From an optimization exercise on the open Yosys and OpenROAD flow, aimed at small area and a short achievable clock period; shortcuts taken in it are not production practice.
RTL that was checked went through simulation tests only; none was proved equivalent to the original.
Not every run is shown, and edits may drop behaviour that the tests do not exercise.
Only the layout flow was run in runs 18 and 19; the RTL was not checked for function there.
In runs 6 to 15, 18 and 19 the design's own scripts or RTL, not TritonCTS, make the clock network.
The flow treats the clock pin as an ideal source. Dropping or thinning the clock tree relies on that and would not hold on a real chip.

`flow/run.sh`:
```
#!/bin/bash
# synth_recipe.tcl (not shown) runs the flow's synth.tcl, then flattens the netlist and writes it again
# the make line also repeats each setting of config.mk as NAME=value (left out here)
make -C /OpenROAD-flow-scripts/flow DESIGN_CONFIG=/design/flow/config.mk WORK_HOME=/design/flow/orfs CLKGATE_MAP_FILE= SYNTH_SCRIPT=/design/flow/synth_recipe.tcl finish
```
`flow/config.mk`:
```
export PLATFORM = sky130hd
export DESIGN_NAME = mul32
export DESIGN_NICKNAME = mul32
export VERILOG_FILES = /design/flow/design.v
export SDC_FILE = /design/flow/constraint.sdc
export NUM_CORES = 4
export LEC_CHECK = 0
export ABC_AREA = 1
export CAP_MARGIN = 20
export CORE_MARGIN = 2
export CORE_UTILIZATION = 40
export SLEW_MARGIN = 20
export SYNTH_HIERARCHICAL = 1
export SYNTH_MINIMUM_KEEP_SIZE = 0
```
`flow/constraint.sdc`:
```
create_clock -name core_clock -period 30.0 [get_ports {clk}]
set_input_delay 6.0000 -clock core_clock [delete_from_list [all_inputs] [get_ports {clk}]]
set_output_delay 6.0000 -clock core_clock [all_outputs]
set_load 0.01 [all_outputs]
```
`flow/design.v`:
```
module bw_fa(input a, input b, input ci, output s, output co);
    assign s = a ^ b ^ ci;
    assign co = (a & b) | (a & ci) | (b & ci);
endmodule
module bw_ha(input a, input b, output s, output co);
    assign s = a ^ b;
    assign co = a & b;
endmodule
module bw_booth_enc(input [31:0] b, output [15:0] none, output [15:0] ntwo, output [15:0] neg);
    wire [32:0] bx = {b, 1'b0};
    genvar i;
    generate
        for (i = 0; i < 16; i = i + 1) begin : g
            assign none[i] = ~(bx[2*i+1] ^ bx[2*i]);
            assign ntwo[i] = ~((bx[2*i+2] & ~bx[2*i+1] & ~bx[2*i]) | (~bx[2*i+2] & bx[2*i+1] & bx[2*i]));
            assign neg[i] = bx[2*i+2];
        end
    endgenerate
endmodule
module baughWooleyArrayMultiplier(product, na, none, ntwo, neg);
    output [63:0] product;
    input [31:0] na;
    input [15:0] none;
    input [15:0] ntwo;
    input [15:0] neg;
    wire s1;
    wire c2;
    wire s3;
    wire c4;
    wire s5;
    wire c6;
    wire s7;
    wire c8;
    wire s9;
    wire c10;
    wire s11;
    wire c12;
    wire s13;
    wire c14;
    wire s15;
    wire c16;
    wire s17;
    wire c18;
    wire s19;
    wire c20;
    wire s21;
    wire c22;
    wire s23;
    wire c24;
    wire s25;
    wire c26;
    wire s27;
    wire c28;
    wire s29;
    wire c30;
    wire s31;
    wire c32;
    wire s33;
    wire c34;
    wire s35;
    wire c36;
    wire s37;
    wire c38;
    wire s39;
    wire c40;
    wire s41;
    wire c42;
    wire s43;
    wire c44;
    wire s45;
    wire c46;
    wire s47;
    wire c48;
    wire s49;
    wire c50;
    wire s51;
    wire c52;
    wire s53;
    wire c54;
    wire s55;
    wire c56;
    wire s57;
    wire c58;
    wire s59;
    wire c60;
    wire s61;
    wire c62;
    wire s63;
    wire c64;
    wire s65;
    wire c66;
    wire s67;
    wire c68;
    wire s69;
    wire c70;
    wire s71;
    wire c72;
    wire s73;
    wire c74;
    wire s75;
    wire c76;
    wire s77;
    wire c78;
    wire s79;
    wire c80;
    wire s81;
    wire c82;
    wire s83;
    wire c84;
    wire s85;
    wire c86;
    wire s87;
    wire c88;
    wire s89;
    wire c90;
    wire s91;
    wire c92;
    wire s93;
    wire c94;
    wire s95;
    wire c96;
    wire s97;
    wire c98;
    wire s99;
    wire c100;
    wire s101;
    wire c102;
    wire s103;
    wire c104;
    wire s105;
    wire c106;
    wire s107;
    wire c108;
    wire s109;
    wire c110;
    wire s111;
    wire c112;
    wire s113;
    wire c114;
    wire s115;
    wire c116;
    wire s117;
    wire c118;
    wire s119;
    wire c120;
    wire s121;
    wire c122;
    wire s123;
    wire c124;
    wire s125;
    wire c126;
    wire s127;
    wire c128;
    wire s129;
    wire c130;
    wire s131;
    wire c132;
    wire s133;
    wire c134;
    wire s135;
    wire c136;
    wire s137;
    wire c138;
    wire s139;
    wire c140;
    wire s141;
    wire c142;
    wire s143;
    wire c144;
    wire s145;
    wire c146;
    wire s147;
    wire c148;
    wire s149;
    wire c150;
    wire s151;
    wire c152;
    wire s153;
    wire c154;
    wire s155;
    wire c156;
    wire s157;
    wire c158;
    wire s159;
    wire c160;
    wire s161;
    wire c162;
    wire s163;
    wire c164;
    wire s165;
    wire c166;
    wire s167;
    wire c168;
    wire s169;
    wire c170;
    wire s171;
    wire c172;
    wire s173;
    wire c174;
    wire s175;
    wire c176;
    wire s177;
    wire c178;
    wire s179;
    wire c180;
    wire s181;
    wire c182;
    wire s183;
    wire c184;
    wire s185;
    wire c186;
    wire s187;
    wire c188;
    wire s189;
    wire c190;
    wire s191;
    wire c192;
    wire s193;
    wire c194;
    wire s195;
    wire c196;
    wire s197;
    wire c198;
    wire s199;
    wire c200;
    wire s201;
    wire c202;
    wire s203;
    wire c204;
    wire s205;
    wire c206;
    wire s207;
    wire c208;
    wire s209;
    wire c210;
    wire s211;
    wire c212;
    wire s213;
    wire c214;
    wire s215;
    wire c216;
    wire s217;
    wire c218;
    wire s219;
    wire c220;
    wire s221;
    wire c222;
    wire s223;
    wire c224;
    wire s225;
    wire c226;
    wire s227;
    wire c228;
    wire s229;
    wire c230;
    wire s231;
    wire c232;
    wire s233;
    wire c234;
    wire s235;
    wire c236;
    wire s237;
    wire c238;
    wire s239;
    wire c240;
    wire s241;
    wire c242;
    wire s243;
    wire c244;
    wire s245;
    wire c246;
    wire s247;
    wire c248;
    wire s249;
    wire c250;
    wire s251;
    wire c252;
    wire s253;
    wire c254;
    wire s255;
    wire c256;
    wire s257;
    wire c258;
    wire s259;
    wire c260;
    wire s261;
    wire c262;
    wire s263;
    wire c264;
    wire s265;
    wire c266;
    wire s267;
    wire c268;
    wire s269;
    wire c270;
    wire s271;
    wire c272;
    wire s273;
    wire c274;
    wire s275;
    wire c276;
    wire s277;
    wire c278;
    wire s279;
    wire c280;
    wire s281;
    wire c282;
    wire s283;
    wire c284;
    wire s285;
    wire c286;
    wire s287;
    wire c288;
    wire s289;
    wire c290;
    wire s291;
    wire c292;
    wire s293;
    wire c294;
    wire s295;
    wire c296;
    wire s297;
    wire c298;
    wire s299;
    wire c300;
    wire s301;
    wire c302;
    wire s303;
    wire c304;
    wire s305;
    wire c306;
    wire s307;
    wire c308;
    wire s309;
    wire c310;
    wire s311;
    wire c312;
    wire s313;
    wire c314;
    wire s315;
    wire c316;
    wire s317;
    wire c318;
    wire s319;
    wire c320;
    wire s321;
    wire c322;
    wire s323;
    wire c324;
    wire s325;
    wire c326;
    wire s327;
    wire c328;
    wire s329;
    wire c330;
    wire s331;
    wire c332;
    wire s333;
    wire c334;
    wire s335;
    wire c336;
    wire s337;
    wire c338;
    wire s339;
    wire c340;
    wire s341;
    wire c342;
    wire s343;
    wire c344;
    wire s345;
    wire c346;
    wire s347;
    wire c348;
    wire s349;
    wire c350;
    wire s351;
    wire c352;
    wire s353;
    wire c354;
    wire s355;
    wire c356;
    wire s357;
    wire c358;
    wire s359;
    wire c360;
    wire s361;
    wire c362;
    wire s363;
    wire c364;
    wire s365;
    wire c366;
    wire s367;
    wire c368;
    wire s369;
    wire c370;
    wire s371;
    wire c372;
    wire s373;
    wire c374;
    wire s375;
    wire c376;
    wire s377;
    wire c378;
    wire s379;
    wire c380;
    wire s381;
    wire c382;
    wire s383;
    wire c384;
    wire s385;
    wire c386;
    wire s387;
    wire c388;
    wire s389;
    wire c390;
    wire s391;
    wire c392;
    wire s393;
    wire c394;
    wire s395;
    wire c396;
    wire s397;
    wire c398;
    wire s399;
    wire c400;
    wire s401;
    wire c402;
    wire s403;
    wire c404;
    wire s405;
    wire c406;
    wire s407;
    wire c408;
    wire s409;
    wire c410;
    wire s411;
    wire c412;
    wire s413;
    wire c414;
    wire s415;
    wire c416;
    wire s417;
    wire c418;
    wire s419;
    wire c420;
    wire s421;
    wire c422;
    wire s423;
    wire c424;
    wire s425;
    wire c426;
    wire s427;
    wire c428;
    wire s429;
    wire c430;
    wire s431;
    wire c432;
    wire s433;
    wire c434;
    wire s435;
    wire c436;
    wire s437;
    wire c438;
    wire s439;
    wire c440;
    wire s441;
    wire c442;
    wire s443;
    wire c444;
    wire s445;
    wire c446;
    wire s447;
    wire c448;
    wire s449;
    wire c450;
    wire s451;
    wire c452;
    wire s453;
    wire c454;
    wire s455;
    wire c456;
    wire s457;
    wire c458;
    wire s459;
    wire c460;
    wire s461;
    wire c462;
    wire s463;
    wire c464;
    wire s465;
    wire c466;
    wire s467;
    wire c468;
    wire s469;
    wire c470;
    wire s471;
    wire c472;
    wire s473;
    wire c474;
    wire s475;
    wire c476;
    wire s477;
    wire c478;
    wire s479;
    wire c480;
    wire s481;
    wire c482;
    wire s483;
    wire c484;
    wire s485;
    wire c486;
    wire s487;
    wire c488;
    wire s489;
    wire c490;
    wire s491;
    wire c492;
    wire s493;
    wire c494;
    wire s495;
    wire c496;
    wire s497;
    wire c498;
    wire s499;
    wire c500;
    wire s501;
    wire c502;
    wire s503;
    wire c504;
    wire s505;
    wire c506;
    wire s507;
    wire c508;
    wire s509;
    wire c510;
    wire s511;
    wire c512;
    wire s513;
    wire c514;
    wire s515;
    wire c516;
    wire s517;
    wire c518;
    wire s519;
    wire c520;
    wire s521;
    wire c522;
    wire s523;
    wire c524;
    wire s525;
    wire c526;
    wire s527;
    wire c528;
    wire s529;
    wire c530;
    wire s531;
    wire c532;
    wire s533;
    wire c534;
    wire s535;
    wire c536;
    wire s537;
    wire c538;
    wire s539;
    wire c540;
    wire s541;
    wire c542;
    wire s543;
    wire c544;
    wire s545;
    wire c546;
    wire s547;
    wire c548;
    wire s549;
    wire c550;
    wire s551;
    wire c552;
    wire s553;
    wire c554;
    wire s555;
    wire c556;
    wire s557;
    wire c558;
    wire s559;
    wire c560;
    wire s561;
    wire c562;
    wire s563;
    wire c564;
    wire s565;
    wire c566;
    wire s567;
    wire c568;
    wire s569;
    wire c570;
    wire s571;
    wire c572;
    wire s573;
    wire c574;
    wire s575;
    wire c576;
    wire s577;
    wire c578;
    wire s579;
    wire c580;
    wire s581;
    wire c582;
    wire s583;
    wire c584;
    wire s585;
    wire c586;
    wire s587;
    wire c588;
    wire s589;
    wire c590;
    wire s591;
    wire c592;
    wire s593;
    wire c594;
    wire s595;
    wire c596;
    wire s597;
    wire c598;
    wire s599;
    wire c600;
    wire s601;
    wire c602;
    wire s603;
    wire c604;
    wire s605;
    wire c606;
    wire s607;
    wire c608;
    wire s609;
    wire c610;
    wire s611;
    wire c612;
    wire s613;
    wire c614;
    wire s615;
    wire c616;
    wire s617;
    wire c618;
    wire s619;
    wire c620;
    wire s621;
    wire c622;
    wire s623;
    wire c624;
    wire s625;
    wire c626;
    wire s627;
    wire c628;
    wire s629;
    wire c630;
    wire s631;
    wire c632;
    wire s633;
    wire c634;
    wire s635;
    wire c636;
    wire s637;
    wire c638;
    wire s639;
    wire c640;
    wire s641;
    wire c642;
    wire s643;
    wire c644;
    wire s645;
    wire c646;
    wire s647;
    wire c648;
    wire s649;
    wire c650;
    wire s651;
    wire c652;
    wire s653;
    wire c654;
    wire s655;
    wire c656;
    wire s657;
    wire c658;
    wire s659;
    wire c660;
    wire s661;
    wire c662;
    wire s663;
    wire c664;
    wire s665;
    wire c666;
    wire s667;
    wire c668;
    wire s669;
    wire c670;
    wire s671;
    wire c672;
    wire s673;
    wire c674;
    wire s675;
    wire c676;
    wire s677;
    wire c678;
    wire s679;
    wire c680;
    wire s681;
    wire c682;
    wire s683;
    wire c684;
    wire s685;
    wire c686;
    wire s687;
    wire c688;
    wire s689;
    wire c690;
    wire s691;
    wire c692;
    wire s693;
    wire c694;
    wire s695;
    wire c696;
    wire s697;
    wire c698;
    wire s699;
    wire c700;
    wire s701;
    wire c702;
    wire s703;
    wire c704;
    wire s705;
    wire c706;
    wire s707;
    wire c708;
    wire s709;
    wire c710;
    wire s711;
    wire c712;
    wire s713;
    wire c714;
    wire s715;
    wire c716;
    wire s717;
    wire c718;
    wire s719;
    wire c720;
    wire s721;
    wire c722;
    wire s723;
    wire c724;
    wire s725;
    wire c726;
    wire s727;
    wire c728;
    wire s729;
    wire c730;
    wire s731;
    wire c732;
    wire s733;
    wire c734;
    wire s735;
    wire c736;
    wire s737;
    wire c738;
    wire s739;
    wire c740;
    wire s741;
    wire c742;
    wire s743;
    wire c744;
    wire s745;
    wire c746;
    wire s747;
    wire c748;
    wire s749;
    wire c750;
    wire s751;
    wire c752;
    wire s753;
    wire c754;
    wire s755;
    wire c756;
    wire s757;
    wire c758;
    wire s759;
    wire c760;
    wire s761;
    wire c762;
    wire s763;
    wire c764;
    wire s765;
    wire c766;
    wire s767;
    wire c768;
    wire s769;
    wire c770;
    wire s771;
    wire c772;
    wire s773;
    wire c774;
    wire s775;
    wire c776;
    wire s777;
    wire c778;
    wire s779;
    wire c780;
    wire s781;
    wire c782;
    wire s783;
    wire c784;
    wire s785;
    wire c786;
    wire s787;
    wire c788;
    wire s789;
    wire c790;
    wire s791;
    wire c792;
    wire s793;
    wire c794;
    wire s795;
    wire c796;
    wire s797;
    wire c798;
    wire s799;
    wire c800;
    wire s801;
    wire c802;
    wire s803;
    wire c804;
    wire s805;
    wire c806;
    wire s807;
    wire c808;
    wire s809;
    wire c810;
    wire s811;
    wire c812;
    wire s813;
    wire c814;
    wire s815;
    wire c816;
    wire s817;
    wire c818;
    wire s819;
    wire c820;
    wire s821;
    wire c822;
    wire s823;
    wire c824;
    wire s825;
    wire c826;
    wire s827;
    wire c828;
    wire s829;
    wire c830;
    wire s831;
    wire c832;
    wire s833;
    wire c834;
    wire s835;
    wire c836;
    wire s837;
    wire c838;
    wire s839;
    wire c840;
    wire s841;
    wire c842;
    wire s843;
    wire c844;
    wire s845;
    wire c846;
    wire s847;
    wire c848;
    wire s849;
    wire c850;
    wire s851;
    wire c852;
    wire s853;
    wire c854;
    wire s855;
    wire c856;
    wire s857;
    wire c858;
    wire s859;
    wire c860;
    wire s861;
    wire c862;
    wire s863;
    wire c864;
    wire s865;
    wire c866;
    wire s867;
    wire c868;
    wire s869;
    wire c870;
    wire s871;
    wire c872;
    wire s873;
    wire c874;
    wire s875;
    wire c876;
    wire s877;
    wire c878;
    wire s879;
    wire c880;
    wire s881;
    wire c882;
    wire s883;
    wire c884;
    wire s885;
    wire c886;
    wire s887;
    wire c888;
    wire s889;
    wire c890;
    wire s891;
    wire c892;
    wire s893;
    wire c894;
    wire s895;
    wire c896;
    wire s897;
    wire c898;
    wire s899;
    wire c900;
    wire s901;
    wire c902;
    wire s903;
    wire c904;
    wire s905;
    wire c906;
    wire s907;
    wire c908;
    wire s909;
    wire c910;
    wire s911;
    wire c912;
    wire s913;
    wire c914;
    wire s915;
    wire c916;
    wire s917;
    wire c918;
    wire s919;
    wire c920;
    wire s921;
    wire c922;
    wire s923;
    wire c924;
    wire s925;
    wire c926;
    wire s927;
    wire c928;
    wire s929;
    wire c930;
    wire s931;
    wire c932;
    wire s933;
    wire c934;
    wire s935;
    wire c936;
    wire s937;
    wire c938;
    wire s939;
    wire c940;
    wire s941;
    wire c942;
    wire s943;
    wire c944;
    wire s945;
    wire c946;
    wire s947;
    wire c948;
    wire s949;
    wire c950;
    wire s951;
    wire c952;
    wire s953;
    wire c954;
    wire s955;
    wire c956;
    wire s957;
    wire c958;
    wire s959;
    wire c960;
    wire s961;
    wire c962;
    wire s963;
    wire c964;
    wire s965;
    wire c966;
    wire s967;
    wire c968;
    wire s969;
    wire c970;
    wire s971;
    wire c972;
    wire s973;
    wire c974;
    wire s975;
    wire c976;
    wire s977;
    wire c978;
    wire s979;
    wire c980;
    wire s981;
    wire c982;
    wire s983;
    wire c984;
    wire s985;
    wire c986;
    wire s987;
    wire c988;
    wire s989;
    wire c990;
    wire p0_0 = ~(na[0] | none[0]) ^ neg[0];
    wire p0_1 = ~((na[1] | none[0]) & (na[0] | ntwo[0])) ^ neg[0];
    wire p0_2 = ~((na[2] | none[0]) & (na[1] | ntwo[0])) ^ neg[0];
    wire p0_3 = ~((na[3] | none[0]) & (na[2] | ntwo[0])) ^ neg[0];
    wire p0_4 = ~((na[4] | none[0]) & (na[3] | ntwo[0])) ^ neg[0];
    wire p0_5 = ~((na[5] | none[0]) & (na[4] | ntwo[0])) ^ neg[0];
    wire p0_6 = ~((na[6] | none[0]) & (na[5] | ntwo[0])) ^ neg[0];
    wire p0_7 = ~((na[7] | none[0]) & (na[6] | ntwo[0])) ^ neg[0];
    wire p0_8 = ~((na[8] | none[0]) & (na[7] | ntwo[0])) ^ neg[0];
    wire p0_9 = ~((na[9] | none[0]) & (na[8] | ntwo[0])) ^ neg[0];
    wire p0_10 = ~((na[10] | none[0]) & (na[9] | ntwo[0])) ^ neg[0];
    wire p0_11 = ~((na[11] | none[0]) & (na[10] | ntwo[0])) ^ neg[0];
    wire p0_12 = ~((na[12] | none[0]) & (na[11] | ntwo[0])) ^ neg[0];
    wire p0_13 = ~((na[13] | none[0]) & (na[12] | ntwo[0])) ^ neg[0];
    wire p0_14 = ~((na[14] | none[0]) & (na[13] | ntwo[0])) ^ neg[0];
    wire p0_15 = ~((na[15] | none[0]) & (na[14] | ntwo[0])) ^ neg[0];
    wire p0_16 = ~((na[16] | none[0]) & (na[15] | ntwo[0])) ^ neg[0];
    wire p0_17 = ~((na[17] | none[0]) & (na[16] | ntwo[0])) ^ neg[0];
    wire p0_18 = ~((na[18] | none[0]) & (na[17] | ntwo[0])) ^ neg[0];
    wire p0_19 = ~((na[19] | none[0]) & (na[18] | ntwo[0])) ^ neg[0];
    wire p0_20 = ~((na[20] | none[0]) & (na[19] | ntwo[0])) ^ neg[0];
    wire p0_21 = ~((na[21] | none[0]) & (na[20] | ntwo[0])) ^ neg[0];
    wire p0_22 = ~((na[22] | none[0]) & (na[21] | ntwo[0])) ^ neg[0];
    wire p0_23 = ~((na[23] | none[0]) & (na[22] | ntwo[0])) ^ neg[0];
    wire p0_24 = ~((na[24] | none[0]) & (na[23] | ntwo[0])) ^ neg[0];
    wire p0_25 = ~((na[25] | none[0]) & (na[24] | ntwo[0])) ^ neg[0];
    wire p0_26 = ~((na[26] | none[0]) & (na[25] | ntwo[0])) ^ neg[0];
    wire p0_27 = ~((na[27] | none[0]) & (na[26] | ntwo[0])) ^ neg[0];
    wire p0_28 = ~((na[28] | none[0]) & (na[27] | ntwo[0])) ^ neg[0];
    wire p0_29 = ~((na[29] | none[0]) & (na[28] | ntwo[0])) ^ neg[0];
    wire p0_30 = ~((na[30] | none[0]) & (na[29] | ntwo[0])) ^ neg[0];
    wire p0_31 = ~((na[31] | none[0]) & (na[30] | ntwo[0])) ^ neg[0];
    wire p0_32 = ~((na[31] | none[0]) & (na[31] | ntwo[0])) ^ neg[0];
    wire ns0 = ~p0_32;
    wire p1_0 = ~(na[0] | none[1]) ^ neg[1];
    wire p1_1 = ~((na[1] | none[1]) & (na[0] | ntwo[1])) ^ neg[1];
    wire p1_2 = ~((na[2] | none[1]) & (na[1] | ntwo[1])) ^ neg[1];
    wire p1_3 = ~((na[3] | none[1]) & (na[2] | ntwo[1])) ^ neg[1];
    wire p1_4 = ~((na[4] | none[1]) & (na[3] | ntwo[1])) ^ neg[1];
    wire p1_5 = ~((na[5] | none[1]) & (na[4] | ntwo[1])) ^ neg[1];
    wire p1_6 = ~((na[6] | none[1]) & (na[5] | ntwo[1])) ^ neg[1];
    wire p1_7 = ~((na[7] | none[1]) & (na[6] | ntwo[1])) ^ neg[1];
    wire p1_8 = ~((na[8] | none[1]) & (na[7] | ntwo[1])) ^ neg[1];
    wire p1_9 = ~((na[9] | none[1]) & (na[8] | ntwo[1])) ^ neg[1];
    wire p1_10 = ~((na[10] | none[1]) & (na[9] | ntwo[1])) ^ neg[1];
    wire p1_11 = ~((na[11] | none[1]) & (na[10] | ntwo[1])) ^ neg[1];
    wire p1_12 = ~((na[12] | none[1]) & (na[11] | ntwo[1])) ^ neg[1];
    wire p1_13 = ~((na[13] | none[1]) & (na[12] | ntwo[1])) ^ neg[1];
    wire p1_14 = ~((na[14] | none[1]) & (na[13] | ntwo[1])) ^ neg[1];
    wire p1_15 = ~((na[15] | none[1]) & (na[14] | ntwo[1])) ^ neg[1];
    wire p1_16 = ~((na[16] | none[1]) & (na[15] | ntwo[1])) ^ neg[1];
    wire p1_17 = ~((na[17] | none[1]) & (na[16] | ntwo[1])) ^ neg[1];
    wire p1_18 = ~((na[18] | none[1]) & (na[17] | ntwo[1])) ^ neg[1];
    wire p1_19 = ~((na[19] | none[1]) & (na[18] | ntwo[1])) ^ neg[1];
    wire p1_20 = ~((na[20] | none[1]) & (na[19] | ntwo[1])) ^ neg[1];
    wire p1_21 = ~((na[21] | none[1]) & (na[20] | ntwo[1])) ^ neg[1];
    wire p1_22 = ~((na[22] | none[1]) & (na[21] | ntwo[1])) ^ neg[1];
    wire p1_23 = ~((na[23] | none[1]) & (na[22] | ntwo[1])) ^ neg[1];
    wire p1_24 = ~((na[24] | none[1]) & (na[23] | ntwo[1])) ^ neg[1];
    wire p1_25 = ~((na[25] | none[1]) & (na[24] | ntwo[1])) ^ neg[1];
    wire p1_26 = ~((na[26] | none[1]) & (na[25] | ntwo[1])) ^ neg[1];
    wire p1_27 = ~((na[27] | none[1]) & (na[26] | ntwo[1])) ^ neg[1];
    wire p1_28 = ~((na[28] | none[1]) & (na[27] | ntwo[1])) ^ neg[1];
    wire p1_29 = ~((na[29] | none[1]) & (na[28] | ntwo[1])) ^ neg[1];
    wire p1_30 = ~((na[30] | none[1]) & (na[29] | ntwo[1])) ^ neg[1];
    wire p1_31 = ~((na[31] | none[1]) & (na[30] | ntwo[1])) ^ neg[1];
    wire p1_32 = ~((na[31] | none[1]) & (na[31] | ntwo[1])) ^ neg[1];
    wire ns1 = ~p1_32;
    wire p2_0 = ~(na[0] | none[2]) ^ neg[2];
    wire p2_1 = ~((na[1] | none[2]) & (na[0] | ntwo[2])) ^ neg[2];
    wire p2_2 = ~((na[2] | none[2]) & (na[1] | ntwo[2])) ^ neg[2];
    wire p2_3 = ~((na[3] | none[2]) & (na[2] | ntwo[2])) ^ neg[2];
    wire p2_4 = ~((na[4] | none[2]) & (na[3] | ntwo[2])) ^ neg[2];
    wire p2_5 = ~((na[5] | none[2]) & (na[4] | ntwo[2])) ^ neg[2];
    wire p2_6 = ~((na[6] | none[2]) & (na[5] | ntwo[2])) ^ neg[2];
    wire p2_7 = ~((na[7] | none[2]) & (na[6] | ntwo[2])) ^ neg[2];
    wire p2_8 = ~((na[8] | none[2]) & (na[7] | ntwo[2])) ^ neg[2];
    wire p2_9 = ~((na[9] | none[2]) & (na[8] | ntwo[2])) ^ neg[2];
    wire p2_10 = ~((na[10] | none[2]) & (na[9] | ntwo[2])) ^ neg[2];
    wire p2_11 = ~((na[11] | none[2]) & (na[10] | ntwo[2])) ^ neg[2];
    wire p2_12 = ~((na[12] | none[2]) & (na[11] | ntwo[2])) ^ neg[2];
    wire p2_13 = ~((na[13] | none[2]) & (na[12] | ntwo[2])) ^ neg[2];
    wire p2_14 = ~((na[14] | none[2]) & (na[13] | ntwo[2])) ^ neg[2];
    wire p2_15 = ~((na[15] | none[2]) & (na[14] | ntwo[2])) ^ neg[2];
    wire p2_16 = ~((na[16] | none[2]) & (na[15] | ntwo[2])) ^ neg[2];
    wire p2_17 = ~((na[17] | none[2]) & (na[16] | ntwo[2])) ^ neg[2];
    wire p2_18 = ~((na[18] | none[2]) & (na[17] | ntwo[2])) ^ neg[2];
    wire p2_19 = ~((na[19] | none[2]) & (na[18] | ntwo[2])) ^ neg[2];
    wire p2_20 = ~((na[20] | none[2]) & (na[19] | ntwo[2])) ^ neg[2];
    wire p2_21 = ~((na[21] | none[2]) & (na[20] | ntwo[2])) ^ neg[2];
    wire p2_22 = ~((na[22] | none[2]) & (na[21] | ntwo[2])) ^ neg[2];
    wire p2_23 = ~((na[23] | none[2]) & (na[22] | ntwo[2])) ^ neg[2];
    wire p2_24 = ~((na[24] | none[2]) & (na[23] | ntwo[2])) ^ neg[2];
    wire p2_25 = ~((na[25] | none[2]) & (na[24] | ntwo[2])) ^ neg[2];
    wire p2_26 = ~((na[26] | none[2]) & (na[25] | ntwo[2])) ^ neg[2];
    wire p2_27 = ~((na[27] | none[2]) & (na[26] | ntwo[2])) ^ neg[2];
    wire p2_28 = ~((na[28] | none[2]) & (na[27] | ntwo[2])) ^ neg[2];
    wire p2_29 = ~((na[29] | none[2]) & (na[28] | ntwo[2])) ^ neg[2];
    wire p2_30 = ~((na[30] | none[2]) & (na[29] | ntwo[2])) ^ neg[2];
    wire p2_31 = ~((na[31] | none[2]) & (na[30] | ntwo[2])) ^ neg[2];
    wire p2_32 = ~((na[31] | none[2]) & (na[31] | ntwo[2])) ^ neg[2];
    wire ns2 = ~p2_32;
    wire p3_0 = ~(na[0] | none[3]) ^ neg[3];
    wire p3_1 = ~((na[1] | none[3]) & (na[0] | ntwo[3])) ^ neg[3];
    wire p3_2 = ~((na[2] | none[3]) & (na[1] | ntwo[3])) ^ neg[3];
    wire p3_3 = ~((na[3] | none[3]) & (na[2] | ntwo[3])) ^ neg[3];
    wire p3_4 = ~((na[4] | none[3]) & (na[3] | ntwo[3])) ^ neg[3];
    wire p3_5 = ~((na[5] | none[3]) & (na[4] | ntwo[3])) ^ neg[3];
    wire p3_6 = ~((na[6] | none[3]) & (na[5] | ntwo[3])) ^ neg[3];
    wire p3_7 = ~((na[7] | none[3]) & (na[6] | ntwo[3])) ^ neg[3];
    wire p3_8 = ~((na[8] | none[3]) & (na[7] | ntwo[3])) ^ neg[3];
    wire p3_9 = ~((na[9] | none[3]) & (na[8] | ntwo[3])) ^ neg[3];
    wire p3_10 = ~((na[10] | none[3]) & (na[9] | ntwo[3])) ^ neg[3];
    wire p3_11 = ~((na[11] | none[3]) & (na[10] | ntwo[3])) ^ neg[3];
    wire p3_12 = ~((na[12] | none[3]) & (na[11] | ntwo[3])) ^ neg[3];
    wire p3_13 = ~((na[13] | none[3]) & (na[12] | ntwo[3])) ^ neg[3];
    wire p3_14 = ~((na[14] | none[3]) & (na[13] | ntwo[3])) ^ neg[3];
    wire p3_15 = ~((na[15] | none[3]) & (na[14] | ntwo[3])) ^ neg[3];
    wire p3_16 = ~((na[16] | none[3]) & (na[15] | ntwo[3])) ^ neg[3];
    wire p3_17 = ~((na[17] | none[3]) & (na[16] | ntwo[3])) ^ neg[3];
    wire p3_18 = ~((na[18] | none[3]) & (na[17] | ntwo[3])) ^ neg[3];
    wire p3_19 = ~((na[19] | none[3]) & (na[18] | ntwo[3])) ^ neg[3];
    wire p3_20 = ~((na[20] | none[3]) & (na[19] | ntwo[3])) ^ neg[3];
    wire p3_21 = ~((na[21] | none[3]) & (na[20] | ntwo[3])) ^ neg[3];
    wire p3_22 = ~((na[22] | none[3]) & (na[21] | ntwo[3])) ^ neg[3];
    wire p3_23 = ~((na[23] | none[3]) & (na[22] | ntwo[3])) ^ neg[3];
    wire p3_24 = ~((na[24] | none[3]) & (na[23] | ntwo[3])) ^ neg[3];
    wire p3_25 = ~((na[25] | none[3]) & (na[24] | ntwo[3])) ^ neg[3];
    wire p3_26 = ~((na[26] | none[3]) & (na[25] | ntwo[3])) ^ neg[3];
    wire p3_27 = ~((na[27] | none[3]) & (na[26] | ntwo[3])) ^ neg[3];
    wire p3_28 = ~((na[28] | none[3]) & (na[27] | ntwo[3])) ^ neg[3];
    wire p3_29 = ~((na[29] | none[3]) & (na[28] | ntwo[3])) ^ neg[3];
    wire p3_30 = ~((na[30] | none[3]) & (na[29] | ntwo[3])) ^ neg[3];
    wire p3_31 = ~((na[31] | none[3]) & (na[30] | ntwo[3])) ^ neg[3];
    wire p3_32 = ~((na[31] | none[3]) & (na[31] | ntwo[3])) ^ neg[3];
    wire ns3 = ~p3_32;
    wire p4_0 = ~(na[0] | none[4]) ^ neg[4];
    wire p4_1 = ~((na[1] | none[4]) & (na[0] | ntwo[4])) ^ neg[4];
    wire p4_2 = ~((na[2] | none[4]) & (na[1] | ntwo[4])) ^ neg[4];
    wire p4_3 = ~((na[3] | none[4]) & (na[2] | ntwo[4])) ^ neg[4];
    wire p4_4 = ~((na[4] | none[4]) & (na[3] | ntwo[4])) ^ neg[4];
    wire p4_5 = ~((na[5] | none[4]) & (na[4] | ntwo[4])) ^ neg[4];
    wire p4_6 = ~((na[6] | none[4]) & (na[5] | ntwo[4])) ^ neg[4];
    wire p4_7 = ~((na[7] | none[4]) & (na[6] | ntwo[4])) ^ neg[4];
    wire p4_8 = ~((na[8] | none[4]) & (na[7] | ntwo[4])) ^ neg[4];
    wire p4_9 = ~((na[9] | none[4]) & (na[8] | ntwo[4])) ^ neg[4];
    wire p4_10 = ~((na[10] | none[4]) & (na[9] | ntwo[4])) ^ neg[4];
    wire p4_11 = ~((na[11] | none[4]) & (na[10] | ntwo[4])) ^ neg[4];
    wire p4_12 = ~((na[12] | none[4]) & (na[11] | ntwo[4])) ^ neg[4];
    wire p4_13 = ~((na[13] | none[4]) & (na[12] | ntwo[4])) ^ neg[4];
    wire p4_14 = ~((na[14] | none[4]) & (na[13] | ntwo[4])) ^ neg[4];
    wire p4_15 = ~((na[15] | none[4]) & (na[14] | ntwo[4])) ^ neg[4];
    wire p4_16 = ~((na[16] | none[4]) & (na[15] | ntwo[4])) ^ neg[4];
    wire p4_17 = ~((na[17] | none[4]) & (na[16] | ntwo[4])) ^ neg[4];
    wire p4_18 = ~((na[18] | none[4]) & (na[17] | ntwo[4])) ^ neg[4];
    wire p4_19 = ~((na[19] | none[4]) & (na[18] | ntwo[4])) ^ neg[4];
    wire p4_20 = ~((na[20] | none[4]) & (na[19] | ntwo[4])) ^ neg[4];
    wire p4_21 = ~((na[21] | none[4]) & (na[20] | ntwo[4])) ^ neg[4];
    wire p4_22 = ~((na[22] | none[4]) & (na[21] | ntwo[4])) ^ neg[4];
    wire p4_23 = ~((na[23] | none[4]) & (na[22] | ntwo[4])) ^ neg[4];
    wire p4_24 = ~((na[24] | none[4]) & (na[23] | ntwo[4])) ^ neg[4];
    wire p4_25 = ~((na[25] | none[4]) & (na[24] | ntwo[4])) ^ neg[4];
    wire p4_26 = ~((na[26] | none[4]) & (na[25] | ntwo[4])) ^ neg[4];
    wire p4_27 = ~((na[27] | none[4]) & (na[26] | ntwo[4])) ^ neg[4];
    wire p4_28 = ~((na[28] | none[4]) & (na[27] | ntwo[4])) ^ neg[4];
    wire p4_29 = ~((na[29] | none[4]) & (na[28] | ntwo[4])) ^ neg[4];
    wire p4_30 = ~((na[30] | none[4]) & (na[29] | ntwo[4])) ^ neg[4];
    wire p4_31 = ~((na[31] | none[4]) & (na[30] | ntwo[4])) ^ neg[4];
    wire p4_32 = ~((na[31] | none[4]) & (na[31] | ntwo[4])) ^ neg[4];
    wire ns4 = ~p4_32;
    wire p5_0 = ~(na[0] | none[5]) ^ neg[5];
    wire p5_1 = ~((na[1] | none[5]) & (na[0] | ntwo[5])) ^ neg[5];
    wire p5_2 = ~((na[2] | none[5]) & (na[1] | ntwo[5])) ^ neg[5];
    wire p5_3 = ~((na[3] | none[5]) & (na[2] | ntwo[5])) ^ neg[5];
    wire p5_4 = ~((na[4] | none[5]) & (na[3] | ntwo[5])) ^ neg[5];
    wire p5_5 = ~((na[5] | none[5]) & (na[4] | ntwo[5])) ^ neg[5];
    wire p5_6 = ~((na[6] | none[5]) & (na[5] | ntwo[5])) ^ neg[5];
    wire p5_7 = ~((na[7] | none[5]) & (na[6] | ntwo[5])) ^ neg[5];
    wire p5_8 = ~((na[8] | none[5]) & (na[7] | ntwo[5])) ^ neg[5];
    wire p5_9 = ~((na[9] | none[5]) & (na[8] | ntwo[5])) ^ neg[5];
    wire p5_10 = ~((na[10] | none[5]) & (na[9] | ntwo[5])) ^ neg[5];
    wire p5_11 = ~((na[11] | none[5]) & (na[10] | ntwo[5])) ^ neg[5];
    wire p5_12 = ~((na[12] | none[5]) & (na[11] | ntwo[5])) ^ neg[5];
    wire p5_13 = ~((na[13] | none[5]) & (na[12] | ntwo[5])) ^ neg[5];
    wire p5_14 = ~((na[14] | none[5]) & (na[13] | ntwo[5])) ^ neg[5];
    wire p5_15 = ~((na[15] | none[5]) & (na[14] | ntwo[5])) ^ neg[5];
    wire p5_16 = ~((na[16] | none[5]) & (na[15] | ntwo[5])) ^ neg[5];
    wire p5_17 = ~((na[17] | none[5]) & (na[16] | ntwo[5])) ^ neg[5];
    wire p5_18 = ~((na[18] | none[5]) & (na[17] | ntwo[5])) ^ neg[5];
    wire p5_19 = ~((na[19] | none[5]) & (na[18] | ntwo[5])) ^ neg[5];
    wire p5_20 = ~((na[20] | none[5]) & (na[19] | ntwo[5])) ^ neg[5];
    wire p5_21 = ~((na[21] | none[5]) & (na[20] | ntwo[5])) ^ neg[5];
    wire p5_22 = ~((na[22] | none[5]) & (na[21] | ntwo[5])) ^ neg[5];
    wire p5_23 = ~((na[23] | none[5]) & (na[22] | ntwo[5])) ^ neg[5];
    wire p5_24 = ~((na[24] | none[5]) & (na[23] | ntwo[5])) ^ neg[5];
    wire p5_25 = ~((na[25] | none[5]) & (na[24] | ntwo[5])) ^ neg[5];
    wire p5_26 = ~((na[26] | none[5]) & (na[25] | ntwo[5])) ^ neg[5];
    wire p5_27 = ~((na[27] | none[5]) & (na[26] | ntwo[5])) ^ neg[5];
    wire p5_28 = ~((na[28] | none[5]) & (na[27] | ntwo[5])) ^ neg[5];
    wire p5_29 = ~((na[29] | none[5]) & (na[28] | ntwo[5])) ^ neg[5];
    wire p5_30 = ~((na[30] | none[5]) & (na[29] | ntwo[5])) ^ neg[5];
    wire p5_31 = ~((na[31] | none[5]) & (na[30] | ntwo[5])) ^ neg[5];
    wire p5_32 = ~((na[31] | none[5]) & (na[31] | ntwo[5])) ^ neg[5];
    wire ns5 = ~p5_32;
    wire p6_0 = ~(na[0] | none[6]) ^ neg[6];
    wire p6_1 = ~((na[1] | none[6]) & (na[0] | ntwo[6])) ^ neg[6];
    wire p6_2 = ~((na[2] | none[6]) & (na[1] | ntwo[6])) ^ neg[6];
    wire p6_3 = ~((na[3] | none[6]) & (na[2] | ntwo[6])) ^ neg[6];
    wire p6_4 = ~((na[4] | none[6]) & (na[3] | ntwo[6])) ^ neg[6];
    wire p6_5 = ~((na[5] | none[6]) & (na[4] | ntwo[6])) ^ neg[6];
    wire p6_6 = ~((na[6] | none[6]) & (na[5] | ntwo[6])) ^ neg[6];
    wire p6_7 = ~((na[7] | none[6]) & (na[6] | ntwo[6])) ^ neg[6];
    wire p6_8 = ~((na[8] | none[6]) & (na[7] | ntwo[6])) ^ neg[6];
    wire p6_9 = ~((na[9] | none[6]) & (na[8] | ntwo[6])) ^ neg[6];
    wire p6_10 = ~((na[10] | none[6]) & (na[9] | ntwo[6])) ^ neg[6];
    wire p6_11 = ~((na[11] | none[6]) & (na[10] | ntwo[6])) ^ neg[6];
    wire p6_12 = ~((na[12] | none[6]) & (na[11] | ntwo[6])) ^ neg[6];
    wire p6_13 = ~((na[13] | none[6]) & (na[12] | ntwo[6])) ^ neg[6];
    wire p6_14 = ~((na[14] | none[6]) & (na[13] | ntwo[6])) ^ neg[6];
    wire p6_15 = ~((na[15] | none[6]) & (na[14] | ntwo[6])) ^ neg[6];
    wire p6_16 = ~((na[16] | none[6]) & (na[15] | ntwo[6])) ^ neg[6];
    wire p6_17 = ~((na[17] | none[6]) & (na[16] | ntwo[6])) ^ neg[6];
    wire p6_18 = ~((na[18] | none[6]) & (na[17] | ntwo[6])) ^ neg[6];
    wire p6_19 = ~((na[19] | none[6]) & (na[18] | ntwo[6])) ^ neg[6];
    wire p6_20 = ~((na[20] | none[6]) & (na[19] | ntwo[6])) ^ neg[6];
    wire p6_21 = ~((na[21] | none[6]) & (na[20] | ntwo[6])) ^ neg[6];
    wire p6_22 = ~((na[22] | none[6]) & (na[21] | ntwo[6])) ^ neg[6];
    wire p6_23 = ~((na[23] | none[6]) & (na[22] | ntwo[6])) ^ neg[6];
    wire p6_24 = ~((na[24] | none[6]) & (na[23] | ntwo[6])) ^ neg[6];
    wire p6_25 = ~((na[25] | none[6]) & (na[24] | ntwo[6])) ^ neg[6];
    wire p6_26 = ~((na[26] | none[6]) & (na[25] | ntwo[6])) ^ neg[6];
    wire p6_27 = ~((na[27] | none[6]) & (na[26] | ntwo[6])) ^ neg[6];
    wire p6_28 = ~((na[28] | none[6]) & (na[27] | ntwo[6])) ^ neg[6];
    wire p6_29 = ~((na[29] | none[6]) & (na[28] | ntwo[6])) ^ neg[6];
    wire p6_30 = ~((na[30] | none[6]) & (na[29] | ntwo[6])) ^ neg[6];
    wire p6_31 = ~((na[31] | none[6]) & (na[30] | ntwo[6])) ^ neg[6];
    wire p6_32 = ~((na[31] | none[6]) & (na[31] | ntwo[6])) ^ neg[6];
    wire ns6 = ~p6_32;
    wire p7_0 = ~(na[0] | none[7]) ^ neg[7];
    wire p7_1 = ~((na[1] | none[7]) & (na[0] | ntwo[7])) ^ neg[7];
    wire p7_2 = ~((na[2] | none[7]) & (na[1] | ntwo[7])) ^ neg[7];
    wire p7_3 = ~((na[3] | none[7]) & (na[2] | ntwo[7])) ^ neg[7];
    wire p7_4 = ~((na[4] | none[7]) & (na[3] | ntwo[7])) ^ neg[7];
    wire p7_5 = ~((na[5] | none[7]) & (na[4] | ntwo[7])) ^ neg[7];
    wire p7_6 = ~((na[6] | none[7]) & (na[5] | ntwo[7])) ^ neg[7];
    wire p7_7 = ~((na[7] | none[7]) & (na[6] | ntwo[7])) ^ neg[7];
    wire p7_8 = ~((na[8] | none[7]) & (na[7] | ntwo[7])) ^ neg[7];
    wire p7_9 = ~((na[9] | none[7]) & (na[8] | ntwo[7])) ^ neg[7];
    wire p7_10 = ~((na[10] | none[7]) & (na[9] | ntwo[7])) ^ neg[7];
    wire p7_11 = ~((na[11] | none[7]) & (na[10] | ntwo[7])) ^ neg[7];
    wire p7_12 = ~((na[12] | none[7]) & (na[11] | ntwo[7])) ^ neg[7];
    wire p7_13 = ~((na[13] | none[7]) & (na[12] | ntwo[7])) ^ neg[7];
    wire p7_14 = ~((na[14] | none[7]) & (na[13] | ntwo[7])) ^ neg[7];
    wire p7_15 = ~((na[15] | none[7]) & (na[14] | ntwo[7])) ^ neg[7];
    wire p7_16 = ~((na[16] | none[7]) & (na[15] | ntwo[7])) ^ neg[7];
    wire p7_17 = ~((na[17] | none[7]) & (na[16] | ntwo[7])) ^ neg[7];
    wire p7_18 = ~((na[18] | none[7]) & (na[17] | ntwo[7])) ^ neg[7];
    wire p7_19 = ~((na[19] | none[7]) & (na[18] | ntwo[7])) ^ neg[7];
    wire p7_20 = ~((na[20] | none[7]) & (na[19] | ntwo[7])) ^ neg[7];
    wire p7_21 = ~((na[21] | none[7]) & (na[20] | ntwo[7])) ^ neg[7];
    wire p7_22 = ~((na[22] | none[7]) & (na[21] | ntwo[7])) ^ neg[7];
    wire p7_23 = ~((na[23] | none[7]) & (na[22] | ntwo[7])) ^ neg[7];
    wire p7_24 = ~((na[24] | none[7]) & (na[23] | ntwo[7])) ^ neg[7];
    wire p7_25 = ~((na[25] | none[7]) & (na[24] | ntwo[7])) ^ neg[7];
    wire p7_26 = ~((na[26] | none[7]) & (na[25] | ntwo[7])) ^ neg[7];
    wire p7_27 = ~((na[27] | none[7]) & (na[26] | ntwo[7])) ^ neg[7];
    wire p7_28 = ~((na[28] | none[7]) & (na[27] | ntwo[7])) ^ neg[7];
    wire p7_29 = ~((na[29] | none[7]) & (na[28] | ntwo[7])) ^ neg[7];
    wire p7_30 = ~((na[30] | none[7]) & (na[29] | ntwo[7])) ^ neg[7];
    wire p7_31 = ~((na[31] | none[7]) & (na[30] | ntwo[7])) ^ neg[7];
    wire p7_32 = ~((na[31] | none[7]) & (na[31] | ntwo[7])) ^ neg[7];
    wire ns7 = ~p7_32;
    wire p8_0 = ~(na[0] | none[8]) ^ neg[8];
    wire p8_1 = ~((na[1] | none[8]) & (na[0] | ntwo[8])) ^ neg[8];
    wire p8_2 = ~((na[2] | none[8]) & (na[1] | ntwo[8])) ^ neg[8];
    wire p8_3 = ~((na[3] | none[8]) & (na[2] | ntwo[8])) ^ neg[8];
    wire p8_4 = ~((na[4] | none[8]) & (na[3] | ntwo[8])) ^ neg[8];
    wire p8_5 = ~((na[5] | none[8]) & (na[4] | ntwo[8])) ^ neg[8];
    wire p8_6 = ~((na[6] | none[8]) & (na[5] | ntwo[8])) ^ neg[8];
    wire p8_7 = ~((na[7] | none[8]) & (na[6] | ntwo[8])) ^ neg[8];
    wire p8_8 = ~((na[8] | none[8]) & (na[7] | ntwo[8])) ^ neg[8];
    wire p8_9 = ~((na[9] | none[8]) & (na[8] | ntwo[8])) ^ neg[8];
    wire p8_10 = ~((na[10] | none[8]) & (na[9] | ntwo[8])) ^ neg[8];
    wire p8_11 = ~((na[11] | none[8]) & (na[10] | ntwo[8])) ^ neg[8];
    wire p8_12 = ~((na[12] | none[8]) & (na[11] | ntwo[8])) ^ neg[8];
    wire p8_13 = ~((na[13] | none[8]) & (na[12] | ntwo[8])) ^ neg[8];
    wire p8_14 = ~((na[14] | none[8]) & (na[13] | ntwo[8])) ^ neg[8];
    wire p8_15 = ~((na[15] | none[8]) & (na[14] | ntwo[8])) ^ neg[8];
    wire p8_16 = ~((na[16] | none[8]) & (na[15] | ntwo[8])) ^ neg[8];
    wire p8_17 = ~((na[17] | none[8]) & (na[16] | ntwo[8])) ^ neg[8];
    wire p8_18 = ~((na[18] | none[8]) & (na[17] | ntwo[8])) ^ neg[8];
    wire p8_19 = ~((na[19] | none[8]) & (na[18] | ntwo[8])) ^ neg[8];
    wire p8_20 = ~((na[20] | none[8]) & (na[19] | ntwo[8])) ^ neg[8];
    wire p8_21 = ~((na[21] | none[8]) & (na[20] | ntwo[8])) ^ neg[8];
    wire p8_22 = ~((na[22] | none[8]) & (na[21] | ntwo[8])) ^ neg[8];
    wire p8_23 = ~((na[23] | none[8]) & (na[22] | ntwo[8])) ^ neg[8];
    wire p8_24 = ~((na[24] | none[8]) & (na[23] | ntwo[8])) ^ neg[8];
    wire p8_25 = ~((na[25] | none[8]) & (na[24] | ntwo[8])) ^ neg[8];
    wire p8_26 = ~((na[26] | none[8]) & (na[25] | ntwo[8])) ^ neg[8];
    wire p8_27 = ~((na[27] | none[8]) & (na[26] | ntwo[8])) ^ neg[8];
    wire p8_28 = ~((na[28] | none[8]) & (na[27] | ntwo[8])) ^ neg[8];
    wire p8_29 = ~((na[29] | none[8]) & (na[28] | ntwo[8])) ^ neg[8];
    wire p8_30 = ~((na[30] | none[8]) & (na[29] | ntwo[8])) ^ neg[8];
    wire p8_31 = ~((na[31] | none[8]) & (na[30] | ntwo[8])) ^ neg[8];
    wire p8_32 = ~((na[31] | none[8]) & (na[31] | ntwo[8])) ^ neg[8];
    wire ns8 = ~p8_32;
    wire p9_0 = ~(na[0] | none[9]) ^ neg[9];
    wire p9_1 = ~((na[1] | none[9]) & (na[0] | ntwo[9])) ^ neg[9];
    wire p9_2 = ~((na[2] | none[9]) & (na[1] | ntwo[9])) ^ neg[9];
    wire p9_3 = ~((na[3] | none[9]) & (na[2] | ntwo[9])) ^ neg[9];
    wire p9_4 = ~((na[4] | none[9]) & (na[3] | ntwo[9])) ^ neg[9];
    wire p9_5 = ~((na[5] | none[9]) & (na[4] | ntwo[9])) ^ neg[9];
    wire p9_6 = ~((na[6] | none[9]) & (na[5] | ntwo[9])) ^ neg[9];
    wire p9_7 = ~((na[7] | none[9]) & (na[6] | ntwo[9])) ^ neg[9];
    wire p9_8 = ~((na[8] | none[9]) & (na[7] | ntwo[9])) ^ neg[9];
    wire p9_9 = ~((na[9] | none[9]) & (na[8] | ntwo[9])) ^ neg[9];
    wire p9_10 = ~((na[10] | none[9]) & (na[9] | ntwo[9])) ^ neg[9];
    wire p9_11 = ~((na[11] | none[9]) & (na[10] | ntwo[9])) ^ neg[9];
    wire p9_12 = ~((na[12] | none[9]) & (na[11] | ntwo[9])) ^ neg[9];
    wire p9_13 = ~((na[13] | none[9]) & (na[12] | ntwo[9])) ^ neg[9];
    wire p9_14 = ~((na[14] | none[9]) & (na[13] | ntwo[9])) ^ neg[9];
    wire p9_15 = ~((na[15] | none[9]) & (na[14] | ntwo[9])) ^ neg[9];
    wire p9_16 = ~((na[16] | none[9]) & (na[15] | ntwo[9])) ^ neg[9];
    wire p9_17 = ~((na[17] | none[9]) & (na[16] | ntwo[9])) ^ neg[9];
    wire p9_18 = ~((na[18] | none[9]) & (na[17] | ntwo[9])) ^ neg[9];
    wire p9_19 = ~((na[19] | none[9]) & (na[18] | ntwo[9])) ^ neg[9];
    wire p9_20 = ~((na[20] | none[9]) & (na[19] | ntwo[9])) ^ neg[9];
    wire p9_21 = ~((na[21] | none[9]) & (na[20] | ntwo[9])) ^ neg[9];
    wire p9_22 = ~((na[22] | none[9]) & (na[21] | ntwo[9])) ^ neg[9];
    wire p9_23 = ~((na[23] | none[9]) & (na[22] | ntwo[9])) ^ neg[9];
    wire p9_24 = ~((na[24] | none[9]) & (na[23] | ntwo[9])) ^ neg[9];
    wire p9_25 = ~((na[25] | none[9]) & (na[24] | ntwo[9])) ^ neg[9];
    wire p9_26 = ~((na[26] | none[9]) & (na[25] | ntwo[9])) ^ neg[9];
    wire p9_27 = ~((na[27] | none[9]) & (na[26] | ntwo[9])) ^ neg[9];
    wire p9_28 = ~((na[28] | none[9]) & (na[27] | ntwo[9])) ^ neg[9];
    wire p9_29 = ~((na[29] | none[9]) & (na[28] | ntwo[9])) ^ neg[9];
    wire p9_30 = ~((na[30] | none[9]) & (na[29] | ntwo[9])) ^ neg[9];
    wire p9_31 = ~((na[31] | none[9]) & (na[30] | ntwo[9])) ^ neg[9];
    wire p9_32 = ~((na[31] | none[9]) & (na[31] | ntwo[9])) ^ neg[9];
    wire ns9 = ~p9_32;
    wire p10_0 = ~(na[0] | none[10]) ^ neg[10];
    wire p10_1 = ~((na[1] | none[10]) & (na[0] | ntwo[10])) ^ neg[10];
    wire p10_2 = ~((na[2] | none[10]) & (na[1] | ntwo[10])) ^ neg[10];
    wire p10_3 = ~((na[3] | none[10]) & (na[2] | ntwo[10])) ^ neg[10];
    wire p10_4 = ~((na[4] | none[10]) & (na[3] | ntwo[10])) ^ neg[10];
    wire p10_5 = ~((na[5] | none[10]) & (na[4] | ntwo[10])) ^ neg[10];
    wire p10_6 = ~((na[6] | none[10]) & (na[5] | ntwo[10])) ^ neg[10];
    wire p10_7 = ~((na[7] | none[10]) & (na[6] | ntwo[10])) ^ neg[10];
    wire p10_8 = ~((na[8] | none[10]) & (na[7] | ntwo[10])) ^ neg[10];
    wire p10_9 = ~((na[9] | none[10]) & (na[8] | ntwo[10])) ^ neg[10];
    wire p10_10 = ~((na[10] | none[10]) & (na[9] | ntwo[10])) ^ neg[10];
    wire p10_11 = ~((na[11] | none[10]) & (na[10] | ntwo[10])) ^ neg[10];
    wire p10_12 = ~((na[12] | none[10]) & (na[11] | ntwo[10])) ^ neg[10];
    wire p10_13 = ~((na[13] | none[10]) & (na[12] | ntwo[10])) ^ neg[10];
    wire p10_14 = ~((na[14] | none[10]) & (na[13] | ntwo[10])) ^ neg[10];
    wire p10_15 = ~((na[15] | none[10]) & (na[14] | ntwo[10])) ^ neg[10];
    wire p10_16 = ~((na[16] | none[10]) & (na[15] | ntwo[10])) ^ neg[10];
    wire p10_17 = ~((na[17] | none[10]) & (na[16] | ntwo[10])) ^ neg[10];
    wire p10_18 = ~((na[18] | none[10]) & (na[17] | ntwo[10])) ^ neg[10];
    wire p10_19 = ~((na[19] | none[10]) & (na[18] | ntwo[10])) ^ neg[10];
    wire p10_20 = ~((na[20] | none[10]) & (na[19] | ntwo[10])) ^ neg[10];
    wire p10_21 = ~((na[21] | none[10]) & (na[20] | ntwo[10])) ^ neg[10];
    wire p10_22 = ~((na[22] | none[10]) & (na[21] | ntwo[10])) ^ neg[10];
    wire p10_23 = ~((na[23] | none[10]) & (na[22] | ntwo[10])) ^ neg[10];
    wire p10_24 = ~((na[24] | none[10]) & (na[23] | ntwo[10])) ^ neg[10];
    wire p10_25 = ~((na[25] | none[10]) & (na[24] | ntwo[10])) ^ neg[10];
    wire p10_26 = ~((na[26] | none[10]) & (na[25] | ntwo[10])) ^ neg[10];
    wire p10_27 = ~((na[27] | none[10]) & (na[26] | ntwo[10])) ^ neg[10];
    wire p10_28 = ~((na[28] | none[10]) & (na[27] | ntwo[10])) ^ neg[10];
    wire p10_29 = ~((na[29] | none[10]) & (na[28] | ntwo[10])) ^ neg[10];
    wire p10_30 = ~((na[30] | none[10]) & (na[29] | ntwo[10])) ^ neg[10];
    wire p10_31 = ~((na[31] | none[10]) & (na[30] | ntwo[10])) ^ neg[10];
    wire p10_32 = ~((na[31] | none[10]) & (na[31] | ntwo[10])) ^ neg[10];
    wire ns10 = ~p10_32;
    wire p11_0 = ~(na[0] | none[11]) ^ neg[11];
    wire p11_1 = ~((na[1] | none[11]) & (na[0] | ntwo[11])) ^ neg[11];
    wire p11_2 = ~((na[2] | none[11]) & (na[1] | ntwo[11])) ^ neg[11];
    wire p11_3 = ~((na[3] | none[11]) & (na[2] | ntwo[11])) ^ neg[11];
    wire p11_4 = ~((na[4] | none[11]) & (na[3] | ntwo[11])) ^ neg[11];
    wire p11_5 = ~((na[5] | none[11]) & (na[4] | ntwo[11])) ^ neg[11];
    wire p11_6 = ~((na[6] | none[11]) & (na[5] | ntwo[11])) ^ neg[11];
    wire p11_7 = ~((na[7] | none[11]) & (na[6] | ntwo[11])) ^ neg[11];
    wire p11_8 = ~((na[8] | none[11]) & (na[7] | ntwo[11])) ^ neg[11];
    wire p11_9 = ~((na[9] | none[11]) & (na[8] | ntwo[11])) ^ neg[11];
    wire p11_10 = ~((na[10] | none[11]) & (na[9] | ntwo[11])) ^ neg[11];
    wire p11_11 = ~((na[11] | none[11]) & (na[10] | ntwo[11])) ^ neg[11];
    wire p11_12 = ~((na[12] | none[11]) & (na[11] | ntwo[11])) ^ neg[11];
    wire p11_13 = ~((na[13] | none[11]) & (na[12] | ntwo[11])) ^ neg[11];
    wire p11_14 = ~((na[14] | none[11]) & (na[13] | ntwo[11])) ^ neg[11];
    wire p11_15 = ~((na[15] | none[11]) & (na[14] | ntwo[11])) ^ neg[11];
    wire p11_16 = ~((na[16] | none[11]) & (na[15] | ntwo[11])) ^ neg[11];
    wire p11_17 = ~((na[17] | none[11]) & (na[16] | ntwo[11])) ^ neg[11];
    wire p11_18 = ~((na[18] | none[11]) & (na[17] | ntwo[11])) ^ neg[11];
    wire p11_19 = ~((na[19] | none[11]) & (na[18] | ntwo[11])) ^ neg[11];
    wire p11_20 = ~((na[20] | none[11]) & (na[19] | ntwo[11])) ^ neg[11];
    wire p11_21 = ~((na[21] | none[11]) & (na[20] | ntwo[11])) ^ neg[11];
    wire p11_22 = ~((na[22] | none[11]) & (na[21] | ntwo[11])) ^ neg[11];
    wire p11_23 = ~((na[23] | none[11]) & (na[22] | ntwo[11])) ^ neg[11];
    wire p11_24 = ~((na[24] | none[11]) & (na[23] | ntwo[11])) ^ neg[11];
    wire p11_25 = ~((na[25] | none[11]) & (na[24] | ntwo[11])) ^ neg[11];
    wire p11_26 = ~((na[26] | none[11]) & (na[25] | ntwo[11])) ^ neg[11];
    wire p11_27 = ~((na[27] | none[11]) & (na[26] | ntwo[11])) ^ neg[11];
    wire p11_28 = ~((na[28] | none[11]) & (na[27] | ntwo[11])) ^ neg[11];
    wire p11_29 = ~((na[29] | none[11]) & (na[28] | ntwo[11])) ^ neg[11];
    wire p11_30 = ~((na[30] | none[11]) & (na[29] | ntwo[11])) ^ neg[11];
    wire p11_31 = ~((na[31] | none[11]) & (na[30] | ntwo[11])) ^ neg[11];
    wire p11_32 = ~((na[31] | none[11]) & (na[31] | ntwo[11])) ^ neg[11];
    wire ns11 = ~p11_32;
    wire p12_0 = ~(na[0] | none[12]) ^ neg[12];
    wire p12_1 = ~((na[1] | none[12]) & (na[0] | ntwo[12])) ^ neg[12];
    wire p12_2 = ~((na[2] | none[12]) & (na[1] | ntwo[12])) ^ neg[12];
    wire p12_3 = ~((na[3] | none[12]) & (na[2] | ntwo[12])) ^ neg[12];
    wire p12_4 = ~((na[4] | none[12]) & (na[3] | ntwo[12])) ^ neg[12];
    wire p12_5 = ~((na[5] | none[12]) & (na[4] | ntwo[12])) ^ neg[12];
    wire p12_6 = ~((na[6] | none[12]) & (na[5] | ntwo[12])) ^ neg[12];
    wire p12_7 = ~((na[7] | none[12]) & (na[6] | ntwo[12])) ^ neg[12];
    wire p12_8 = ~((na[8] | none[12]) & (na[7] | ntwo[12])) ^ neg[12];
    wire p12_9 = ~((na[9] | none[12]) & (na[8] | ntwo[12])) ^ neg[12];
    wire p12_10 = ~((na[10] | none[12]) & (na[9] | ntwo[12])) ^ neg[12];
    wire p12_11 = ~((na[11] | none[12]) & (na[10] | ntwo[12])) ^ neg[12];
    wire p12_12 = ~((na[12] | none[12]) & (na[11] | ntwo[12])) ^ neg[12];
    wire p12_13 = ~((na[13] | none[12]) & (na[12] | ntwo[12])) ^ neg[12];
    wire p12_14 = ~((na[14] | none[12]) & (na[13] | ntwo[12])) ^ neg[12];
    wire p12_15 = ~((na[15] | none[12]) & (na[14] | ntwo[12])) ^ neg[12];
    wire p12_16 = ~((na[16] | none[12]) & (na[15] | ntwo[12])) ^ neg[12];
    wire p12_17 = ~((na[17] | none[12]) & (na[16] | ntwo[12])) ^ neg[12];
    wire p12_18 = ~((na[18] | none[12]) & (na[17] | ntwo[12])) ^ neg[12];
    wire p12_19 = ~((na[19] | none[12]) & (na[18] | ntwo[12])) ^ neg[12];
    wire p12_20 = ~((na[20] | none[12]) & (na[19] | ntwo[12])) ^ neg[12];
    wire p12_21 = ~((na[21] | none[12]) & (na[20] | ntwo[12])) ^ neg[12];
    wire p12_22 = ~((na[22] | none[12]) & (na[21] | ntwo[12])) ^ neg[12];
    wire p12_23 = ~((na[23] | none[12]) & (na[22] | ntwo[12])) ^ neg[12];
    wire p12_24 = ~((na[24] | none[12]) & (na[23] | ntwo[12])) ^ neg[12];
    wire p12_25 = ~((na[25] | none[12]) & (na[24] | ntwo[12])) ^ neg[12];
    wire p12_26 = ~((na[26] | none[12]) & (na[25] | ntwo[12])) ^ neg[12];
    wire p12_27 = ~((na[27] | none[12]) & (na[26] | ntwo[12])) ^ neg[12];
    wire p12_28 = ~((na[28] | none[12]) & (na[27] | ntwo[12])) ^ neg[12];
    wire p12_29 = ~((na[29] | none[12]) & (na[28] | ntwo[12])) ^ neg[12];
    wire p12_30 = ~((na[30] | none[12]) & (na[29] | ntwo[12])) ^ neg[12];
    wire p12_31 = ~((na[31] | none[12]) & (na[30] | ntwo[12])) ^ neg[12];
    wire p12_32 = ~((na[31] | none[12]) & (na[31] | ntwo[12])) ^ neg[12];
    wire ns12 = ~p12_32;
    wire p13_0 = ~(na[0] | none[13]) ^ neg[13];
    wire p13_1 = ~((na[1] | none[13]) & (na[0] | ntwo[13])) ^ neg[13];
    wire p13_2 = ~((na[2] | none[13]) & (na[1] | ntwo[13])) ^ neg[13];
    wire p13_3 = ~((na[3] | none[13]) & (na[2] | ntwo[13])) ^ neg[13];
    wire p13_4 = ~((na[4] | none[13]) & (na[3] | ntwo[13])) ^ neg[13];
    wire p13_5 = ~((na[5] | none[13]) & (na[4] | ntwo[13])) ^ neg[13];
    wire p13_6 = ~((na[6] | none[13]) & (na[5] | ntwo[13])) ^ neg[13];
    wire p13_7 = ~((na[7] | none[13]) & (na[6] | ntwo[13])) ^ neg[13];
    wire p13_8 = ~((na[8] | none[13]) & (na[7] | ntwo[13])) ^ neg[13];
    wire p13_9 = ~((na[9] | none[13]) & (na[8] | ntwo[13])) ^ neg[13];
    wire p13_10 = ~((na[10] | none[13]) & (na[9] | ntwo[13])) ^ neg[13];
    wire p13_11 = ~((na[11] | none[13]) & (na[10] | ntwo[13])) ^ neg[13];
    wire p13_12 = ~((na[12] | none[13]) & (na[11] | ntwo[13])) ^ neg[13];
    wire p13_13 = ~((na[13] | none[13]) & (na[12] | ntwo[13])) ^ neg[13];
    wire p13_14 = ~((na[14] | none[13]) & (na[13] | ntwo[13])) ^ neg[13];
    wire p13_15 = ~((na[15] | none[13]) & (na[14] | ntwo[13])) ^ neg[13];
    wire p13_16 = ~((na[16] | none[13]) & (na[15] | ntwo[13])) ^ neg[13];
    wire p13_17 = ~((na[17] | none[13]) & (na[16] | ntwo[13])) ^ neg[13];
    wire p13_18 = ~((na[18] | none[13]) & (na[17] | ntwo[13])) ^ neg[13];
    wire p13_19 = ~((na[19] | none[13]) & (na[18] | ntwo[13])) ^ neg[13];
    wire p13_20 = ~((na[20] | none[13]) & (na[19] | ntwo[13])) ^ neg[13];
    wire p13_21 = ~((na[21] | none[13]) & (na[20] | ntwo[13])) ^ neg[13];
    wire p13_22 = ~((na[22] | none[13]) & (na[21] | ntwo[13])) ^ neg[13];
    wire p13_23 = ~((na[23] | none[13]) & (na[22] | ntwo[13])) ^ neg[13];
    wire p13_24 = ~((na[24] | none[13]) & (na[23] | ntwo[13])) ^ neg[13];
    wire p13_25 = ~((na[25] | none[13]) & (na[24] | ntwo[13])) ^ neg[13];
    wire p13_26 = ~((na[26] | none[13]) & (na[25] | ntwo[13])) ^ neg[13];
    wire p13_27 = ~((na[27] | none[13]) & (na[26] | ntwo[13])) ^ neg[13];
    wire p13_28 = ~((na[28] | none[13]) & (na[27] | ntwo[13])) ^ neg[13];
    wire p13_29 = ~((na[29] | none[13]) & (na[28] | ntwo[13])) ^ neg[13];
    wire p13_30 = ~((na[30] | none[13]) & (na[29] | ntwo[13])) ^ neg[13];
    wire p13_31 = ~((na[31] | none[13]) & (na[30] | ntwo[13])) ^ neg[13];
    wire p13_32 = ~((na[31] | none[13]) & (na[31] | ntwo[13])) ^ neg[13];
    wire ns13 = ~p13_32;
    wire p14_0 = ~(na[0] | none[14]) ^ neg[14];
    wire p14_1 = ~((na[1] | none[14]) & (na[0] | ntwo[14])) ^ neg[14];
    wire p14_2 = ~((na[2] | none[14]) & (na[1] | ntwo[14])) ^ neg[14];
    wire p14_3 = ~((na[3] | none[14]) & (na[2] | ntwo[14])) ^ neg[14];
    wire p14_4 = ~((na[4] | none[14]) & (na[3] | ntwo[14])) ^ neg[14];
    wire p14_5 = ~((na[5] | none[14]) & (na[4] | ntwo[14])) ^ neg[14];
    wire p14_6 = ~((na[6] | none[14]) & (na[5] | ntwo[14])) ^ neg[14];
    wire p14_7 = ~((na[7] | none[14]) & (na[6] | ntwo[14])) ^ neg[14];
    wire p14_8 = ~((na[8] | none[14]) & (na[7] | ntwo[14])) ^ neg[14];
    wire p14_9 = ~((na[9] | none[14]) & (na[8] | ntwo[14])) ^ neg[14];
    wire p14_10 = ~((na[10] | none[14]) & (na[9] | ntwo[14])) ^ neg[14];
    wire p14_11 = ~((na[11] | none[14]) & (na[10] | ntwo[14])) ^ neg[14];
    wire p14_12 = ~((na[12] | none[14]) & (na[11] | ntwo[14])) ^ neg[14];
    wire p14_13 = ~((na[13] | none[14]) & (na[12] | ntwo[14])) ^ neg[14];
    wire p14_14 = ~((na[14] | none[14]) & (na[13] | ntwo[14])) ^ neg[14];
    wire p14_15 = ~((na[15] | none[14]) & (na[14] | ntwo[14])) ^ neg[14];
    wire p14_16 = ~((na[16] | none[14]) & (na[15] | ntwo[14])) ^ neg[14];
    wire p14_17 = ~((na[17] | none[14]) & (na[16] | ntwo[14])) ^ neg[14];
    wire p14_18 = ~((na[18] | none[14]) & (na[17] | ntwo[14])) ^ neg[14];
    wire p14_19 = ~((na[19] | none[14]) & (na[18] | ntwo[14])) ^ neg[14];
    wire p14_20 = ~((na[20] | none[14]) & (na[19] | ntwo[14])) ^ neg[14];
    wire p14_21 = ~((na[21] | none[14]) & (na[20] | ntwo[14])) ^ neg[14];
    wire p14_22 = ~((na[22] | none[14]) & (na[21] | ntwo[14])) ^ neg[14];
    wire p14_23 = ~((na[23] | none[14]) & (na[22] | ntwo[14])) ^ neg[14];
    wire p14_24 = ~((na[24] | none[14]) & (na[23] | ntwo[14])) ^ neg[14];
    wire p14_25 = ~((na[25] | none[14]) & (na[24] | ntwo[14])) ^ neg[14];
    wire p14_26 = ~((na[26] | none[14]) & (na[25] | ntwo[14])) ^ neg[14];
    wire p14_27 = ~((na[27] | none[14]) & (na[26] | ntwo[14])) ^ neg[14];
    wire p14_28 = ~((na[28] | none[14]) & (na[27] | ntwo[14])) ^ neg[14];
    wire p14_29 = ~((na[29] | none[14]) & (na[28] | ntwo[14])) ^ neg[14];
    wire p14_30 = ~((na[30] | none[14]) & (na[29] | ntwo[14])) ^ neg[14];
    wire p14_31 = ~((na[31] | none[14]) & (na[30] | ntwo[14])) ^ neg[14];
    wire p14_32 = ~((na[31] | none[14]) & (na[31] | ntwo[14])) ^ neg[14];
    wire ns14 = ~p14_32;
    wire p15_0 = ~(na[0] | none[15]) ^ neg[15];
    wire p15_1 = ~((na[1] | none[15]) & (na[0] | ntwo[15])) ^ neg[15];
    wire p15_2 = ~((na[2] | none[15]) & (na[1] | ntwo[15])) ^ neg[15];
    wire p15_3 = ~((na[3] | none[15]) & (na[2] | ntwo[15])) ^ neg[15];
    wire p15_4 = ~((na[4] | none[15]) & (na[3] | ntwo[15])) ^ neg[15];
    wire p15_5 = ~((na[5] | none[15]) & (na[4] | ntwo[15])) ^ neg[15];
    wire p15_6 = ~((na[6] | none[15]) & (na[5] | ntwo[15])) ^ neg[15];
    wire p15_7 = ~((na[7] | none[15]) & (na[6] | ntwo[15])) ^ neg[15];
    wire p15_8 = ~((na[8] | none[15]) & (na[7] | ntwo[15])) ^ neg[15];
    wire p15_9 = ~((na[9] | none[15]) & (na[8] | ntwo[15])) ^ neg[15];
    wire p15_10 = ~((na[10] | none[15]) & (na[9] | ntwo[15])) ^ neg[15];
    wire p15_11 = ~((na[11] | none[15]) & (na[10] | ntwo[15])) ^ neg[15];
    wire p15_12 = ~((na[12] | none[15]) & (na[11] | ntwo[15])) ^ neg[15];
    wire p15_13 = ~((na[13] | none[15]) & (na[12] | ntwo[15])) ^ neg[15];
    wire p15_14 = ~((na[14] | none[15]) & (na[13] | ntwo[15])) ^ neg[15];
    wire p15_15 = ~((na[15] | none[15]) & (na[14] | ntwo[15])) ^ neg[15];
    wire p15_16 = ~((na[16] | none[15]) & (na[15] | ntwo[15])) ^ neg[15];
    wire p15_17 = ~((na[17] | none[15]) & (na[16] | ntwo[15])) ^ neg[15];
    wire p15_18 = ~((na[18] | none[15]) & (na[17] | ntwo[15])) ^ neg[15];
    wire p15_19 = ~((na[19] | none[15]) & (na[18] | ntwo[15])) ^ neg[15];
    wire p15_20 = ~((na[20] | none[15]) & (na[19] | ntwo[15])) ^ neg[15];
    wire p15_21 = ~((na[21] | none[15]) & (na[20] | ntwo[15])) ^ neg[15];
    wire p15_22 = ~((na[22] | none[15]) & (na[21] | ntwo[15])) ^ neg[15];
    wire p15_23 = ~((na[23] | none[15]) & (na[22] | ntwo[15])) ^ neg[15];
    wire p15_24 = ~((na[24] | none[15]) & (na[23] | ntwo[15])) ^ neg[15];
    wire p15_25 = ~((na[25] | none[15]) & (na[24] | ntwo[15])) ^ neg[15];
    wire p15_26 = ~((na[26] | none[15]) & (na[25] | ntwo[15])) ^ neg[15];
    wire p15_27 = ~((na[27] | none[15]) & (na[26] | ntwo[15])) ^ neg[15];
    wire p15_28 = ~((na[28] | none[15]) & (na[27] | ntwo[15])) ^ neg[15];
    wire p15_29 = ~((na[29] | none[15]) & (na[28] | ntwo[15])) ^ neg[15];
    wire p15_30 = ~((na[30] | none[15]) & (na[29] | ntwo[15])) ^ neg[15];
    wire p15_31 = ~((na[31] | none[15]) & (na[30] | ntwo[15])) ^ neg[15];
    wire p15_32 = ~((na[31] | none[15]) & (na[31] | ntwo[15])) ^ neg[15];
    wire ns15 = ~p15_32;
    wire k1 = ~p2_31;
    wire k2 = ~p3_31;
    wire k3 = ~p4_31;
    wire k4 = ~p5_31;
    wire k5 = ~p6_31;
    wire k6 = ~p7_31;
    wire k7 = ~p8_31;
    wire k8 = ~p9_31;
    wire k9 = ~p10_31;
    wire k10 = ~p11_31;
    wire k11 = ~p12_31;
    wire k12 = ~p13_31;
    wire k13 = ~p14_31;
    wire k14 = ~p15_31;
    bw_ha ha0 (.a(neg[12]), .b(p0_24), .s(s1), .co(c2));
    bw_ha ha1 (.a(p0_25), .b(p1_23), .s(s3), .co(c4));
    bw_fa fa0 (.a(neg[13]), .b(p0_26), .ci(p1_24), .s(s5), .co(c6));
    bw_ha ha2 (.a(p2_22), .b(p3_20), .s(s7), .co(c8));
    bw_fa fa1 (.a(p0_27), .b(p1_25), .ci(p2_23), .s(s9), .co(c10));
    bw_ha ha3 (.a(p3_21), .b(p4_19), .s(s11), .co(c12));
    bw_fa fa2 (.a(neg[14]), .b(p0_28), .ci(p1_26), .s(s13), .co(c14));
    bw_fa fa3 (.a(p2_24), .b(p3_22), .ci(p4_20), .s(s15), .co(c16));
    bw_ha ha4 (.a(p5_18), .b(p6_16), .s(s17), .co(c18));
    bw_fa fa4 (.a(p0_29), .b(p1_27), .ci(p2_25), .s(s19), .co(c20));
    bw_fa fa5 (.a(p3_23), .b(p4_21), .ci(p5_19), .s(s21), .co(c22));
    bw_ha ha5 (.a(p6_17), .b(p7_15), .s(s23), .co(c24));
    bw_fa fa6 (.a(neg[15]), .b(p0_30), .ci(p1_28), .s(s25), .co(c26));
    bw_fa fa7 (.a(p2_26), .b(p3_24), .ci(p4_22), .s(s27), .co(c28));
    bw_fa fa8 (.a(p5_20), .b(p6_18), .ci(p7_16), .s(s29), .co(c30));
    bw_ha ha6 (.a(p8_14), .b(p9_12), .s(s31), .co(c32));
    bw_fa fa9 (.a(p0_31), .b(p1_29), .ci(p2_27), .s(s33), .co(c34));
    bw_fa fa10 (.a(p3_25), .b(p4_23), .ci(p5_21), .s(s35), .co(c36));
    bw_fa fa11 (.a(p6_19), .b(p7_17), .ci(p8_15), .s(s37), .co(c38));
    bw_ha ha7 (.a(p9_13), .b(p10_11), .s(s39), .co(c40));
    bw_fa fa12 (.a(p0_32), .b(p1_30), .ci(p2_28), .s(s41), .co(c42));
    bw_fa fa13 (.a(p3_26), .b(p4_24), .ci(p5_22), .s(s43), .co(c44));
    bw_fa fa14 (.a(p6_20), .b(p7_18), .ci(p8_16), .s(s45), .co(c46));
    bw_ha ha8 (.a(p9_14), .b(p10_12), .s(s47), .co(c48));
    bw_fa fa15 (.a(p0_32), .b(p1_31), .ci(p2_29), .s(s49), .co(c50));
    bw_fa fa16 (.a(p3_27), .b(p4_25), .ci(p5_23), .s(s51), .co(c52));
    bw_fa fa17 (.a(p6_21), .b(p7_19), .ci(p8_17), .s(s53), .co(c54));
    bw_ha ha9 (.a(p9_15), .b(p10_13), .s(s55), .co(c56));
    bw_fa fa18 (.a(p2_30), .b(p3_28), .ci(p4_26), .s(s57), .co(c58));
    bw_fa fa19 (.a(p5_24), .b(p6_22), .ci(p7_20), .s(s59), .co(c60));
    bw_fa fa20 (.a(p8_18), .b(p9_16), .ci(p10_14), .s(s61), .co(c62));
    bw_ha ha10 (.a(p11_12), .b(p12_10), .s(s63), .co(c64));
    bw_fa fa21 (.a(p3_29), .b(p4_27), .ci(p5_25), .s(s65), .co(c66));
    bw_fa fa22 (.a(p6_23), .b(p7_21), .ci(p8_19), .s(s67), .co(c68));
    bw_ha ha11 (.a(p9_17), .b(p10_15), .s(s69), .co(c70));
    bw_fa fa23 (.a(p3_30), .b(p4_28), .ci(p5_26), .s(s71), .co(c72));
    bw_fa fa24 (.a(p6_24), .b(p7_22), .ci(p8_20), .s(s73), .co(c74));
    bw_ha ha12 (.a(p9_18), .b(p10_16), .s(s75), .co(c76));
    bw_fa fa25 (.a(p4_29), .b(p5_27), .ci(p6_25), .s(s77), .co(c78));
    bw_ha ha13 (.a(p7_23), .b(p8_21), .s(s79), .co(c80));
    bw_fa fa26 (.a(p4_30), .b(p5_28), .ci(p6_26), .s(s81), .co(c82));
    bw_ha ha14 (.a(p7_24), .b(p8_22), .s(s83), .co(c84));
    bw_ha ha15 (.a(p5_29), .b(p6_27), .s(s85), .co(c86));
    bw_ha ha16 (.a(p5_30), .b(p6_28), .s(s87), .co(c88));
    bw_ha ha17 (.a(neg[8]), .b(p0_16), .s(s89), .co(c90));
    bw_ha ha18 (.a(p0_17), .b(p1_15), .s(s91), .co(c92));
    bw_fa fa27 (.a(neg[9]), .b(p0_18), .ci(p1_16), .s(s93), .co(c94));
    bw_ha ha19 (.a(p2_14), .b(p3_12), .s(s95), .co(c96));
    bw_fa fa28 (.a(p0_19), .b(p1_17), .ci(p2_15), .s(s97), .co(c98));
    bw_ha ha20 (.a(p3_13), .b(p4_11), .s(s99), .co(c100));
    bw_fa fa29 (.a(neg[10]), .b(p0_20), .ci(p1_18), .s(s101), .co(c102));
    bw_fa fa30 (.a(p2_16), .b(p3_14), .ci(p4_12), .s(s103), .co(c104));
    bw_ha ha21 (.a(p5_10), .b(p6_8), .s(s105), .co(c106));
    bw_fa fa31 (.a(p0_21), .b(p1_19), .ci(p2_17), .s(s107), .co(c108));
    bw_fa fa32 (.a(p3_15), .b(p4_13), .ci(p5_11), .s(s109), .co(c110));
    bw_ha ha22 (.a(p6_9), .b(p7_7), .s(s111), .co(c112));
    bw_fa fa33 (.a(neg[11]), .b(p0_22), .ci(p1_20), .s(s113), .co(c114));
    bw_fa fa34 (.a(p2_18), .b(p3_16), .ci(p4_14), .s(s115), .co(c116));
    bw_fa fa35 (.a(p5_12), .b(p6_10), .ci(p7_8), .s(s117), .co(c118));
    bw_ha ha23 (.a(p8_6), .b(p9_4), .s(s119), .co(c120));
    bw_fa fa36 (.a(p0_23), .b(p1_21), .ci(p2_19), .s(s121), .co(c122));
    bw_fa fa37 (.a(p3_17), .b(p4_15), .ci(p5_13), .s(s123), .co(c124));
    bw_fa fa38 (.a(p6_11), .b(p7_9), .ci(p8_7), .s(s125), .co(c126));
    bw_ha ha24 (.a(p9_5), .b(p10_3), .s(s127), .co(c128));
    bw_fa fa39 (.a(p1_22), .b(p2_20), .ci(p3_18), .s(s129), .co(c130));
    bw_fa fa40 (.a(p4_16), .b(p5_14), .ci(p6_12), .s(s131), .co(c132));
    bw_fa fa41 (.a(p7_10), .b(p8_8), .ci(p9_6), .s(s133), .co(c134));
    bw_fa fa42 (.a(p10_4), .b(p11_2), .ci(p12_0), .s(s135), .co(c136));
    bw_fa fa43 (.a(p2_21), .b(p3_19), .ci(p4_17), .s(s137), .co(c138));
    bw_fa fa44 (.a(p5_15), .b(p6_13), .ci(p7_11), .s(s139), .co(c140));
    bw_fa fa45 (.a(p8_9), .b(p9_7), .ci(p10_5), .s(s141), .co(c142));
    bw_fa fa46 (.a(p11_3), .b(p12_1), .ci(c2), .s(s143), .co(c144));
    bw_fa fa47 (.a(p4_18), .b(p5_16), .ci(p6_14), .s(s145), .co(c146));
    bw_fa fa48 (.a(p7_12), .b(p8_10), .ci(p9_8), .s(s147), .co(c148));
    bw_fa fa49 (.a(p10_6), .b(p11_4), .ci(p12_2), .s(s149), .co(c150));
    bw_fa fa50 (.a(p13_0), .b(c4), .ci(s7), .s(s151), .co(c152));
    bw_fa fa51 (.a(p5_17), .b(p6_15), .ci(p7_13), .s(s153), .co(c154));
    bw_fa fa52 (.a(p8_11), .b(p9_9), .ci(p10_7), .s(s155), .co(c156));
    bw_fa fa53 (.a(p11_5), .b(p12_3), .ci(p13_1), .s(s157), .co(c158));
    bw_fa fa54 (.a(c8), .b(s11), .ci(c6), .s(s159), .co(c160));
    bw_fa fa55 (.a(p7_14), .b(p8_12), .ci(p9_10), .s(s161), .co(c162));
    bw_fa fa56 (.a(p10_8), .b(p11_6), .ci(p12_4), .s(s163), .co(c164));
    bw_fa fa57 (.a(p13_2), .b(p14_0), .ci(c12), .s(s165), .co(c166));
    bw_fa fa58 (.a(s17), .b(c10), .ci(s13), .s(s167), .co(c168));
    bw_fa fa59 (.a(p8_13), .b(p9_11), .ci(p10_9), .s(s169), .co(c170));
    bw_fa fa60 (.a(p11_7), .b(p12_5), .ci(p13_3), .s(s171), .co(c172));
    bw_fa fa61 (.a(p14_1), .b(c18), .ci(s23), .s(s173), .co(c174));
    bw_fa fa62 (.a(c14), .b(c16), .ci(s19), .s(s175), .co(c176));
    bw_fa fa63 (.a(p10_10), .b(p11_8), .ci(p12_6), .s(s177), .co(c178));
    bw_fa fa64 (.a(p13_4), .b(p14_2), .ci(p15_0), .s(s179), .co(c180));
    bw_fa fa65 (.a(c24), .b(s31), .ci(c20), .s(s181), .co(c182));
    bw_fa fa66 (.a(c22), .b(s25), .ci(s27), .s(s183), .co(c184));
    bw_fa fa67 (.a(p11_9), .b(p12_7), .ci(p13_5), .s(s185), .co(c186));
    bw_fa fa68 (.a(p14_3), .b(p15_1), .ci(c32), .s(s187), .co(c188));
    bw_fa fa69 (.a(s39), .b(c26), .ci(c28), .s(s189), .co(c190));
    bw_fa fa70 (.a(c30), .b(s33), .ci(s35), .s(s191), .co(c192));
    bw_fa fa71 (.a(p11_10), .b(p12_8), .ci(p13_6), .s(s193), .co(c194));
    bw_fa fa72 (.a(p14_4), .b(p15_2), .ci(c40), .s(s195), .co(c196));
    bw_fa fa73 (.a(s47), .b(c34), .ci(c36), .s(s197), .co(c198));
    bw_fa fa74 (.a(c38), .b(s41), .ci(s43), .s(s199), .co(c200));
    bw_fa fa75 (.a(p11_11), .b(p12_9), .ci(p13_7), .s(s201), .co(c202));
    bw_fa fa76 (.a(p14_5), .b(p15_3), .ci(c48), .s(s203), .co(c204));
    bw_fa fa77 (.a(s55), .b(c42), .ci(c44), .s(s205), .co(c206));
    bw_fa fa78 (.a(c46), .b(s49), .ci(s51), .s(s207), .co(c208));
    bw_fa fa79 (.a(p13_8), .b(p14_6), .ci(p15_4), .s(s209), .co(c210));
    bw_fa fa80 (.a(ns0), .b(ns1), .ci(c56), .s(s211), .co(c212));
    bw_fa fa81 (.a(s63), .b(c50), .ci(c52), .s(s213), .co(c214));
    bw_fa fa82 (.a(c54), .b(s57), .ci(s59), .s(s215), .co(c216));
    bw_fa fa83 (.a(p11_13), .b(p12_11), .ci(p13_9), .s(s217), .co(c218));
    bw_fa fa84 (.a(p14_7), .b(p15_5), .ci(k1), .s(s219), .co(c220));
    bw_fa fa85 (.a(c64), .b(s69), .ci(c58), .s(s221), .co(c222));
    bw_fa fa86 (.a(c60), .b(c62), .ci(s65), .s(s223), .co(c224));
    bw_fa fa87 (.a(p11_14), .b(p12_12), .ci(p13_10), .s(s225), .co(c226));
    bw_fa fa88 (.a(p14_8), .b(p15_6), .ci(p2_31), .s(s227), .co(c228));
    bw_fa fa89 (.a(ns2), .b(c70), .ci(s75), .s(s229), .co(c230));
    bw_fa fa90 (.a(c66), .b(c68), .ci(s71), .s(s231), .co(c232));
    bw_fa fa91 (.a(p9_19), .b(p10_17), .ci(p11_15), .s(s233), .co(c234));
    bw_fa fa92 (.a(p12_13), .b(p13_11), .ci(p14_9), .s(s235), .co(c236));
    bw_fa fa93 (.a(p15_7), .b(k2), .ci(c76), .s(s237), .co(c238));
    bw_fa fa94 (.a(s79), .b(c72), .ci(c74), .s(s239), .co(c240));
    bw_fa fa95 (.a(p9_20), .b(p10_18), .ci(p11_16), .s(s241), .co(c242));
    bw_fa fa96 (.a(p12_14), .b(p13_12), .ci(p14_10), .s(s243), .co(c244));
    bw_fa fa97 (.a(p15_8), .b(p3_31), .ci(ns3), .s(s245), .co(c246));
    bw_fa fa98 (.a(c80), .b(s83), .ci(c78), .s(s247), .co(c248));
    bw_fa fa99 (.a(p7_25), .b(p8_23), .ci(p9_21), .s(s249), .co(c250));
    bw_fa fa100 (.a(p10_19), .b(p11_17), .ci(p12_15), .s(s251), .co(c252));
    bw_fa fa101 (.a(p13_13), .b(p14_11), .ci(p15_9), .s(s253), .co(c254));
    bw_fa fa102 (.a(k3), .b(c84), .ci(s85), .s(s255), .co(c256));
    bw_fa fa103 (.a(p7_26), .b(p8_24), .ci(p9_22), .s(s257), .co(c258));
    bw_fa fa104 (.a(p10_20), .b(p11_18), .ci(p12_16), .s(s259), .co(c260));
    bw_fa fa105 (.a(p13_14), .b(p14_12), .ci(p15_10), .s(s261), .co(c262));
    bw_fa fa106 (.a(p4_31), .b(ns4), .ci(c86), .s(s263), .co(c264));
    bw_fa fa107 (.a(p6_29), .b(p7_27), .ci(p8_25), .s(s265), .co(c266));
    bw_fa fa108 (.a(p9_23), .b(p10_21), .ci(p11_19), .s(s267), .co(c268));
    bw_fa fa109 (.a(p12_17), .b(p13_15), .ci(p14_13), .s(s269), .co(c270));
    bw_ha ha25 (.a(p15_11), .b(k4), .s(s271), .co(c272));
    bw_fa fa110 (.a(p6_30), .b(p7_28), .ci(p8_26), .s(s273), .co(c274));
    bw_fa fa111 (.a(p9_24), .b(p10_22), .ci(p11_20), .s(s275), .co(c276));
    bw_fa fa112 (.a(p12_18), .b(p13_16), .ci(p14_14), .s(s277), .co(c278));
    bw_ha ha26 (.a(p15_12), .b(p5_31), .s(s279), .co(c280));
    bw_fa fa113 (.a(p7_29), .b(p8_27), .ci(p9_25), .s(s281), .co(c282));
    bw_fa fa114 (.a(p10_23), .b(p11_21), .ci(p12_19), .s(s283), .co(c284));
    bw_ha ha27 (.a(p13_17), .b(p14_15), .s(s285), .co(c286));
    bw_fa fa115 (.a(p7_30), .b(p8_28), .ci(p9_26), .s(s287), .co(c288));
    bw_fa fa116 (.a(p10_24), .b(p11_22), .ci(p12_20), .s(s289), .co(c290));
    bw_ha ha28 (.a(p13_18), .b(p14_16), .s(s291), .co(c292));
    bw_fa fa117 (.a(p8_29), .b(p9_27), .ci(p10_25), .s(s293), .co(c294));
    bw_ha ha29 (.a(p11_23), .b(p12_21), .s(s295), .co(c296));
    bw_fa fa118 (.a(p8_30), .b(p9_28), .ci(p10_26), .s(s297), .co(c298));
    bw_ha ha30 (.a(p11_24), .b(p12_22), .s(s299), .co(c300));
    bw_ha ha31 (.a(p9_29), .b(p10_27), .s(s301), .co(c302));
    bw_ha ha32 (.a(p9_30), .b(p10_28), .s(s303), .co(c304));
    bw_ha ha33 (.a(neg[5]), .b(p0_10), .s(s305), .co(c306));
    bw_ha ha34 (.a(p0_11), .b(p1_9), .s(s307), .co(c308));
    bw_fa fa119 (.a(neg[6]), .b(p0_12), .ci(p1_10), .s(s309), .co(c310));
    bw_ha ha35 (.a(p2_8), .b(p3_6), .s(s311), .co(c312));
    bw_fa fa120 (.a(p0_13), .b(p1_11), .ci(p2_9), .s(s313), .co(c314));
    bw_ha ha36 (.a(p3_7), .b(p4_5), .s(s315), .co(c316));
    bw_fa fa121 (.a(neg[7]), .b(p0_14), .ci(p1_12), .s(s317), .co(c318));
    bw_fa fa122 (.a(p2_10), .b(p3_8), .ci(p4_6), .s(s319), .co(c320));
    bw_ha ha37 (.a(p5_4), .b(p6_2), .s(s321), .co(c322));
    bw_fa fa123 (.a(p0_15), .b(p1_13), .ci(p2_11), .s(s323), .co(c324));
    bw_fa fa124 (.a(p3_9), .b(p4_7), .ci(p5_5), .s(s325), .co(c326));
    bw_ha ha38 (.a(p6_3), .b(p7_1), .s(s327), .co(c328));
    bw_fa fa125 (.a(p1_14), .b(p2_12), .ci(p3_10), .s(s329), .co(c330));
    bw_fa fa126 (.a(p4_8), .b(p5_6), .ci(p6_4), .s(s331), .co(c332));
    bw_fa fa127 (.a(p7_2), .b(p8_0), .ci(s89), .s(s333), .co(c334));
    bw_fa fa128 (.a(p2_13), .b(p3_11), .ci(p4_9), .s(s335), .co(c336));
    bw_fa fa129 (.a(p5_7), .b(p6_5), .ci(p7_3), .s(s337), .co(c338));
    bw_fa fa130 (.a(p8_1), .b(c90), .ci(s91), .s(s339), .co(c340));
    bw_fa fa131 (.a(p4_10), .b(p5_8), .ci(p6_6), .s(s341), .co(c342));
    bw_fa fa132 (.a(p7_4), .b(p8_2), .ci(p9_0), .s(s343), .co(c344));
    bw_fa fa133 (.a(c92), .b(s95), .ci(s93), .s(s345), .co(c346));
    bw_fa fa134 (.a(p5_9), .b(p6_7), .ci(p7_5), .s(s347), .co(c348));
    bw_fa fa135 (.a(p8_3), .b(p9_1), .ci(c96), .s(s349), .co(c350));
    bw_fa fa136 (.a(s99), .b(c94), .ci(s97), .s(s351), .co(c352));
    bw_fa fa137 (.a(p7_6), .b(p8_4), .ci(p9_2), .s(s353), .co(c354));
    bw_fa fa138 (.a(p10_0), .b(c100), .ci(s105), .s(s355), .co(c356));
    bw_fa fa139 (.a(c98), .b(s101), .ci(s103), .s(s357), .co(c358));
    bw_fa fa140 (.a(p8_5), .b(p9_3), .ci(p10_1), .s(s359), .co(c360));
    bw_fa fa141 (.a(c106), .b(s111), .ci(c102), .s(s361), .co(c362));
    bw_fa fa142 (.a(c104), .b(s107), .ci(s109), .s(s363), .co(c364));
    bw_fa fa143 (.a(p10_2), .b(p11_0), .ci(c112), .s(s365), .co(c366));
    bw_fa fa144 (.a(s119), .b(c108), .ci(c110), .s(s367), .co(c368));
    bw_fa fa145 (.a(s113), .b(s115), .ci(s117), .s(s369), .co(c370));
    bw_fa fa146 (.a(p11_1), .b(c120), .ci(s127), .s(s371), .co(c372));
    bw_fa fa147 (.a(c114), .b(c116), .ci(c118), .s(s373), .co(c374));
    bw_fa fa148 (.a(s121), .b(s123), .ci(s125), .s(s375), .co(c376));
    bw_fa fa149 (.a(c128), .b(s1), .ci(c122), .s(s377), .co(c378));
    bw_fa fa150 (.a(c124), .b(c126), .ci(s129), .s(s379), .co(c380));
    bw_fa fa151 (.a(s131), .b(s133), .ci(s135), .s(s381), .co(c382));
    bw_fa fa152 (.a(s3), .b(c130), .ci(c132), .s(s383), .co(c384));
    bw_fa fa153 (.a(c134), .b(c136), .ci(s137), .s(s385), .co(c386));
    bw_fa fa154 (.a(s139), .b(s141), .ci(s143), .s(s387), .co(c388));
    bw_fa fa155 (.a(c138), .b(c140), .ci(c142), .s(s389), .co(c390));
    bw_fa fa156 (.a(s145), .b(s147), .ci(s149), .s(s391), .co(c392));
    bw_fa fa157 (.a(s5), .b(c144), .ci(s151), .s(s393), .co(c394));
    bw_fa fa158 (.a(c146), .b(c148), .ci(c150), .s(s395), .co(c396));
    bw_fa fa159 (.a(s153), .b(s155), .ci(s157), .s(s397), .co(c398));
    bw_fa fa160 (.a(s9), .b(c152), .ci(s159), .s(s399), .co(c400));
    bw_fa fa161 (.a(c154), .b(c156), .ci(c158), .s(s401), .co(c402));
    bw_fa fa162 (.a(s161), .b(s163), .ci(s15), .s(s403), .co(c404));
    bw_fa fa163 (.a(s165), .b(c160), .ci(s167), .s(s405), .co(c406));
    bw_fa fa164 (.a(c162), .b(c164), .ci(s169), .s(s407), .co(c408));
    bw_fa fa165 (.a(s171), .b(s21), .ci(c166), .s(s409), .co(c410));
    bw_fa fa166 (.a(s173), .b(c168), .ci(s175), .s(s411), .co(c412));
    bw_fa fa167 (.a(c170), .b(c172), .ci(s177), .s(s413), .co(c414));
    bw_fa fa168 (.a(s179), .b(s29), .ci(c174), .s(s415), .co(c416));
    bw_fa fa169 (.a(s181), .b(c176), .ci(s183), .s(s417), .co(c418));
    bw_fa fa170 (.a(c178), .b(c180), .ci(s185), .s(s419), .co(c420));
    bw_fa fa171 (.a(s37), .b(s187), .ci(c182), .s(s421), .co(c422));
    bw_fa fa172 (.a(s189), .b(c184), .ci(s191), .s(s423), .co(c424));
    bw_fa fa173 (.a(c186), .b(s193), .ci(s45), .s(s425), .co(c426));
    bw_fa fa174 (.a(c188), .b(s195), .ci(c190), .s(s427), .co(c428));
    bw_fa fa175 (.a(s197), .b(c192), .ci(s199), .s(s429), .co(c430));
    bw_fa fa176 (.a(c194), .b(s201), .ci(s53), .s(s431), .co(c432));
    bw_fa fa177 (.a(c196), .b(s203), .ci(c198), .s(s433), .co(c434));
    bw_fa fa178 (.a(s205), .b(c200), .ci(s207), .s(s435), .co(c436));
    bw_fa fa179 (.a(c202), .b(s209), .ci(s61), .s(s437), .co(c438));
    bw_fa fa180 (.a(c204), .b(s211), .ci(c206), .s(s439), .co(c440));
    bw_fa fa181 (.a(s213), .b(c208), .ci(s215), .s(s441), .co(c442));
    bw_fa fa182 (.a(c210), .b(s217), .ci(s67), .s(s443), .co(c444));
    bw_fa fa183 (.a(s219), .b(c212), .ci(c214), .s(s445), .co(c446));
    bw_fa fa184 (.a(s221), .b(c216), .ci(s223), .s(s447), .co(c448));
    bw_fa fa185 (.a(c218), .b(s225), .ci(s227), .s(s449), .co(c450));
    bw_fa fa186 (.a(s73), .b(c220), .ci(s229), .s(s451), .co(c452));
    bw_fa fa187 (.a(c222), .b(c224), .ci(s231), .s(s453), .co(c454));
    bw_fa fa188 (.a(c226), .b(c228), .ci(s233), .s(s455), .co(c456));
    bw_fa fa189 (.a(s235), .b(s77), .ci(s237), .s(s457), .co(c458));
    bw_fa fa190 (.a(c230), .b(s239), .ci(c232), .s(s459), .co(c460));
    bw_fa fa191 (.a(c234), .b(c236), .ci(s241), .s(s461), .co(c462));
    bw_fa fa192 (.a(s243), .b(s81), .ci(s245), .s(s463), .co(c464));
    bw_fa fa193 (.a(c238), .b(c240), .ci(s247), .s(s465), .co(c466));
    bw_fa fa194 (.a(c242), .b(c244), .ci(c82), .s(s467), .co(c468));
    bw_fa fa195 (.a(s249), .b(s251), .ci(s253), .s(s469), .co(c470));
    bw_fa fa196 (.a(c246), .b(s255), .ci(c248), .s(s471), .co(c472));
    bw_fa fa197 (.a(s87), .b(c250), .ci(c252), .s(s473), .co(c474));
    bw_fa fa198 (.a(c254), .b(s257), .ci(s259), .s(s475), .co(c476));
    bw_fa fa199 (.a(s261), .b(s263), .ci(c256), .s(s477), .co(c478));
    bw_fa fa200 (.a(c88), .b(s271), .ci(c258), .s(s479), .co(c480));
    bw_fa fa201 (.a(c260), .b(c262), .ci(s265), .s(s481), .co(c482));
    bw_fa fa202 (.a(s267), .b(s269), .ci(c264), .s(s483), .co(c484));
    bw_fa fa203 (.a(ns5), .b(c272), .ci(s279), .s(s485), .co(c486));
    bw_fa fa204 (.a(c266), .b(c268), .ci(c270), .s(s487), .co(c488));
    bw_fa fa205 (.a(s273), .b(s275), .ci(s277), .s(s489), .co(c490));
    bw_fa fa206 (.a(p15_13), .b(k5), .ci(c280), .s(s491), .co(c492));
    bw_fa fa207 (.a(s285), .b(c274), .ci(c276), .s(s493), .co(c494));
    bw_fa fa208 (.a(c278), .b(s281), .ci(s283), .s(s495), .co(c496));
    bw_fa fa209 (.a(p15_14), .b(p6_31), .ci(ns6), .s(s497), .co(c498));
    bw_fa fa210 (.a(c286), .b(s291), .ci(c282), .s(s499), .co(c500));
    bw_fa fa211 (.a(c284), .b(s287), .ci(s289), .s(s501), .co(c502));
    bw_fa fa212 (.a(p13_19), .b(p14_17), .ci(p15_15), .s(s503), .co(c504));
    bw_fa fa213 (.a(k6), .b(c292), .ci(s295), .s(s505), .co(c506));
    bw_fa fa214 (.a(c288), .b(c290), .ci(s293), .s(s507), .co(c508));
    bw_fa fa215 (.a(p13_20), .b(p14_18), .ci(p15_16), .s(s509), .co(c510));
    bw_fa fa216 (.a(p7_31), .b(ns7), .ci(c296), .s(s511), .co(c512));
    bw_fa fa217 (.a(s299), .b(c294), .ci(s297), .s(s513), .co(c514));
    bw_fa fa218 (.a(p11_25), .b(p12_23), .ci(p13_21), .s(s515), .co(c516));
    bw_fa fa219 (.a(p14_19), .b(p15_17), .ci(k7), .s(s517), .co(c518));
    bw_fa fa220 (.a(c300), .b(s301), .ci(c298), .s(s519), .co(c520));
    bw_fa fa221 (.a(p11_26), .b(p12_24), .ci(p13_22), .s(s521), .co(c522));
    bw_fa fa222 (.a(p14_20), .b(p15_18), .ci(p8_31), .s(s523), .co(c524));
    bw_fa fa223 (.a(ns8), .b(c302), .ci(s303), .s(s525), .co(c526));
    bw_fa fa224 (.a(p10_29), .b(p11_27), .ci(p12_25), .s(s527), .co(c528));
    bw_fa fa225 (.a(p13_23), .b(p14_21), .ci(p15_19), .s(s529), .co(c530));
    bw_ha ha39 (.a(k8), .b(c304), .s(s531), .co(c532));
    bw_fa fa226 (.a(p10_30), .b(p11_28), .ci(p12_26), .s(s533), .co(c534));
    bw_fa fa227 (.a(p13_24), .b(p14_22), .ci(p15_20), .s(s535), .co(c536));
    bw_ha ha40 (.a(p9_31), .b(ns9), .s(s537), .co(c538));
    bw_fa fa228 (.a(p11_29), .b(p12_27), .ci(p13_25), .s(s539), .co(c540));
    bw_ha ha41 (.a(p14_23), .b(p15_21), .s(s541), .co(c542));
    bw_fa fa229 (.a(p11_30), .b(p12_28), .ci(p13_26), .s(s543), .co(c544));
    bw_ha ha42 (.a(p14_24), .b(p15_22), .s(s545), .co(c546));
    bw_ha ha43 (.a(p12_29), .b(p13_27), .s(s547), .co(c548));
    bw_ha ha44 (.a(p12_30), .b(p13_28), .s(s549), .co(c550));
    bw_ha ha45 (.a(neg[3]), .b(p0_6), .s(s551), .co(c552));
    bw_ha ha46 (.a(p0_7), .b(p1_5), .s(s553), .co(c554));
    bw_fa fa230 (.a(neg[4]), .b(p0_8), .ci(p1_6), .s(s555), .co(c556));
    bw_ha ha47 (.a(p2_4), .b(p3_2), .s(s557), .co(c558));
    bw_fa fa231 (.a(p0_9), .b(p1_7), .ci(p2_5), .s(s559), .co(c560));
    bw_ha ha48 (.a(p3_3), .b(p4_1), .s(s561), .co(c562));
    bw_fa fa232 (.a(p1_8), .b(p2_6), .ci(p3_4), .s(s563), .co(c564));
    bw_fa fa233 (.a(p4_2), .b(p5_0), .ci(s305), .s(s565), .co(c566));
    bw_fa fa234 (.a(p2_7), .b(p3_5), .ci(p4_3), .s(s567), .co(c568));
    bw_fa fa235 (.a(p5_1), .b(c306), .ci(s307), .s(s569), .co(c570));
    bw_fa fa236 (.a(p4_4), .b(p5_2), .ci(p6_0), .s(s571), .co(c572));
    bw_fa fa237 (.a(c308), .b(s311), .ci(s309), .s(s573), .co(c574));
    bw_fa fa238 (.a(p5_3), .b(p6_1), .ci(c312), .s(s575), .co(c576));
    bw_fa fa239 (.a(s315), .b(c310), .ci(s313), .s(s577), .co(c578));
    bw_fa fa240 (.a(p7_0), .b(c316), .ci(s321), .s(s579), .co(c580));
    bw_fa fa241 (.a(c314), .b(s317), .ci(s319), .s(s581), .co(c582));
    bw_fa fa242 (.a(c322), .b(s327), .ci(c318), .s(s583), .co(c584));
    bw_fa fa243 (.a(c320), .b(s323), .ci(s325), .s(s585), .co(c586));
    bw_fa fa244 (.a(c328), .b(c324), .ci(c326), .s(s587), .co(c588));
    bw_fa fa245 (.a(s329), .b(s331), .ci(s333), .s(s589), .co(c590));
    bw_fa fa246 (.a(c330), .b(c332), .ci(s335), .s(s591), .co(c592));
    bw_fa fa247 (.a(s337), .b(c334), .ci(s339), .s(s593), .co(c594));
    bw_fa fa248 (.a(c336), .b(c338), .ci(s341), .s(s595), .co(c596));
    bw_fa fa249 (.a(s343), .b(c340), .ci(s345), .s(s597), .co(c598));
    bw_fa fa250 (.a(c342), .b(c344), .ci(s347), .s(s599), .co(c600));
    bw_fa fa251 (.a(s349), .b(c346), .ci(s351), .s(s601), .co(c602));
    bw_fa fa252 (.a(c348), .b(s353), .ci(c350), .s(s603), .co(c604));
    bw_fa fa253 (.a(s355), .b(c352), .ci(s357), .s(s605), .co(c606));
    bw_fa fa254 (.a(c354), .b(s359), .ci(c356), .s(s607), .co(c608));
    bw_fa fa255 (.a(s361), .b(c358), .ci(s363), .s(s609), .co(c610));
    bw_fa fa256 (.a(c360), .b(s365), .ci(c362), .s(s611), .co(c612));
    bw_fa fa257 (.a(s367), .b(c364), .ci(s369), .s(s613), .co(c614));
    bw_fa fa258 (.a(c366), .b(s371), .ci(c368), .s(s615), .co(c616));
    bw_fa fa259 (.a(s373), .b(c370), .ci(s375), .s(s617), .co(c618));
    bw_fa fa260 (.a(c372), .b(c374), .ci(s377), .s(s619), .co(c620));
    bw_fa fa261 (.a(c376), .b(s379), .ci(s381), .s(s621), .co(c622));
    bw_fa fa262 (.a(c378), .b(s383), .ci(c380), .s(s623), .co(c624));
    bw_fa fa263 (.a(c382), .b(s385), .ci(s387), .s(s625), .co(c626));
    bw_fa fa264 (.a(c384), .b(s389), .ci(c386), .s(s627), .co(c628));
    bw_fa fa265 (.a(s391), .b(c388), .ci(s393), .s(s629), .co(c630));
    bw_fa fa266 (.a(c390), .b(s395), .ci(c392), .s(s631), .co(c632));
    bw_fa fa267 (.a(s397), .b(c394), .ci(s399), .s(s633), .co(c634));
    bw_fa fa268 (.a(c396), .b(s401), .ci(c398), .s(s635), .co(c636));
    bw_fa fa269 (.a(s403), .b(c400), .ci(s405), .s(s637), .co(c638));
    bw_fa fa270 (.a(c402), .b(c404), .ci(s407), .s(s639), .co(c640));
    bw_fa fa271 (.a(s409), .b(c406), .ci(s411), .s(s641), .co(c642));
    bw_fa fa272 (.a(c408), .b(s413), .ci(c410), .s(s643), .co(c644));
    bw_fa fa273 (.a(s415), .b(c412), .ci(s417), .s(s645), .co(c646));
    bw_fa fa274 (.a(c414), .b(s419), .ci(c416), .s(s647), .co(c648));
    bw_fa fa275 (.a(s421), .b(c418), .ci(s423), .s(s649), .co(c650));
    bw_fa fa276 (.a(c420), .b(s425), .ci(c422), .s(s651), .co(c652));
    bw_fa fa277 (.a(s427), .b(c424), .ci(s429), .s(s653), .co(c654));
    bw_fa fa278 (.a(c426), .b(s431), .ci(c428), .s(s655), .co(c656));
    bw_fa fa279 (.a(s433), .b(c430), .ci(s435), .s(s657), .co(c658));
    bw_fa fa280 (.a(c432), .b(s437), .ci(c434), .s(s659), .co(c660));
    bw_fa fa281 (.a(s439), .b(c436), .ci(s441), .s(s661), .co(c662));
    bw_fa fa282 (.a(c438), .b(s443), .ci(c440), .s(s663), .co(c664));
    bw_fa fa283 (.a(s445), .b(c442), .ci(s447), .s(s665), .co(c666));
    bw_fa fa284 (.a(c444), .b(s449), .ci(c446), .s(s667), .co(c668));
    bw_fa fa285 (.a(s451), .b(c448), .ci(s453), .s(s669), .co(c670));
    bw_fa fa286 (.a(c450), .b(s455), .ci(c452), .s(s671), .co(c672));
    bw_fa fa287 (.a(s457), .b(c454), .ci(s459), .s(s673), .co(c674));
    bw_fa fa288 (.a(c456), .b(s461), .ci(s463), .s(s675), .co(c676));
    bw_fa fa289 (.a(c458), .b(c460), .ci(s465), .s(s677), .co(c678));
    bw_fa fa290 (.a(s467), .b(c462), .ci(c464), .s(s679), .co(c680));
    bw_fa fa291 (.a(s469), .b(c466), .ci(s471), .s(s681), .co(c682));
    bw_fa fa292 (.a(c468), .b(s473), .ci(c470), .s(s683), .co(c684));
    bw_fa fa293 (.a(s475), .b(s477), .ci(c472), .s(s685), .co(c686));
    bw_fa fa294 (.a(c474), .b(s479), .ci(c476), .s(s687), .co(c688));
    bw_fa fa295 (.a(s481), .b(c478), .ci(s483), .s(s689), .co(c690));
    bw_fa fa296 (.a(s485), .b(c480), .ci(s487), .s(s691), .co(c692));
    bw_fa fa297 (.a(c482), .b(s489), .ci(c484), .s(s693), .co(c694));
    bw_fa fa298 (.a(s491), .b(c486), .ci(c488), .s(s695), .co(c696));
    bw_fa fa299 (.a(s493), .b(c490), .ci(s495), .s(s697), .co(c698));
    bw_fa fa300 (.a(s497), .b(c492), .ci(c494), .s(s699), .co(c700));
    bw_fa fa301 (.a(s499), .b(c496), .ci(s501), .s(s701), .co(c702));
    bw_fa fa302 (.a(s503), .b(c498), .ci(s505), .s(s703), .co(c704));
    bw_fa fa303 (.a(c500), .b(c502), .ci(s507), .s(s705), .co(c706));
    bw_fa fa304 (.a(c504), .b(s509), .ci(s511), .s(s707), .co(c708));
    bw_fa fa305 (.a(c506), .b(c508), .ci(s513), .s(s709), .co(c710));
    bw_fa fa306 (.a(c510), .b(s515), .ci(s517), .s(s711), .co(c712));
    bw_fa fa307 (.a(c512), .b(s519), .ci(c514), .s(s713), .co(c714));
    bw_fa fa308 (.a(c516), .b(s521), .ci(s523), .s(s715), .co(c716));
    bw_fa fa309 (.a(c518), .b(s525), .ci(c520), .s(s717), .co(c718));
    bw_fa fa310 (.a(c522), .b(c524), .ci(s527), .s(s719), .co(c720));
    bw_fa fa311 (.a(s529), .b(s531), .ci(c526), .s(s721), .co(c722));
    bw_fa fa312 (.a(s537), .b(c528), .ci(c530), .s(s723), .co(c724));
    bw_fa fa313 (.a(s533), .b(s535), .ci(c532), .s(s725), .co(c726));
    bw_fa fa314 (.a(k9), .b(c538), .ci(s541), .s(s727), .co(c728));
    bw_fa fa315 (.a(c534), .b(c536), .ci(s539), .s(s729), .co(c730));
    bw_fa fa316 (.a(p10_31), .b(ns10), .ci(c542), .s(s731), .co(c732));
    bw_fa fa317 (.a(s545), .b(c540), .ci(s543), .s(s733), .co(c734));
    bw_fa fa318 (.a(p14_25), .b(p15_23), .ci(k10), .s(s735), .co(c736));
    bw_fa fa319 (.a(c546), .b(s547), .ci(c544), .s(s737), .co(c738));
    bw_fa fa320 (.a(p14_26), .b(p15_24), .ci(p11_31), .s(s739), .co(c740));
    bw_fa fa321 (.a(ns11), .b(c548), .ci(s549), .s(s741), .co(c742));
    bw_fa fa322 (.a(p13_29), .b(p14_27), .ci(p15_25), .s(s743), .co(c744));
    bw_ha ha49 (.a(k11), .b(c550), .s(s745), .co(c746));
    bw_fa fa323 (.a(p13_30), .b(p14_28), .ci(p15_26), .s(s747), .co(c748));
    bw_ha ha50 (.a(p12_31), .b(ns12), .s(s749), .co(c750));
    bw_ha ha51 (.a(p14_29), .b(p15_27), .s(s751), .co(c752));
    bw_ha ha52 (.a(p14_30), .b(p15_28), .s(s753), .co(c754));
    bw_ha ha53 (.a(neg[2]), .b(p0_4), .s(s755), .co(c756));
    bw_ha ha54 (.a(p0_5), .b(p1_3), .s(s757), .co(c758));
    bw_fa fa324 (.a(p1_4), .b(p2_2), .ci(p3_0), .s(s759), .co(c760));
    bw_fa fa325 (.a(p2_3), .b(p3_1), .ci(c552), .s(s761), .co(c762));
    bw_fa fa326 (.a(p4_0), .b(c554), .ci(s557), .s(s763), .co(c764));
    bw_fa fa327 (.a(c558), .b(s561), .ci(c556), .s(s765), .co(c766));
    bw_fa fa328 (.a(c562), .b(c560), .ci(s563), .s(s767), .co(c768));
    bw_fa fa329 (.a(c564), .b(s567), .ci(c566), .s(s769), .co(c770));
    bw_fa fa330 (.a(c568), .b(s571), .ci(c570), .s(s771), .co(c772));
    bw_fa fa331 (.a(c572), .b(s575), .ci(c574), .s(s773), .co(c774));
    bw_fa fa332 (.a(c576), .b(s579), .ci(c578), .s(s775), .co(c776));
    bw_fa fa333 (.a(c580), .b(s583), .ci(c582), .s(s777), .co(c778));
    bw_fa fa334 (.a(c584), .b(s587), .ci(c586), .s(s779), .co(c780));
    bw_fa fa335 (.a(c588), .b(s591), .ci(c590), .s(s781), .co(c782));
    bw_fa fa336 (.a(c592), .b(s595), .ci(c594), .s(s783), .co(c784));
    bw_fa fa337 (.a(c596), .b(s599), .ci(c598), .s(s785), .co(c786));
    bw_fa fa338 (.a(c600), .b(s603), .ci(c602), .s(s787), .co(c788));
    bw_fa fa339 (.a(c604), .b(s607), .ci(c606), .s(s789), .co(c790));
    bw_fa fa340 (.a(c608), .b(s611), .ci(c610), .s(s791), .co(c792));
    bw_fa fa341 (.a(c612), .b(s615), .ci(c614), .s(s793), .co(c794));
    bw_fa fa342 (.a(c616), .b(c618), .ci(s619), .s(s795), .co(c796));
    bw_fa fa343 (.a(c620), .b(c622), .ci(s623), .s(s797), .co(c798));
    bw_fa fa344 (.a(c624), .b(s627), .ci(c626), .s(s799), .co(c800));
    bw_fa fa345 (.a(c628), .b(s631), .ci(c630), .s(s801), .co(c802));
    bw_fa fa346 (.a(c632), .b(s635), .ci(c634), .s(s803), .co(c804));
    bw_fa fa347 (.a(c636), .b(s639), .ci(c638), .s(s805), .co(c806));
    bw_fa fa348 (.a(c640), .b(s643), .ci(c642), .s(s807), .co(c808));
    bw_fa fa349 (.a(c644), .b(s647), .ci(c646), .s(s809), .co(c810));
    bw_fa fa350 (.a(c648), .b(s651), .ci(c650), .s(s811), .co(c812));
    bw_fa fa351 (.a(c652), .b(s655), .ci(c654), .s(s813), .co(c814));
    bw_fa fa352 (.a(c656), .b(s659), .ci(c658), .s(s815), .co(c816));
    bw_fa fa353 (.a(c660), .b(s663), .ci(c662), .s(s817), .co(c818));
    bw_fa fa354 (.a(c664), .b(s667), .ci(c666), .s(s819), .co(c820));
    bw_fa fa355 (.a(c668), .b(s671), .ci(c670), .s(s821), .co(c822));
    bw_fa fa356 (.a(s675), .b(c672), .ci(c674), .s(s823), .co(c824));
    bw_fa fa357 (.a(c676), .b(s679), .ci(c678), .s(s825), .co(c826));
    bw_fa fa358 (.a(c680), .b(s683), .ci(c682), .s(s827), .co(c828));
    bw_fa fa359 (.a(c684), .b(s687), .ci(s689), .s(s829), .co(c830));
    bw_fa fa360 (.a(c688), .b(s691), .ci(c690), .s(s831), .co(c832));
    bw_fa fa361 (.a(c692), .b(s695), .ci(s697), .s(s833), .co(c834));
    bw_fa fa362 (.a(c696), .b(s699), .ci(c698), .s(s835), .co(c836));
    bw_fa fa363 (.a(c700), .b(s703), .ci(c702), .s(s837), .co(c838));
    bw_fa fa364 (.a(c704), .b(s707), .ci(c706), .s(s839), .co(c840));
    bw_fa fa365 (.a(s711), .b(c708), .ci(c710), .s(s841), .co(c842));
    bw_fa fa366 (.a(c712), .b(s715), .ci(c714), .s(s843), .co(c844));
    bw_fa fa367 (.a(c716), .b(s719), .ci(s721), .s(s845), .co(c846));
    bw_fa fa368 (.a(s723), .b(c720), .ci(s725), .s(s847), .co(c848));
    bw_fa fa369 (.a(s727), .b(c724), .ci(c726), .s(s849), .co(c850));
    bw_fa fa370 (.a(s731), .b(c728), .ci(c730), .s(s851), .co(c852));
    bw_fa fa371 (.a(s735), .b(c732), .ci(s737), .s(s853), .co(c854));
    bw_fa fa372 (.a(s739), .b(c736), .ci(s741), .s(s855), .co(c856));
    bw_fa fa373 (.a(c740), .b(s743), .ci(s745), .s(s857), .co(c858));
    bw_fa fa374 (.a(s749), .b(c744), .ci(s747), .s(s859), .co(c860));
    bw_fa fa375 (.a(k12), .b(c750), .ci(s751), .s(s861), .co(c862));
    bw_fa fa376 (.a(p13_31), .b(ns13), .ci(c752), .s(s863), .co(c864));
    bw_ha ha55 (.a(p15_29), .b(k13), .s(s865), .co(c866));
    bw_ha ha56 (.a(p15_30), .b(p14_31), .s(s867), .co(c868));
    bw_ha ha57 (.a(neg[1]), .b(p0_2), .s(s869), .co(c870));
    bw_ha ha58 (.a(p0_3), .b(p1_1), .s(s871), .co(c872));
    bw_fa fa377 (.a(p1_2), .b(p2_0), .ci(s755), .s(s873), .co(c874));
    bw_fa fa378 (.a(p2_1), .b(c756), .ci(s757), .s(s875), .co(c876));
    bw_fa fa379 (.a(c758), .b(s551), .ci(s759), .s(s877), .co(c878));
    bw_fa fa380 (.a(s553), .b(c760), .ci(s761), .s(s879), .co(c880));
    bw_fa fa381 (.a(s555), .b(c762), .ci(s763), .s(s881), .co(c882));
    bw_fa fa382 (.a(s559), .b(c764), .ci(s765), .s(s883), .co(c884));
    bw_fa fa383 (.a(s565), .b(c766), .ci(s767), .s(s885), .co(c886));
    bw_fa fa384 (.a(s569), .b(c768), .ci(s769), .s(s887), .co(c888));
    bw_fa fa385 (.a(s573), .b(c770), .ci(s771), .s(s889), .co(c890));
    bw_fa fa386 (.a(s577), .b(c772), .ci(s773), .s(s891), .co(c892));
    bw_fa fa387 (.a(s581), .b(c774), .ci(s775), .s(s893), .co(c894));
    bw_fa fa388 (.a(s585), .b(c776), .ci(s777), .s(s895), .co(c896));
    bw_fa fa389 (.a(s589), .b(c778), .ci(s779), .s(s897), .co(c898));
    bw_fa fa390 (.a(s593), .b(c780), .ci(s781), .s(s899), .co(c900));
    bw_fa fa391 (.a(s597), .b(c782), .ci(s783), .s(s901), .co(c902));
    bw_fa fa392 (.a(s601), .b(c784), .ci(s785), .s(s903), .co(c904));
    bw_fa fa393 (.a(s605), .b(c786), .ci(s787), .s(s905), .co(c906));
    bw_fa fa394 (.a(s609), .b(c788), .ci(s789), .s(s907), .co(c908));
    bw_fa fa395 (.a(s613), .b(c790), .ci(s791), .s(s909), .co(c910));
    bw_fa fa396 (.a(s617), .b(c792), .ci(s793), .s(s911), .co(c912));
    bw_fa fa397 (.a(s621), .b(c794), .ci(s795), .s(s913), .co(c914));
    bw_fa fa398 (.a(s625), .b(c796), .ci(s797), .s(s915), .co(c916));
    bw_fa fa399 (.a(s629), .b(c798), .ci(s799), .s(s917), .co(c918));
    bw_fa fa400 (.a(s633), .b(c800), .ci(s801), .s(s919), .co(c920));
    bw_fa fa401 (.a(s637), .b(c802), .ci(s803), .s(s921), .co(c922));
    bw_fa fa402 (.a(s641), .b(c804), .ci(s805), .s(s923), .co(c924));
    bw_fa fa403 (.a(s645), .b(c806), .ci(s807), .s(s925), .co(c926));
    bw_fa fa404 (.a(s649), .b(c808), .ci(s809), .s(s927), .co(c928));
    bw_fa fa405 (.a(s653), .b(c810), .ci(s811), .s(s929), .co(c930));
    bw_fa fa406 (.a(s657), .b(c812), .ci(s813), .s(s931), .co(c932));
    bw_fa fa407 (.a(s661), .b(c814), .ci(s815), .s(s933), .co(c934));
    bw_fa fa408 (.a(s665), .b(c816), .ci(s817), .s(s935), .co(c936));
    bw_fa fa409 (.a(s669), .b(c818), .ci(s819), .s(s937), .co(c938));
    bw_fa fa410 (.a(s673), .b(c820), .ci(s821), .s(s939), .co(c940));
    bw_fa fa411 (.a(s677), .b(c822), .ci(s823), .s(s941), .co(c942));
    bw_fa fa412 (.a(s681), .b(c824), .ci(s825), .s(s943), .co(c944));
    bw_fa fa413 (.a(s685), .b(c826), .ci(s827), .s(s945), .co(c946));
    bw_fa fa414 (.a(c686), .b(s829), .ci(c828), .s(s947), .co(c948));
    bw_fa fa415 (.a(s693), .b(c830), .ci(s831), .s(s949), .co(c950));
    bw_fa fa416 (.a(c694), .b(s833), .ci(c832), .s(s951), .co(c952));
    bw_fa fa417 (.a(s701), .b(c834), .ci(s835), .s(s953), .co(c954));
    bw_fa fa418 (.a(s705), .b(c836), .ci(s837), .s(s955), .co(c956));
    bw_fa fa419 (.a(s709), .b(c838), .ci(s839), .s(s957), .co(c958));
    bw_fa fa420 (.a(s713), .b(c840), .ci(s841), .s(s959), .co(c960));
    bw_fa fa421 (.a(s717), .b(c842), .ci(s843), .s(s961), .co(c962));
    bw_fa fa422 (.a(c718), .b(s845), .ci(c844), .s(s963), .co(c964));
    bw_fa fa423 (.a(c722), .b(s847), .ci(c846), .s(s965), .co(c966));
    bw_fa fa424 (.a(s729), .b(c848), .ci(s849), .s(s967), .co(c968));
    bw_fa fa425 (.a(s733), .b(c850), .ci(s851), .s(s969), .co(c970));
    bw_fa fa426 (.a(c734), .b(c852), .ci(s853), .s(s971), .co(c972));
    bw_fa fa427 (.a(c738), .b(s855), .ci(c854), .s(s973), .co(c974));
    bw_fa fa428 (.a(c742), .b(s857), .ci(c856), .s(s975), .co(c976));
    bw_fa fa429 (.a(c746), .b(s859), .ci(c858), .s(s977), .co(c978));
    bw_fa fa430 (.a(c748), .b(s861), .ci(c860), .s(s979), .co(c980));
    bw_fa fa431 (.a(s753), .b(s863), .ci(c862), .s(s981), .co(c982));
    bw_fa fa432 (.a(c754), .b(s865), .ci(c864), .s(s983), .co(c984));
    bw_fa fa433 (.a(ns14), .b(c866), .ci(s867), .s(s985), .co(c986));
    bw_ha ha59 (.a(k14), .b(c868), .s(s987), .co(c988));
    bw_ha ha60 (.a(p15_31), .b(ns15), .s(s989), .co(c990));
    wire [63:0] opx = {1'b1, s989, s987, s985, c982, s981, s979, s977, s975, c972, c970, c968, s967, s965, c962, c960, c958, c956, c954, s953, c950, s949, c946, c944, c942, c940, c938, c936, c934, c932, c930, c928, c926, c924, c922, c920, c918, c916, c914, c912, c910, c908, c906, c904, c902, c900, c898, c896, c894, c892, c890, c888, c886, c884, c882, c880, c878, c876, c874, c872, c870, p1_0, p0_1, neg[0]};
    wire [63:0] opy = {c990, c988, c986, c984, s983, c980, c978, c976, c974, s973, s971, s969, c966, c964, s963, s961, s959, s957, s955, c952, s951, c948, s947, s945, s943, s941, s939, s937, s935, s933, s931, s929, s927, s925, s923, s921, s919, s917, s915, s913, s911, s909, s907, s905, s903, s901, s899, s897, s895, s893, s891, s889, s887, s885, s883, s881, s879, s877, s875, s873, s871, s869, 1'b0, p0_0};
    wire [63:0] g0 = opx & opy;
    wire [63:0] p0 = opx ^ opy;
    wire gg1 = g0[1] | (p0[1] & g0[0]);
    wire pp1 = p0[1] & p0[0];
    wire gg2 = g0[3] | (p0[3] & g0[2]);
    wire pp2 = p0[3] & p0[2];
    wire gg3 = g0[5] | (p0[5] & g0[4]);
    wire pp3 = p0[5] & p0[4];
    wire gg4 = g0[7] | (p0[7] & g0[6]);
    wire pp4 = p0[7] & p0[6];
    wire gg5 = g0[9] | (p0[9] & g0[8]);
    wire pp5 = p0[9] & p0[8];
    wire gg6 = g0[11] | (p0[11] & g0[10]);
    wire pp6 = p0[11] & p0[10];
    wire gg7 = g0[13] | (p0[13] & g0[12]);
    wire pp7 = p0[13] & p0[12];
    wire gg8 = g0[15] | (p0[15] & g0[14]);
    wire pp8 = p0[15] & p0[14];
    wire gg9 = g0[17] | (p0[17] & g0[16]);
    wire pp9 = p0[17] & p0[16];
    wire gg10 = g0[19] | (p0[19] & g0[18]);
    wire pp10 = p0[19] & p0[18];
    wire gg11 = g0[21] | (p0[21] & g0[20]);
    wire pp11 = p0[21] & p0[20];
    wire gg12 = g0[23] | (p0[23] & g0[22]);
    wire pp12 = p0[23] & p0[22];
    wire gg13 = g0[25] | (p0[25] & g0[24]);
    wire pp13 = p0[25] & p0[24];
    wire gg14 = g0[27] | (p0[27] & g0[26]);
    wire pp14 = p0[27] & p0[26];
    wire gg15 = g0[29] | (p0[29] & g0[28]);
    wire pp15 = p0[29] & p0[28];
    wire gg16 = g0[31] | (p0[31] & g0[30]);
    wire pp16 = p0[31] & p0[30];
    wire gg17 = g0[33] | (p0[33] & g0[32]);
    wire pp17 = p0[33] & p0[32];
    wire gg18 = g0[35] | (p0[35] & g0[34]);
    wire pp18 = p0[35] & p0[34];
    wire gg19 = g0[37] | (p0[37] & g0[36]);
    wire pp19 = p0[37] & p0[36];
    wire gg20 = g0[39] | (p0[39] & g0[38]);
    wire pp20 = p0[39] & p0[38];
    wire gg21 = g0[41] | (p0[41] & g0[40]);
    wire pp21 = p0[41] & p0[40];
    wire gg22 = g0[43] | (p0[43] & g0[42]);
    wire pp22 = p0[43] & p0[42];
    wire gg23 = g0[45] | (p0[45] & g0[44]);
    wire pp23 = p0[45] & p0[44];
    wire gg24 = g0[47] | (p0[47] & g0[46]);
    wire pp24 = p0[47] & p0[46];
    wire gg25 = g0[49] | (p0[49] & g0[48]);
    wire pp25 = p0[49] & p0[48];
    wire gg26 = g0[51] | (p0[51] & g0[50]);
    wire pp26 = p0[51] & p0[50];
    wire gg27 = g0[53] | (p0[53] & g0[52]);
    wire pp27 = p0[53] & p0[52];
    wire gg28 = g0[55] | (p0[55] & g0[54]);
    wire pp28 = p0[55] & p0[54];
    wire gg29 = g0[57] | (p0[57] & g0[56]);
    wire pp29 = p0[57] & p0[56];
    wire gg30 = g0[59] | (p0[59] & g0[58]);
    wire pp30 = p0[59] & p0[58];
    wire gg31 = g0[61] | (p0[61] & g0[60]);
    wire pp31 = p0[61] & p0[60];
    wire gg32 = g0[63] | (p0[63] & g0[62]);
    wire pp32 = p0[63] & p0[62];
    wire gg33 = gg2 | (pp2 & gg1);
    wire pp33 = pp2 & pp1;
    wire gg34 = gg4 | (pp4 & gg3);
    wire pp34 = pp4 & pp3;
    wire gg35 = gg6 | (pp6 & gg5);
    wire pp35 = pp6 & pp5;
    wire gg36 = gg8 | (pp8 & gg7);
    wire pp36 = pp8 & pp7;
    wire gg37 = gg10 | (pp10 & gg9);
    wire pp37 = pp10 & pp9;
    wire gg38 = gg12 | (pp12 & gg11);
    wire pp38 = pp12 & pp11;
    wire gg39 = gg14 | (pp14 & gg13);
    wire pp39 = pp14 & pp13;
    wire gg40 = gg16 | (pp16 & gg15);
    wire pp40 = pp16 & pp15;
    wire gg41 = gg18 | (pp18 & gg17);
    wire pp41 = pp18 & pp17;
    wire gg42 = gg20 | (pp20 & gg19);
    wire pp42 = pp20 & pp19;
    wire gg43 = gg22 | (pp22 & gg21);
    wire pp43 = pp22 & pp21;
    wire gg44 = gg24 | (pp24 & gg23);
    wire pp44 = pp24 & pp23;
    wire gg45 = gg26 | (pp26 & gg25);
    wire pp45 = pp26 & pp25;
    wire gg46 = gg28 | (pp28 & gg27);
    wire pp46 = pp28 & pp27;
    wire gg47 = gg30 | (pp30 & gg29);
    wire pp47 = pp30 & pp29;
    wire gg48 = gg32 | (pp32 & gg31);
    wire pp48 = pp32 & pp31;
    wire gg49 = gg34 | (pp34 & gg33);
    wire pp49 = pp34 & pp33;
    wire gg50 = gg36 | (pp36 & gg35);
    wire pp50 = pp36 & pp35;
    wire gg51 = gg38 | (pp38 & gg37);
    wire pp51 = pp38 & pp37;
    wire gg52 = gg40 | (pp40 & gg39);
    wire pp52 = pp40 & pp39;
    wire gg53 = gg42 | (pp42 & gg41);
    wire pp53 = pp42 & pp41;
    wire gg54 = gg44 | (pp44 & gg43);
    wire pp54 = pp44 & pp43;
    wire gg55 = gg46 | (pp46 & gg45);
    wire pp55 = pp46 & pp45;
    wire gg56 = gg48 | (pp48 & gg47);
    wire pp56 = pp48 & pp47;
    wire gg57 = gg50 | (pp50 & gg49);
    wire pp57 = pp50 & pp49;
    wire gg58 = gg52 | (pp52 & gg51);
    wire pp58 = pp52 & pp51;
    wire gg59 = gg54 | (pp54 & gg53);
    wire pp59 = pp54 & pp53;
    wire gg60 = gg56 | (pp56 & gg55);
    wire pp60 = pp56 & pp55;
    wire gg61 = gg58 | (pp58 & gg57);
    wire pp61 = pp58 & pp57;
    wire gg62 = gg60 | (pp60 & gg59);
    wire pp62 = pp60 & pp59;
    wire gg63 = gg62 | (pp62 & gg61);
    wire pp63 = pp62 & pp61;
    wire gg64 = gg59 | (pp59 & gg61);
    wire pp64 = pp59 & pp61;
    wire gg65 = gg51 | (pp51 & gg57);
    wire pp65 = pp51 & pp57;
    wire gg66 = gg53 | (pp53 & gg61);
    wire pp66 = pp53 & pp61;
    wire gg67 = gg55 | (pp55 & gg64);
    wire pp67 = pp55 & pp64;
    wire gg68 = gg35 | (pp35 & gg49);
    wire pp68 = pp35 & pp49;
    wire gg69 = gg37 | (pp37 & gg57);
    wire pp69 = pp37 & pp57;
    wire gg70 = gg39 | (pp39 & gg65);
    wire pp70 = pp39 & pp65;
    wire gg71 = gg41 | (pp41 & gg61);
    wire pp71 = pp41 & pp61;
    wire gg72 = gg43 | (pp43 & gg66);
    wire pp72 = pp43 & pp66;
    wire gg73 = gg45 | (pp45 & gg64);
    wire pp73 = pp45 & pp64;
    wire gg74 = gg47 | (pp47 & gg67);
    wire pp74 = pp47 & pp67;
    wire gg75 = gg3 | (pp3 & gg33);
    wire pp75 = pp3 & pp33;
    wire gg76 = gg5 | (pp5 & gg49);
    wire pp76 = pp5 & pp49;
    wire gg77 = gg7 | (pp7 & gg68);
    wire pp77 = pp7 & pp68;
    wire gg78 = gg9 | (pp9 & gg57);
    wire pp78 = pp9 & pp57;
    wire gg79 = gg11 | (pp11 & gg69);
    wire pp79 = pp11 & pp69;
    wire gg80 = gg13 | (pp13 & gg65);
    wire pp80 = pp13 & pp65;
    wire gg81 = gg15 | (pp15 & gg70);
    wire pp81 = pp15 & pp70;
    wire gg82 = gg17 | (pp17 & gg61);
    wire pp82 = pp17 & pp61;
    wire gg83 = gg19 | (pp19 & gg71);
    wire pp83 = pp19 & pp71;
    wire gg84 = gg21 | (pp21 & gg66);
    wire pp84 = pp21 & pp66;
    wire gg85 = gg23 | (pp23 & gg72);
    wire pp85 = pp23 & pp72;
    wire gg86 = gg25 | (pp25 & gg64);
    wire pp86 = pp25 & pp64;
    wire gg87 = gg27 | (pp27 & gg73);
    wire pp87 = pp27 & pp73;
    wire gg88 = gg29 | (pp29 & gg67);
    wire pp88 = pp29 & pp67;
    wire gg89 = gg31 | (pp31 & gg74);
    wire pp89 = pp31 & pp74;
    wire gg90 = g0[2] | (p0[2] & gg1);
    wire pp90 = p0[2] & pp1;
    wire gg91 = g0[4] | (p0[4] & gg33);
    wire pp91 = p0[4] & pp33;
    wire gg92 = g0[6] | (p0[6] & gg75);
    wire pp92 = p0[6] & pp75;
    wire gg93 = g0[8] | (p0[8] & gg49);
    wire pp93 = p0[8] & pp49;
    wire gg94 = g0[10] | (p0[10] & gg76);
    wire pp94 = p0[10] & pp76;
    wire gg95 = g0[12] | (p0[12] & gg68);
    wire pp95 = p0[12] & pp68;
    wire gg96 = g0[14] | (p0[14] & gg77);
    wire pp96 = p0[14] & pp77;
    wire gg97 = g0[16] | (p0[16] & gg57);
    wire pp97 = p0[16] & pp57;
    wire gg98 = g0[18] | (p0[18] & gg78);
    wire pp98 = p0[18] & pp78;
    wire gg99 = g0[20] | (p0[20] & gg69);
    wire pp99 = p0[20] & pp69;
    wire gg100 = g0[22] | (p0[22] & gg79);
    wire pp100 = p0[22] & pp79;
    wire gg101 = g0[24] | (p0[24] & gg65);
    wire pp101 = p0[24] & pp65;
    wire gg102 = g0[26] | (p0[26] & gg80);
    wire pp102 = p0[26] & pp80;
    wire gg103 = g0[28] | (p0[28] & gg70);
    wire pp103 = p0[28] & pp70;
    wire gg104 = g0[30] | (p0[30] & gg81);
    wire pp104 = p0[30] & pp81;
    wire gg105 = g0[32] | (p0[32] & gg61);
    wire pp105 = p0[32] & pp61;
    wire gg106 = g0[34] | (p0[34] & gg82);
    wire pp106 = p0[34] & pp82;
    wire gg107 = g0[36] | (p0[36] & gg71);
    wire pp107 = p0[36] & pp71;
    wire gg108 = g0[38] | (p0[38] & gg83);
    wire pp108 = p0[38] & pp83;
    wire gg109 = g0[40] | (p0[40] & gg66);
    wire pp109 = p0[40] & pp66;
    wire gg110 = g0[42] | (p0[42] & gg84);
    wire pp110 = p0[42] & pp84;
    wire gg111 = g0[44] | (p0[44] & gg72);
    wire pp111 = p0[44] & pp72;
    wire gg112 = g0[46] | (p0[46] & gg85);
    wire pp112 = p0[46] & pp85;
    wire gg113 = g0[48] | (p0[48] & gg64);
    wire pp113 = p0[48] & pp64;
    wire gg114 = g0[50] | (p0[50] & gg86);
    wire pp114 = p0[50] & pp86;
    wire gg115 = g0[52] | (p0[52] & gg73);
    wire pp115 = p0[52] & pp73;
    wire gg116 = g0[54] | (p0[54] & gg87);
    wire pp116 = p0[54] & pp87;
    wire gg117 = g0[56] | (p0[56] & gg67);
    wire pp117 = p0[56] & pp67;
    wire gg118 = g0[58] | (p0[58] & gg88);
    wire pp118 = p0[58] & pp88;
    wire gg119 = g0[60] | (p0[60] & gg74);
    wire pp119 = p0[60] & pp74;
    wire gg120 = g0[62] | (p0[62] & gg89);
    wire pp120 = p0[62] & pp89;
    assign product[0] = p0[0];
    assign product[1] = p0[1] ^ g0[0];
    assign product[2] = p0[2] ^ gg1;
    assign product[3] = p0[3] ^ gg90;
    assign product[4] = p0[4] ^ gg33;
    assign product[5] = p0[5] ^ gg91;
    assign product[6] = p0[6] ^ gg75;
    assign product[7] = p0[7] ^ gg92;
    assign product[8] = p0[8] ^ gg49;
    assign product[9] = p0[9] ^ gg93;
    assign product[10] = p0[10] ^ gg76;
    assign product[11] = p0[11] ^ gg94;
    assign product[12] = p0[12] ^ gg68;
    assign product[13] = p0[13] ^ gg95;
    assign product[14] = p0[14] ^ gg77;
    assign product[15] = p0[15] ^ gg96;
    assign product[16] = p0[16] ^ gg57;
    assign product[17] = p0[17] ^ gg97;
    assign product[18] = p0[18] ^ gg78;
    assign product[19] = p0[19] ^ gg98;
    assign product[20] = p0[20] ^ gg69;
    assign product[21] = p0[21] ^ gg99;
    assign product[22] = p0[22] ^ gg79;
    assign product[23] = p0[23] ^ gg100;
    assign product[24] = p0[24] ^ gg65;
    assign product[25] = p0[25] ^ gg101;
    assign product[26] = p0[26] ^ gg80;
    assign product[27] = p0[27] ^ gg102;
    assign product[28] = p0[28] ^ gg70;
    assign product[29] = p0[29] ^ gg103;
    assign product[30] = p0[30] ^ gg81;
    assign product[31] = p0[31] ^ gg104;
    assign product[32] = p0[32] ^ gg61;
    assign product[33] = p0[33] ^ gg105;
    assign product[34] = p0[34] ^ gg82;
    assign product[35] = p0[35] ^ gg106;
    assign product[36] = p0[36] ^ gg71;
    assign product[37] = p0[37] ^ gg107;
    assign product[38] = p0[38] ^ gg83;
    assign product[39] = p0[39] ^ gg108;
    assign product[40] = p0[40] ^ gg66;
    assign product[41] = p0[41] ^ gg109;
    assign product[42] = p0[42] ^ gg84;
    assign product[43] = p0[43] ^ gg110;
    assign product[44] = p0[44] ^ gg72;
    assign product[45] = p0[45] ^ gg111;
    assign product[46] = p0[46] ^ gg85;
    assign product[47] = p0[47] ^ gg112;
    assign product[48] = p0[48] ^ gg64;
    assign product[49] = p0[49] ^ gg113;
    assign product[50] = p0[50] ^ gg86;
    assign product[51] = p0[51] ^ gg114;
    assign product[52] = p0[52] ^ gg73;
    assign product[53] = p0[53] ^ gg115;
    assign product[54] = p0[54] ^ gg87;
    assign product[55] = p0[55] ^ gg116;
    assign product[56] = p0[56] ^ gg67;
    assign product[57] = p0[57] ^ gg117;
    assign product[58] = p0[58] ^ gg88;
    assign product[59] = p0[59] ^ gg118;
    assign product[60] = p0[60] ^ gg74;
    assign product[61] = p0[61] ^ gg119;
    assign product[62] = p0[62] ^ gg89;
    assign product[63] = p0[63] ^ gg120;
endmodule
module mul32 (
    input             clk,
    input      [31:0] a,
    input      [31:0] b,
    output reg [63:0] product
);
    reg  [31:0] na_q;
    reg  [15:0] none_q, ntwo_q, neg_q;
    wire [15:0] none_d, ntwo_d, neg_d;
    wire [63:0] p;
    bw_booth_enc u_enc (.b(b), .none(none_d), .ntwo(ntwo_d), .neg(neg_d));
    baughWooleyArrayMultiplier u_mul (
        .product(p), .na(na_q), .none(none_q), .ntwo(ntwo_q), .neg(neg_q)
    );
    always @(posedge clk) begin
        na_q    <= ~a;
        none_q  <= none_d;
        ntwo_q  <= ntwo_d;
        neg_q   <= neg_d;
        product <= p;
    end
endmodule
```
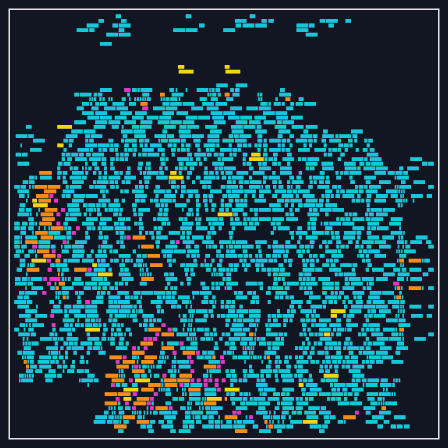
Figure 1: run 1, cell sizes after repair.
magenta -> _3 and _4 cells  # cells 72, share 3.0%
orange -> _2 cells  # cells 82, share 3.4%
yellow -> _6 and larger  # cells 28, share 1.2%
cyan -> _0 and _1 cells  # cells 2,220, share 92%
final instance area: 0.0269 mm^2
Buffers, non-clock: 193
setup ws final: 22,640 ps

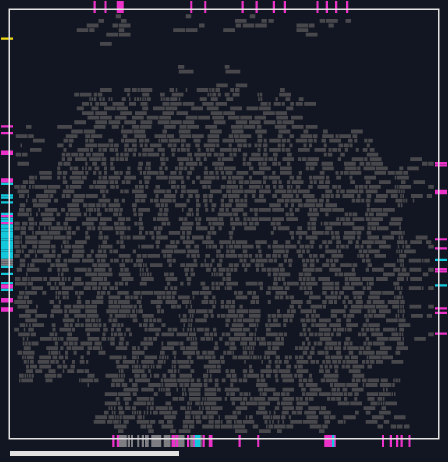
Figure 2: run 1, I/O pins on the die edge.
Scale bar: 100 um. Pins as bars across the die edge, other pins in grey.
cyan -> a  # pins 32, direction input, edge 26 west, 4 south, 2 east
yellow -> clk  # pins 1, direction input, edge west
magenta -> product  # pins 64, direction output, edge 23 south, 16 north, 14 west, 11 east
Port Buffer Count: 128
Die Y: 253 um
Die W: 253 um

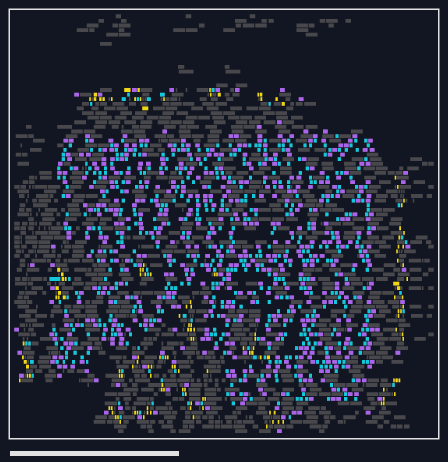
Figure 3: run 1, selected gate families.
Scale bar: 100 um.
purple -> xor and xnor cells  # cells 574
cyan -> aoi and oai cells  # cells 554
yellow -> nand cells  # cells 141, where spread over the die
fraction of area in multi-input gates: 74.9%
Cell Count, Final, Fillers Out: 3,192
commonest non-fill, non-tap cell in the layout: xor2_1

==> summary.txt, run 1 <==
* DRT antenna net count at 0
* Seq. cell area at between 0.002 and 0.003 mm^2
* Worst-Margin Slew at 1150 ps
* Regs by FF count: product: 64 flops, na_q: 32 flops
* Synth Flop Type: dfxtp_1
* Clock-cell share at 2.14%
* Via count at around 20,000
* Layer with the highest usage: met2
* DR vias/cell at 6.35
* CTS clock-pin slew for the worst setup and hold paths at 70 ps
* Rows at between 90 and 100
* Highest Signal Layer: met4
* Commonest cells after routing, fill and taps aside: xor2_1 (550), o22ai_1 (496), fa_1 (465), clkdlybuf4s50_1 (128)
* Yosys top cell by area: fa_1
* Mean Syn Cell Area at 10.0 um^2
* Final min period at 7360 ps
* Worst Setup EP: product[60]
* Final nets at 3,042
* Share of layout cells above drive strength 1 at 7.58%
* Synth cell count leaders: xor2_1 (550), o22ai_1 (496), fa_1 (465), clkbuf_1 (234), dfxtp_1 (144)
* DRT iter0 DRCs at 2,389
* Mux cell area share after synthesis at 0%
* Synth Warn # at 7
* Critical path fanouts, max at 1
* Dpl cell area at 0.0264 mm^2
* Final GP Congestion at around 0.87
* Post-Place Setup Slack at 23,010 ps
* Top-Level Pins at 129
* Seq cells at 144
* Max-slew headroom at a little under a quarter
* DRT Wirelength at 86.3 mm
* Hold_ws at 909 ps
* Post-DP HPWL at 52.9 mm
* Vias in the first global route at 21,854
* WL met3 at 10.1 mm
* Largest Register: product
* Post-synthesis instance total at 2,465
* Worst min path class: reg2reg
* Synth Area in Simple Gates at 3.00%
* Filler instances at 5,729
* Synth top area share at 37.7%
* Sequential share of cell area at 11.0%
* EDFF count, synth at 0
* Cells on worst reg2reg path at 24
* GRT overflow at 0
* CTS tree: built
* NonClk Buf Share at 6.57%
* Period utilisation layout at 24.5%
* All-Layer GR Usage at 27.3%
* Synth Area in Compound Gates at 14.4%
* TritonRoute pass-1 iters at 5
* Routed len/inst at between 20 and 30 um
* Die area at approximately 0.064 mm^2
* Req. time, crit path at 24,000 ps
* Max Root-Sink Buffers at 2
* Master of the slowest instance on the critical path: clkdlybuf4s50_1
* FFs w/ async S/R, synth at 0%
* Metal-1 WL at 31.1 mm
* Xor and xnor area share after synthesis at between 20% and 30%
* Critical path's top delay family: buffers and inverters
* Post-synthesis sequential area ratio at 11.7%
* Pin count of the biggest net entering global routing at 35
* Worst Hold End: product[0]$_DFF_P_
* Area-dominant class: multi-input gates
* Clock buffers at 18
* Clock latency on the worst-skew pair at between 400 and 500 ps
* Max-cap violations at 0
* Most common cell in the netlist: xor2_1
* Status: no timing/DRC/antenna violations
* Drt drc at 0
* Fin. max-slew vios at 0
* Met2 Routed Length at 40.0 mm
* Tapcells at around 800
* Distinct cell type count after synthesis at 33
* WHS Path Cells at 2
* First-pass GRT wire length at 131 mm
* Post-CTS Setup Inserts at 0
* M2 GR Usage at between 40 and 50%
* HP Start: neg_q[0]$_DFF_P_
* Seq cells post-synth at around 140
* Post-Syn Area at around 0.025 mm^2
* Critical path launch point type: flop
* #MultiIn Comb at 1,909
* Reg-to-reg endpoint: product[63]$_DFF_P_
* Initial Utilization at between 40% and 50%
* Core area at between 0.06 and 0.07 mm^2
* Count of final setup violators at 0
* FF-to-FF Start: ntwo_q[4]$_DFF_P_
* CTS buffer count at 17
* Clk root buf: clkbuf_16
* Clock Skew at 19.2 ps
* Area of the multi-input gates at 0.0202 mm^2
* CP max stage delay at between 500 and 600 ps
* Placed instance count at 3,160
* Max reg flops at 64
* Synth Area in Adders at 43.9%
* H-tree Lvls at 4
* Non-clk invs at between 100 and 150
* Initial antenna violation count at 0
Figure 4. Metal 2 (run 1).
Cells faint in the background.
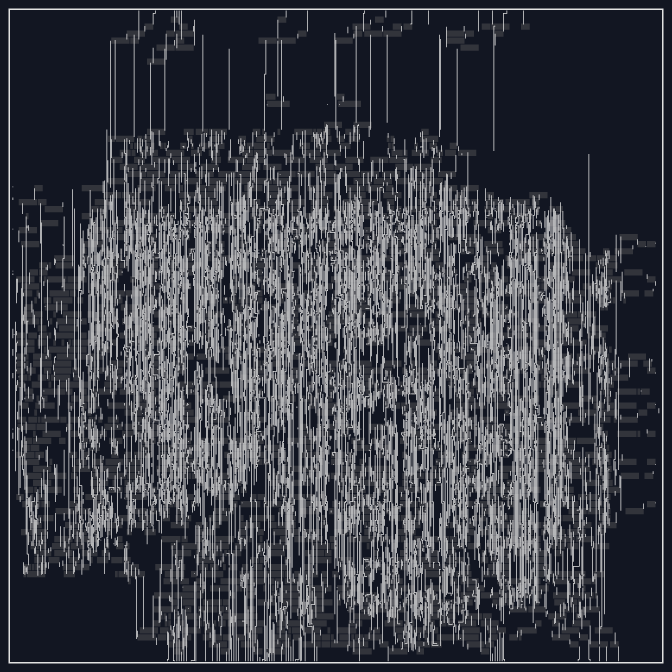

==> inputs of run 2 (changes only) <==
==> flow/flow/run.sh (new file) <==
#!/bin/bash
export BUFFER_PORTS_ARGS="-buffer_cell sky130_fd_sc_hd__buf_2"
bash standard.sh > standard.log 2>&1
==> flow/standard.sh (new file) <==
#!/bin/bash
# synth_recipe.tcl (not shown) runs the flow's synth.tcl, then flattens the netlist and writes it again
# the make line also repeats each setting of config.mk as NAME=value (left out here)
make -C /OpenROAD-flow-scripts/flow DESIGN_CONFIG=/design/flow/config.mk WORK_HOME=/design/flow/orfs CLKGATE_MAP_FILE= SYNTH_SCRIPT=/design/flow/synth_recipe.tcl "${@:-finish}"
removed: flow/run.sh
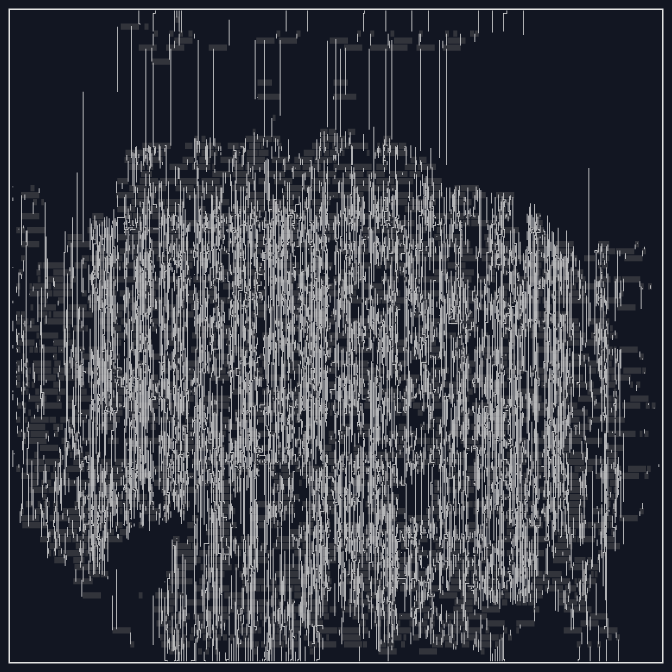
Figure 5: run 2, metal 2.
Cells faint in the background.
wire length on this layer = 38.4 mm
longest straight run = 77.9 um
main direction = vertical
nets with wire on the layer = 2,575
share of all routed wire = 47%
via count: 19,772
DRT Wirelength: 81.6 mm
M2 GR Usage: 41.8%

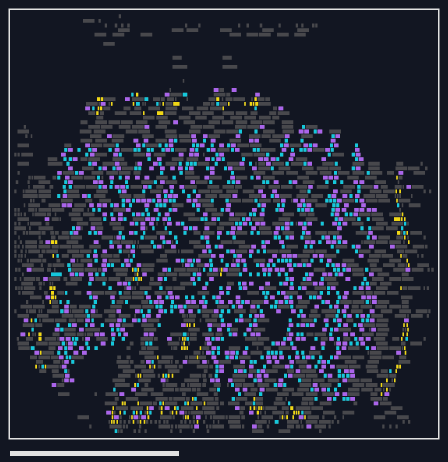
Figure 6: run 2, selected gate families.
Scale bar: 100 um.
yellow -> nand cells  # cells 141, where spread over the die
purple -> xor and xnor cells  # cells 574
cyan -> aoi and oai cells  # cells 554
Cell Count, Final, Fillers Out: 3,181
fraction of area in multi-input gates: 76.9%

==> summary.txt, run 2 <==
* Setup ws final at 22,980 ps (+333 ps)
* Synth cell count leaders: xor2_1 (550), o22ai_1 (496), fa_1 (465), clkbuf_1 (234), dfxtp_1 (144)
* Final nets at 3,031 (-0.36%)
* CTS tree: built
* Hold_ws at 881 ps (-27.6 ps)
* Max-slew headroom at 28.4% (+5.2 points)
* Worst Hold End: product[0]$_DFF_P_
* #MultiIn Comb at 1,909 (unchanged)
* Seq cells at 144 (unchanged)
* Post-CTS Setup Inserts at 0 (unchanged)
* CTS clock-pin slew for the worst setup and hold paths at 100 ps (+30 ps)
* Count of final setup violators at 0 (unchanged)
* Clock-cell share at 2.35% (+0.21 points)
* Status: no timing/DRC/antenna violations
* Reg-to-reg endpoint: product[55]$_DFF_P_
* Non-clk invs at 124 (unchanged)
* Final min period at 7020 ps (-333 ps)
* Port Buffer Count at 128 (unchanged)
* GRT overflow at 0 (unchanged)
* Commonest non-fill, non-tap cell in the layout: xor2_1
* Dpl cell area at 0.0256 mm^2 (-2.8%)
* H-tree Lvls at 4 (unchanged)
* FFs w/ async S/R, synth at 0% (unchanged)
* Layer with the highest usage: met2
* Worst Setup EP: product[7]
* Synth Area in Simple Gates at 3.00% (unchanged)
* Buffers, non-clock at 182 (-5.7%)
* Highest Signal Layer: met5
* NonClk Buf Share at 3.99% (-2.6 points)
* DRT iter0 DRCs at 2,381 (-0.33%)
* Master of the slowest instance on the critical path: dfxtp_1
* WHS Path Cells at 2 (unchanged)
* Post-Syn Area at 0.0247 mm^2 (unchanged)
* Max-cap violations at 0 (unchanged)
* Mean Syn Cell Area at 10.0 um^2 (unchanged)
* Mux cell area share after synthesis at 0% (unchanged)
* Final instance area at 0.0262 mm^2 (-2.6%)
* Vias in the first global route at 21,183 (-3.1%)
* Clock Skew at 31.1 ps (+12.0 ps)
* Synth Area in Compound Gates at 14.4% (unchanged)
* Critical path fanouts, max at 1 (unchanged)
* Tapcells at 790 (unchanged)
* Largest Register: product
* Post-synthesis sequential area ratio at 11.7% (unchanged)
* Post-Place Setup Slack at 23,440 ps (+433 ps)
* Critical path launch point type: flop
* CTS buffer count at 17 (unchanged)
* Area-dominant class: multi-input gates
* Clk root buf: clkbuf_16
* Filler instances at 5,806 (+1.3%)
* Initial Utilization at 40.3% (unchanged)
* CP max stage delay at 360 ps (-190 ps)
* Cells on worst reg2reg path at 20 (-17%)
* Sequential share of cell area at 11.2% (+0.22 points)
* Final GP Congestion at 0.857 (-1.2%)
* Synth top area share at 37.7% (unchanged)
* Die Y at 253 um (unchanged)
* Pin count of the biggest net entering global routing at 35 (unchanged)
* Synth Warn # at 7 (unchanged)
* Drt drc at 0 (unchanged)
* Yosys top cell by area: fa_1
* EDFF count, synth at 0 (unchanged)
* Req. time, crit path at 24,000 ps (about the same)
* Period utilisation layout at 23.4% (-1.1 points)
* Area of the multi-input gates at 0.0202 mm^2 (unchanged)
* Commonest cells after routing, fill and taps aside: xor2_1 (550), o22ai_1 (496), fa_1 (465), buf_2 (128)
* Most common cell in the netlist: xor2_1
* DRT antenna net count at 0 (unchanged)
* Max Root-Sink Buffers at 2 (unchanged)
* Placed instance count at 3,149 (-0.35%)
* All-Layer GR Usage at 26.0% (-1.3 points)
* Worst min path class: reg2reg
* FF-to-FF Start: none_q[5]$_DFF_P_
* Regs by FF count: product: 64 flops, na_q: 32 flops
* Share of layout cells above drive strength 1 at 11.9% (+4.3 points)
* Distinct cell type count after synthesis at 33 (unchanged)
* Rows at 91 (unchanged)
* Synth Area in Adders at 43.9% (unchanged)
* Clock latency on the worst-skew pair at 520 ps (+30 ps)
* Seq. cell area at 0.00294 mm^2 (-0.63%)
* Met2 Routed Length at 38.4 mm (-4.2%)
* Post-synthesis instance total at 2,465 (unchanged)
* WL met3 at 8.14 mm (-19%)
* Seq cells post-synth at 144 (unchanged)
* Clock buffers at 17 (-1)
* Routed len/inst at 25.7 um (-5.1%)
* Fin. max-slew vios at 0 (unchanged)
* Post-route setup TNS at 0 ps
* Synth Flop Type: dfxtp_1
* Post-DP HPWL at 53.1 mm (+0.38%)
* Core area at 0.0614 mm^2 (unchanged)
* Worst-Margin Slew at 1070 ps (-78.5 ps)
* Die W at 253 um (unchanged)
* First-pass GRT wire length at 126 mm (-3.6%)
* Max reg flops at 64 (unchanged)
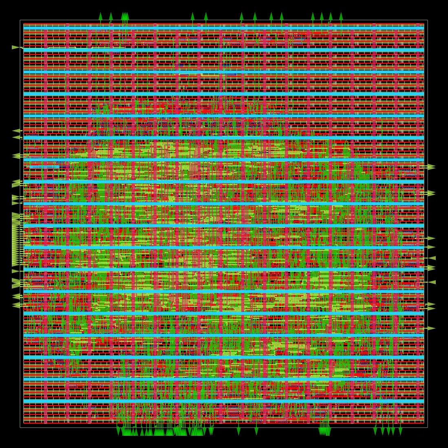
Figure 7: run 2, full-chip view from the flow's report step.
final core utilization: 42.8%
die area: 0.0638 mm^2
Top-Level Pins: 129

Figure 8. I/O pins on the die edge (run 2).
Scale bar: 100 um. Pins as bars across the die edge, other pins in grey.
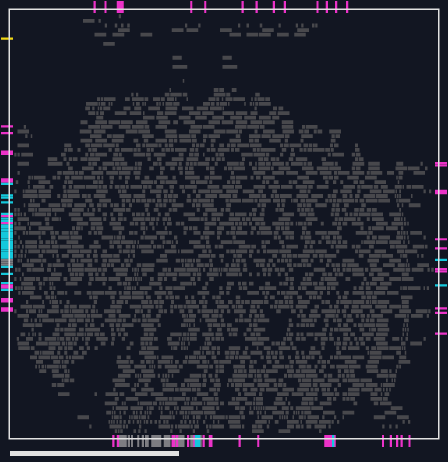

==> inputs of run 3 (changes only) <==
==> flow/flow/run.sh (replaced) <==
#!/bin/bash
export BUFFER_PORTS_ARGS="-buffer_cell sky130_fd_sc_hd__buf_2"
export CTS_ARGS="-sink_clustering_enable -repair_clock_nets -dont_use_dummy_load -sink_clustering_size 24 -sink_clustering_max_diameter 100 -buf_list sky130_fd_sc_hd__clkbuf_16"
bash standard.sh > standard.log 2>&1
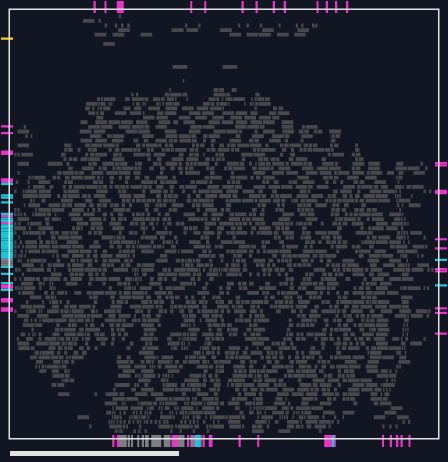
Figure 9: run 3, I/O pins on the die edge.
Scale bar: 100 um. Pins as bars across the die edge, other pins in grey.
cyan -> a  # pins 32, direction input, edge 26 west, 4 south, 2 east
magenta -> product  # pins 64, direction output, edge 23 south, 16 north, 14 west, 11 east
yellow -> clk  # pins 1, direction input, edge west

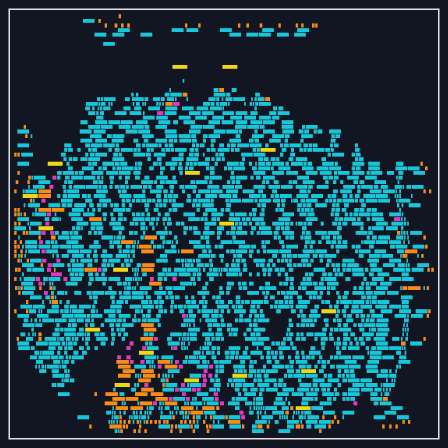
Figure 10: run 3, cell sizes after repair.
cyan -> _0 and _1 cells  # cells 2,107, share 89%
magenta -> _3 and _4 cells  # cells 58, share 2.4%
orange -> _2 cells  # cells 194, share 8.2%
yellow -> _6 and larger  # cells 17, share 0.72%
final instance area: 0.0260 mm^2
setup ws final: 22,990 ps

==> summary.txt, run 3 <==
* Met3 Use GR at 5.77%
* Worst-Margin Slew at 1050 ps (-26.3 ps)
* CTS clock-pin slew for the worst setup and hold paths at 70 ps (-30 ps)
* Port Buffer Count at 128 (unchanged)
* Synth Warn # at 7 (unchanged)
* Mux cell area share after synthesis at 0% (unchanged)
* NonClk Buf Share at 4.02% (+0.029 points)
* CP max stage delay at 360 ps (about the same)
* Max reg flops at 64 (unchanged)
* Post-synthesis instance total at 2,465 (unchanged)
* Filler instances at 5,828 (+0.38%)
* Dpl cell area at 0.0256 mm^2 (unchanged)
* Final core utilization at 42.4% (-0.31 points)
* Non-clk invs at 124 (unchanged)
* Tapcells at 790 (unchanged)
* Post-synthesis sequential area ratio at 11.7% (unchanged)
* WL met3 at 8.16 mm (+0.22%)
* Seq cells post-synth at 144 (unchanged)
* Synth top area share at 37.7% (unchanged)
* Final nets at 3,031 (unchanged)
* Sequential share of cell area at 11.3% (+0.082 points)
* Post-route setup TNS at 0 ps (unchanged)
* Area-dominant class: multi-input gates
* First-pass GRT wire length at 126 mm (-0.15%)
* H-tree Lvls at 4 (unchanged)
* Pin count of the biggest net entering global routing at 35 (unchanged)
* Distinct cell type count after synthesis at 33 (unchanged)
* GRT overflow at 0 (unchanged)
* Regs by FF count: product: 64 flops, na_q: 32 flops
* Buffers, non-clock at 182 (unchanged)
* Synth cell count leaders: xor2_1 (550), o22ai_1 (496), fa_1 (465), clkbuf_1 (234), dfxtp_1 (144)
* Worst Setup EP: product[7]
* Share of layout cells above drive strength 1 at 11.3% (-0.56 points)
* Commonest cells after routing, fill and taps aside: xor2_1 (550), o22ai_1 (496), fa_1 (465), buf_2 (128)
* Seq. cell area at 0.00294 mm^2 (unchanged)
* Fraction of area in multi-input gates at 77.5% (+0.56 points)
* Reg2reg setup slack at 23,360 ps
* Initial Utilization at 40.3% (unchanged)
* Period utilisation layout at 23.4% (-0.049 points)
* WHS Path Cells at 2 (unchanged)
* Clock buffers at 17 (unchanged)
* Count of final setup violators at 0 (unchanged)
* Top-Level Pins at 129 (unchanged)
* Max-cap violations at 0 (unchanged)
* Critical path launch point type: flop
* Max-slew headroom at 30.1% (+1.8 points)
* Synth Flop Type: dfxtp_1
* Clock-cell share at 1.63% (-0.71 points)
* Synth Area in Compound Gates at 14.4% (unchanged)
* Final min period at 7010 ps (-14.7 ps)
* Post-Syn Area at 0.0247 mm^2 (unchanged)
* Critical path fanouts, max at 1 (unchanged)
* Master of the slowest instance on the critical path: dfxtp_1
* Highest Signal Layer: met5
* Area of the multi-input gates at 0.0202 mm^2 (unchanged)
* Clk root buf: clkbuf_16
* Rows at 91 (unchanged)
* Mean Syn Cell Area at 10.0 um^2 (unchanged)
* DRT antenna net count at 0 (unchanged)
* FF-to-FF Start: none_q[5]$_DFF_P_
* Clock Skew at 40.1 ps (+8.98 ps)
* Seq cells at 144 (unchanged)
* Die area at 0.0638 mm^2 (unchanged)
* Synth Area in Adders at 43.9% (unchanged)
* Hold_ws at 879 ps (-1.54 ps)
* Met2 Routed Length at 38.5 mm (+0.46%)
* #MultiIn Comb at 1,909 (unchanged)
* Worst min path class: reg2reg
* Yosys top cell by area: fa_1
* Most common cell in the netlist: xor2_1
* Req. time, crit path at 24,000 ps (about the same)
* CTS buffer count at 17 (unchanged)
* Layer with the highest usage: met2
* Fin. max-slew vios at 0 (unchanged)
* Core area at 0.0614 mm^2 (unchanged)
* EDFF count, synth at 0 (unchanged)
* Post-CTS Setup Inserts at 0 (unchanged)
* Post-DP HPWL at 53.1 mm (unchanged)
* Cells on worst reg2reg path at 22 (+10%)
* Die W at 253 um (unchanged)
* Commonest non-fill, non-tap cell in the layout: xor2_1
* Drt drc at 0 (unchanged)
* CTS tree: built
* Status: no timing/DRC/antenna violations
* DRT iter0 DRCs at 2,476 (+4.0%)
* Vias in the first global route at 21,112 (-0.34%)
* All-Layer GR Usage at 26.0% (unchanged)
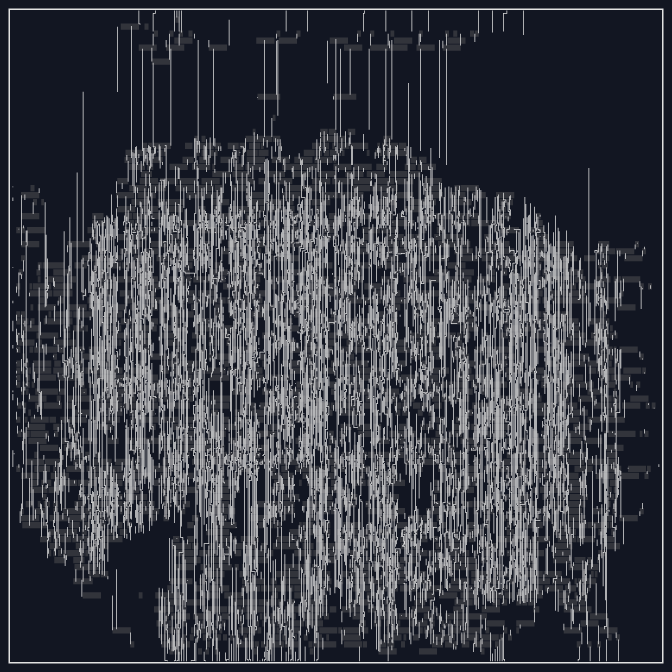
Figure 11: run 3, metal 2.
Cells faint in the background.
longest straight run = 74.1 um
main direction = vertical
share of all routed wire = 47%
nets with wire on the layer = 2,574
M2 GR Usage: 41.7%
DRT Wirelength: 81.6 mm
via count: 19,691

Figure 12. Selected gate families (run 3).
Scale bar: 100 um.
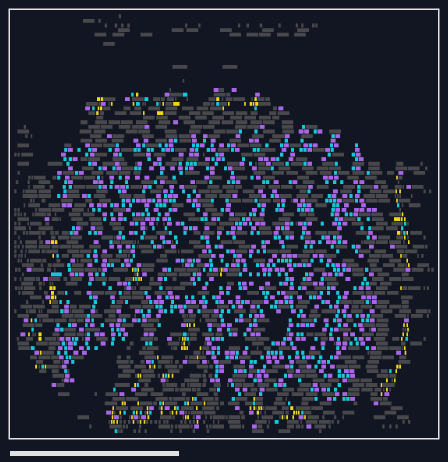

==> inputs of run 4 (changes only) <==
--- a/flow/config.mk
+++ b/flow/config.mk
@@ -9,5 +9,5 @@
 export CAP_MARGIN = 20
 export CORE_MARGIN = 2
-export CORE_UTILIZATION = 40
+export CORE_UTILIZATION = 65
 export SLEW_MARGIN = 20
 export SYNTH_HIERARCHICAL = 1
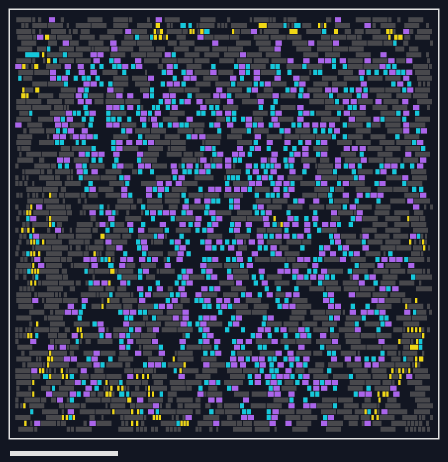
Figure 13: run 4, selected gate families.
Scale bar: 50 um.
yellow -> nand cells  # cells 141, where spread over the die
cyan -> aoi and oai cells  # cells 554, where spread over the die
purple -> xor and xnor cells  # cells 574, where spread over the die
fraction of area in multi-input gates: 78.5%
Cell Count, Final, Fillers Out: 2,886

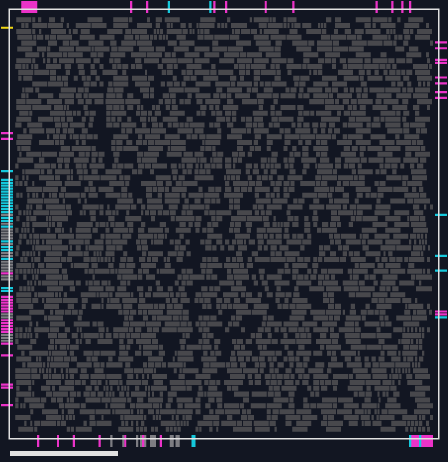
Figure 14: run 4, I/O pins on the die edge.
Scale bar: 50 um. Pins as bars across the die edge, other pins in grey.
magenta -> product  # pins 64, direction output, edge 19 west, 18 north, 17 south, 10 east
cyan -> a  # pins 32, direction input, edge 22 west, 4 south, 4 east, 2 north
yellow -> clk  # pins 1, direction input, edge west
all pins by edge = 62 west, 33 south, 20 north, 14 east
Die Y: 199 um
Die W: 199 um

==> summary.txt, run 4 <==
* Status: no timing/DRC/antenna violations
* FF-to-FF Start: none_q[8]$_DFF_P_
* Share of layout cells above drive strength 1 at 11.7% (+0.35 points)
* Synth Flop Type: dfxtp_1
* EDFF count, synth at 0 (unchanged)
* Non-clk invs at 124 (unchanged)
* Most common cell in the netlist: xor2_1
* DRT Wirelength at 82.4 mm (+1.0%)
* Met3 Use GR at 15.7% (+9.9 points)
* Clock Skew at 16.2 ps (-23.9 ps)
* Critical path launch point type: flop
* Clock-cell share at 1.66% (+0.022 points)
* Hold_ws at 927 ps (+47.6 ps)
* Clk root buf: clkbuf_16
* Req. time, crit path at 24,000 ps (about the same)
* CP max stage delay at 330 ps (-30 ps)
* Master of the slowest instance on the critical path: dfxtp_1
* Post-route setup TNS at 0 ps (unchanged)
* Port Buffer Count at 128 (unchanged)
* Synth Area in Compound Gates at 14.4% (unchanged)
* Yosys top cell by area: fa_1
* Mean Syn Cell Area at 10.0 um^2 (unchanged)
* Tapcells at 511 (-35%)
* CTS tree: built
* Dpl cell area at 0.0253 mm^2 (-1.4%)
* CTS clock-pin slew for the worst setup and hold paths at 70 ps (about the same)
* Worst-Margin Slew at 1100 ps (+51.3 ps)
* Via count at 20,257 (+2.9%)
* DRT antenna net count at 0 (unchanged)
* Top-Level Pins at 129 (unchanged)
* Synth cell count leaders: xor2_1 (550), o22ai_1 (496), fa_1 (465), clkbuf_1 (234), dfxtp_1 (144)
* Filler instances at 2,975 (-49%)
* Fin. max-slew vios at 0 (unchanged)
* Seq cells at 144 (unchanged)
* Die area at 0.0396 mm^2 (-38%)
* Final core utilization at 68.4% (+26 points)
* GRT overflow at 0 (unchanged)
* Max-slew headroom at 26.7% (-3.4 points)
* Drt drc at 0 (unchanged)
* Commonest non-fill, non-tap cell in the layout: xor2_1
* Reg2reg setup slack at 23,110 ps (-250 ps)
* Core area at 0.0376 mm^2 (-39%)
* Sequential share of cell area at 11.5% (+0.20 points)
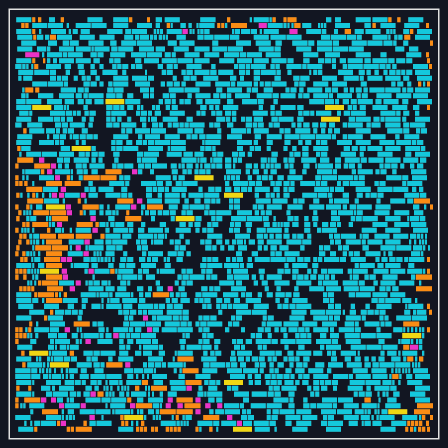
Figure 15: run 4, cell sizes after repair.
cyan -> _0 and _1 cells  # cells 2,097, share 88%
yellow -> _6 and larger  # cells 17, share 0.72%
magenta -> _3 and _4 cells  # cells 56, share 2.4%
orange -> _2 cells  # cells 204, share 8.6%
final instance area: 0.0257 mm^2
Area growth syn-to-layout: 3.98%
setup ws final: 23,050 ps
Buffers, non-clock: 180

Figure 16. Full-chip view from the flow's report step (run 4).
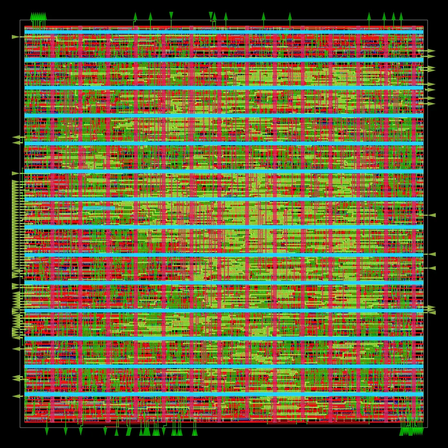

==> inputs of run 5 (changes only) <==
==> flow/flow/run.sh (replaced) <==
#!/bin/bash
export BUFFER_PORTS_ARGS="-buffer_cell sky130_fd_sc_hd__buf_2"
export CTS_ARGS="-sink_clustering_enable -repair_clock_nets -dont_use_dummy_load"
export POST_CTS_TCL="$PWD/flow/clock_roots.tcl"
bash standard.sh > standard.log 2>&1
==> flow/flow/clock_roots.tcl (new file) <==
set block [ord::get_db_block]
set port_net [[$block findBTerm clk] getNet]
set roots {}
foreach it [$port_net getITerms] { lappend roots [$it getInst] }
if {[llength $roots] != 1} { error "clock_roots: expected one root buffer, found [llength $roots]" }
set root [lindex $roots 0]
set root_master [[$root getMaster] getName]
set root_out ""
foreach it [$root getITerms] {
  if {[$it isOutputSignal]} { set root_out [$it getNet] }
}
set leaves {}
foreach it [$root_out getITerms] {
  if {[$it isInputSignal]} { lappend leaves $it }
}
puts "clock_roots: root [$root getName] ($root_master) drives [llength $leaves] pins"
# split the leaves at the median x, then each half at its median y
proc loc {it} {
  set b [[$it getInst] getBBox]
  return [list [expr {([$b xMin] + [$b xMax]) / 2}] [expr {([$b yMin] + [$b yMax]) / 2}]]
}
set pts {}
foreach it $leaves { lappend pts [concat [loc $it] [list $it]] }
set pts [lsort -integer -index 0 $pts]
set h [expr {[llength $pts] / 2}]
set groups {}
foreach half [list [lrange $pts 0 [expr {$h - 1}]] [lrange $pts $h end]] {
  set half [lsort -integer -index 1 $half]
  set q [expr {[llength $half] / 2}]
  lappend groups [lrange $half 0 [expr {$q - 1}]] [lrange $half $q end]
}
set n 0
foreach g $groups {
  if {[llength $g] == 0} continue
  set sx 0; set sy 0
  foreach p $g { incr sx [lindex $p 0]; incr sy [lindex $p 1] }
  set cx [expr {$sx / [llength $g]}]
  set cy [expr {$sy / [llength $g]}]
  set bname "clkroot_$n"
  set nname "clkroot_net_$n"
  set inst [odb::dbInst_create $block [[ord::get_db] findMaster $root_master] $bname]
  set net [odb::dbNet_create $block $nname]
  $inst setLocation $cx $cy
  $inst setPlacementStatus PLACED
  $net setSigType CLOCK
  foreach p $g {
    set it [lindex $p 2]
    $it disconnect
    $it connect $net
  }
  foreach it [$inst getITerms] {
    if {[$it isOutputSignal]} { $it connect $net }
    if {[$it isInputSignal]} { $it connect $port_net }
  }
  puts "clock_roots: $bname at $cx $cy drives [llength $g] pins"
  incr n
}
odb::dbInst_destroy $root
odb::dbNet_destroy $root_out
detailed_placement
check_placement
estimate_parasitics -placement
--- a/flow/config.mk
+++ b/flow/config.mk
@@ -9,5 +9,5 @@
 export CAP_MARGIN = 20
 export CORE_MARGIN = 2
-export CORE_UTILIZATION = 65
+export CORE_UTILIZATION = 40
 export SLEW_MARGIN = 20
 export SYNTH_HIERARCHICAL = 1
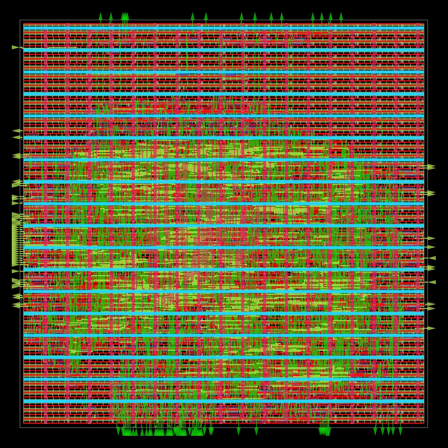
Figure 17: run 5, full-chip view from the flow's report step.
Rows: 91
Die W: 253 um
Die Y: 253 um

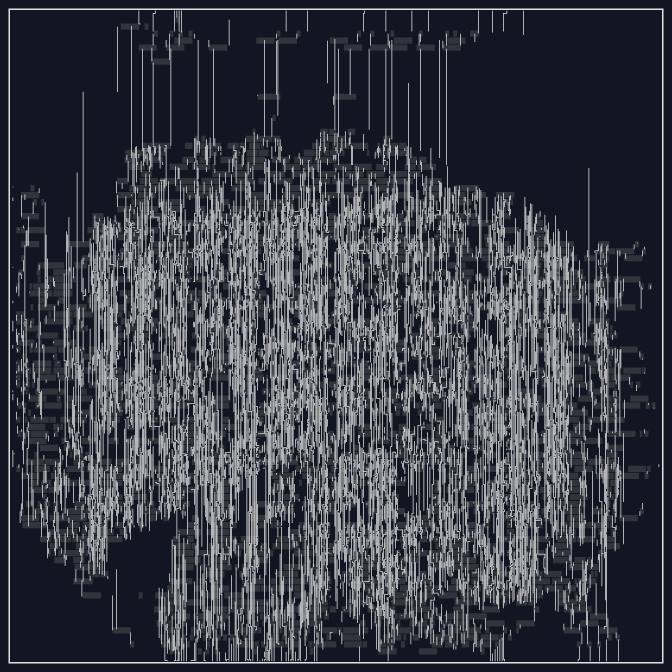
Figure 18: run 5, metal 2.
Cells faint in the background.
longest straight run = 79.0 um
nets with wire on the layer = 2,583
via count: 19,832
M2 GR Usage: 41.9%
DRT Wirelength: 81.8 mm

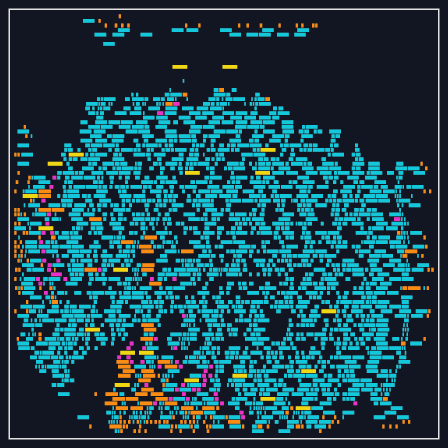
Figure 19: run 5, cell sizes after repair.
magenta -> _3 and _4 cells  # cells 58, share 2.4%
yellow -> _6 and larger  # cells 20, share 0.84%
orange -> _2 cells  # cells 194, share 8.2%
cyan -> _0 and _1 cells  # cells 2,107, share 89%
Area growth syn-to-layout: 5.70%
setup ws final: 23,190 ps

==> summary.txt, run 5 <==
* CTS clock-pin slew for the worst setup and hold paths at 70 ps (about the same)
* Sequential share of cell area at 11.3% (-0.23 points)
* Mean Syn Cell Area at 10.0 um^2 (unchanged)
* Fin. max-slew vios at 0 (unchanged)
* Tapcells at 790 (+55%)
* Dpl cell area at 0.0256 mm^2 (+1.4%)
* Final instance area at 0.0261 mm^2 (+1.7%)
* Drt drc at 0 (unchanged)
* Top-Level Pins at 129 (unchanged)
* Synth cell count leaders: xor2_1 (550), o22ai_1 (496), fa_1 (465), clkbuf_1 (234), dfxtp_1 (144)
* Core area at 0.0614 mm^2 (+63%)
* Cell Count, Final, Fillers Out at 3,169 (+9.8%)
* Filler instances at 5,818 (+96%)
* Commonest non-fill, non-tap cell in the layout: xor2_1
* GRT overflow at 0 (unchanged)
* Yosys top cell by area: fa_1
* Share of layout cells above drive strength 1 at 11.4% (-0.23 points)
* Seq cells at 144 (unchanged)
* Critical path launch point type: flop
* Clock Skew at 44.3 ps (+28.1 ps)
* Die area at 0.0638 mm^2 (+61%)
* Req. time, crit path at 24,000 ps (about the same)
* Max reg flops at 64
* Port Buffer Count at 128 (unchanged)
* Max-slew headroom at 27.0% (+0.27 points)
* DRT antenna net count at 0 (unchanged)
* Cell count along the critical path at 1
* Status: no timing/DRC/antenna violations
* CP max stage delay at 350 ps (+20 ps)
* Met3 Use GR at 5.05% (-11 points)
* Hold_ws at 879 ps (-48.2 ps)
* Synth Area in Compound Gates at 14.4% (unchanged)
* Count of final setup violators at 0
* Fraction of area in multi-input gates at 77.3% (-1.3 points)
* Non-clk invs at 124 (unchanged)
* Worst-Margin Slew at 1100 ps (-4.03 ps)
Figure 20. Selected gate families (run 5).
Scale bar: 100 um.
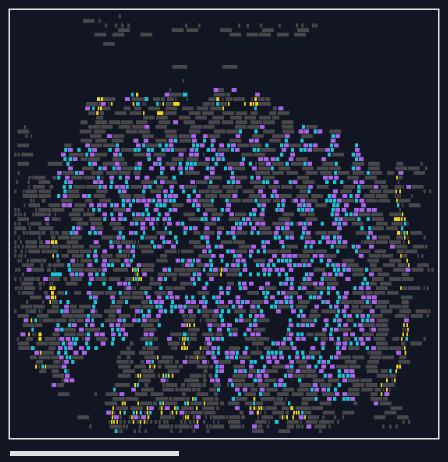

==> inputs of run 6 (changes only) <==
==> flow/flow/run.sh (replaced) <==
#!/bin/bash
export BUFFER_PORTS_ARGS="-buffer_cell sky130_fd_sc_hd__buf_2"
export CTS_ARGS="-sink_clustering_enable -repair_clock_nets -dont_use_dummy_load"
export POST_CTS_TCL="$PWD/flow/clock_inv.tcl"
bash standard.sh > standard.log 2>&1
==> flow/flow/clock_inv.tcl (new file) <==
# Clock tree rework, run after CTS. CTS builds one root buffer that drives
# every leaf buffer across the die. Here the clock port instead drives up to
# four root inverters, one per quadrant of the leaves, and each leaf buffer
# becomes an inverter: every register's clock still passes through the same
# two stages (now inverting twice), keeping the tree balanced, with about
# half the insertion delay. Leaf clusters and flip-flops are left as CTS
# made them.
set root_cell sky130_fd_sc_hd__clkinv_16
set leaf_cell sky130_fd_sc_hd__clkinv_8
set block [ord::get_db_block]
set port_net [[$block findBTerm clk] getNet]
set roots {}
foreach it [$port_net getITerms] { lappend roots [$it getInst] }
if {[llength $roots] != 1} { error "clock_roots: expected one root buffer, found [llength $roots]" }
set root [lindex $roots 0]
set root_master [[$root getMaster] getName]
set root_out ""
foreach it [$root getITerms] {
  if {[$it isOutputSignal]} { set root_out [$it getNet] }
}
set leaves {}
foreach it [$root_out getITerms] {
  if {[$it isInputSignal]} { lappend leaves $it }
}
# every leaf must be a buffer whose output drives only flip-flop clock pins
foreach it $leaves {
  set li [$it getInst]
  if {![string match "*clkbuf*" [[$li getMaster] getName]]} { error "clock_roots: unexpected leaf [$li getName]" }
  foreach o [$li getITerms] {
    if {[$o isOutputSignal]} {
      foreach s [[$o getNet] getITerms] {
        if {[$s isInputSignal] && ![string match "*dfxtp*" [[[$s getInst] getMaster] getName]]} {
          error "clock_roots: leaf [$li getName] drives [[$s getInst] getName]"
        }
      }
    }
  }
}
puts "clock_roots: root [$root getName] ($root_master) drives [llength $leaves] pins"
# split the leaves at the median x, then each half at its median y
proc loc {it} {
  set b [[$it getInst] getBBox]
  return [list [expr {([$b xMin] + [$b xMax]) / 2}] [expr {([$b yMin] + [$b yMax]) / 2}]]
}
set pts {}
foreach it $leaves { lappend pts [concat [loc $it] [list $it]] }
set pts [lsort -integer -index 0 $pts]
set h [expr {[llength $pts] / 2}]
set groups {}
foreach half [list [lrange $pts 0 [expr {$h - 1}]] [lrange $pts $h end]] {
  set half [lsort -integer -index 1 $half]
  set q [expr {[llength $half] / 2}]
  lappend groups [lrange $half 0 [expr {$q - 1}]] [lrange $half $q end]
}
set n 0
foreach g $groups {
  if {[llength $g] == 0} continue
  set sx 0; set sy 0
  foreach p $g { incr sx [lindex $p 0]; incr sy [lindex $p 1] }
  set cx [expr {$sx / [llength $g]}]
  set cy [expr {$sy / [llength $g]}]
  set bname "clkroot_$n"
  set nname "clkroot_net_$n"
  set inst [odb::dbInst_create $block [[ord::get_db] findMaster $root_cell] $bname]
  set net [odb::dbNet_create $block $nname]
  $inst setLocation $cx $cy
  $inst setPlacementStatus PLACED
  $net setSigType CLOCK
  foreach p $g {
    set it [lindex $p 2]
    $it disconnect
    $it connect $net
  }
  foreach it [$inst getITerms] {
    if {[$it isOutputSignal]} { $it connect $net }
    if {[$it isInputSignal]} { $it connect $port_net }
  }
  puts "clock_roots: $bname at $cx $cy drives [llength $g] pins"
  incr n
}
# replace each leaf buffer by an inverter at the same place
set k 0
foreach it $leaves {
  set li [$it getInst]
  set in_net ""
  set out_net ""
  foreach t [$li getITerms] {
    if {[$t isInputSignal]} { set in_net [$t getNet] }
    if {[$t isOutputSignal]} { set out_net [$t getNet] }
  }
  set loc [$li getLocation]
  set ni [odb::dbInst_create $block [[ord::get_db] findMaster $leaf_cell] "clkleaf_$k"]
  $ni setLocation [lindex $loc 0] [lindex $loc 1]
  $ni setPlacementStatus PLACED
  odb::dbInst_destroy $li
  foreach t [$ni getITerms] {
    if {[$t isInputSignal]} { $t connect $in_net }
    if {[$t isOutputSignal]} { $t connect $out_net }
  }
  incr k
}
odb::dbInst_destroy $root
odb::dbNet_destroy $root_out
detailed_placement
check_placement
estimate_parasitics -placement
removed: flow/flow/clock_roots.tcl
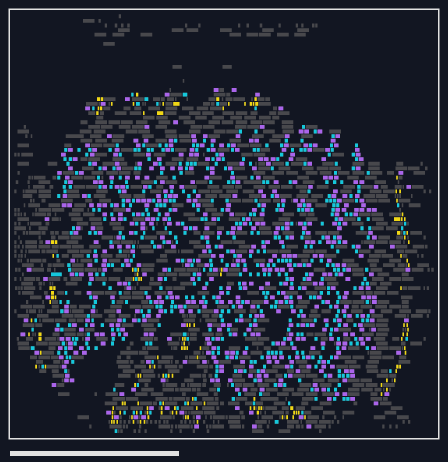
Figure 21: run 6, selected gate families.
Scale bar: 100 um.
yellow -> nand cells  # cells 141, where spread over the die
purple -> xor and xnor cells  # cells 574
cyan -> aoi and oai cells  # cells 554
Cell Count, Final, Fillers Out: 3,169
fraction of area in multi-input gates: 77.6%

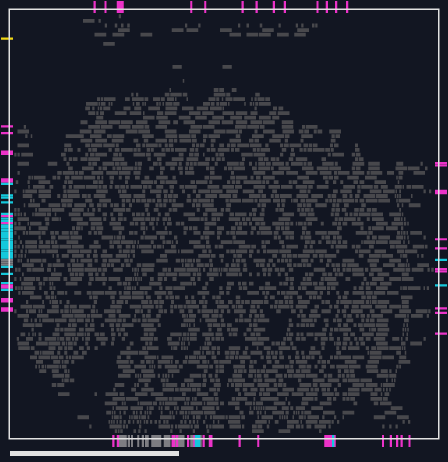
Figure 22: run 6, I/O pins on the die edge.
Scale bar: 100 um. Pins as bars across the die edge, other pins in grey.
yellow -> clk  # pins 1, direction input, edge west
cyan -> a  # pins 32, direction input, edge 26 west, 4 south, 2 east
magenta -> product  # pins 64, direction output, edge 23 south, 16 north, 14 west, 11 east
all pins by edge = 56 south, 44 west, 16 north, 13 east

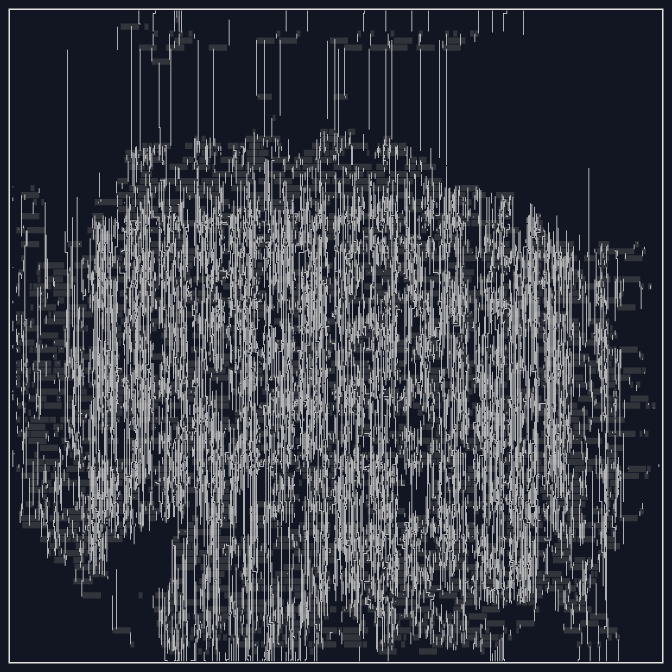
Figure 23: run 6, metal 2.
Cells faint in the background.
longest straight run = 74.5 um
wire length on this layer = 38.3 mm
share of all routed wire = 47%
main direction = vertical
nets with wire on the layer = 2,573
DRT Wirelength: 81.5 mm
M2 GR Usage: 41.9%
via count: 19,647

==> summary.txt, run 6 <==
* Critical path's top delay family: flip-flops
* GRT overflow at 0 (unchanged)
* Synth Warn # at 7
* Die Y at 253 um (unchanged)
* Drt drc at 0 (unchanged)
* Xor and xnor area share after synthesis at 20.3%
* Yosys top cell by area: fa_1
* DRT antenna net count at 0 (unchanged)
* Synth top area share at 37.7%
* Core area at 0.0614 mm^2 (unchanged)
* Share of layout cells above drive strength 1 at 11.4% (unchanged)
* Final instance area at 0.0260 mm^2 (-0.46%)
* FF-to-FF Start: none_q[5]$_DFF_P_
* Dpl cell area at 0.0256 mm^2 (unchanged)
* Final core utilization at 42.4%
* Max reg flops at 64 (unchanged)
* Post-synthesis sequential area ratio at 11.7%
* Non-clk invs at 144 (+16%)
* Hold_ws at 875 ps (-4.32 ps)
* Post-route setup TNS at 0 ps
* Synth cell count leaders: xor2_1 (550), o22ai_1 (496), fa_1 (465), clkbuf_1 (234), dfxtp_1 (144)
* Cells on worst reg2reg path at 22
* CTS clock-pin slew for the worst setup and hold paths at 70 ps (about the same)
* Rows at 91 (unchanged)
* Reg-to-reg endpoint: product[55]$_DFF_P_
* Synth Area in Compound Gates at 14.4% (unchanged)
* Max-cap violations at 0
* Seq cells post-synth at 144
* Distinct cell type count after synthesis at 33
* Area of the multi-input gates at 0.0202 mm^2
* Fin. max-slew vios at 0 (unchanged)
* Mux cell area share after synthesis at 0%
* Top-Level Pins at 129 (unchanged)
* Port Buffer Count at 128 (unchanged)
* CP max stage delay at 350 ps (about the same)
* Synth Area in Adders at 43.9%
* Initial antenna violation count at 1
* Worst path bufs/invs at 1
* Seq cells at 144 (unchanged)
* Critical path launch point type: flop
* EDFF count, synth at 0
* Mean Syn Cell Area at 10.0 um^2 (unchanged)
* CP Capture Type: output pin
* Count of final setup violators at 0 (unchanged)
* Final min period at approximately 6700 ps
* WL met3 at 8.30 mm
* Status: no timing/DRC/antenna violations
* Die W at 253 um (unchanged)
* Met2 Routed Length at around 38 mm
* All-Layer GR Usage at 25.7%
* Post-synthesis instance total at 2,465
* M1 GR Usage at 32.5%
* Clock Skew at 38.8 ps (-5.50 ps)
* Commonest non-fill, non-tap cell in the layout: xor2_1
* Worst Setup EP: product[7]
* Placed instance count at 3,149
* Die area at 0.0638 mm^2 (unchanged)
* Worst-Margin Slew at 1100 ps (+0.151 ps)
* Setup ws final at 23,340 ps (+145 ps)
* Tapcells at 790 (unchanged)
* Seq. cell area at 0.00294 mm^2
* Req. time, crit path at 24,000 ps (about the same)
* Initial Utilization at 40.3%
* Area growth syn-to-layout at 5.21%
* Critical path arrival at ~660 ps
* Filler instances at 5,837 (+0.33%)
* Met3 Use GR at 5.05% (unchanged)
* Max-slew headroom at 27.0% (about the same)
* Cell count along the critical path at 1 (unchanged)
* Synth Flop Type: dfxtp_1
* Sequential share of cell area at 11.3% (+0.052 points)
Figure 24. Full-chip view from the flow's report step (run 6).
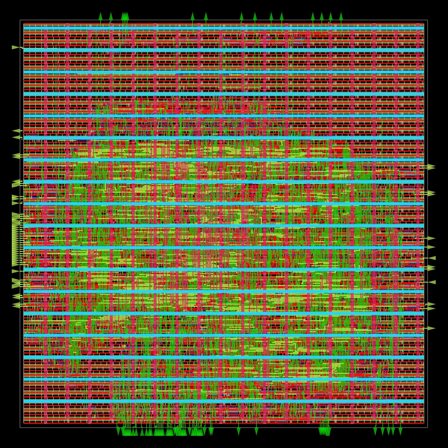

==> inputs of run 7 (changes only) <==
--- a/flow/config.mk
+++ b/flow/config.mk
@@ -9,5 +9,5 @@
 export CAP_MARGIN = 20
 export CORE_MARGIN = 2
-export CORE_UTILIZATION = 40
+export CORE_UTILIZATION = 65
 export SLEW_MARGIN = 20
 export SYNTH_HIERARCHICAL = 1
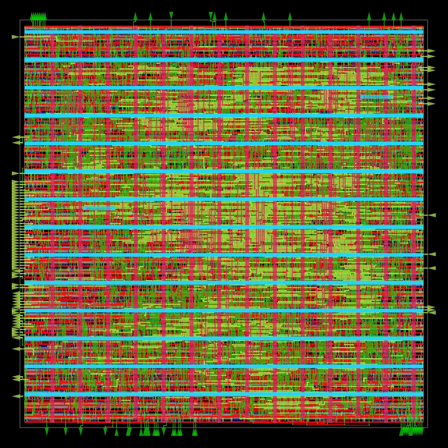
Figure 25: run 7, full-chip view from the flow's report step.
Cell Count, Final, Fillers Out: 2,889
Rows: 71
die area: 0.0396 mm^2

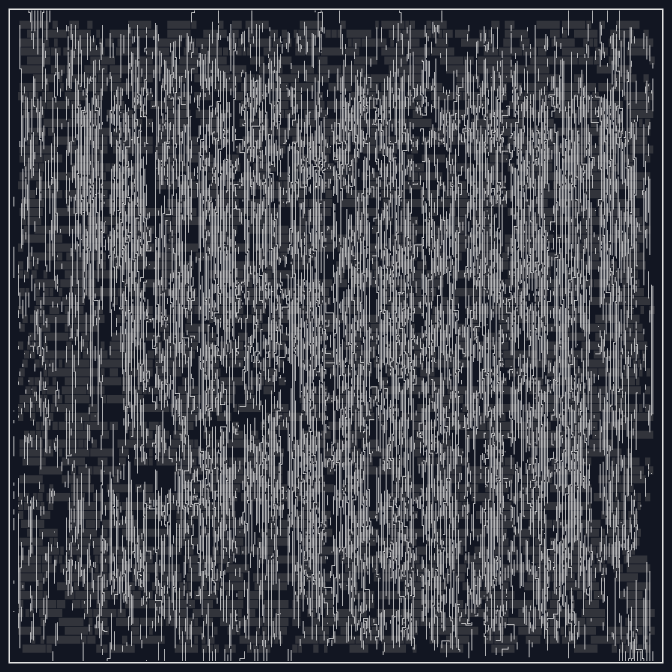
Figure 26: run 7, metal 2.
Cells faint in the background.
nets with wire on the layer = 2,566
main direction = vertical
longest straight run = 73.3 um
DRT Wirelength: 82.3 mm
M2 GR Usage: 63.9%
via count: 20,263

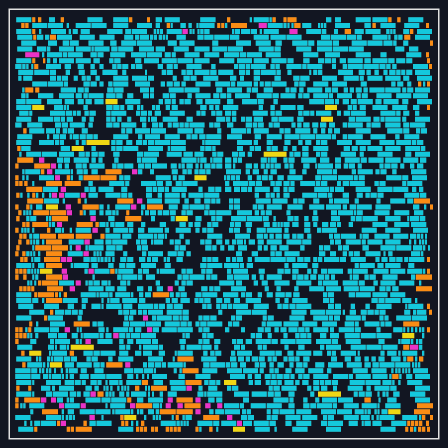
Figure 27: run 7, cell sizes after repair.
orange -> _2 cells  # cells 204, share 8.6%
magenta -> _3 and _4 cells  # cells 56, share 2.4%
yellow -> _6 and larger  # cells 20, share 0.84%
cyan -> _0 and _1 cells  # cells 2,097, share 88%
Area growth syn-to-layout: 3.80%
final instance area: 0.0257 mm^2
setup ws final: 23,110 ps

==> summary.txt, run 7 <==
* Status: no timing/DRC/antenna violations
* Cells on worst reg2reg path at 24 (+9.1%)
* Cell count along the critical path at 24 (+23)
* Most common cell in the netlist: xor2_1
* All-Layer GR Usage at 42.7% (+17 points)
* WL met3 at 11.5 mm (+39%)
* Critical path's top delay family: adder cells
* Xor and xnor area share after synthesis at 20.3% (unchanged)
* Share of layout cells above drive strength 1 at 11.8% (+0.35 points)
* Initial Utilization at 65.8% (+25 points)
* CP max stage delay at 1030 ps (+680 ps)
* Sequential share of cell area at 11.5% (+0.20 points)
* Synth Warn # at 7 (unchanged)
* Dpl cell area at 0.0253 mm^2 (-1.4%)
* FF-to-FF Start: none_q[8]$_DFF_P_
* Clock Skew at 21.4 ps (-17.4 ps)
* Vias in the first global route at 21,632
* Mean Syn Cell Area at 10.0 um^2 (unchanged)
* Seq. cell area at 0.00295 mm^2 (+0.43%)
* Post-route setup TNS at 0 ps (unchanged)
* Highest Signal Layer: met5
* Critical path launch point type: flop
* Distinct cell type count after synthesis at 33 (unchanged)
* Crit path cell chain: o22ai_1, xor2_1, ha_1, fa_1, fa_1, fa_1, fa_1, fa_1, ha_1, a21o_1, nor2_1, nand2_1, a21oi_1, nand2_4, nand2_4, nand2_4, nand2_2, nand2_2, nand2_2, nand2_2, nand2_1, nand2_1, fa_1, xnor2_1
* Hold_ws at 937 ps (+62.8 ps)
* Req. time, crit path at 30,060 ps (+6060 ps)
* Worst path bufs/invs at 0 (-1)
* Main combinational cell family by area after synthesis: adder cells
* Synth Area in Adders at 43.9% (unchanged)
* Critical path's most frequent cell: fa_1
* Count of final setup violators at 0 (unchanged)
* FFs w/ async S/R, synth at 0%
* Drt drc at 0 (unchanged)
* EDFF count, synth at 0 (unchanged)
* Filler instances at 2,997 (-49%)
* Synth cell count leaders: xor2_1 (550), o22ai_1 (496), fa_1 (465), clkbuf_1 (234), dfxtp_1 (144)
* Post-Syn Area at 0.0247 mm^2
* Largest Register: product
* Synth Area in Compound Gates at 14.4% (unchanged)
* Fraction of area in multi-input gates at 78.7% (+1.1 points)
* Syn Nets at 3,118
* Post-synthesis sequential area ratio at 11.7% (unchanged)
* Die Y at 199 um (-21%)
* Post-Place Setup Slack at approximately 23,000 ps
* Area of the multi-input gates at 0.0202 mm^2 (unchanged)
* Seq cells post-synth at 144 (unchanged)
* Unrepaired setup endpoints after global routing: no
* Synth Flop Type: dfxtp_1
* M1 GR Usage at 56.5% (+24 points)
* Worst Setup EP: product[63]$_DFF_P_
* Top-Level Pins at 129 (unchanged)
* Die W at 199 um (-21%)
* Post-DP HPWL at ~50 mm
* Port Buffer Count at 128 (unchanged)
* Critical path arrival at 6950 ps (+6290 ps)
* CTS clock-pin slew for the worst setup and hold paths at 60 ps (about the same)
* Yosys top cell by area: fa_1
* Crit path from: none_q[8]$_DFF_P_
* Core area at 0.0376 mm^2 (-39%)
* Period utilisation layout at between 20% and 30%
* Commonest non-fill, non-tap cell in the layout: xor2_1
* Non-clk invs at 144 (unchanged)
* Synth top area share at 37.7% (unchanged)
* GRT overflow at 0 (unchanged)
* Mux cell area share after synthesis at 0% (unchanged)
* Master of the slowest instance on the critical path: dfxtp_2
* Final min period at 6890 ps (+229 ps)
* Met3 Use GR at 13.6% (+8.6 points)
* Fin. max-slew vios at 0 (unchanged)
* Layer with the highest usage: met2
* Placed instance count at 2,868 (-8.9%)
* Seq cells at 144 (unchanged)
* Max-cap violations at 0 (unchanged)
* Tapcells at 511 (-35%)
* Max reg flops at 64 (unchanged)
* Reg-to-reg endpoint: product[63]$_DFF_P_
* CP Capture Type: flop
* Met2 Routed Length at 35.7 mm (-6.9%)
* Final core utilization at 68.3% (+26 points)
* Worst-Margin Slew at 1090 ps (-4.75 ps)
* DRT antenna net count at 0 (unchanged)
* Initial antenna violation count at 2 (+1)
* Post-synthesis instance total at 2,465 (unchanged)
* Max-slew headroom at 27.3% (+0.32 points)
Figure 28. Selected gate families (run 7).
Scale bar: 50 um.
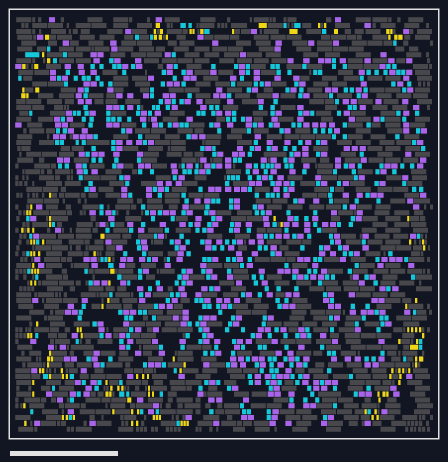

--- run 8: outline of the changes from run 7 ---
flow/design.v: 2399 -> 2341 lines; modules unchanged: 3
  bw_booth_enc: edited, 11 -> 12 lines
  bw_xnor: new, 3 lines
  bw_or: new, 3 lines
  bw_fa1: new, 4 lines
  baughWooleyArrayMultiplier: edited, 2358 -> 2289 lines
==> module bw_xnor as of run 8 <==
module bw_xnor(input a, input b, output y);
    assign y = ~(a ^ b);
endmodule
==> module bw_fa1 as of run 8 <==
module bw_fa1(input a, input b, output s, output co);
    bw_xnor u_s (.a(a), .b(b), .y(s));
    bw_or u_co (.a(a), .b(b), .y(co));
endmodule
==> module bw_or as of run 8 <==
module bw_or(input a, input b, output y);
    assign y = a | b;
endmodule
==> module bw_booth_enc as of run 8 <==
module bw_booth_enc(input [31:0] b, output [15:0] none, output [15:0] ntwo, output [15:0] neg);
    wire [32:0] bx = {b, 1'b0};
    genvar i;
    generate
        for (i = 0; i < 16; i = i + 1) begin : g
            wire x1 = bx[2*i+2] ^ bx[2*i+1];
            assign none[i] = ~(bx[2*i+1] ^ bx[2*i]);
            assign ntwo[i] = ~(x1 & none[i]);
            assign neg[i] = bx[2*i+2];
        end
    endgenerate
endmodule
--- a/flow/flow/run.sh
+++ b/flow/flow/run.sh
@@ -3,3 +3,4 @@
 export CTS_ARGS="-sink_clustering_enable -repair_clock_nets -dont_use_dummy_load"
 export POST_CTS_TCL="$PWD/flow/clock_inv.tcl"
+export SETUP_SLACK_MARGIN=23.35
 bash standard.sh > standard.log 2>&1
--- a/flow/config.mk
+++ b/flow/config.mk
@@ -9,5 +9,5 @@
 export CAP_MARGIN = 20
 export CORE_MARGIN = 2
-export CORE_UTILIZATION = 65
+export CORE_UTILIZATION = 40
 export SLEW_MARGIN = 20
 export SYNTH_HIERARCHICAL = 1
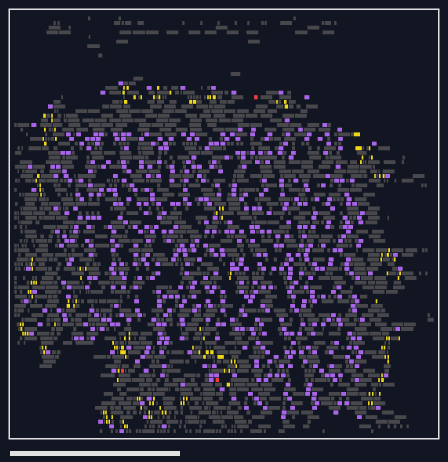
Figure 29: run 8, selected gate families.
Scale bar: 100 um.
red -> and/or cells  # cells 3
purple -> xor and xnor cells  # cells 573
yellow -> nand cells  # cells 147, where spread over the die
fraction of area in multi-input gates: 76.5%
Cell Count, Final, Fillers Out: 3,155

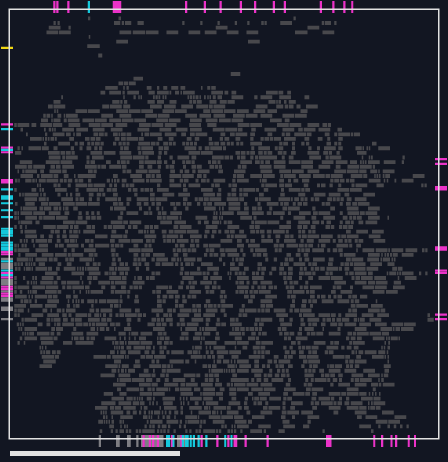
Figure 30: run 8, I/O pins on the die edge.
Scale bar: 100 um. Pins as bars across the die edge, other pins in grey.
magenta -> product  # pins 64, direction output, edge 22 south, 19 north, 13 west, 10 east
cyan -> a  # pins 32, direction input, edge 19 west, 12 south, 1 north
yellow -> clk  # pins 1, direction input, edge west
all pins by edge = 53 south, 46 west, 20 north, 10 east
Die Y: 251 um
Die W: 251 um

==> summary.txt, run 8 <==
* Largest Register: product
* Core area at 0.0604 mm^2 (+61%)
* Mux cell area share after synthesis at 0% (unchanged)
* Synth Warn # at 7 (unchanged)
* Initial antenna violation count at 2 (unchanged)
* Area of the multi-input gates at 0.0199 mm^2 (-1.5%)
* Critical path arrival at 600 ps (-6350 ps)
* Met3 Use GR at 5.92% (-7.7 points)
* Critical path launch point type: flop
* Max-slew headroom at 32.5% (+5.3 points)
* Yosys top cell by area: fa_1
* Non-clk invs at 143 (-0.69%)
* EDFF count, synth at 0 (unchanged)
* Top-Level Pins at 129 (unchanged)
* Synth cell count leaders: xor2_1 (545), o22ai_1 (496), fa_1 (465), clkbuf_1 (230), dfxtp_1 (144)
* Main combinational cell family by area after synthesis: adder cells
* M1 GR Usage at 31.7% (-25 points)
* Post-Syn Area at 0.0244 mm^2 (-1.2%)
* Most common cell in the netlist: xor2_1
* Reg-to-reg endpoint: product[62]$_DFF_P_
* Count of final setup violators at 0 (unchanged)
* Status: no timing/DRC/antenna violations
* Xor and xnor area share after synthesis at 20.6% (+0.21 points)
* Syn Nets at 3,069 (-1.6%)
* Final instance area at 0.0260 mm^2 (+1.3%)
* Hold_ws at 793 ps (-144 ps)
* Clock Skew at 27.7 ps (+6.30 ps)
* Cells on worst reg2reg path at 20 (-17%)
* GRT overflow at 0 (unchanged)
* Tapcells at 782 (+53%)
* Seq. cell area at 0.00299 mm^2 (+1.3%)
* CTS clock-pin slew for the worst setup and hold paths at 60 ps (about the same)
* Drt drc at 0 (unchanged)
* Filler instances at 5,796 (+93%)
* Max reg flops at 64 (unchanged)
* Worst Setup EP: product[7]
* Rows at 90 (+27%)
* Synth Area in Compound Gates at 14.7% (+0.24 points)
* Area growth syn-to-layout at 6.47%
* Max-cap violations at 0 (unchanged)
* Seq cells at 144 (unchanged)
* Post-DP HPWL at 51.8 mm (+2.1%)
* Post-Place Setup Slack at 23,420 ps (+78.6 ps)
* Vias in the first global route at 21,746 (+0.53%)
* Die area at 0.0630 mm^2 (+59%)
* Period utilisation layout at 22.0% (-0.97 points)
* Share of layout cells above drive strength 1 at 13.4% (+1.6 points)
* Post-route setup TNS at 0 ps (unchanged)
* FF-to-FF Start: na_q[9]$_DFF_P_
* Final min period at 6600 ps (-290 ps)
* Synth Area in Adders at 43.0% (-0.90 points)
* DRT antenna net count at 0 (unchanged)
* WL met3 at 8.21 mm (-29%)
* Critical path's top delay family: flip-flops
* Setup ws final at 23,400 ps (+290 ps)
* All-Layer GR Usage at 26.1% (-17 points)
* CP Capture Type: output pin
* Distinct cell type count after synthesis at 36 (+9.1%)
* Unrepaired setup endpoints after global routing: no
* Highest Signal Layer: met5
* Synth Flop Type: dfxtp_1
* Port Buffer Count at 128 (unchanged)
* Fin. max-slew vios at 0 (unchanged)
* Initial Utilization at 40.5% (-25 points)
* Crit path cell chain: buf_2
* Sequential share of cell area at 11.5% (about the same)
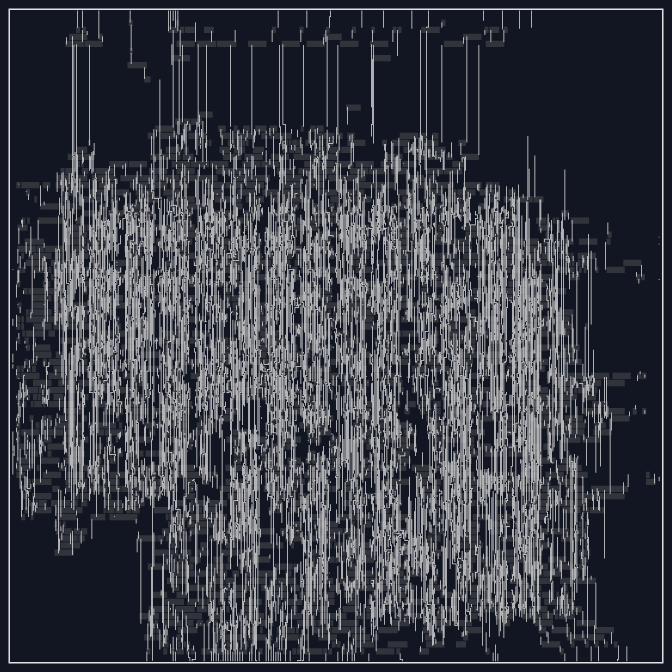
Figure 31: run 8, metal 2.
Cells faint in the background.
longest straight run = 93.2 um
wire length on this layer = 38.6 mm
main direction = vertical
share of all routed wire = 47%
M2 GR Usage: 42.6%
DRT Wirelength: 82.6 mm
via count: 19,803

Figure 32. Full-chip view from the flow's report step (run 8).
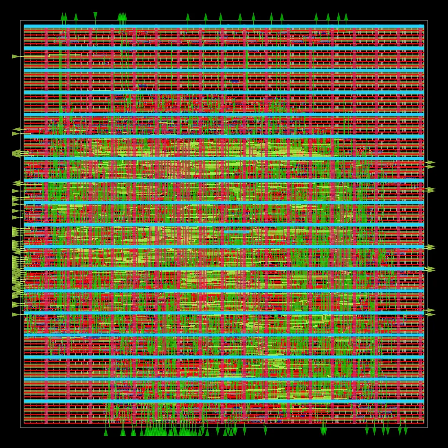

==> inputs of run 9 (changes only) <==
==> flow/flow/run.sh (replaced) <==
#!/bin/bash
export BUFFER_PORTS_ARGS="-buffer_cell sky130_fd_sc_hd__buf_2"
export CTS_ARGS="-sink_clustering_enable -repair_clock_nets -dont_use_dummy_load"
export POST_CTS_TCL="$PWD/flow/clock_inv.tcl"
export SETUP_SLACK_MARGIN=23.25
bash standard.sh > standard.log 2>&1
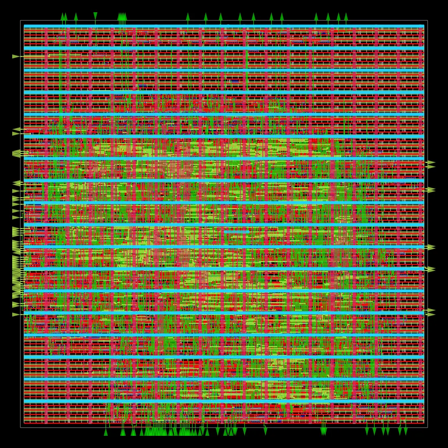
Figure 33: run 9, full-chip view from the flow's report step.
final core utilization: 43.0%
Rows: 90
final instance area: 0.0260 mm^2

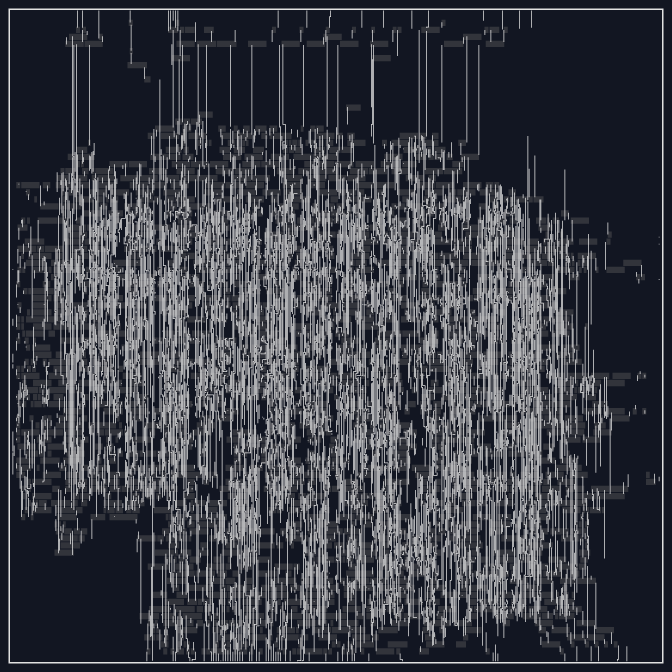
Figure 34: run 9, metal 2.
Cells faint in the background.
nets with wire on the layer = 2,557
wire length on this layer = 38.6 mm
longest straight run = 93.2 um
main direction = vertical
DRT Wirelength: 82.4 mm

==> summary.txt, run 9 <==
* Via count at 19,803 (unchanged)
* Reg-to-reg endpoint: product[62]$_DFF_P_
* Syn Nets at 3,069 (unchanged)
* GRT overflow at 0 (unchanged)
* Xor and xnor area share after synthesis at 20.6% (unchanged)
* Max reg flops at 64 (unchanged)
* Final min period at 6600 ps (+1.80 ps)
* Fraction of area in multi-input gates at 76.6% (+0.11 points)
* Die area at 0.0630 mm^2 (unchanged)
* Die W at 251 um (unchanged)
* Highest Signal Layer: met5
* Crit path cell chain: buf_2
* Synth Warn # at 7 (unchanged)
* Non-clk invs at 143 (unchanged)
* Critical path arrival at 600 ps (about the same)
* Fin. max-slew vios at 0 (unchanged)
* Synth Area in Compound Gates at 14.7% (unchanged)
* WL met3 at 8.33 mm (+1.5%)
* Sequential share of cell area at 11.5% (-0.022 points)
* Cells on worst reg2reg path at 20 (unchanged)
* Most common cell in the netlist: xor2_1
* Unrepaired setup endpoints after global routing: no
* Synth Area in Adders at 43.0% (unchanged)
* Core area at 0.0604 mm^2 (unchanged)
* Critical path launch point type: flop
* FF-to-FF Start: na_q[12]$_DFF_P_
* Post-route setup TNS at 0 ps (unchanged)
* Largest Register: product
* Cell Count, Final, Fillers Out at 3,155 (unchanged)
* Die Y at 251 um (unchanged)
* Hold_ws at 787 ps (-6.62 ps)
* Post-Place Setup Slack at 23,420 ps (unchanged)
* Met3 Use GR at 5.92% (unchanged)
* Status: no timing/DRC/antenna violations
* Seq cells at 144 (unchanged)
* CP Capture Type: output pin
* Synth Flop Type: dfxtp_1
* Max-cap violations at 0 (unchanged)
* Period utilisation layout at 22.0% (about the same)
* Clock Skew at 27.0 ps (-0.682 ps)
* CTS clock-pin slew for the worst setup and hold paths at 60 ps (about the same)
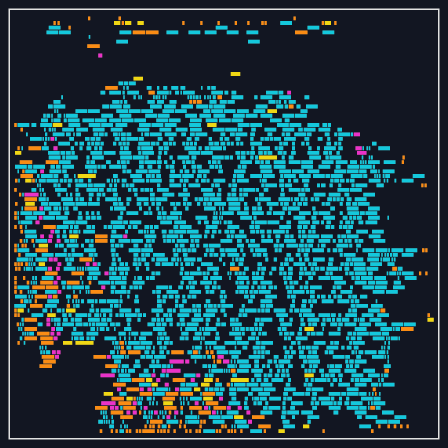
Figure 35: run 9, cell sizes after repair.
orange -> _2 cells  # cells 205, share 8.6%
magenta -> _3 and _4 cells  # cells 75, share 3.2%
yellow -> _6 and larger  # cells 38, share 1.6%
cyan -> _0 and _1 cells  # cells 2,055, share 87%
setup ws final: 23,400 ps
Area growth syn-to-layout: 6.32%

Figure 36. Selected gate families (run 9).
Scale bar: 100 um.
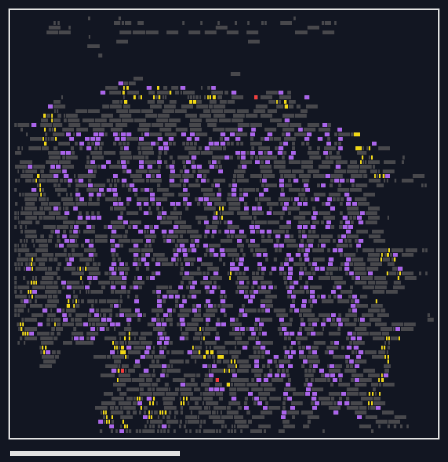

==> inputs of run 10 (changes only) <==
==> flow/flow/run.sh (replaced) <==
#!/bin/bash
export BUFFER_PORTS_ARGS="-buffer_cell sky130_fd_sc_hd__buf_2"
export CTS_ARGS="-sink_clustering_enable -repair_clock_nets -dont_use_dummy_load"
export POST_CTS_TCL="$PWD/flow/clock_inv.tcl"
bash standard.sh > standard.log 2>&1
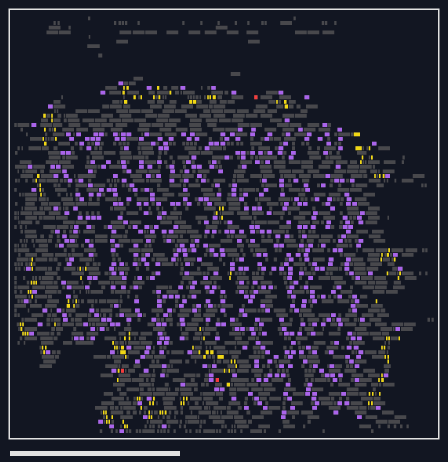
Figure 37: run 10, selected gate families.
Scale bar: 100 um.
yellow -> nand cells  # cells 147, where spread over the die
red -> and/or cells  # cells 3
purple -> xor and xnor cells  # cells 573
fraction of area in multi-input gates: 77.1%
Cell Count, Final, Fillers Out: 3,154

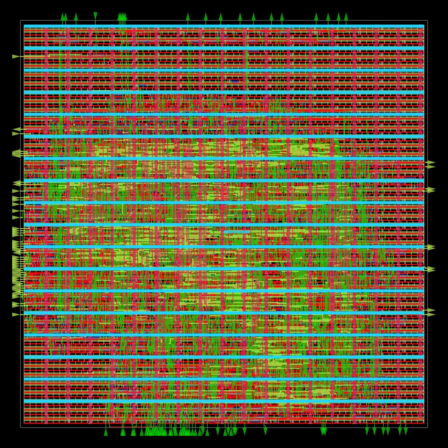
Figure 38: run 10, full-chip view from the flow's report step.
final core utilization: 42.8%
final instance area: 0.0258 mm^2
DRT Wirelength: 82.2 mm

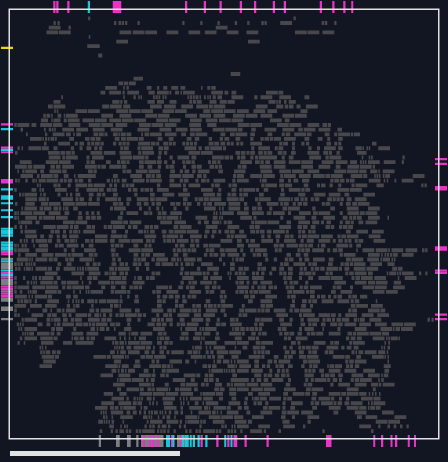
Figure 39: run 10, I/O pins on the die edge.
Scale bar: 100 um. Pins as bars across the die edge, other pins in grey.
yellow -> clk  # pins 1, direction input, edge west
magenta -> product  # pins 64, direction output, edge 22 south, 19 north, 13 west, 10 east
cyan -> a  # pins 32, direction input, edge 19 west, 12 south, 1 north

==> summary.txt, run 10 <==
* Status: no timing/DRC/antenna violations
* CP max stage delay at ~1000 ps
* Metal-1 WL at 30.3 mm
* Post-Syn Area at 0.0244 mm^2
* GRT overflow at 0 (unchanged)
* Fin. max-slew vios at 0 (unchanged)
* Non-clk invs at 143 (unchanged)
* Port Buffer Count at 128
* Layer with the highest usage: met2
* CTS clock-pin slew for the worst setup and hold paths at 50 ps (about the same)
* Final GP Congestion at 0.870
* Yosys top cell by area: fa_1
* Largest Register: product
* Max-slew headroom at 29.5%
* Mean Syn Cell Area at 9.99 um^2
* HP Start: ntwo_q[0]$_DFF_P_
* DRT iter0 DRCs at 2,082
* Count of final setup violators at 0
* Synth Area in Adders at 43.0% (unchanged)
* Setup ws final at 23,280 ps (-123 ps)
* Placed instance count at 3,134
* Met3 Use GR at 5.89% (-0.031 points)
* Met2 Routed Length at 38.5 mm
* Cell count along the critical path at 18
* Critical path launch point type: flop
* Worst Hold End: product[1]$_DFF_P_
* Routed len/inst at 26.1 um
* Initial antenna violation count at 2
* Critical path's top delay family: adder cells
* FF-to-FF Start: ntwo_q[8]$_DFF_P_
* CP Capture Type: flop
* Main combinational cell family by area after synthesis: adder cells
* Distinct cell type count after synthesis at 36
* Area growth syn-to-layout at 5.67%
* TritonRoute pass-1 iters at 6
* Final min period at 6720 ps (+123 ps)
* Req. time, crit path at 30,040 ps
* Period utilisation layout at 22.4% (+0.41 points)
* Mux cell area share after synthesis at 0%
* Initial Utilization at 40.5%
* Post-DP HPWL at 51.8 mm
* Die area at 0.0630 mm^2 (unchanged)
* Worst min path class: reg2reg
* Most common cell in the netlist: xor2_1
* Area of the multi-input gates at 0.0199 mm^2
* Max reg flops at 64 (unchanged)
* Worst path bufs/invs at 1
* Sequential share of cell area at 11.4% (-0.046 points)
* Core area at 0.0604 mm^2 (unchanged)
* Syn Nets at 3,069 (unchanged)
* Post-Place Setup Slack at 23,420 ps (unchanged)
* Reg-to-reg endpoint: product[57]$_DFF_P_
* Die W at 251 um (unchanged)
* WL met3 at 8.03 mm (-3.5%)
* Rows at 90 (unchanged)
* Final nets at 2,999
* Crit path from: ntwo_q[8]$_DFF_P_
* Seq cells post-synth at 144
* Commonest non-fill, non-tap cell in the layout: xor2_1
* Synth Flop Type: dfxtp_1
* Master of the slowest instance on the critical path: dfxtp_2
* Highest Signal Layer: met5
* Max-cap violations at 0 (unchanged)
* Via count at 19,770 (-0.17%)
* Clock Skew at 25.3 ps (-1.69 ps)
* Tapcells at a little under 800
* Crit path cell chain: o22ai_1, xor2_1, fa_1, fa_1, fa_1, fa_1, fa_1, fa_1, ha_1, nand4_1, nor4_1, nand2_2, nand2_2, nand2_1, nand2_1, inv_1, fa_1, xnor2_1
* Seq cells at 144 (unchanged)
* Synth top area share at 38.1%
* Vias in the first global route at 21,729
* Synth Area in Simple Gates at under 10%
* Critical path arrival at 6760 ps (+6160 ps)
* Worst-Margin Slew at 1060 ps
* Share of layout cells above drive strength 1 at 12.7%
* Hold_ws at 759 ps (-27.5 ps)
* Unrepaired setup endpoints after global routing: no
* Clock latency on the worst-skew pair at 170 ps
* Die Y at 251 um (unchanged)
* N_diodes at 0
* Cells on worst reg2reg path at 18 (-10%)
* Seq. cell area at 0.00295 mm^2
* Xor and xnor area share after synthesis at 20.6% (unchanged)
* Synth Area in Compound Gates at 14.7% (unchanged)
* FFs w/ async S/R, synth at 0%
* Post-route setup TNS at 0 ps (unchanged)
* Post-synthesis instance total at between 2,000 and 2,500
* Area-dominant class: multi-input gates
* Final hold vios at 0
* Synth Warn # at 7 (unchanged)
* Class of the most critical setup path: reg2reg
* Reg2reg setup slack at 23,280 ps
* M2 GR Usage at 42.6%
Figure 40. Cell sizes after repair (run 10).
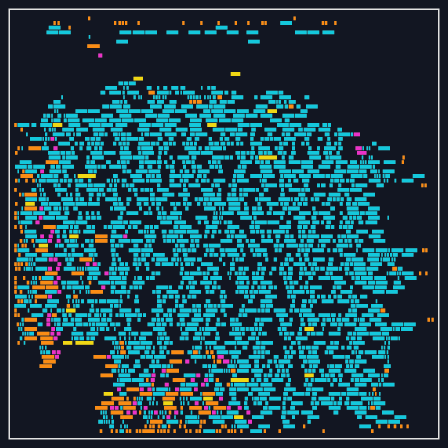

==> inputs of run 11 (changes only) <==
--- a/flow/flow/run.sh
+++ b/flow/flow/run.sh
@@ -3,3 +3,4 @@
 export CTS_ARGS="-sink_clustering_enable -repair_clock_nets -dont_use_dummy_load"
 export POST_CTS_TCL="$PWD/flow/clock_inv.tcl"
+export SETUP_SLACK_MARGIN=23.30
 bash standard.sh > standard.log 2>&1
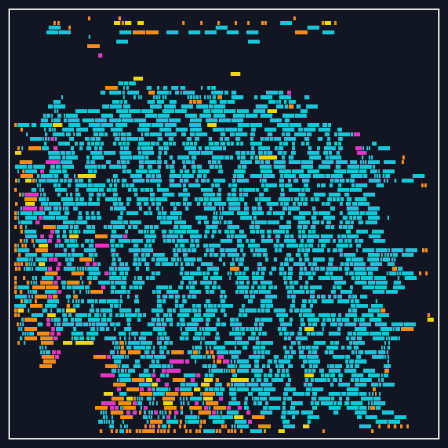
Figure 41: run 11, cell sizes after repair.
magenta -> _3 and _4 cells  # cells 78, share 3.3%
yellow -> _6 and larger  # cells 38, share 1.6%
cyan -> _0 and _1 cells  # cells 2,055, share 87%
orange -> _2 cells  # cells 202, share 8.5%
setup ws final: 23,400 ps
final instance area: 0.0260 mm^2
Area growth syn-to-layout: 6.35%

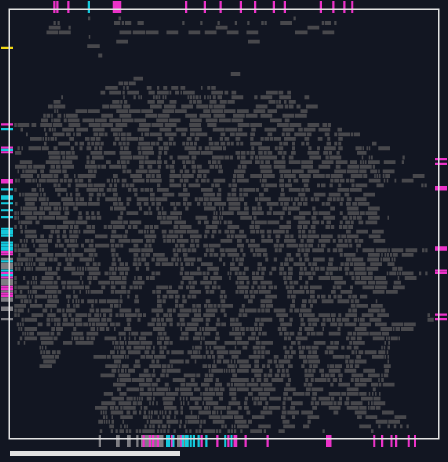
Figure 42: run 11, I/O pins on the die edge.
Scale bar: 100 um. Pins as bars across the die edge, other pins in grey.
magenta -> product  # pins 64, direction output, edge 22 south, 19 north, 13 west, 10 east
cyan -> a  # pins 32, direction input, edge 19 west, 12 south, 1 north
yellow -> clk  # pins 1, direction input, edge west
all pins by edge = 53 south, 46 west, 20 north, 10 east

==> summary.txt, run 11 <==
* Status: no timing/DRC/antenna violations
* Synth Area in Compound Gates at 14.7% (unchanged)
* Post-Syn Area at 0.0244 mm^2 (unchanged)
* Die Y at 251 um (unchanged)
* Max-slew headroom at 35.4% (+5.9 points)
* Worst min path class: reg2reg
* Highest Signal Layer: met5
* Area of the multi-input gates at 0.0199 mm^2 (about the same)
* Distinct cell type count after synthesis at 36 (unchanged)
* Mux cell area share after synthesis at 0% (unchanged)
* Port Buffer Count at 128 (unchanged)
* Synth Area in Simple Gates at 3.20% (unchanged)
* Non-clk invs at 143 (unchanged)
* Final min period at 6600 ps (-123 ps)
* TritonRoute pass-1 iters at 6 (unchanged)
* Layer with the highest usage: met2
* Vias in the first global route at 21,746 (+0.078%)
* Syn Nets at 3,069 (unchanged)
* FF-to-FF Start: na_q[9]$_DFF_P_
* Critical path arrival at 600 ps (-6160 ps)
* Hold_ws at 792 ps (+32.8 ps)
* Worst Hold End: product[0]$_DFF_P_
* Cells on worst reg2reg path at 18 (unchanged)
* Initial antenna violation count at 2 (unchanged)
* Reg2reg setup slack at 23,560 ps (+280 ps)
* CTS clock-pin slew for the worst setup and hold paths at 50 ps (about the same)
* Req. time, crit path at 24,000 ps (-6040 ps)
* Count of final setup violators at 0 (unchanged)
* Seq. cell area at 0.00299 mm^2 (+1.3%)
* Crit path cell chain: buf_2
* Initial Utilization at 40.5% (unchanged)
* GRT overflow at 0 (unchanged)
* Rows at 90 (unchanged)
* Crit path from: product[62]$_DFF_P_
* Max reg flops at 64 (unchanged)
* Core area at 0.0604 mm^2 (unchanged)
* Post-Place Setup Slack at 23,420 ps (unchanged)
* Die area at 0.0630 mm^2 (unchanged)
* Area-dominant class: multi-input gates
* Sequential share of cell area at 11.5% (+0.071 points)
* Yosys top cell by area: fa_1
* Unrepaired setup endpoints after global routing: no
* N_diodes at 0 (unchanged)
* Critical path launch point type: flop
* Period utilisation layout at 22.0% (-0.41 points)
* Post-route setup TNS at 0 ps (unchanged)
* Class of the most critical setup path: reg2out
* Die W at 251 um (unchanged)
* Synth Warn # at 7 (unchanged)
* Master of the slowest instance on the critical path: dfxtp_1
* Placed instance count at 3,134 (unchanged)
* Share of layout cells above drive strength 1 at 13.4% (+0.67 points)
* CP max stage delay at 310 ps (-710 ps)
* Main combinational cell family by area after synthesis: adder cells
* Final GP Congestion at 0.870 (unchanged)
* WL met3 at 8.27 mm (+3.0%)
* Synth Area in Adders at 43.0% (unchanged)
* Fin. max-slew vios at 0 (unchanged)
* Max-cap violations at 0 (unchanged)
* DRT Wirelength at 82.3 mm (about the same)
* Mean Syn Cell Area at 9.99 um^2 (unchanged)
* Clock Skew at 26.5 ps (+1.21 ps)
* Final hold vios at 0 (unchanged)
* Cell count along the critical path at 1 (-17)
* Largest Register: product
* Critical path's top delay family: flip-flops
* Most common cell in the netlist: xor2_1
* Seq cells at 144 (unchanged)
* Final nets at 3,000 (+0.033%)
* Met3 Use GR at 5.92% (+0.031 points)
* CP Capture Type: output pin
* Commonest non-fill, non-tap cell in the layout: xor2_1
* Post-synthesis instance total at 2,444 (unchanged)
* Via count at 19,821 (+0.26%)
* M2 GR Usage at 42.6% (+0.055 points)
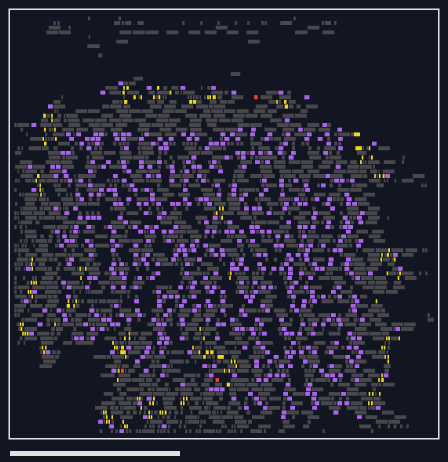
Figure 43: run 11, selected gate families.
Scale bar: 100 um.
purple -> xor and xnor cells  # cells 573
red -> and/or cells  # cells 3
yellow -> nand cells  # cells 147, where spread over the die
fraction of area in multi-input gates: 76.6%
Cell Count, Final, Fillers Out: 3,155

Figure 44. Metal 2 (run 11).
Cells faint in the background.
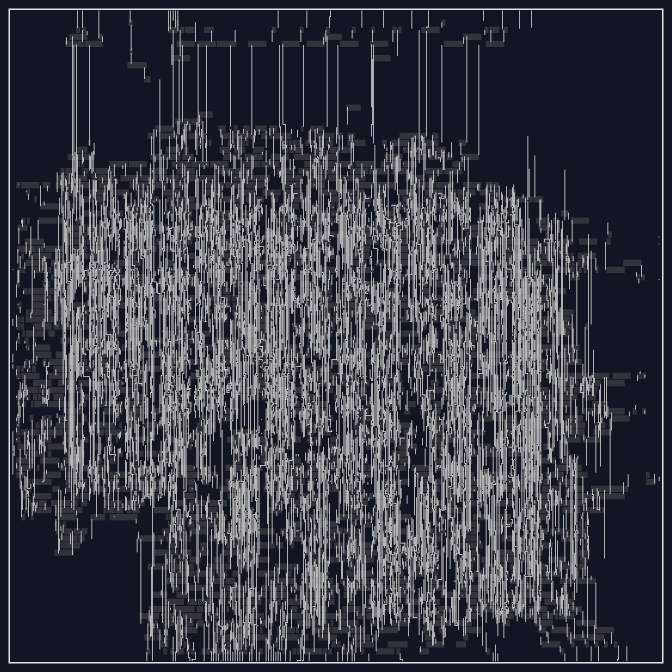

==> inputs of run 12 (changes only) <==
--- a/flow/flow/run.sh
+++ b/flow/flow/run.sh
@@ -4,3 +4,4 @@
 export POST_CTS_TCL="$PWD/flow/clock_inv.tcl"
 export SETUP_SLACK_MARGIN=23.30
+export POST_GLOBAL_PLACE_TCL="$PWD/flow/keep_outputs.tcl"
 bash standard.sh > standard.log 2>&1
==> flow/flow/keep_outputs.tcl (new file) <==
set block [ord::get_db_block]
set n 0
foreach bt [$block getBTerms] {
  if {[$bt getIoType] != "OUTPUT"} continue
  foreach it [[$bt getNet] getITerms] {
    if {[$it isOutputSignal]} {
      [$it getInst] setDoNotTouch 1
      incr n
    }
  }
}
puts "keep_outputs: $n output buffers marked dont_touch"
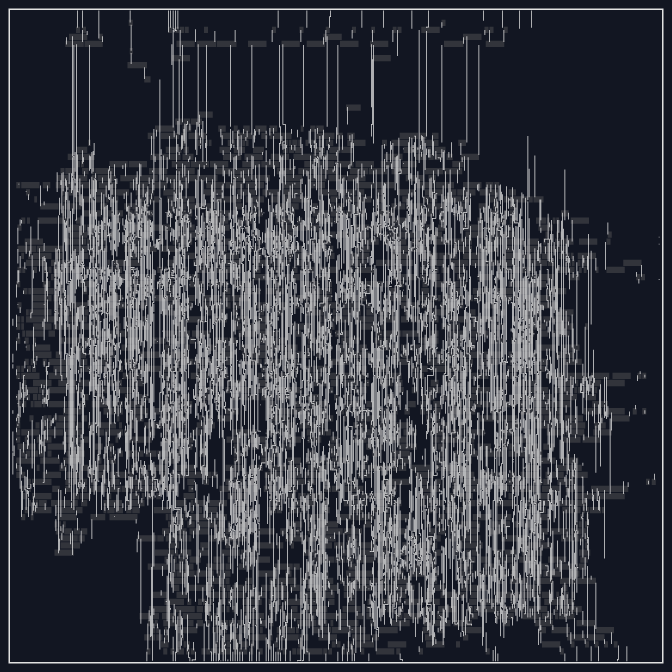
Figure 45: run 12, metal 2.
Cells faint in the background.
share of all routed wire = 47%
main direction = vertical
wire length on this layer = 38.6 mm
nets with wire on the layer = 2,555
longest straight run = 93.2 um
M2 GR Usage: 42.6%
DRT Wirelength: 82.4 mm
via count: 19,820

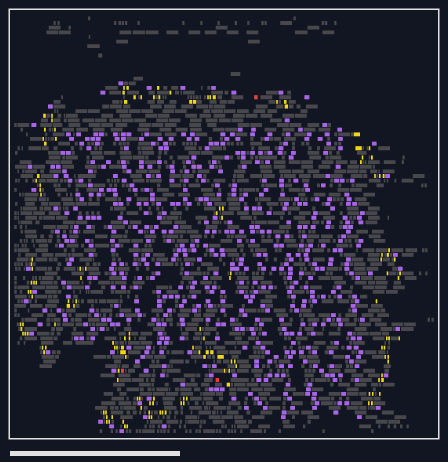
Figure 46: run 12, selected gate families.
Scale bar: 100 um.
yellow -> nand cells  # cells 147, where spread over the die
purple -> xor and xnor cells  # cells 573
red -> and/or cells  # cells 3
fraction of area in multi-input gates: 76.9%

==> summary.txt, run 12 <==
* Vias in the first global route at 21,729 (-0.078%)
* Sequential share of cell area at 11.5% (+0.022 points)
* Critical path launch point type: flop
* Share of layout cells above drive strength 1 at 13.2% (-0.17 points)
* TritonRoute pass-1 iters at 6 (unchanged)
* Final instance area at 0.0259 mm^2 (-0.36%)
* Seq cells at 144 (unchanged)
* Area-dominant class: multi-input gates
* Hold_ws at 787 ps (-5.45 ps)
* Class of the most critical setup path: reg2out
* Cells on worst reg2reg path at 20 (+2)
* Commonest non-fill, non-tap cell in the layout: xor2_1
* Die Y at 251 um (unchanged)
* Cell count along the critical path at 1 (unchanged)
* Largest Register: product
* Die area at 0.0630 mm^2 (unchanged)
* Post-Syn Area at 0.0244 mm^2 (unchanged)
* Die W at 251 um (unchanged)
* Period utilisation layout at 22.0% (+0.036 points)
* Critical path arrival at 610 ps (about the same)
* Max-slew headroom at 34.5% (-0.87 points)
* FF-to-FF Start: na_q[10]$_DFF_P_
* Worst min path class: reg2reg
* Crit path from: product[43]$_DFF_P_
* Final min period at 6610 ps (+10.9 ps)
* Post-Place Setup Slack at 23,420 ps (unchanged)
* GRT overflow at 0 (unchanged)
* Port Buffer Count at 128 (unchanged)
* Initial Utilization at 40.5% (unchanged)
* CP max stage delay at 310 ps (about the same)
* Synth Area in Compound Gates at 14.7% (unchanged)
* Post-synthesis instance total at 2,444 (unchanged)
* Post-route setup TNS at 0 ps (unchanged)
* Final hold vios at 0 (unchanged)
* Crit path cell chain: buf_2
* Worst Hold End: product[0]$_DFF_P_
* Synth Area in Simple Gates at 3.20% (unchanged)
* Regs by FF count: product: 64 flops, na_q: 32 flops
* Count of final setup violators at 0 (unchanged)
* Critical path's top delay family: flip-flops
* Most common cell in the netlist: xor2_1
* Layer with the highest usage: met2
* Area growth syn-to-layout at 5.97%
* Mux cell area share after synthesis at 0% (unchanged)
* Met3 Use GR at 5.89% (-0.031 points)
* Core area at 0.0604 mm^2 (unchanged)
* Unrepaired setup endpoints after global routing: no
* Fin. max-slew vios at 0 (unchanged)
* Syn Nets at 3,069 (unchanged)
* Yosys top cell by area: fa_1
* Final nets at 3,000 (unchanged)
* CP Capture Type: output pin
* Status: no timing/DRC/antenna violations
* CTS clock-pin slew for the worst setup and hold paths at 60 ps (about the same)
* Non-clk invs at 143 (unchanged)
* Initial antenna violation count at 2 (unchanged)
* Distinct cell type count after synthesis at 36 (unchanged)
* Main combinational cell family by area after synthesis: adder cells
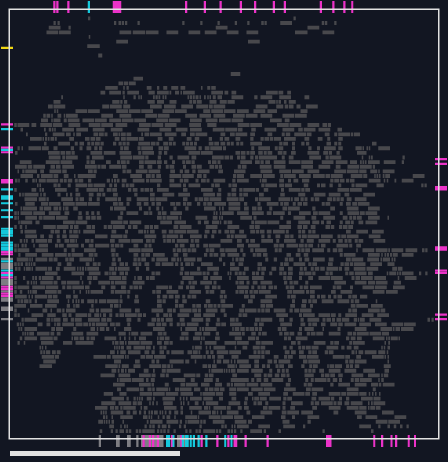
Figure 47: run 12, I/O pins on the die edge.
Scale bar: 100 um. Pins as bars across the die edge, other pins in grey.
magenta -> product  # pins 64, direction output, edge 22 south, 19 north, 13 west, 10 east
cyan -> a  # pins 32, direction input, edge 19 west, 12 south, 1 north
yellow -> clk  # pins 1, direction input, edge west
all pins by edge = 53 south, 46 west, 20 north, 10 east

Figure 48. Cell sizes after repair (run 12).
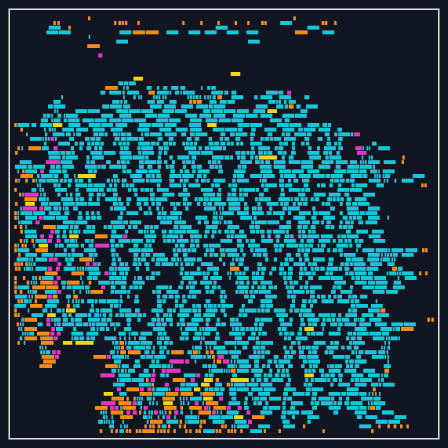

==> inputs of run 13 (changes only) <==
--- a/flow/flow/clock_inv.tcl
+++ b/flow/flow/clock_inv.tcl
@@ -7,5 +7,5 @@
 # made them.
 set root_cell sky130_fd_sc_hd__clkinv_16
-set leaf_cell sky130_fd_sc_hd__clkinv_8
+set leaf_cell sky130_fd_sc_hd__clkinv_4
 set block [ord::get_db_block]
 set port_net [[$block findBTerm clk] getNet]
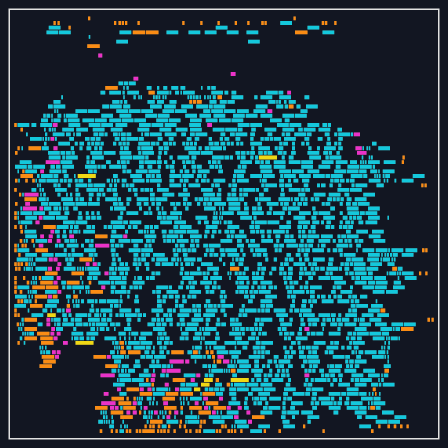
Figure 49: run 13, cell sizes after repair.
cyan -> _0 and _1 cells  # cells 2,059, share 87%
magenta -> _3 and _4 cells  # cells 94, share 4.0%
yellow -> _6 and larger  # cells 8, share 0.34%
orange -> _2 cells  # cells 212, share 8.9%
final instance area: 0.0258 mm^2
Area growth syn-to-layout: 5.48%
setup ws final: 23,380 ps

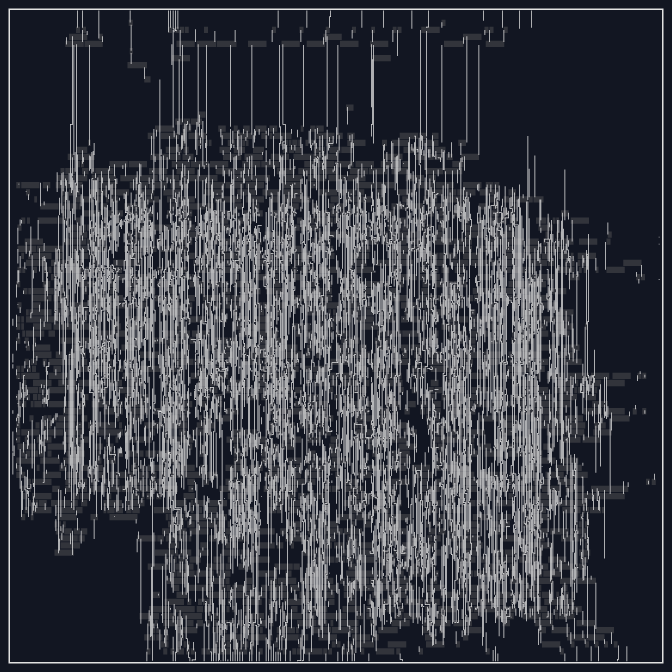
Figure 50: run 13, metal 2.
Cells faint in the background.
main direction = vertical
longest straight run = 93.2 um
share of all routed wire = 47%
via count: 19,753
DRT Wirelength: 82.4 mm

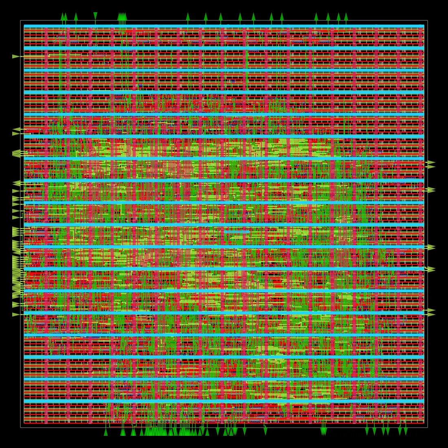
Figure 51: run 13, full-chip view from the flow's report step.
final core utilization: 42.7%
die area: 0.0630 mm^2

==> summary.txt, run 13 <==
* Status: no timing/DRC/antenna violations
* Main combinational cell family by area after synthesis: adder cells
* Clock sinks at 144
* Synth Area in Adders at between 40 and 50%
* CP max stage delay at 320 ps (about the same)
* Worst-Margin Slew at 972 ps
* Vias in the first global route at 21,729 (unchanged)
* Mux cell area share after synthesis at 0% (unchanged)
* Synth top area share at 38.1%
* Post-Syn Area at 0.0244 mm^2 (unchanged)
* Non-clk invs at 143 (unchanged)
* Most common cell in the netlist: xor2_1
* GRT overflow at 0 (unchanged)
* Commonest cells after routing, fill and taps aside: xor2_1 (544), o22ai_1 (496), fa_1 (465), buf_2 (128), nand2_1 (122)
* Seq cells post-synth at 144
* Crit path cell chain: buf_2
* Fin. max-slew vios at 0 (unchanged)
* Die W at 251 um (unchanged)
* Area-dominant class: multi-input gates
* First-pass GRT wire length at 127 mm
* Post-DP HPWL at 51.8 mm
* Class of the most critical setup path: reg2out
* Distinct cell type count after synthesis at 36 (unchanged)
* Yosys top cell by area: fa_1
* Fraction of area in multi-input gates at 77.2% (+0.36 points)
* Commonest non-fill, non-tap cell in the layout: xor2_1
* Layer with the highest usage: met2
* CTS clock-pin slew for the worst setup and hold paths at 90 ps (+30 ps)
* Critical path's top delay family: flip-flops
* Max-slew headroom at 35.2% (+0.71 points)
* Post-synthesis instance total at 2,444 (unchanged)
* Max reg flops at 64
* Met3 Use GR at 5.89% (unchanged)
* Share of layout cells above drive strength 1 at 13.2% (unchanged)
* Cell count along the critical path at 1 (unchanged)
* HP Start: neg_q[0]$_DFF_P_
* FF-to-FF Start: na_q[10]$_DFF_P_
* Unrepaired setup endpoints after global routing: no
* Synth Area in Compound Gates at 14.7% (unchanged)
* Count of final setup violators at 0 (unchanged)
* CP Capture Type: output pin
* Post-route setup TNS at 0 ps (unchanged)
* Synth Area in Simple Gates at 3.20% (unchanged)
* Final hold vios at 0 (unchanged)
* Final nets at 3,000 (unchanged)
* Critical path launch point type: flop
* Highest Signal Layer: met5
* Worst Setup EP: product[43]
* Largest Register: product
* Critical path arrival at 620 ps (about the same)
* Initial Utilization at 40.5% (unchanged)
* Critical path fanouts, max at 1
* Final min period at 6620 ps (+8.50 ps)
* Initial antenna violation count at 2 (unchanged)
* Crit path from: product[43]$_DFF_P_
* Worst min path class: reg2reg
* Sequential share of cell area at 11.6% (+0.054 points)
* Regs by FF count: product: 64 flops, na_q: 32 flops
* Port Buffer Count at 128 (unchanged)
* Post-Place Setup Slack at 23,420 ps (unchanged)
* Core area at 0.0604 mm^2 (unchanged)
* Seq cells at 144 (unchanged)
* Die Y at 251 um (unchanged)
* TritonRoute pass-1 iters at 8 (+2)
* M2 GR Usage at 42.6% (unchanged)
* Hold_ws at 800 ps (+13.8 ps)
* Clock latency on the worst-skew pair at 160 ps
* Req. time, crit path at 24,000 ps
* Cells on worst reg2reg path at 18 (-10%)
* Period utilisation layout at 22.1% (+0.028 points)
* Syn Nets at 3,069 (unchanged)
* Worst Hold End: product[0]$_DFF_P_
Figure 52. I/O pins on the die edge (run 13).
Scale bar: 100 um. Pins as bars across the die edge, other pins in grey.
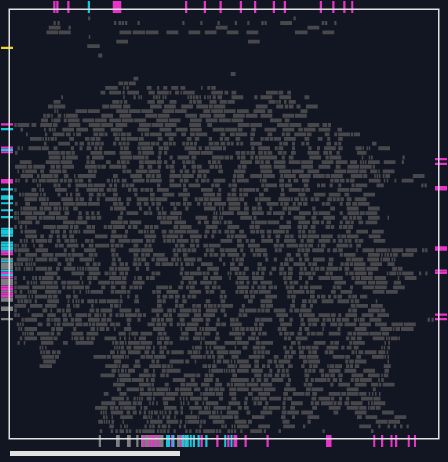

==> inputs of run 14 (changes only) <==
--- a/flow/config.mk
+++ b/flow/config.mk
@@ -6,5 +6,5 @@
 export NUM_CORES = 4
 export LEC_CHECK = 0
-export ABC_AREA = 1
+export ABC_AREA = 0
 export CAP_MARGIN = 20
 export CORE_MARGIN = 2
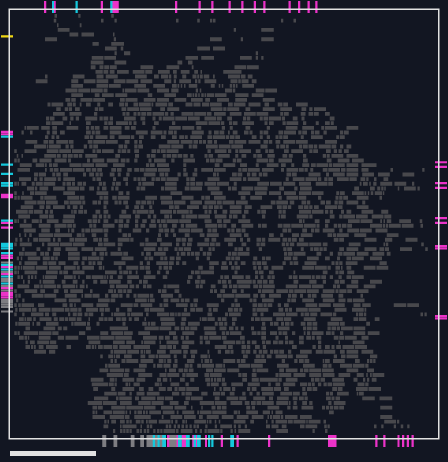
Figure 53: run 14, I/O pins on the die edge.
Scale bar: 50 um. Pins as bars across the die edge, other pins in grey.
cyan -> a  # pins 32, direction input, edge 15 south, 14 west, 3 north
magenta -> product  # pins 64, direction output, edge 22 south, 18 north, 14 west, 10 east
yellow -> clk  # pins 1, direction input, edge west
Die Y: 250 um
Die W: 250 um

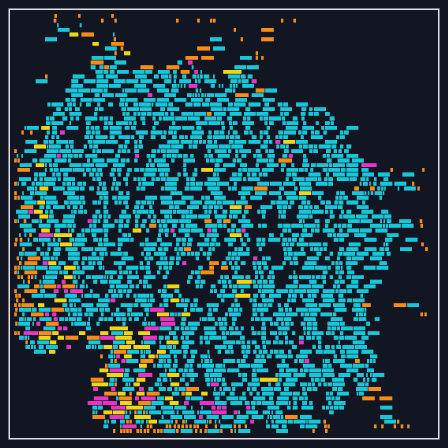
Figure 54: run 14, cell sizes after repair.
orange -> _2 cells  # cells 189, share 8.2%
cyan -> _0 and _1 cells  # cells 1,969, share 86%
magenta -> _3 and _4 cells  # cells 68, share 3.0%
yellow -> _6 and larger  # cells 71, share 3.1%
Area growth syn-to-layout: 9.56%
setup ws final: 23,390 ps
final instance area: 0.0264 mm^2

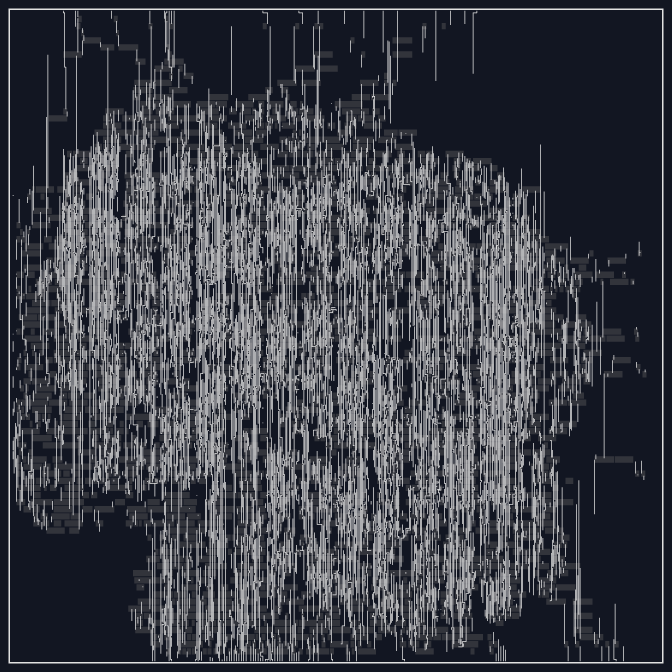
Figure 55: run 14, metal 2.
Cells faint in the background.
nets with wire on the layer = 2,534
wire length on this layer = 39.5 mm
longest straight run = 103 um
main direction = vertical
M2 GR Usage: 43.2%
via count: 19,730
DRT Wirelength: 87.0 mm

==> summary.txt, run 14 <==
* Status: no timing/DRC/antenna violations
* Worst Hold End: product[0]$_DFF_P_
* Worst-Margin Slew at 801 ps (-171 ps)
* Area of the multi-input gates at between 0.015 and 0.02 mm^2
* Seq cells at 144 (unchanged)
* Post-synthesis instance total at 2,341 (-4.2%)
* Top cells by area, synth: fa_1 (39%), xor2_1 (19%), o22ai_1 (13%), dfxtp_1 (12%), ha_1 (4.9%)
* Final min period at 6610 ps (-8.70 ps)
* Synth top area share at 38.6% (+0.46 points)
* Post-Syn Area at 0.0241 mm^2 (-1.2%)
* Final nets at 2,924 (-2.5%)
* Most common cell in the netlist: xor2_1
* Regs by FF count: product: 64 flops, na_q: 32 flops
* TritonRoute pass-1 iters at 8 (unchanged)
* Critical path fanouts, max at 1 (unchanged)
* Share of layout cells above drive strength 1 at 14.3% (+1.0 points)
* Initial antenna violation count at 1 (-1)
* F_max at 151 MHz
* Cells on worst reg2reg path at 21 (+3)
* Area-dominant class: multi-input gates
* Post-Place Setup Slack at 22,870 ps (-557 ps)
* Port Buffer Count at 128 (unchanged)
* Seq cells post-synth at 144 (unchanged)
* Post-route setup TNS at 0 ps (unchanged)
* Max reg flops at 64 (unchanged)
* CTS clock-pin slew for the worst setup and hold paths at 90 ps (about the same)
* HP Start: neg_q[0]$_DFF_P_
* Final hold vios at 0 (unchanged)
* Post-DP HPWL at 52.1 mm (+0.65%)
* Mux cell area share after synthesis at 0% (unchanged)
* Clock sinks at 144 (unchanged)
* Max-slew headroom at 46.6% (+11 points)
* Main combinational cell family by area after synthesis: adder cells
* CP max stage delay at 330 ps (about the same)
* Largest Register: product
* M1 GR Usage at 34.1%
* Vias in the first global route at 21,120 (-2.8%)
* Die area at 0.0623 mm^2 (-1.2%)
* Synth Warn # at 7
* Final core utilization at 44.0% (+1.4 points)
* Synth Area in Compound Gates at 15.8% (+1.2 points)
* Class of the most critical setup path: reg2out
* Synth Area in Simple Gates at 2.06% (-1.1 points)
* Hold_ws at 826 ps (+26.0 ps)
* Critical path launch point type: flop
* Commonest cells after routing, fill and taps aside: xor2_1 (535), o22ai_1 (490), fa_1 (461), buf_2 (128), ha_1 (93)
* Yosys top cell by area: fa_1
* Highest Signal Layer: met5
* FF-to-FF Start: ntwo_q[0]$_DFF_P_
* Worst min path class: reg2reg
* Critical path's top delay family: flip-flops
* Non-clk invs at 89 (-38%)
* Commonest non-fill, non-tap cell in the layout: xor2_1
* First-pass GRT wire length at 129 mm (+1.9%)
* DRT iter0 DRCs at 2,379
* Crit path from: product[62]$_DFF_P_
* Core area at 0.0600 mm^2 (-0.56%)
* Crit path cell chain: buf_2
* Layer with the highest usage: met2
* Sequential share of cell area at 11.4% (-0.22 points)
* Placed instance count at 3,027
* Distinct cell type count after synthesis at 45 (+25%)
* Period utilisation layout at 22.0% (-0.029 points)
* Clock latency on the worst-skew pair at 150 ps (about the same)
* Req. time, crit path at 24,000 ps (about the same)
* Worst Setup EP: product[62]
* Fin. max-slew vios at 0 (unchanged)
* Count of final setup violators at 0 (unchanged)
* Reg-to-reg endpoint: product[62]$_DFF_P_
* Xor and xnor area share after synthesis at 20.8%
* Synth Area in Adders at 43.5% (+0.52 points)
* Initial Utilization at 40.2% (-0.26 points)
* Cell count along the critical path at 1 (unchanged)
* Critical path arrival at 610 ps (about the same)
* GRT overflow at 0 (unchanged)
* CP Capture Type: output pin
* Unrepaired setup endpoints after global routing: no
* All-Layer GR Usage at 27.1%
* Met3 Use GR at 6.64% (+0.75 points)
* Fraction of area in multi-input gates at 75.4% (-1.8 points)
* Synth Flop Type: dfxtp_1
* Syn Nets at 2,966 (-3.4%)
Figure 56. Full-chip view from the flow's report step (run 14).
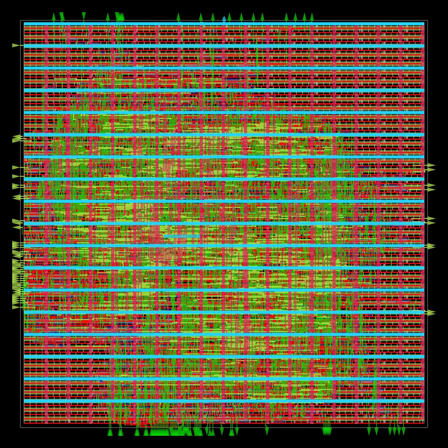

==> inputs of run 15 (changes only) <==
--- a/flow/flow/clock_inv.tcl
+++ b/flow/flow/clock_inv.tcl
@@ -7,5 +7,5 @@
 # made them.
 set root_cell sky130_fd_sc_hd__clkinv_16
-set leaf_cell sky130_fd_sc_hd__clkinv_4
+set leaf_cell sky130_fd_sc_hd__clkinv_8
 set block [ord::get_db_block]
 set port_net [[$block findBTerm clk] getNet]
--- a/flow/config.mk
+++ b/flow/config.mk
@@ -6,9 +6,9 @@
 export NUM_CORES = 4
 export LEC_CHECK = 0
-export ABC_AREA = 0
-export CAP_MARGIN = 20
+export ABC_AREA = 1
+export CAP_MARGIN = 5
 export CORE_MARGIN = 2
 export CORE_UTILIZATION = 40
-export SLEW_MARGIN = 20
+export SLEW_MARGIN = 5
 export SYNTH_HIERARCHICAL = 1
 export SYNTH_MINIMUM_KEEP_SIZE = 0
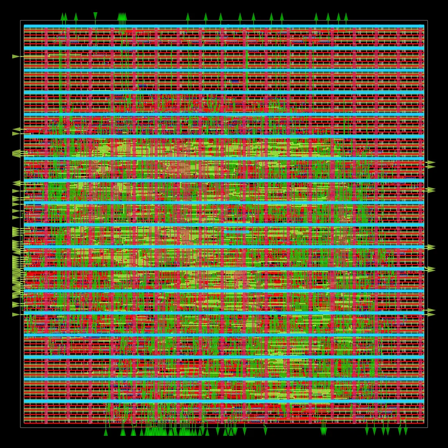
Figure 57: run 15, full-chip view from the flow's report step.
DRT Wirelength: 82.4 mm
Die W: 251 um

==> summary.txt, run 15 <==
* Period utilisation layout at 22.0% (about the same)
* Vias in the first global route at 21,729 (+2.9%)
* Largest Register: product
* Final core utilization at 42.9% (-1.2 points)
* Layer with the highest usage: met2
* Sequential share of cell area at 11.5% (+0.17 points)
* Via count at 19,820 (+0.46%)
* Main combinational cell family by area after synthesis: adder cells
* DRT iter0 DRCs at 2,305 (-3.1%)
* Cell count along the critical path at 1 (unchanged)
* Synth Area in Compound Gates at 14.7% (-1.2 points)
* Final hold vios at 0 (unchanged)
* Final instance area at 0.0259 mm^2 (-2.1%)
* Distinct cell type count after synthesis at 36 (-20%)
* Highest Signal Layer: met5
* TritonRoute pass-1 iters at 6 (-2)
* Die area at 0.0630 mm^2 (+1.2%)
* Worst Setup EP: product[43]
* Area growth syn-to-layout at 5.97%
* Critical path launch point type: flop
* Synth Area in Simple Gates at 3.20% (+1.1 points)
* Seq cells post-synth at 144 (unchanged)
* Regs by FF count: product: 64 flops, na_q: 32 flops
* Yosys top cell by area: fa_1
* Port Buffer Count at 128 (unchanged)
* Status: no timing/DRC/antenna violations
* Post-synthesis instance total at 2,444 (+4.4%)
* Critical path's top delay family: flip-flops
* Unrepaired setup endpoints after global routing: no
* Most common cell in the netlist: xor2_1
* Met3 Use GR at 5.89% (-0.75 points)
* First-pass GRT wire length at 127 mm (-1.9%)
* Synth top area share at 38.1% (-0.46 points)
* Clock latency on the worst-skew pair at 170 ps (+20 ps)
* Max reg flops at 64 (unchanged)
* Crit path cell chain: buf_2
* Max-slew headroom at 34.5% (-12 points)
* Setup ws final at 23,390 ps (-0.200 ps)
* Req. time, crit path at 24,000 ps (about the same)
* Mux cell area share after synthesis at 0% (unchanged)
* Core area at 0.0604 mm^2 (+0.56%)
* Commonest non-fill, non-tap cell in the layout: xor2_1
* Cells on worst reg2reg path at 20 (-4.8%)
* Commonest cells after routing, fill and taps aside: xor2_1 (544), o22ai_1 (496), fa_1 (465), buf_2 (128), nand2_1 (122)
* Fin. max-slew vios at 0 (unchanged)
* CP max stage delay at 310 ps (-20 ps)
* Fraction of area in multi-input gates at 76.9% (+1.4 points)
* Crit path from: product[43]$_DFF_P_
* Synth Flop Type: dfxtp_1
* Post-Place Setup Slack at 23,420 ps (+557 ps)
* M1 GR Usage at 31.7% (-2.4 points)
* Synth Warn # at 7 (unchanged)
* Area-dominant class: multi-input gates
* Final nets at 3,000 (+2.6%)
* Area of the multi-input gates at 0.0199 mm^2 (-0.25%)
* F_max at 151 MHz (about the same)
* Placed instance count at 3,134 (+3.5%)
* Class of the most critical setup path: reg2out
* Critical path fanouts, max at 1 (unchanged)
* Post-DP HPWL at 51.8 mm (-0.65%)
* Count of final setup violators at 0 (unchanged)
* Synth Area in Adders at 43.0% (-0.52 points)
* Non-clk invs at 143 (+61%)
==> inputs of run 16 (changes only) <==
==> flow/flow/keep_outputs.tcl (replaced) <==
set block [ord::get_db_block]
set n 0
foreach bt [$block getBTerms] {
  if {[$bt getIoType] != "OUTPUT"} continue
  set net [$bt getNet]
  foreach it [$net getITerms] {
    if {![$it isOutputSignal]} continue
    set buf [$it getInst]
    $buf setDoNotTouch 1
    incr n
    foreach bi [$buf getITerms] {
      if {![$bi isInputSignal]} continue
      foreach d [[$bi getNet] getITerms] {
        if {[$d isOutputSignal] && [[[$d getInst] getMaster] isSequential]} {
          [$d getInst] setDoNotTouch 1
          incr n
        }
      }
    }
  }
}
puts "keep_outputs: $n cells marked dont_touch"
--- a/flow/config.mk
+++ b/flow/config.mk
@@ -7,8 +7,8 @@
 export LEC_CHECK = 0
 export ABC_AREA = 1
-export CAP_MARGIN = 5
+export CAP_MARGIN = 20
 export CORE_MARGIN = 2
 export CORE_UTILIZATION = 40
-export SLEW_MARGIN = 5
+export SLEW_MARGIN = 20
 export SYNTH_HIERARCHICAL = 1
 export SYNTH_MINIMUM_KEEP_SIZE = 0
==> summary.txt, run 16 <==
* Synth Area in Compound Gates at 14.7% (unchanged)
* Rows at 90
* Synth Warn # at 7 (unchanged)
* Post-synthesis sequential area ratio at a little under an eighth
* Xor and xnor area share after synthesis at 20.6%
* Distinct cell type count after synthesis at 36 (unchanged)
* Placed instance count at 3,134 (unchanged)
* Post-Syn Area at 0.0244 mm^2
* Yosys top cell by area: fa_1
* Syn Nets at 3,069
* Post-Place Setup Slack at 23,420 ps (unchanged)
* Halt Stage: clock tree synthesis
* Clock sinks at 144
* Synth Flop Type: dfxtp_1
* Synth Area in Adders at 43.0% (unchanged)
* Synth Area in Simple Gates at 3.20% (unchanged)
* Die Y at 251 um
* Post-DP HPWL at 51.8 mm (unchanged)
* Synth cell count leaders: xor2_1 (545), o22ai_1 (496), fa_1 (465), clkbuf_1 (230), dfxtp_1 (144)
* Dpl cell area at approximately 0.025 mm^2
* Most common cell in the netlist: xor2_1
* Tool error: [ERROR ODB-0370] Attempt to disconnect term CLK of dont_touch instance product\[9\]$_DFF_P_
* Mux cell area share after synthesis at 0% (unchanged)
* EDFF count, synth at 0
* Main combinational cell family by area after synthesis: adder cells
* Die W at 251 um (unchanged)
* Post-synthesis instance total at 2,444 (unchanged)
* Seq cells post-synth at 144 (unchanged)
* Synth top area share at 38.1% (unchanged)
* Status: aborted with a tool error
* Mean Syn Cell Area at 9.99 um^2
* FFs w/ async S/R, synth at 0%
* Port Buffer Count at 128 (unchanged)
* Top-Level Pins at between 100 and 150
* Initial Utilization at 40.5%
* Top cells by area, synth: fa_1 (38%), xor2_1 (20%), o22ai_1 (13%), dfxtp_1 (12%), ha_1 (4.9%)
==> inputs of run 17 (changes only) <==
--- a/flow/flow/clock_inv.tcl
+++ b/flow/flow/clock_inv.tcl
@@ -7,5 +7,5 @@
 # made them.
 set root_cell sky130_fd_sc_hd__clkinv_16
-set leaf_cell sky130_fd_sc_hd__clkinv_8
+set leaf_cell sky130_fd_sc_hd__clkinv_4
 set block [ord::get_db_block]
 set port_net [[$block findBTerm clk] getNet]
--- a/flow/config.mk
+++ b/flow/config.mk
@@ -6,5 +6,5 @@
 export NUM_CORES = 4
 export LEC_CHECK = 0
-export ABC_AREA = 1
+export ABC_AREA = 0
 export CAP_MARGIN = 20
 export CORE_MARGIN = 2
==> summary.txt, run 17 <==
* Synth Area in Adders at 43.5% (+0.52 points)
* Post-Place Setup Slack at 22,870 ps (-557 ps)
* Placed instance count at 3,027 (-3.4%)
* Status: aborted with a tool error
* Initial Utilization at 40.2% (-0.26 points)
* Clock sinks at 144 (unchanged)
* Synth Area in Simple Gates at 2.06% (-1.1 points)
* Main combinational cell family by area after synthesis: adder cells
* Top cells by area, synth: fa_1 (39%), xor2_1 (19%), o22ai_1 (13%), dfxtp_1 (12%), ha_1 (4.9%)
* Post-synthesis sequential area ratio at 11.9% (+0.14 points)
* Halt Stage: clock tree synthesis
* Dpl cell area at 0.0251 mm^2 (-1.2%)
* Most common cell in the netlist: xor2_1
* Synth Warn # at 7 (unchanged)
* Mux cell area share after synthesis at 0% (unchanged)
* EDFF count, synth at 0 (unchanged)
* Synth Area in Compound Gates at 15.8% (+1.2 points)
* Synth top area share at 38.6% (+0.46 points)
* Yosys top cell by area: fa_1
* Post-DP HPWL at 52.1 mm (+0.65%)
* Mean Syn Cell Area at 10.3 um^2 (+3.2%)
* FFs w/ async S/R, synth at 0% (unchanged)
* Post-synthesis instance total at 2,341 (-4.2%)
* Port Buffer Count at 128 (unchanged)
* Xor and xnor area share after synthesis at 20.8% (+0.28 points)
* Distinct cell type count after synthesis at 45 (+25%)
* Rows at 90 (unchanged)
* Syn Nets at 2,966 (-3.4%)
* Seq cells post-synth at 144 (unchanged)
* Tool error: [ERROR ODB-0370] Attempt to disconnect term CLK of dont_touch instance product\[9\]$_DFF_P_
* Top-Level Pins at 129 (unchanged)
* Synth Flop Type: dfxtp_1
* Synth cell count leaders: xor2_1 (536), o22ai_1 (496), fa_1 (465), clkbuf_1 (237), dfxtp_1 (144)
* Die Y at 250 um (-0.59%)
* Die W at 250 um (-0.59%)
* Post-Syn Area at 0.0241 mm^2 (-1.2%)
==> run 18: too many edits to list; what changed since run 17 <==
flow/design.v: 2341 -> 2256 lines; modules unchanged: 7
  baughWooleyArrayMultiplier: edited, 2289 -> 2204 lines
==> flow/flow/keep_outputs.tcl (replaced) <==
set block [ord::get_db_block]
set n 0
foreach bt [$block getBTerms] {
  if {[$bt getIoType] != "OUTPUT"} continue
  foreach it [[$bt getNet] getITerms] {
    if {[$it isOutputSignal]} {
      [$it getInst] setDoNotTouch 1
      incr n
    }
  }
}
puts "keep_outputs: $n output buffers marked dont_touch"
--- a/flow/config.mk
+++ b/flow/config.mk
@@ -6,5 +6,5 @@
 export NUM_CORES = 4
 export LEC_CHECK = 0
-export ABC_AREA = 0
+export ABC_AREA = 1
 export CAP_MARGIN = 20
 export CORE_MARGIN = 2
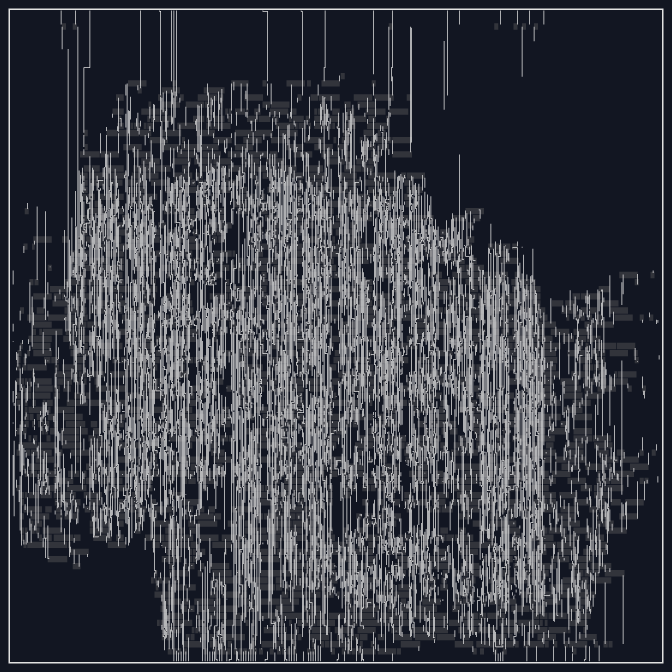
Figure 58: run 18, metal 2.
Cells faint in the background.
longest straight run = 98.6 um
share of all routed wire = 46%
M2 GR Usage: 41.9%
via count: 19,614

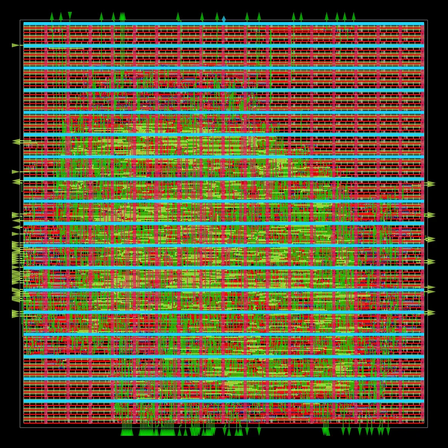
Figure 59: run 18, full-chip view from the flow's report step.
Die W: 250 um
die area: 0.0624 mm^2
DRT Wirelength: 82.1 mm
final instance area: 0.0260 mm^2

==> summary.txt, run 18 <==
* Class of the most critical setup path: reg2reg
* Worst-Margin Slew at 1130 ps
* Worst path bufs/invs at 5
* Port Buffer Count at 128 (unchanged)
* GRT overflow at 0
* Fraction of area in multi-input gates at 76.2%
* Vias in the first global route at 20,575
* Syn Nets at 3,005 (+1.3%)
* Cell Count, Final, Fillers Out at between 3,000 and 4,000
* DR vias/cell at between 6 and 7
* Core area at 0.0600 mm^2
* Synth Area in Adders at 43.3% (-0.20 points)
* Max reg flops at 64
* Mux cell area share after synthesis at 0% (unchanged)
* Top cells by area, synth: fa_1 (39%), xor2_1 (19%), o22ai_1 (13%), dfxtp_1 (12%), ha_1 (4.2%)
* Sequential share of cell area at 11.5%
* #MultiIn Comb at around 1,800
* Critical path's top delay family: adder cells
* Dpl cell area at 0.0251 mm^2 (about the same)
* Critical path fanouts, max at 3
* Post-Syn Area at 0.0242 mm^2 (+0.12%)
* Final hold vios at 0
* Post-synthesis instance total at 2,387 (+2.0%)
* All-Layer GR Usage at 26.2%
* Top-Level Pins at 129 (unchanged)
* Req. time, crit path at 30,090 ps
* Seq cells post-synth at 144 (unchanged)
* Drt drc at 0
* Fin. max-slew vios at 0
* Synth top area share at 39.1% (+0.53 points)
* Status: no timing/DRC/antenna violations
* Master of the slowest instance on the critical path: fa_1
* Layer with the highest usage: met2
* Non-clk invs at 141
* Synth cell count leaders: xor2_1 (537), o22ai_1 (496), fa_1 (472), clkbuf_1 (222), dfxtp_1 (144)
* Regs by FF count: product: 64 flops, na_q: 32 flops
* Post-Place Setup Slack at 21,640 ps (-1230 ps)
* Reg2reg setup slack at 22,420 ps
* Area-dominant class: multi-input gates
* Main combinational cell family by area after synthesis: adder cells
* Max-cap violations at 0
* Synth Warn # at 7 (unchanged)
* Largest Register: product
* WHS Path Cells at 4
* Seq cells at 144
* Worst Hold End: product[0]$_DFF_P_
* N_diodes at 1
* WL met3 at 8.65 mm
* Hold_ws at 821 ps
* Final min period at 7580 ps
* Final nets at 2,955
* Unrepaired setup endpoints after global routing: yes
* Met2 Routed Length at 38.2 mm
* DRT iter0 DRCs at 2,069
* Clock Skew at 36.3 ps
* Max-slew headroom at 24.4%
* Routed len/inst at 26.3 um
* Period utilisation layout at 25.3%
* CP max stage delay at ~420 ps
* Most common cell in the netlist: xor2_1
* Worst min path class: reg2reg
* DRT antenna net count at 0
* Xor and xnor area share after synthesis at 20.5% (-0.32 points)
* Yosys top cell by area: fa_1
* Seq. cell area at ~0.0030 mm^2
* HP Start: na_q[0]$_DFF_P_
* Mean Syn Cell Area at 10.1 um^2 (-1.8%)
* M1 GR Usage at 33.4%
* Cells on worst reg2reg path at 35
* Final core utilization at between 40 and 50%
* Clock sinks at 144 (unchanged)
* Share of layout cells above drive strength 1 at approximately 17%
* Post-route setup TNS at 0 ps
* Post-DP HPWL at 51.6 mm (-0.93%)
* Metal-1 WL at 30.8 mm
* CTS clock-pin slew for the worst setup and hold paths at 80 ps
* Critical path's most frequent cell: fa_2
* FFs w/ async S/R, synth at 0% (unchanged)
* Post-synthesis sequential area ratio at 11.9% (-0.015 points)
* Initial antenna violation count at 1
* Clock latency on the worst-skew pair at 160 ps
* Highest Signal Layer: met4
* Initial Utilization at 40.3% (+0.050 points)
* Distinct cell type count after synthesis at 36 (-20%)
* Placed instance count at 3,059 (+1.1%)
* Synth Flop Type: dfxtp_1
* Synth Area in Compound Gates at 14.7% (-1.2 points)
* Count of final setup violators at 0
* EDFF count, synth at 0 (unchanged)
* Rows at 90 (unchanged)
* Synth Area in Simple Gates at 2.71% (+0.65 points)
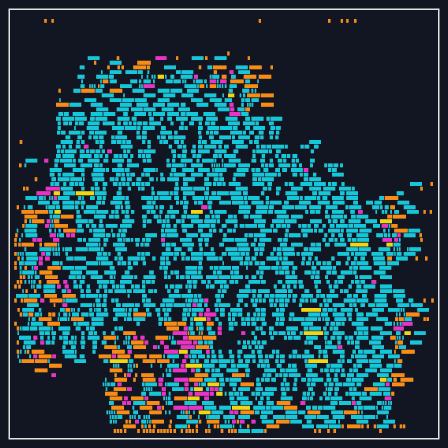
Figure 60: run 18, cell sizes after repair.
cyan -> _0 and _1 cells  # cells 1,938, share 83%
magenta -> _3 and _4 cells  # cells 115, share 4.9%
orange -> _2 cells  # cells 258, share 11%
yellow -> _6 and larger  # cells 24, share 1.0%
Area growth syn-to-layout: 7.80%
setup ws final: 22,420 ps

Figure 61. I/O pins on the die edge (run 18).
Scale bar: 50 um. Pins as bars across the die edge, other pins in grey.
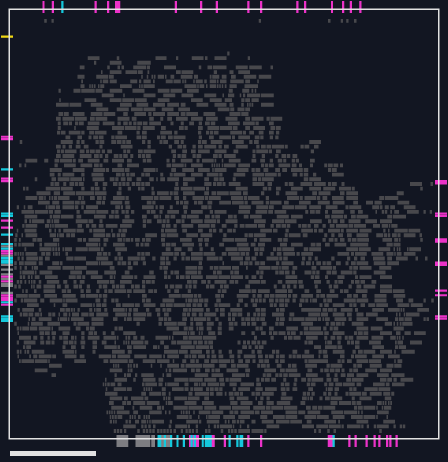

==> run 19: too many edits to list; what changed since run 18 <==
flow/design.v: 2256 -> 2249 lines; modules unchanged: 7
  baughWooleyArrayMultiplier: edited, 2204 -> 2197 lines
--- a/flow/flow/run.sh
+++ b/flow/flow/run.sh
@@ -5,3 +5,4 @@
 export SETUP_SLACK_MARGIN=23.30
 export POST_GLOBAL_PLACE_TCL="$PWD/flow/keep_outputs.tcl"
+export PRE_FINAL_REPORT_TCL="$PWD/flow/release.tcl"
 bash standard.sh > standard.log 2>&1
==> flow/flow/release.tcl (new file) <==
# Run at the start of the final report step, before its global_connect: drop
# the dont_touch marks that flow/keep_outputs.tcl set on the output port
# buffers, so that global_connect ties their supply pins to VDD and VSS.
set n 0
foreach inst [[ord::get_db_block] getInsts] {
  if {[$inst isDoNotTouch]} {
    $inst setDoNotTouch 0
    incr n
  }
}
puts "release: cleared dont_touch on $n cells"
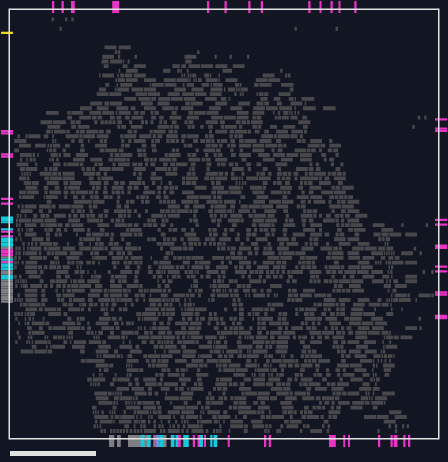
Figure 62: run 19, I/O pins on the die edge.
Scale bar: 50 um. Pins as bars across the die edge, other pins in grey.
yellow -> clk  # pins 1, direction input, edge west
magenta -> product  # pins 64, direction output, edge 22 south, 17 north, 13 east, 12 west
cyan -> a  # pins 32, direction input, edge 18 south, 14 west
Die Y: 249 um
Die W: 249 um

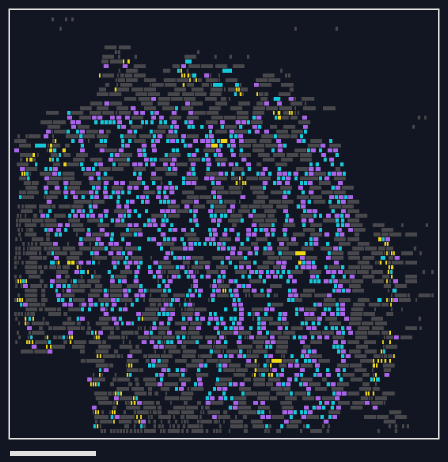
Figure 63: run 19, selected gate families.
Scale bar: 50 um.
cyan -> aoi and oai cells  # cells 557
yellow -> nand cells  # cells 132, where spread over the die
purple -> xor and xnor cells  # cells 552
Cell Count, Final, Fillers Out: 3,118
fraction of area in multi-input gates: 76.3%

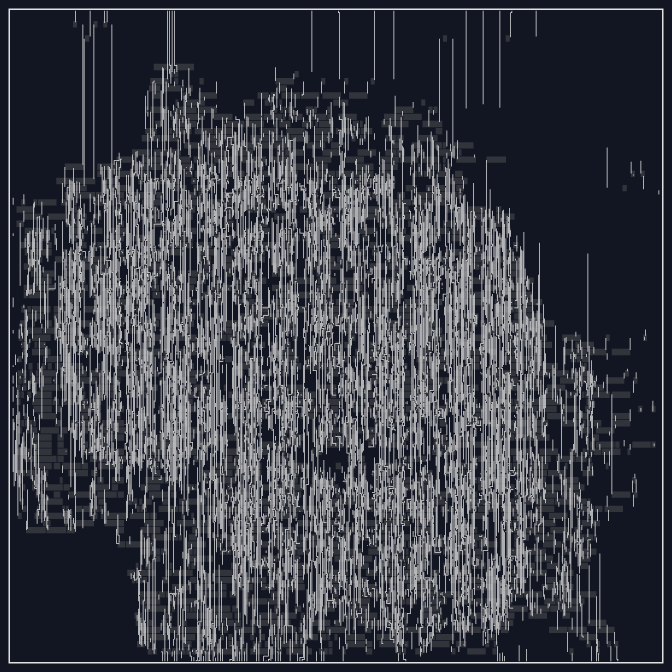
Figure 64: run 19, metal 2.
Cells faint in the background.
main direction = vertical
wire length on this layer = 38.8 mm
longest straight run = 68.7 um
share of all routed wire = 45%
via count: 19,780
DRT Wirelength: 87.0 mm
M2 GR Usage: 43.4%

==> summary.txt, run 19 <==
* Req. time, crit path at 24,000 ps (-6090 ps)
* Hold_ws at 645 ps (-176 ps)
* Mux cell area share after synthesis at 0% (unchanged)
* DRT iter0 DRCs at 2,777 (+34%)
* FFs w/ async S/R, synth at 0% (unchanged)
* Seq cells at 144 (unchanged)
* Routed len/inst at 27.9 um (+6.0%)
* Rows at 89 (-1.1%)
* Final instance area at 0.0255 mm^2 (-2.1%)
* Post-Place Setup Slack at 22,520 ps (+883 ps)
* Non-clk invs at 159 (+13%)
* Core area at 0.0591 mm^2 (-1.5%)
* Final hold vios at 0 (unchanged)
* Setup ws final at 23,310 ps (+887 ps)
* Post-synthesis instance total at 2,406 (+0.80%)
* Max-cap violations at 0 (unchanged)
* Post-Syn Area at 0.0240 mm^2 (-0.72%)
* Final core utilization at 43.1% (-0.28 points)
* Port Buffer Count at 128 (unchanged)
* Metal-1 WL at 31.8 mm (+3.1%)
* Initial Utilization at 40.6% (+0.31 points)
* Max reg flops at 64 (unchanged)
* Clock sinks at 144 (unchanged)
* Dpl cell area at 0.0250 mm^2 (-0.56%)
* EDFF count, synth at 0 (unchanged)
* Master of the slowest instance on the critical path: dfxtp_2
* Fin. max-slew vios at 0 (unchanged)
* Post-route setup TNS at 0 ps (unchanged)
* WHS Path Cells at 2 (-2)
* Worst Hold End: product[0]$_DFF_P_
* GRT overflow at 0 (unchanged)
* Sequential share of cell area at 11.8% (+0.25 points)
* Max-slew headroom at 29.4% (+5.0 points)
* N_diodes at 0 (-1)
* Placed instance count at 3,091 (+1.0%)
* CP max stage delay at 380 ps (-40 ps)
* Post-DP HPWL at 54.1 mm (+4.9%)
* Area growth syn-to-layout at 6.28%
* Top cells by area, synth: fa_1 (39%), xor2_1 (19%), o22ai_1 (13%), dfxtp_1 (12%), ha_1 (3.6%)
* Synth Area in Adders at 42.8% (-0.48 points)
* Clock Skew at 44.3 ps (+8.02 ps)
* Seq. cell area at 0.00300 mm^2 (about the same)
* Xor and xnor area share after synthesis at 20.2% (-0.36 points)
* WL met3 at 10.6 mm (+22%)
* DRT antenna net count at 0 (unchanged)
* Count of final setup violators at 0 (unchanged)
* Highest Signal Layer: met4
* Main combinational cell family by area after synthesis: adder cells
* Synth cell count leaders: xor2_1 (530), o22ai_1 (496), fa_1 (470), clkbuf_1 (214), dfxtp_1 (144)
* Critical path fanouts, max at 1 (-2)
* Synth top area share at 39.2% (+0.12 points)
* DR vias/cell at 6.34 (+0.85%)
* Syn Nets at 3,010 (+0.17%)
* Mean Syn Cell Area at 9.97 um^2 (-1.5%)
* Final nets at 2,951 (-0.14%)
* Critical path's top delay family: flip-flops
* Post-synthesis sequential area ratio at 12.0% (+0.087 points)
* Vias in the first global route at 21,132 (+2.7%)
* Clock latency on the worst-skew pair at 170 ps (about the same)
* Synth Area in Compound Gates at 14.8% (+0.14 points)
* Distinct cell type count after synthesis at 33 (-8.3%)
* Worst min path class: reg2reg
* Status: no timing/DRC/antenna violations
* Regs by FF count: product: 64 flops, na_q: 32 flops
* Met2 Routed Length at 38.8 mm (+1.8%)
* Synth Area in Simple Gates at 3.04% (+0.32 points)

-- afterwards: timing with drivers on the ports --
In the flow no input, the clock included, has a driving cell. The finished layouts below were timed again as built, in two steps. Step 1 sets driving cells, clkbuf_16 on the clock port and buf_2 on the other inputs (assumed; they add their load-dependent delay and slew). Step 2 also shifts input and output timing later by t, the mid clock arrival at the registers, as if the neighbouring blocks saw the same clock. a / b / c = ideal / step 1 / step 2; a / b = the first two.
run	t (ns)	slack for setup (ns)	worst setup path at the end	slew at the worst register clock pin (ns)
run 1	0.544	22.644 / 22.580 / 23.010	input to register	0.08 / 0.08
run 2	0.561	22.978 / 22.914 / 23.369	register to register	0.10 / 0.10
run 3	0.540	22.992 / 22.931 / 23.356	register to register	0.08 / 0.08
run 4	0.530	23.050 / 22.995 / 23.105	register to register	0.07 / 0.07
run 5	0.429	23.195 / 23.068 / 23.375	register to register	0.07 / 0.07
run 6	0.409	23.340 / 23.093 / 23.347	register to register	0.07 / 0.07
run 7	0.403	23.111 / 23.109 / 23.109	register to register	0.06 / 0.07
run 8	0.405	23.401 / 23.145 / 23.474	input to register	0.06 / 0.07
run 9	0.406	23.399 / 23.144 / 23.475	input to register	0.06 / 0.07
run 10	0.405	23.276 / 23.135 / 23.275	register to register	0.06 / 0.07
run 11	0.404	23.400 / 23.147 / 23.478	input to register	0.06 / 0.07
run 12	0.404	23.389 / 23.134 / 23.478	input to register	0.06 / 0.07
run 13	0.386	23.380 / 23.136 / 23.480	input to register	0.10 / 0.10
run 14	0.373	23.389 / 23.145 / 23.421	input to register	0.10 / 0.10
run 15	0.404	23.389 / 23.134 / 23.478	input to register	0.06 / 0.07
run 18	0.392	22.419 / 22.417 / 22.417	register to register	0.10 / 0.10
run 19	0.400	23.307 / 23.056 / 23.456	register to output	0.11 / 0.12
After both steps setup and hold are still met in every run listed.
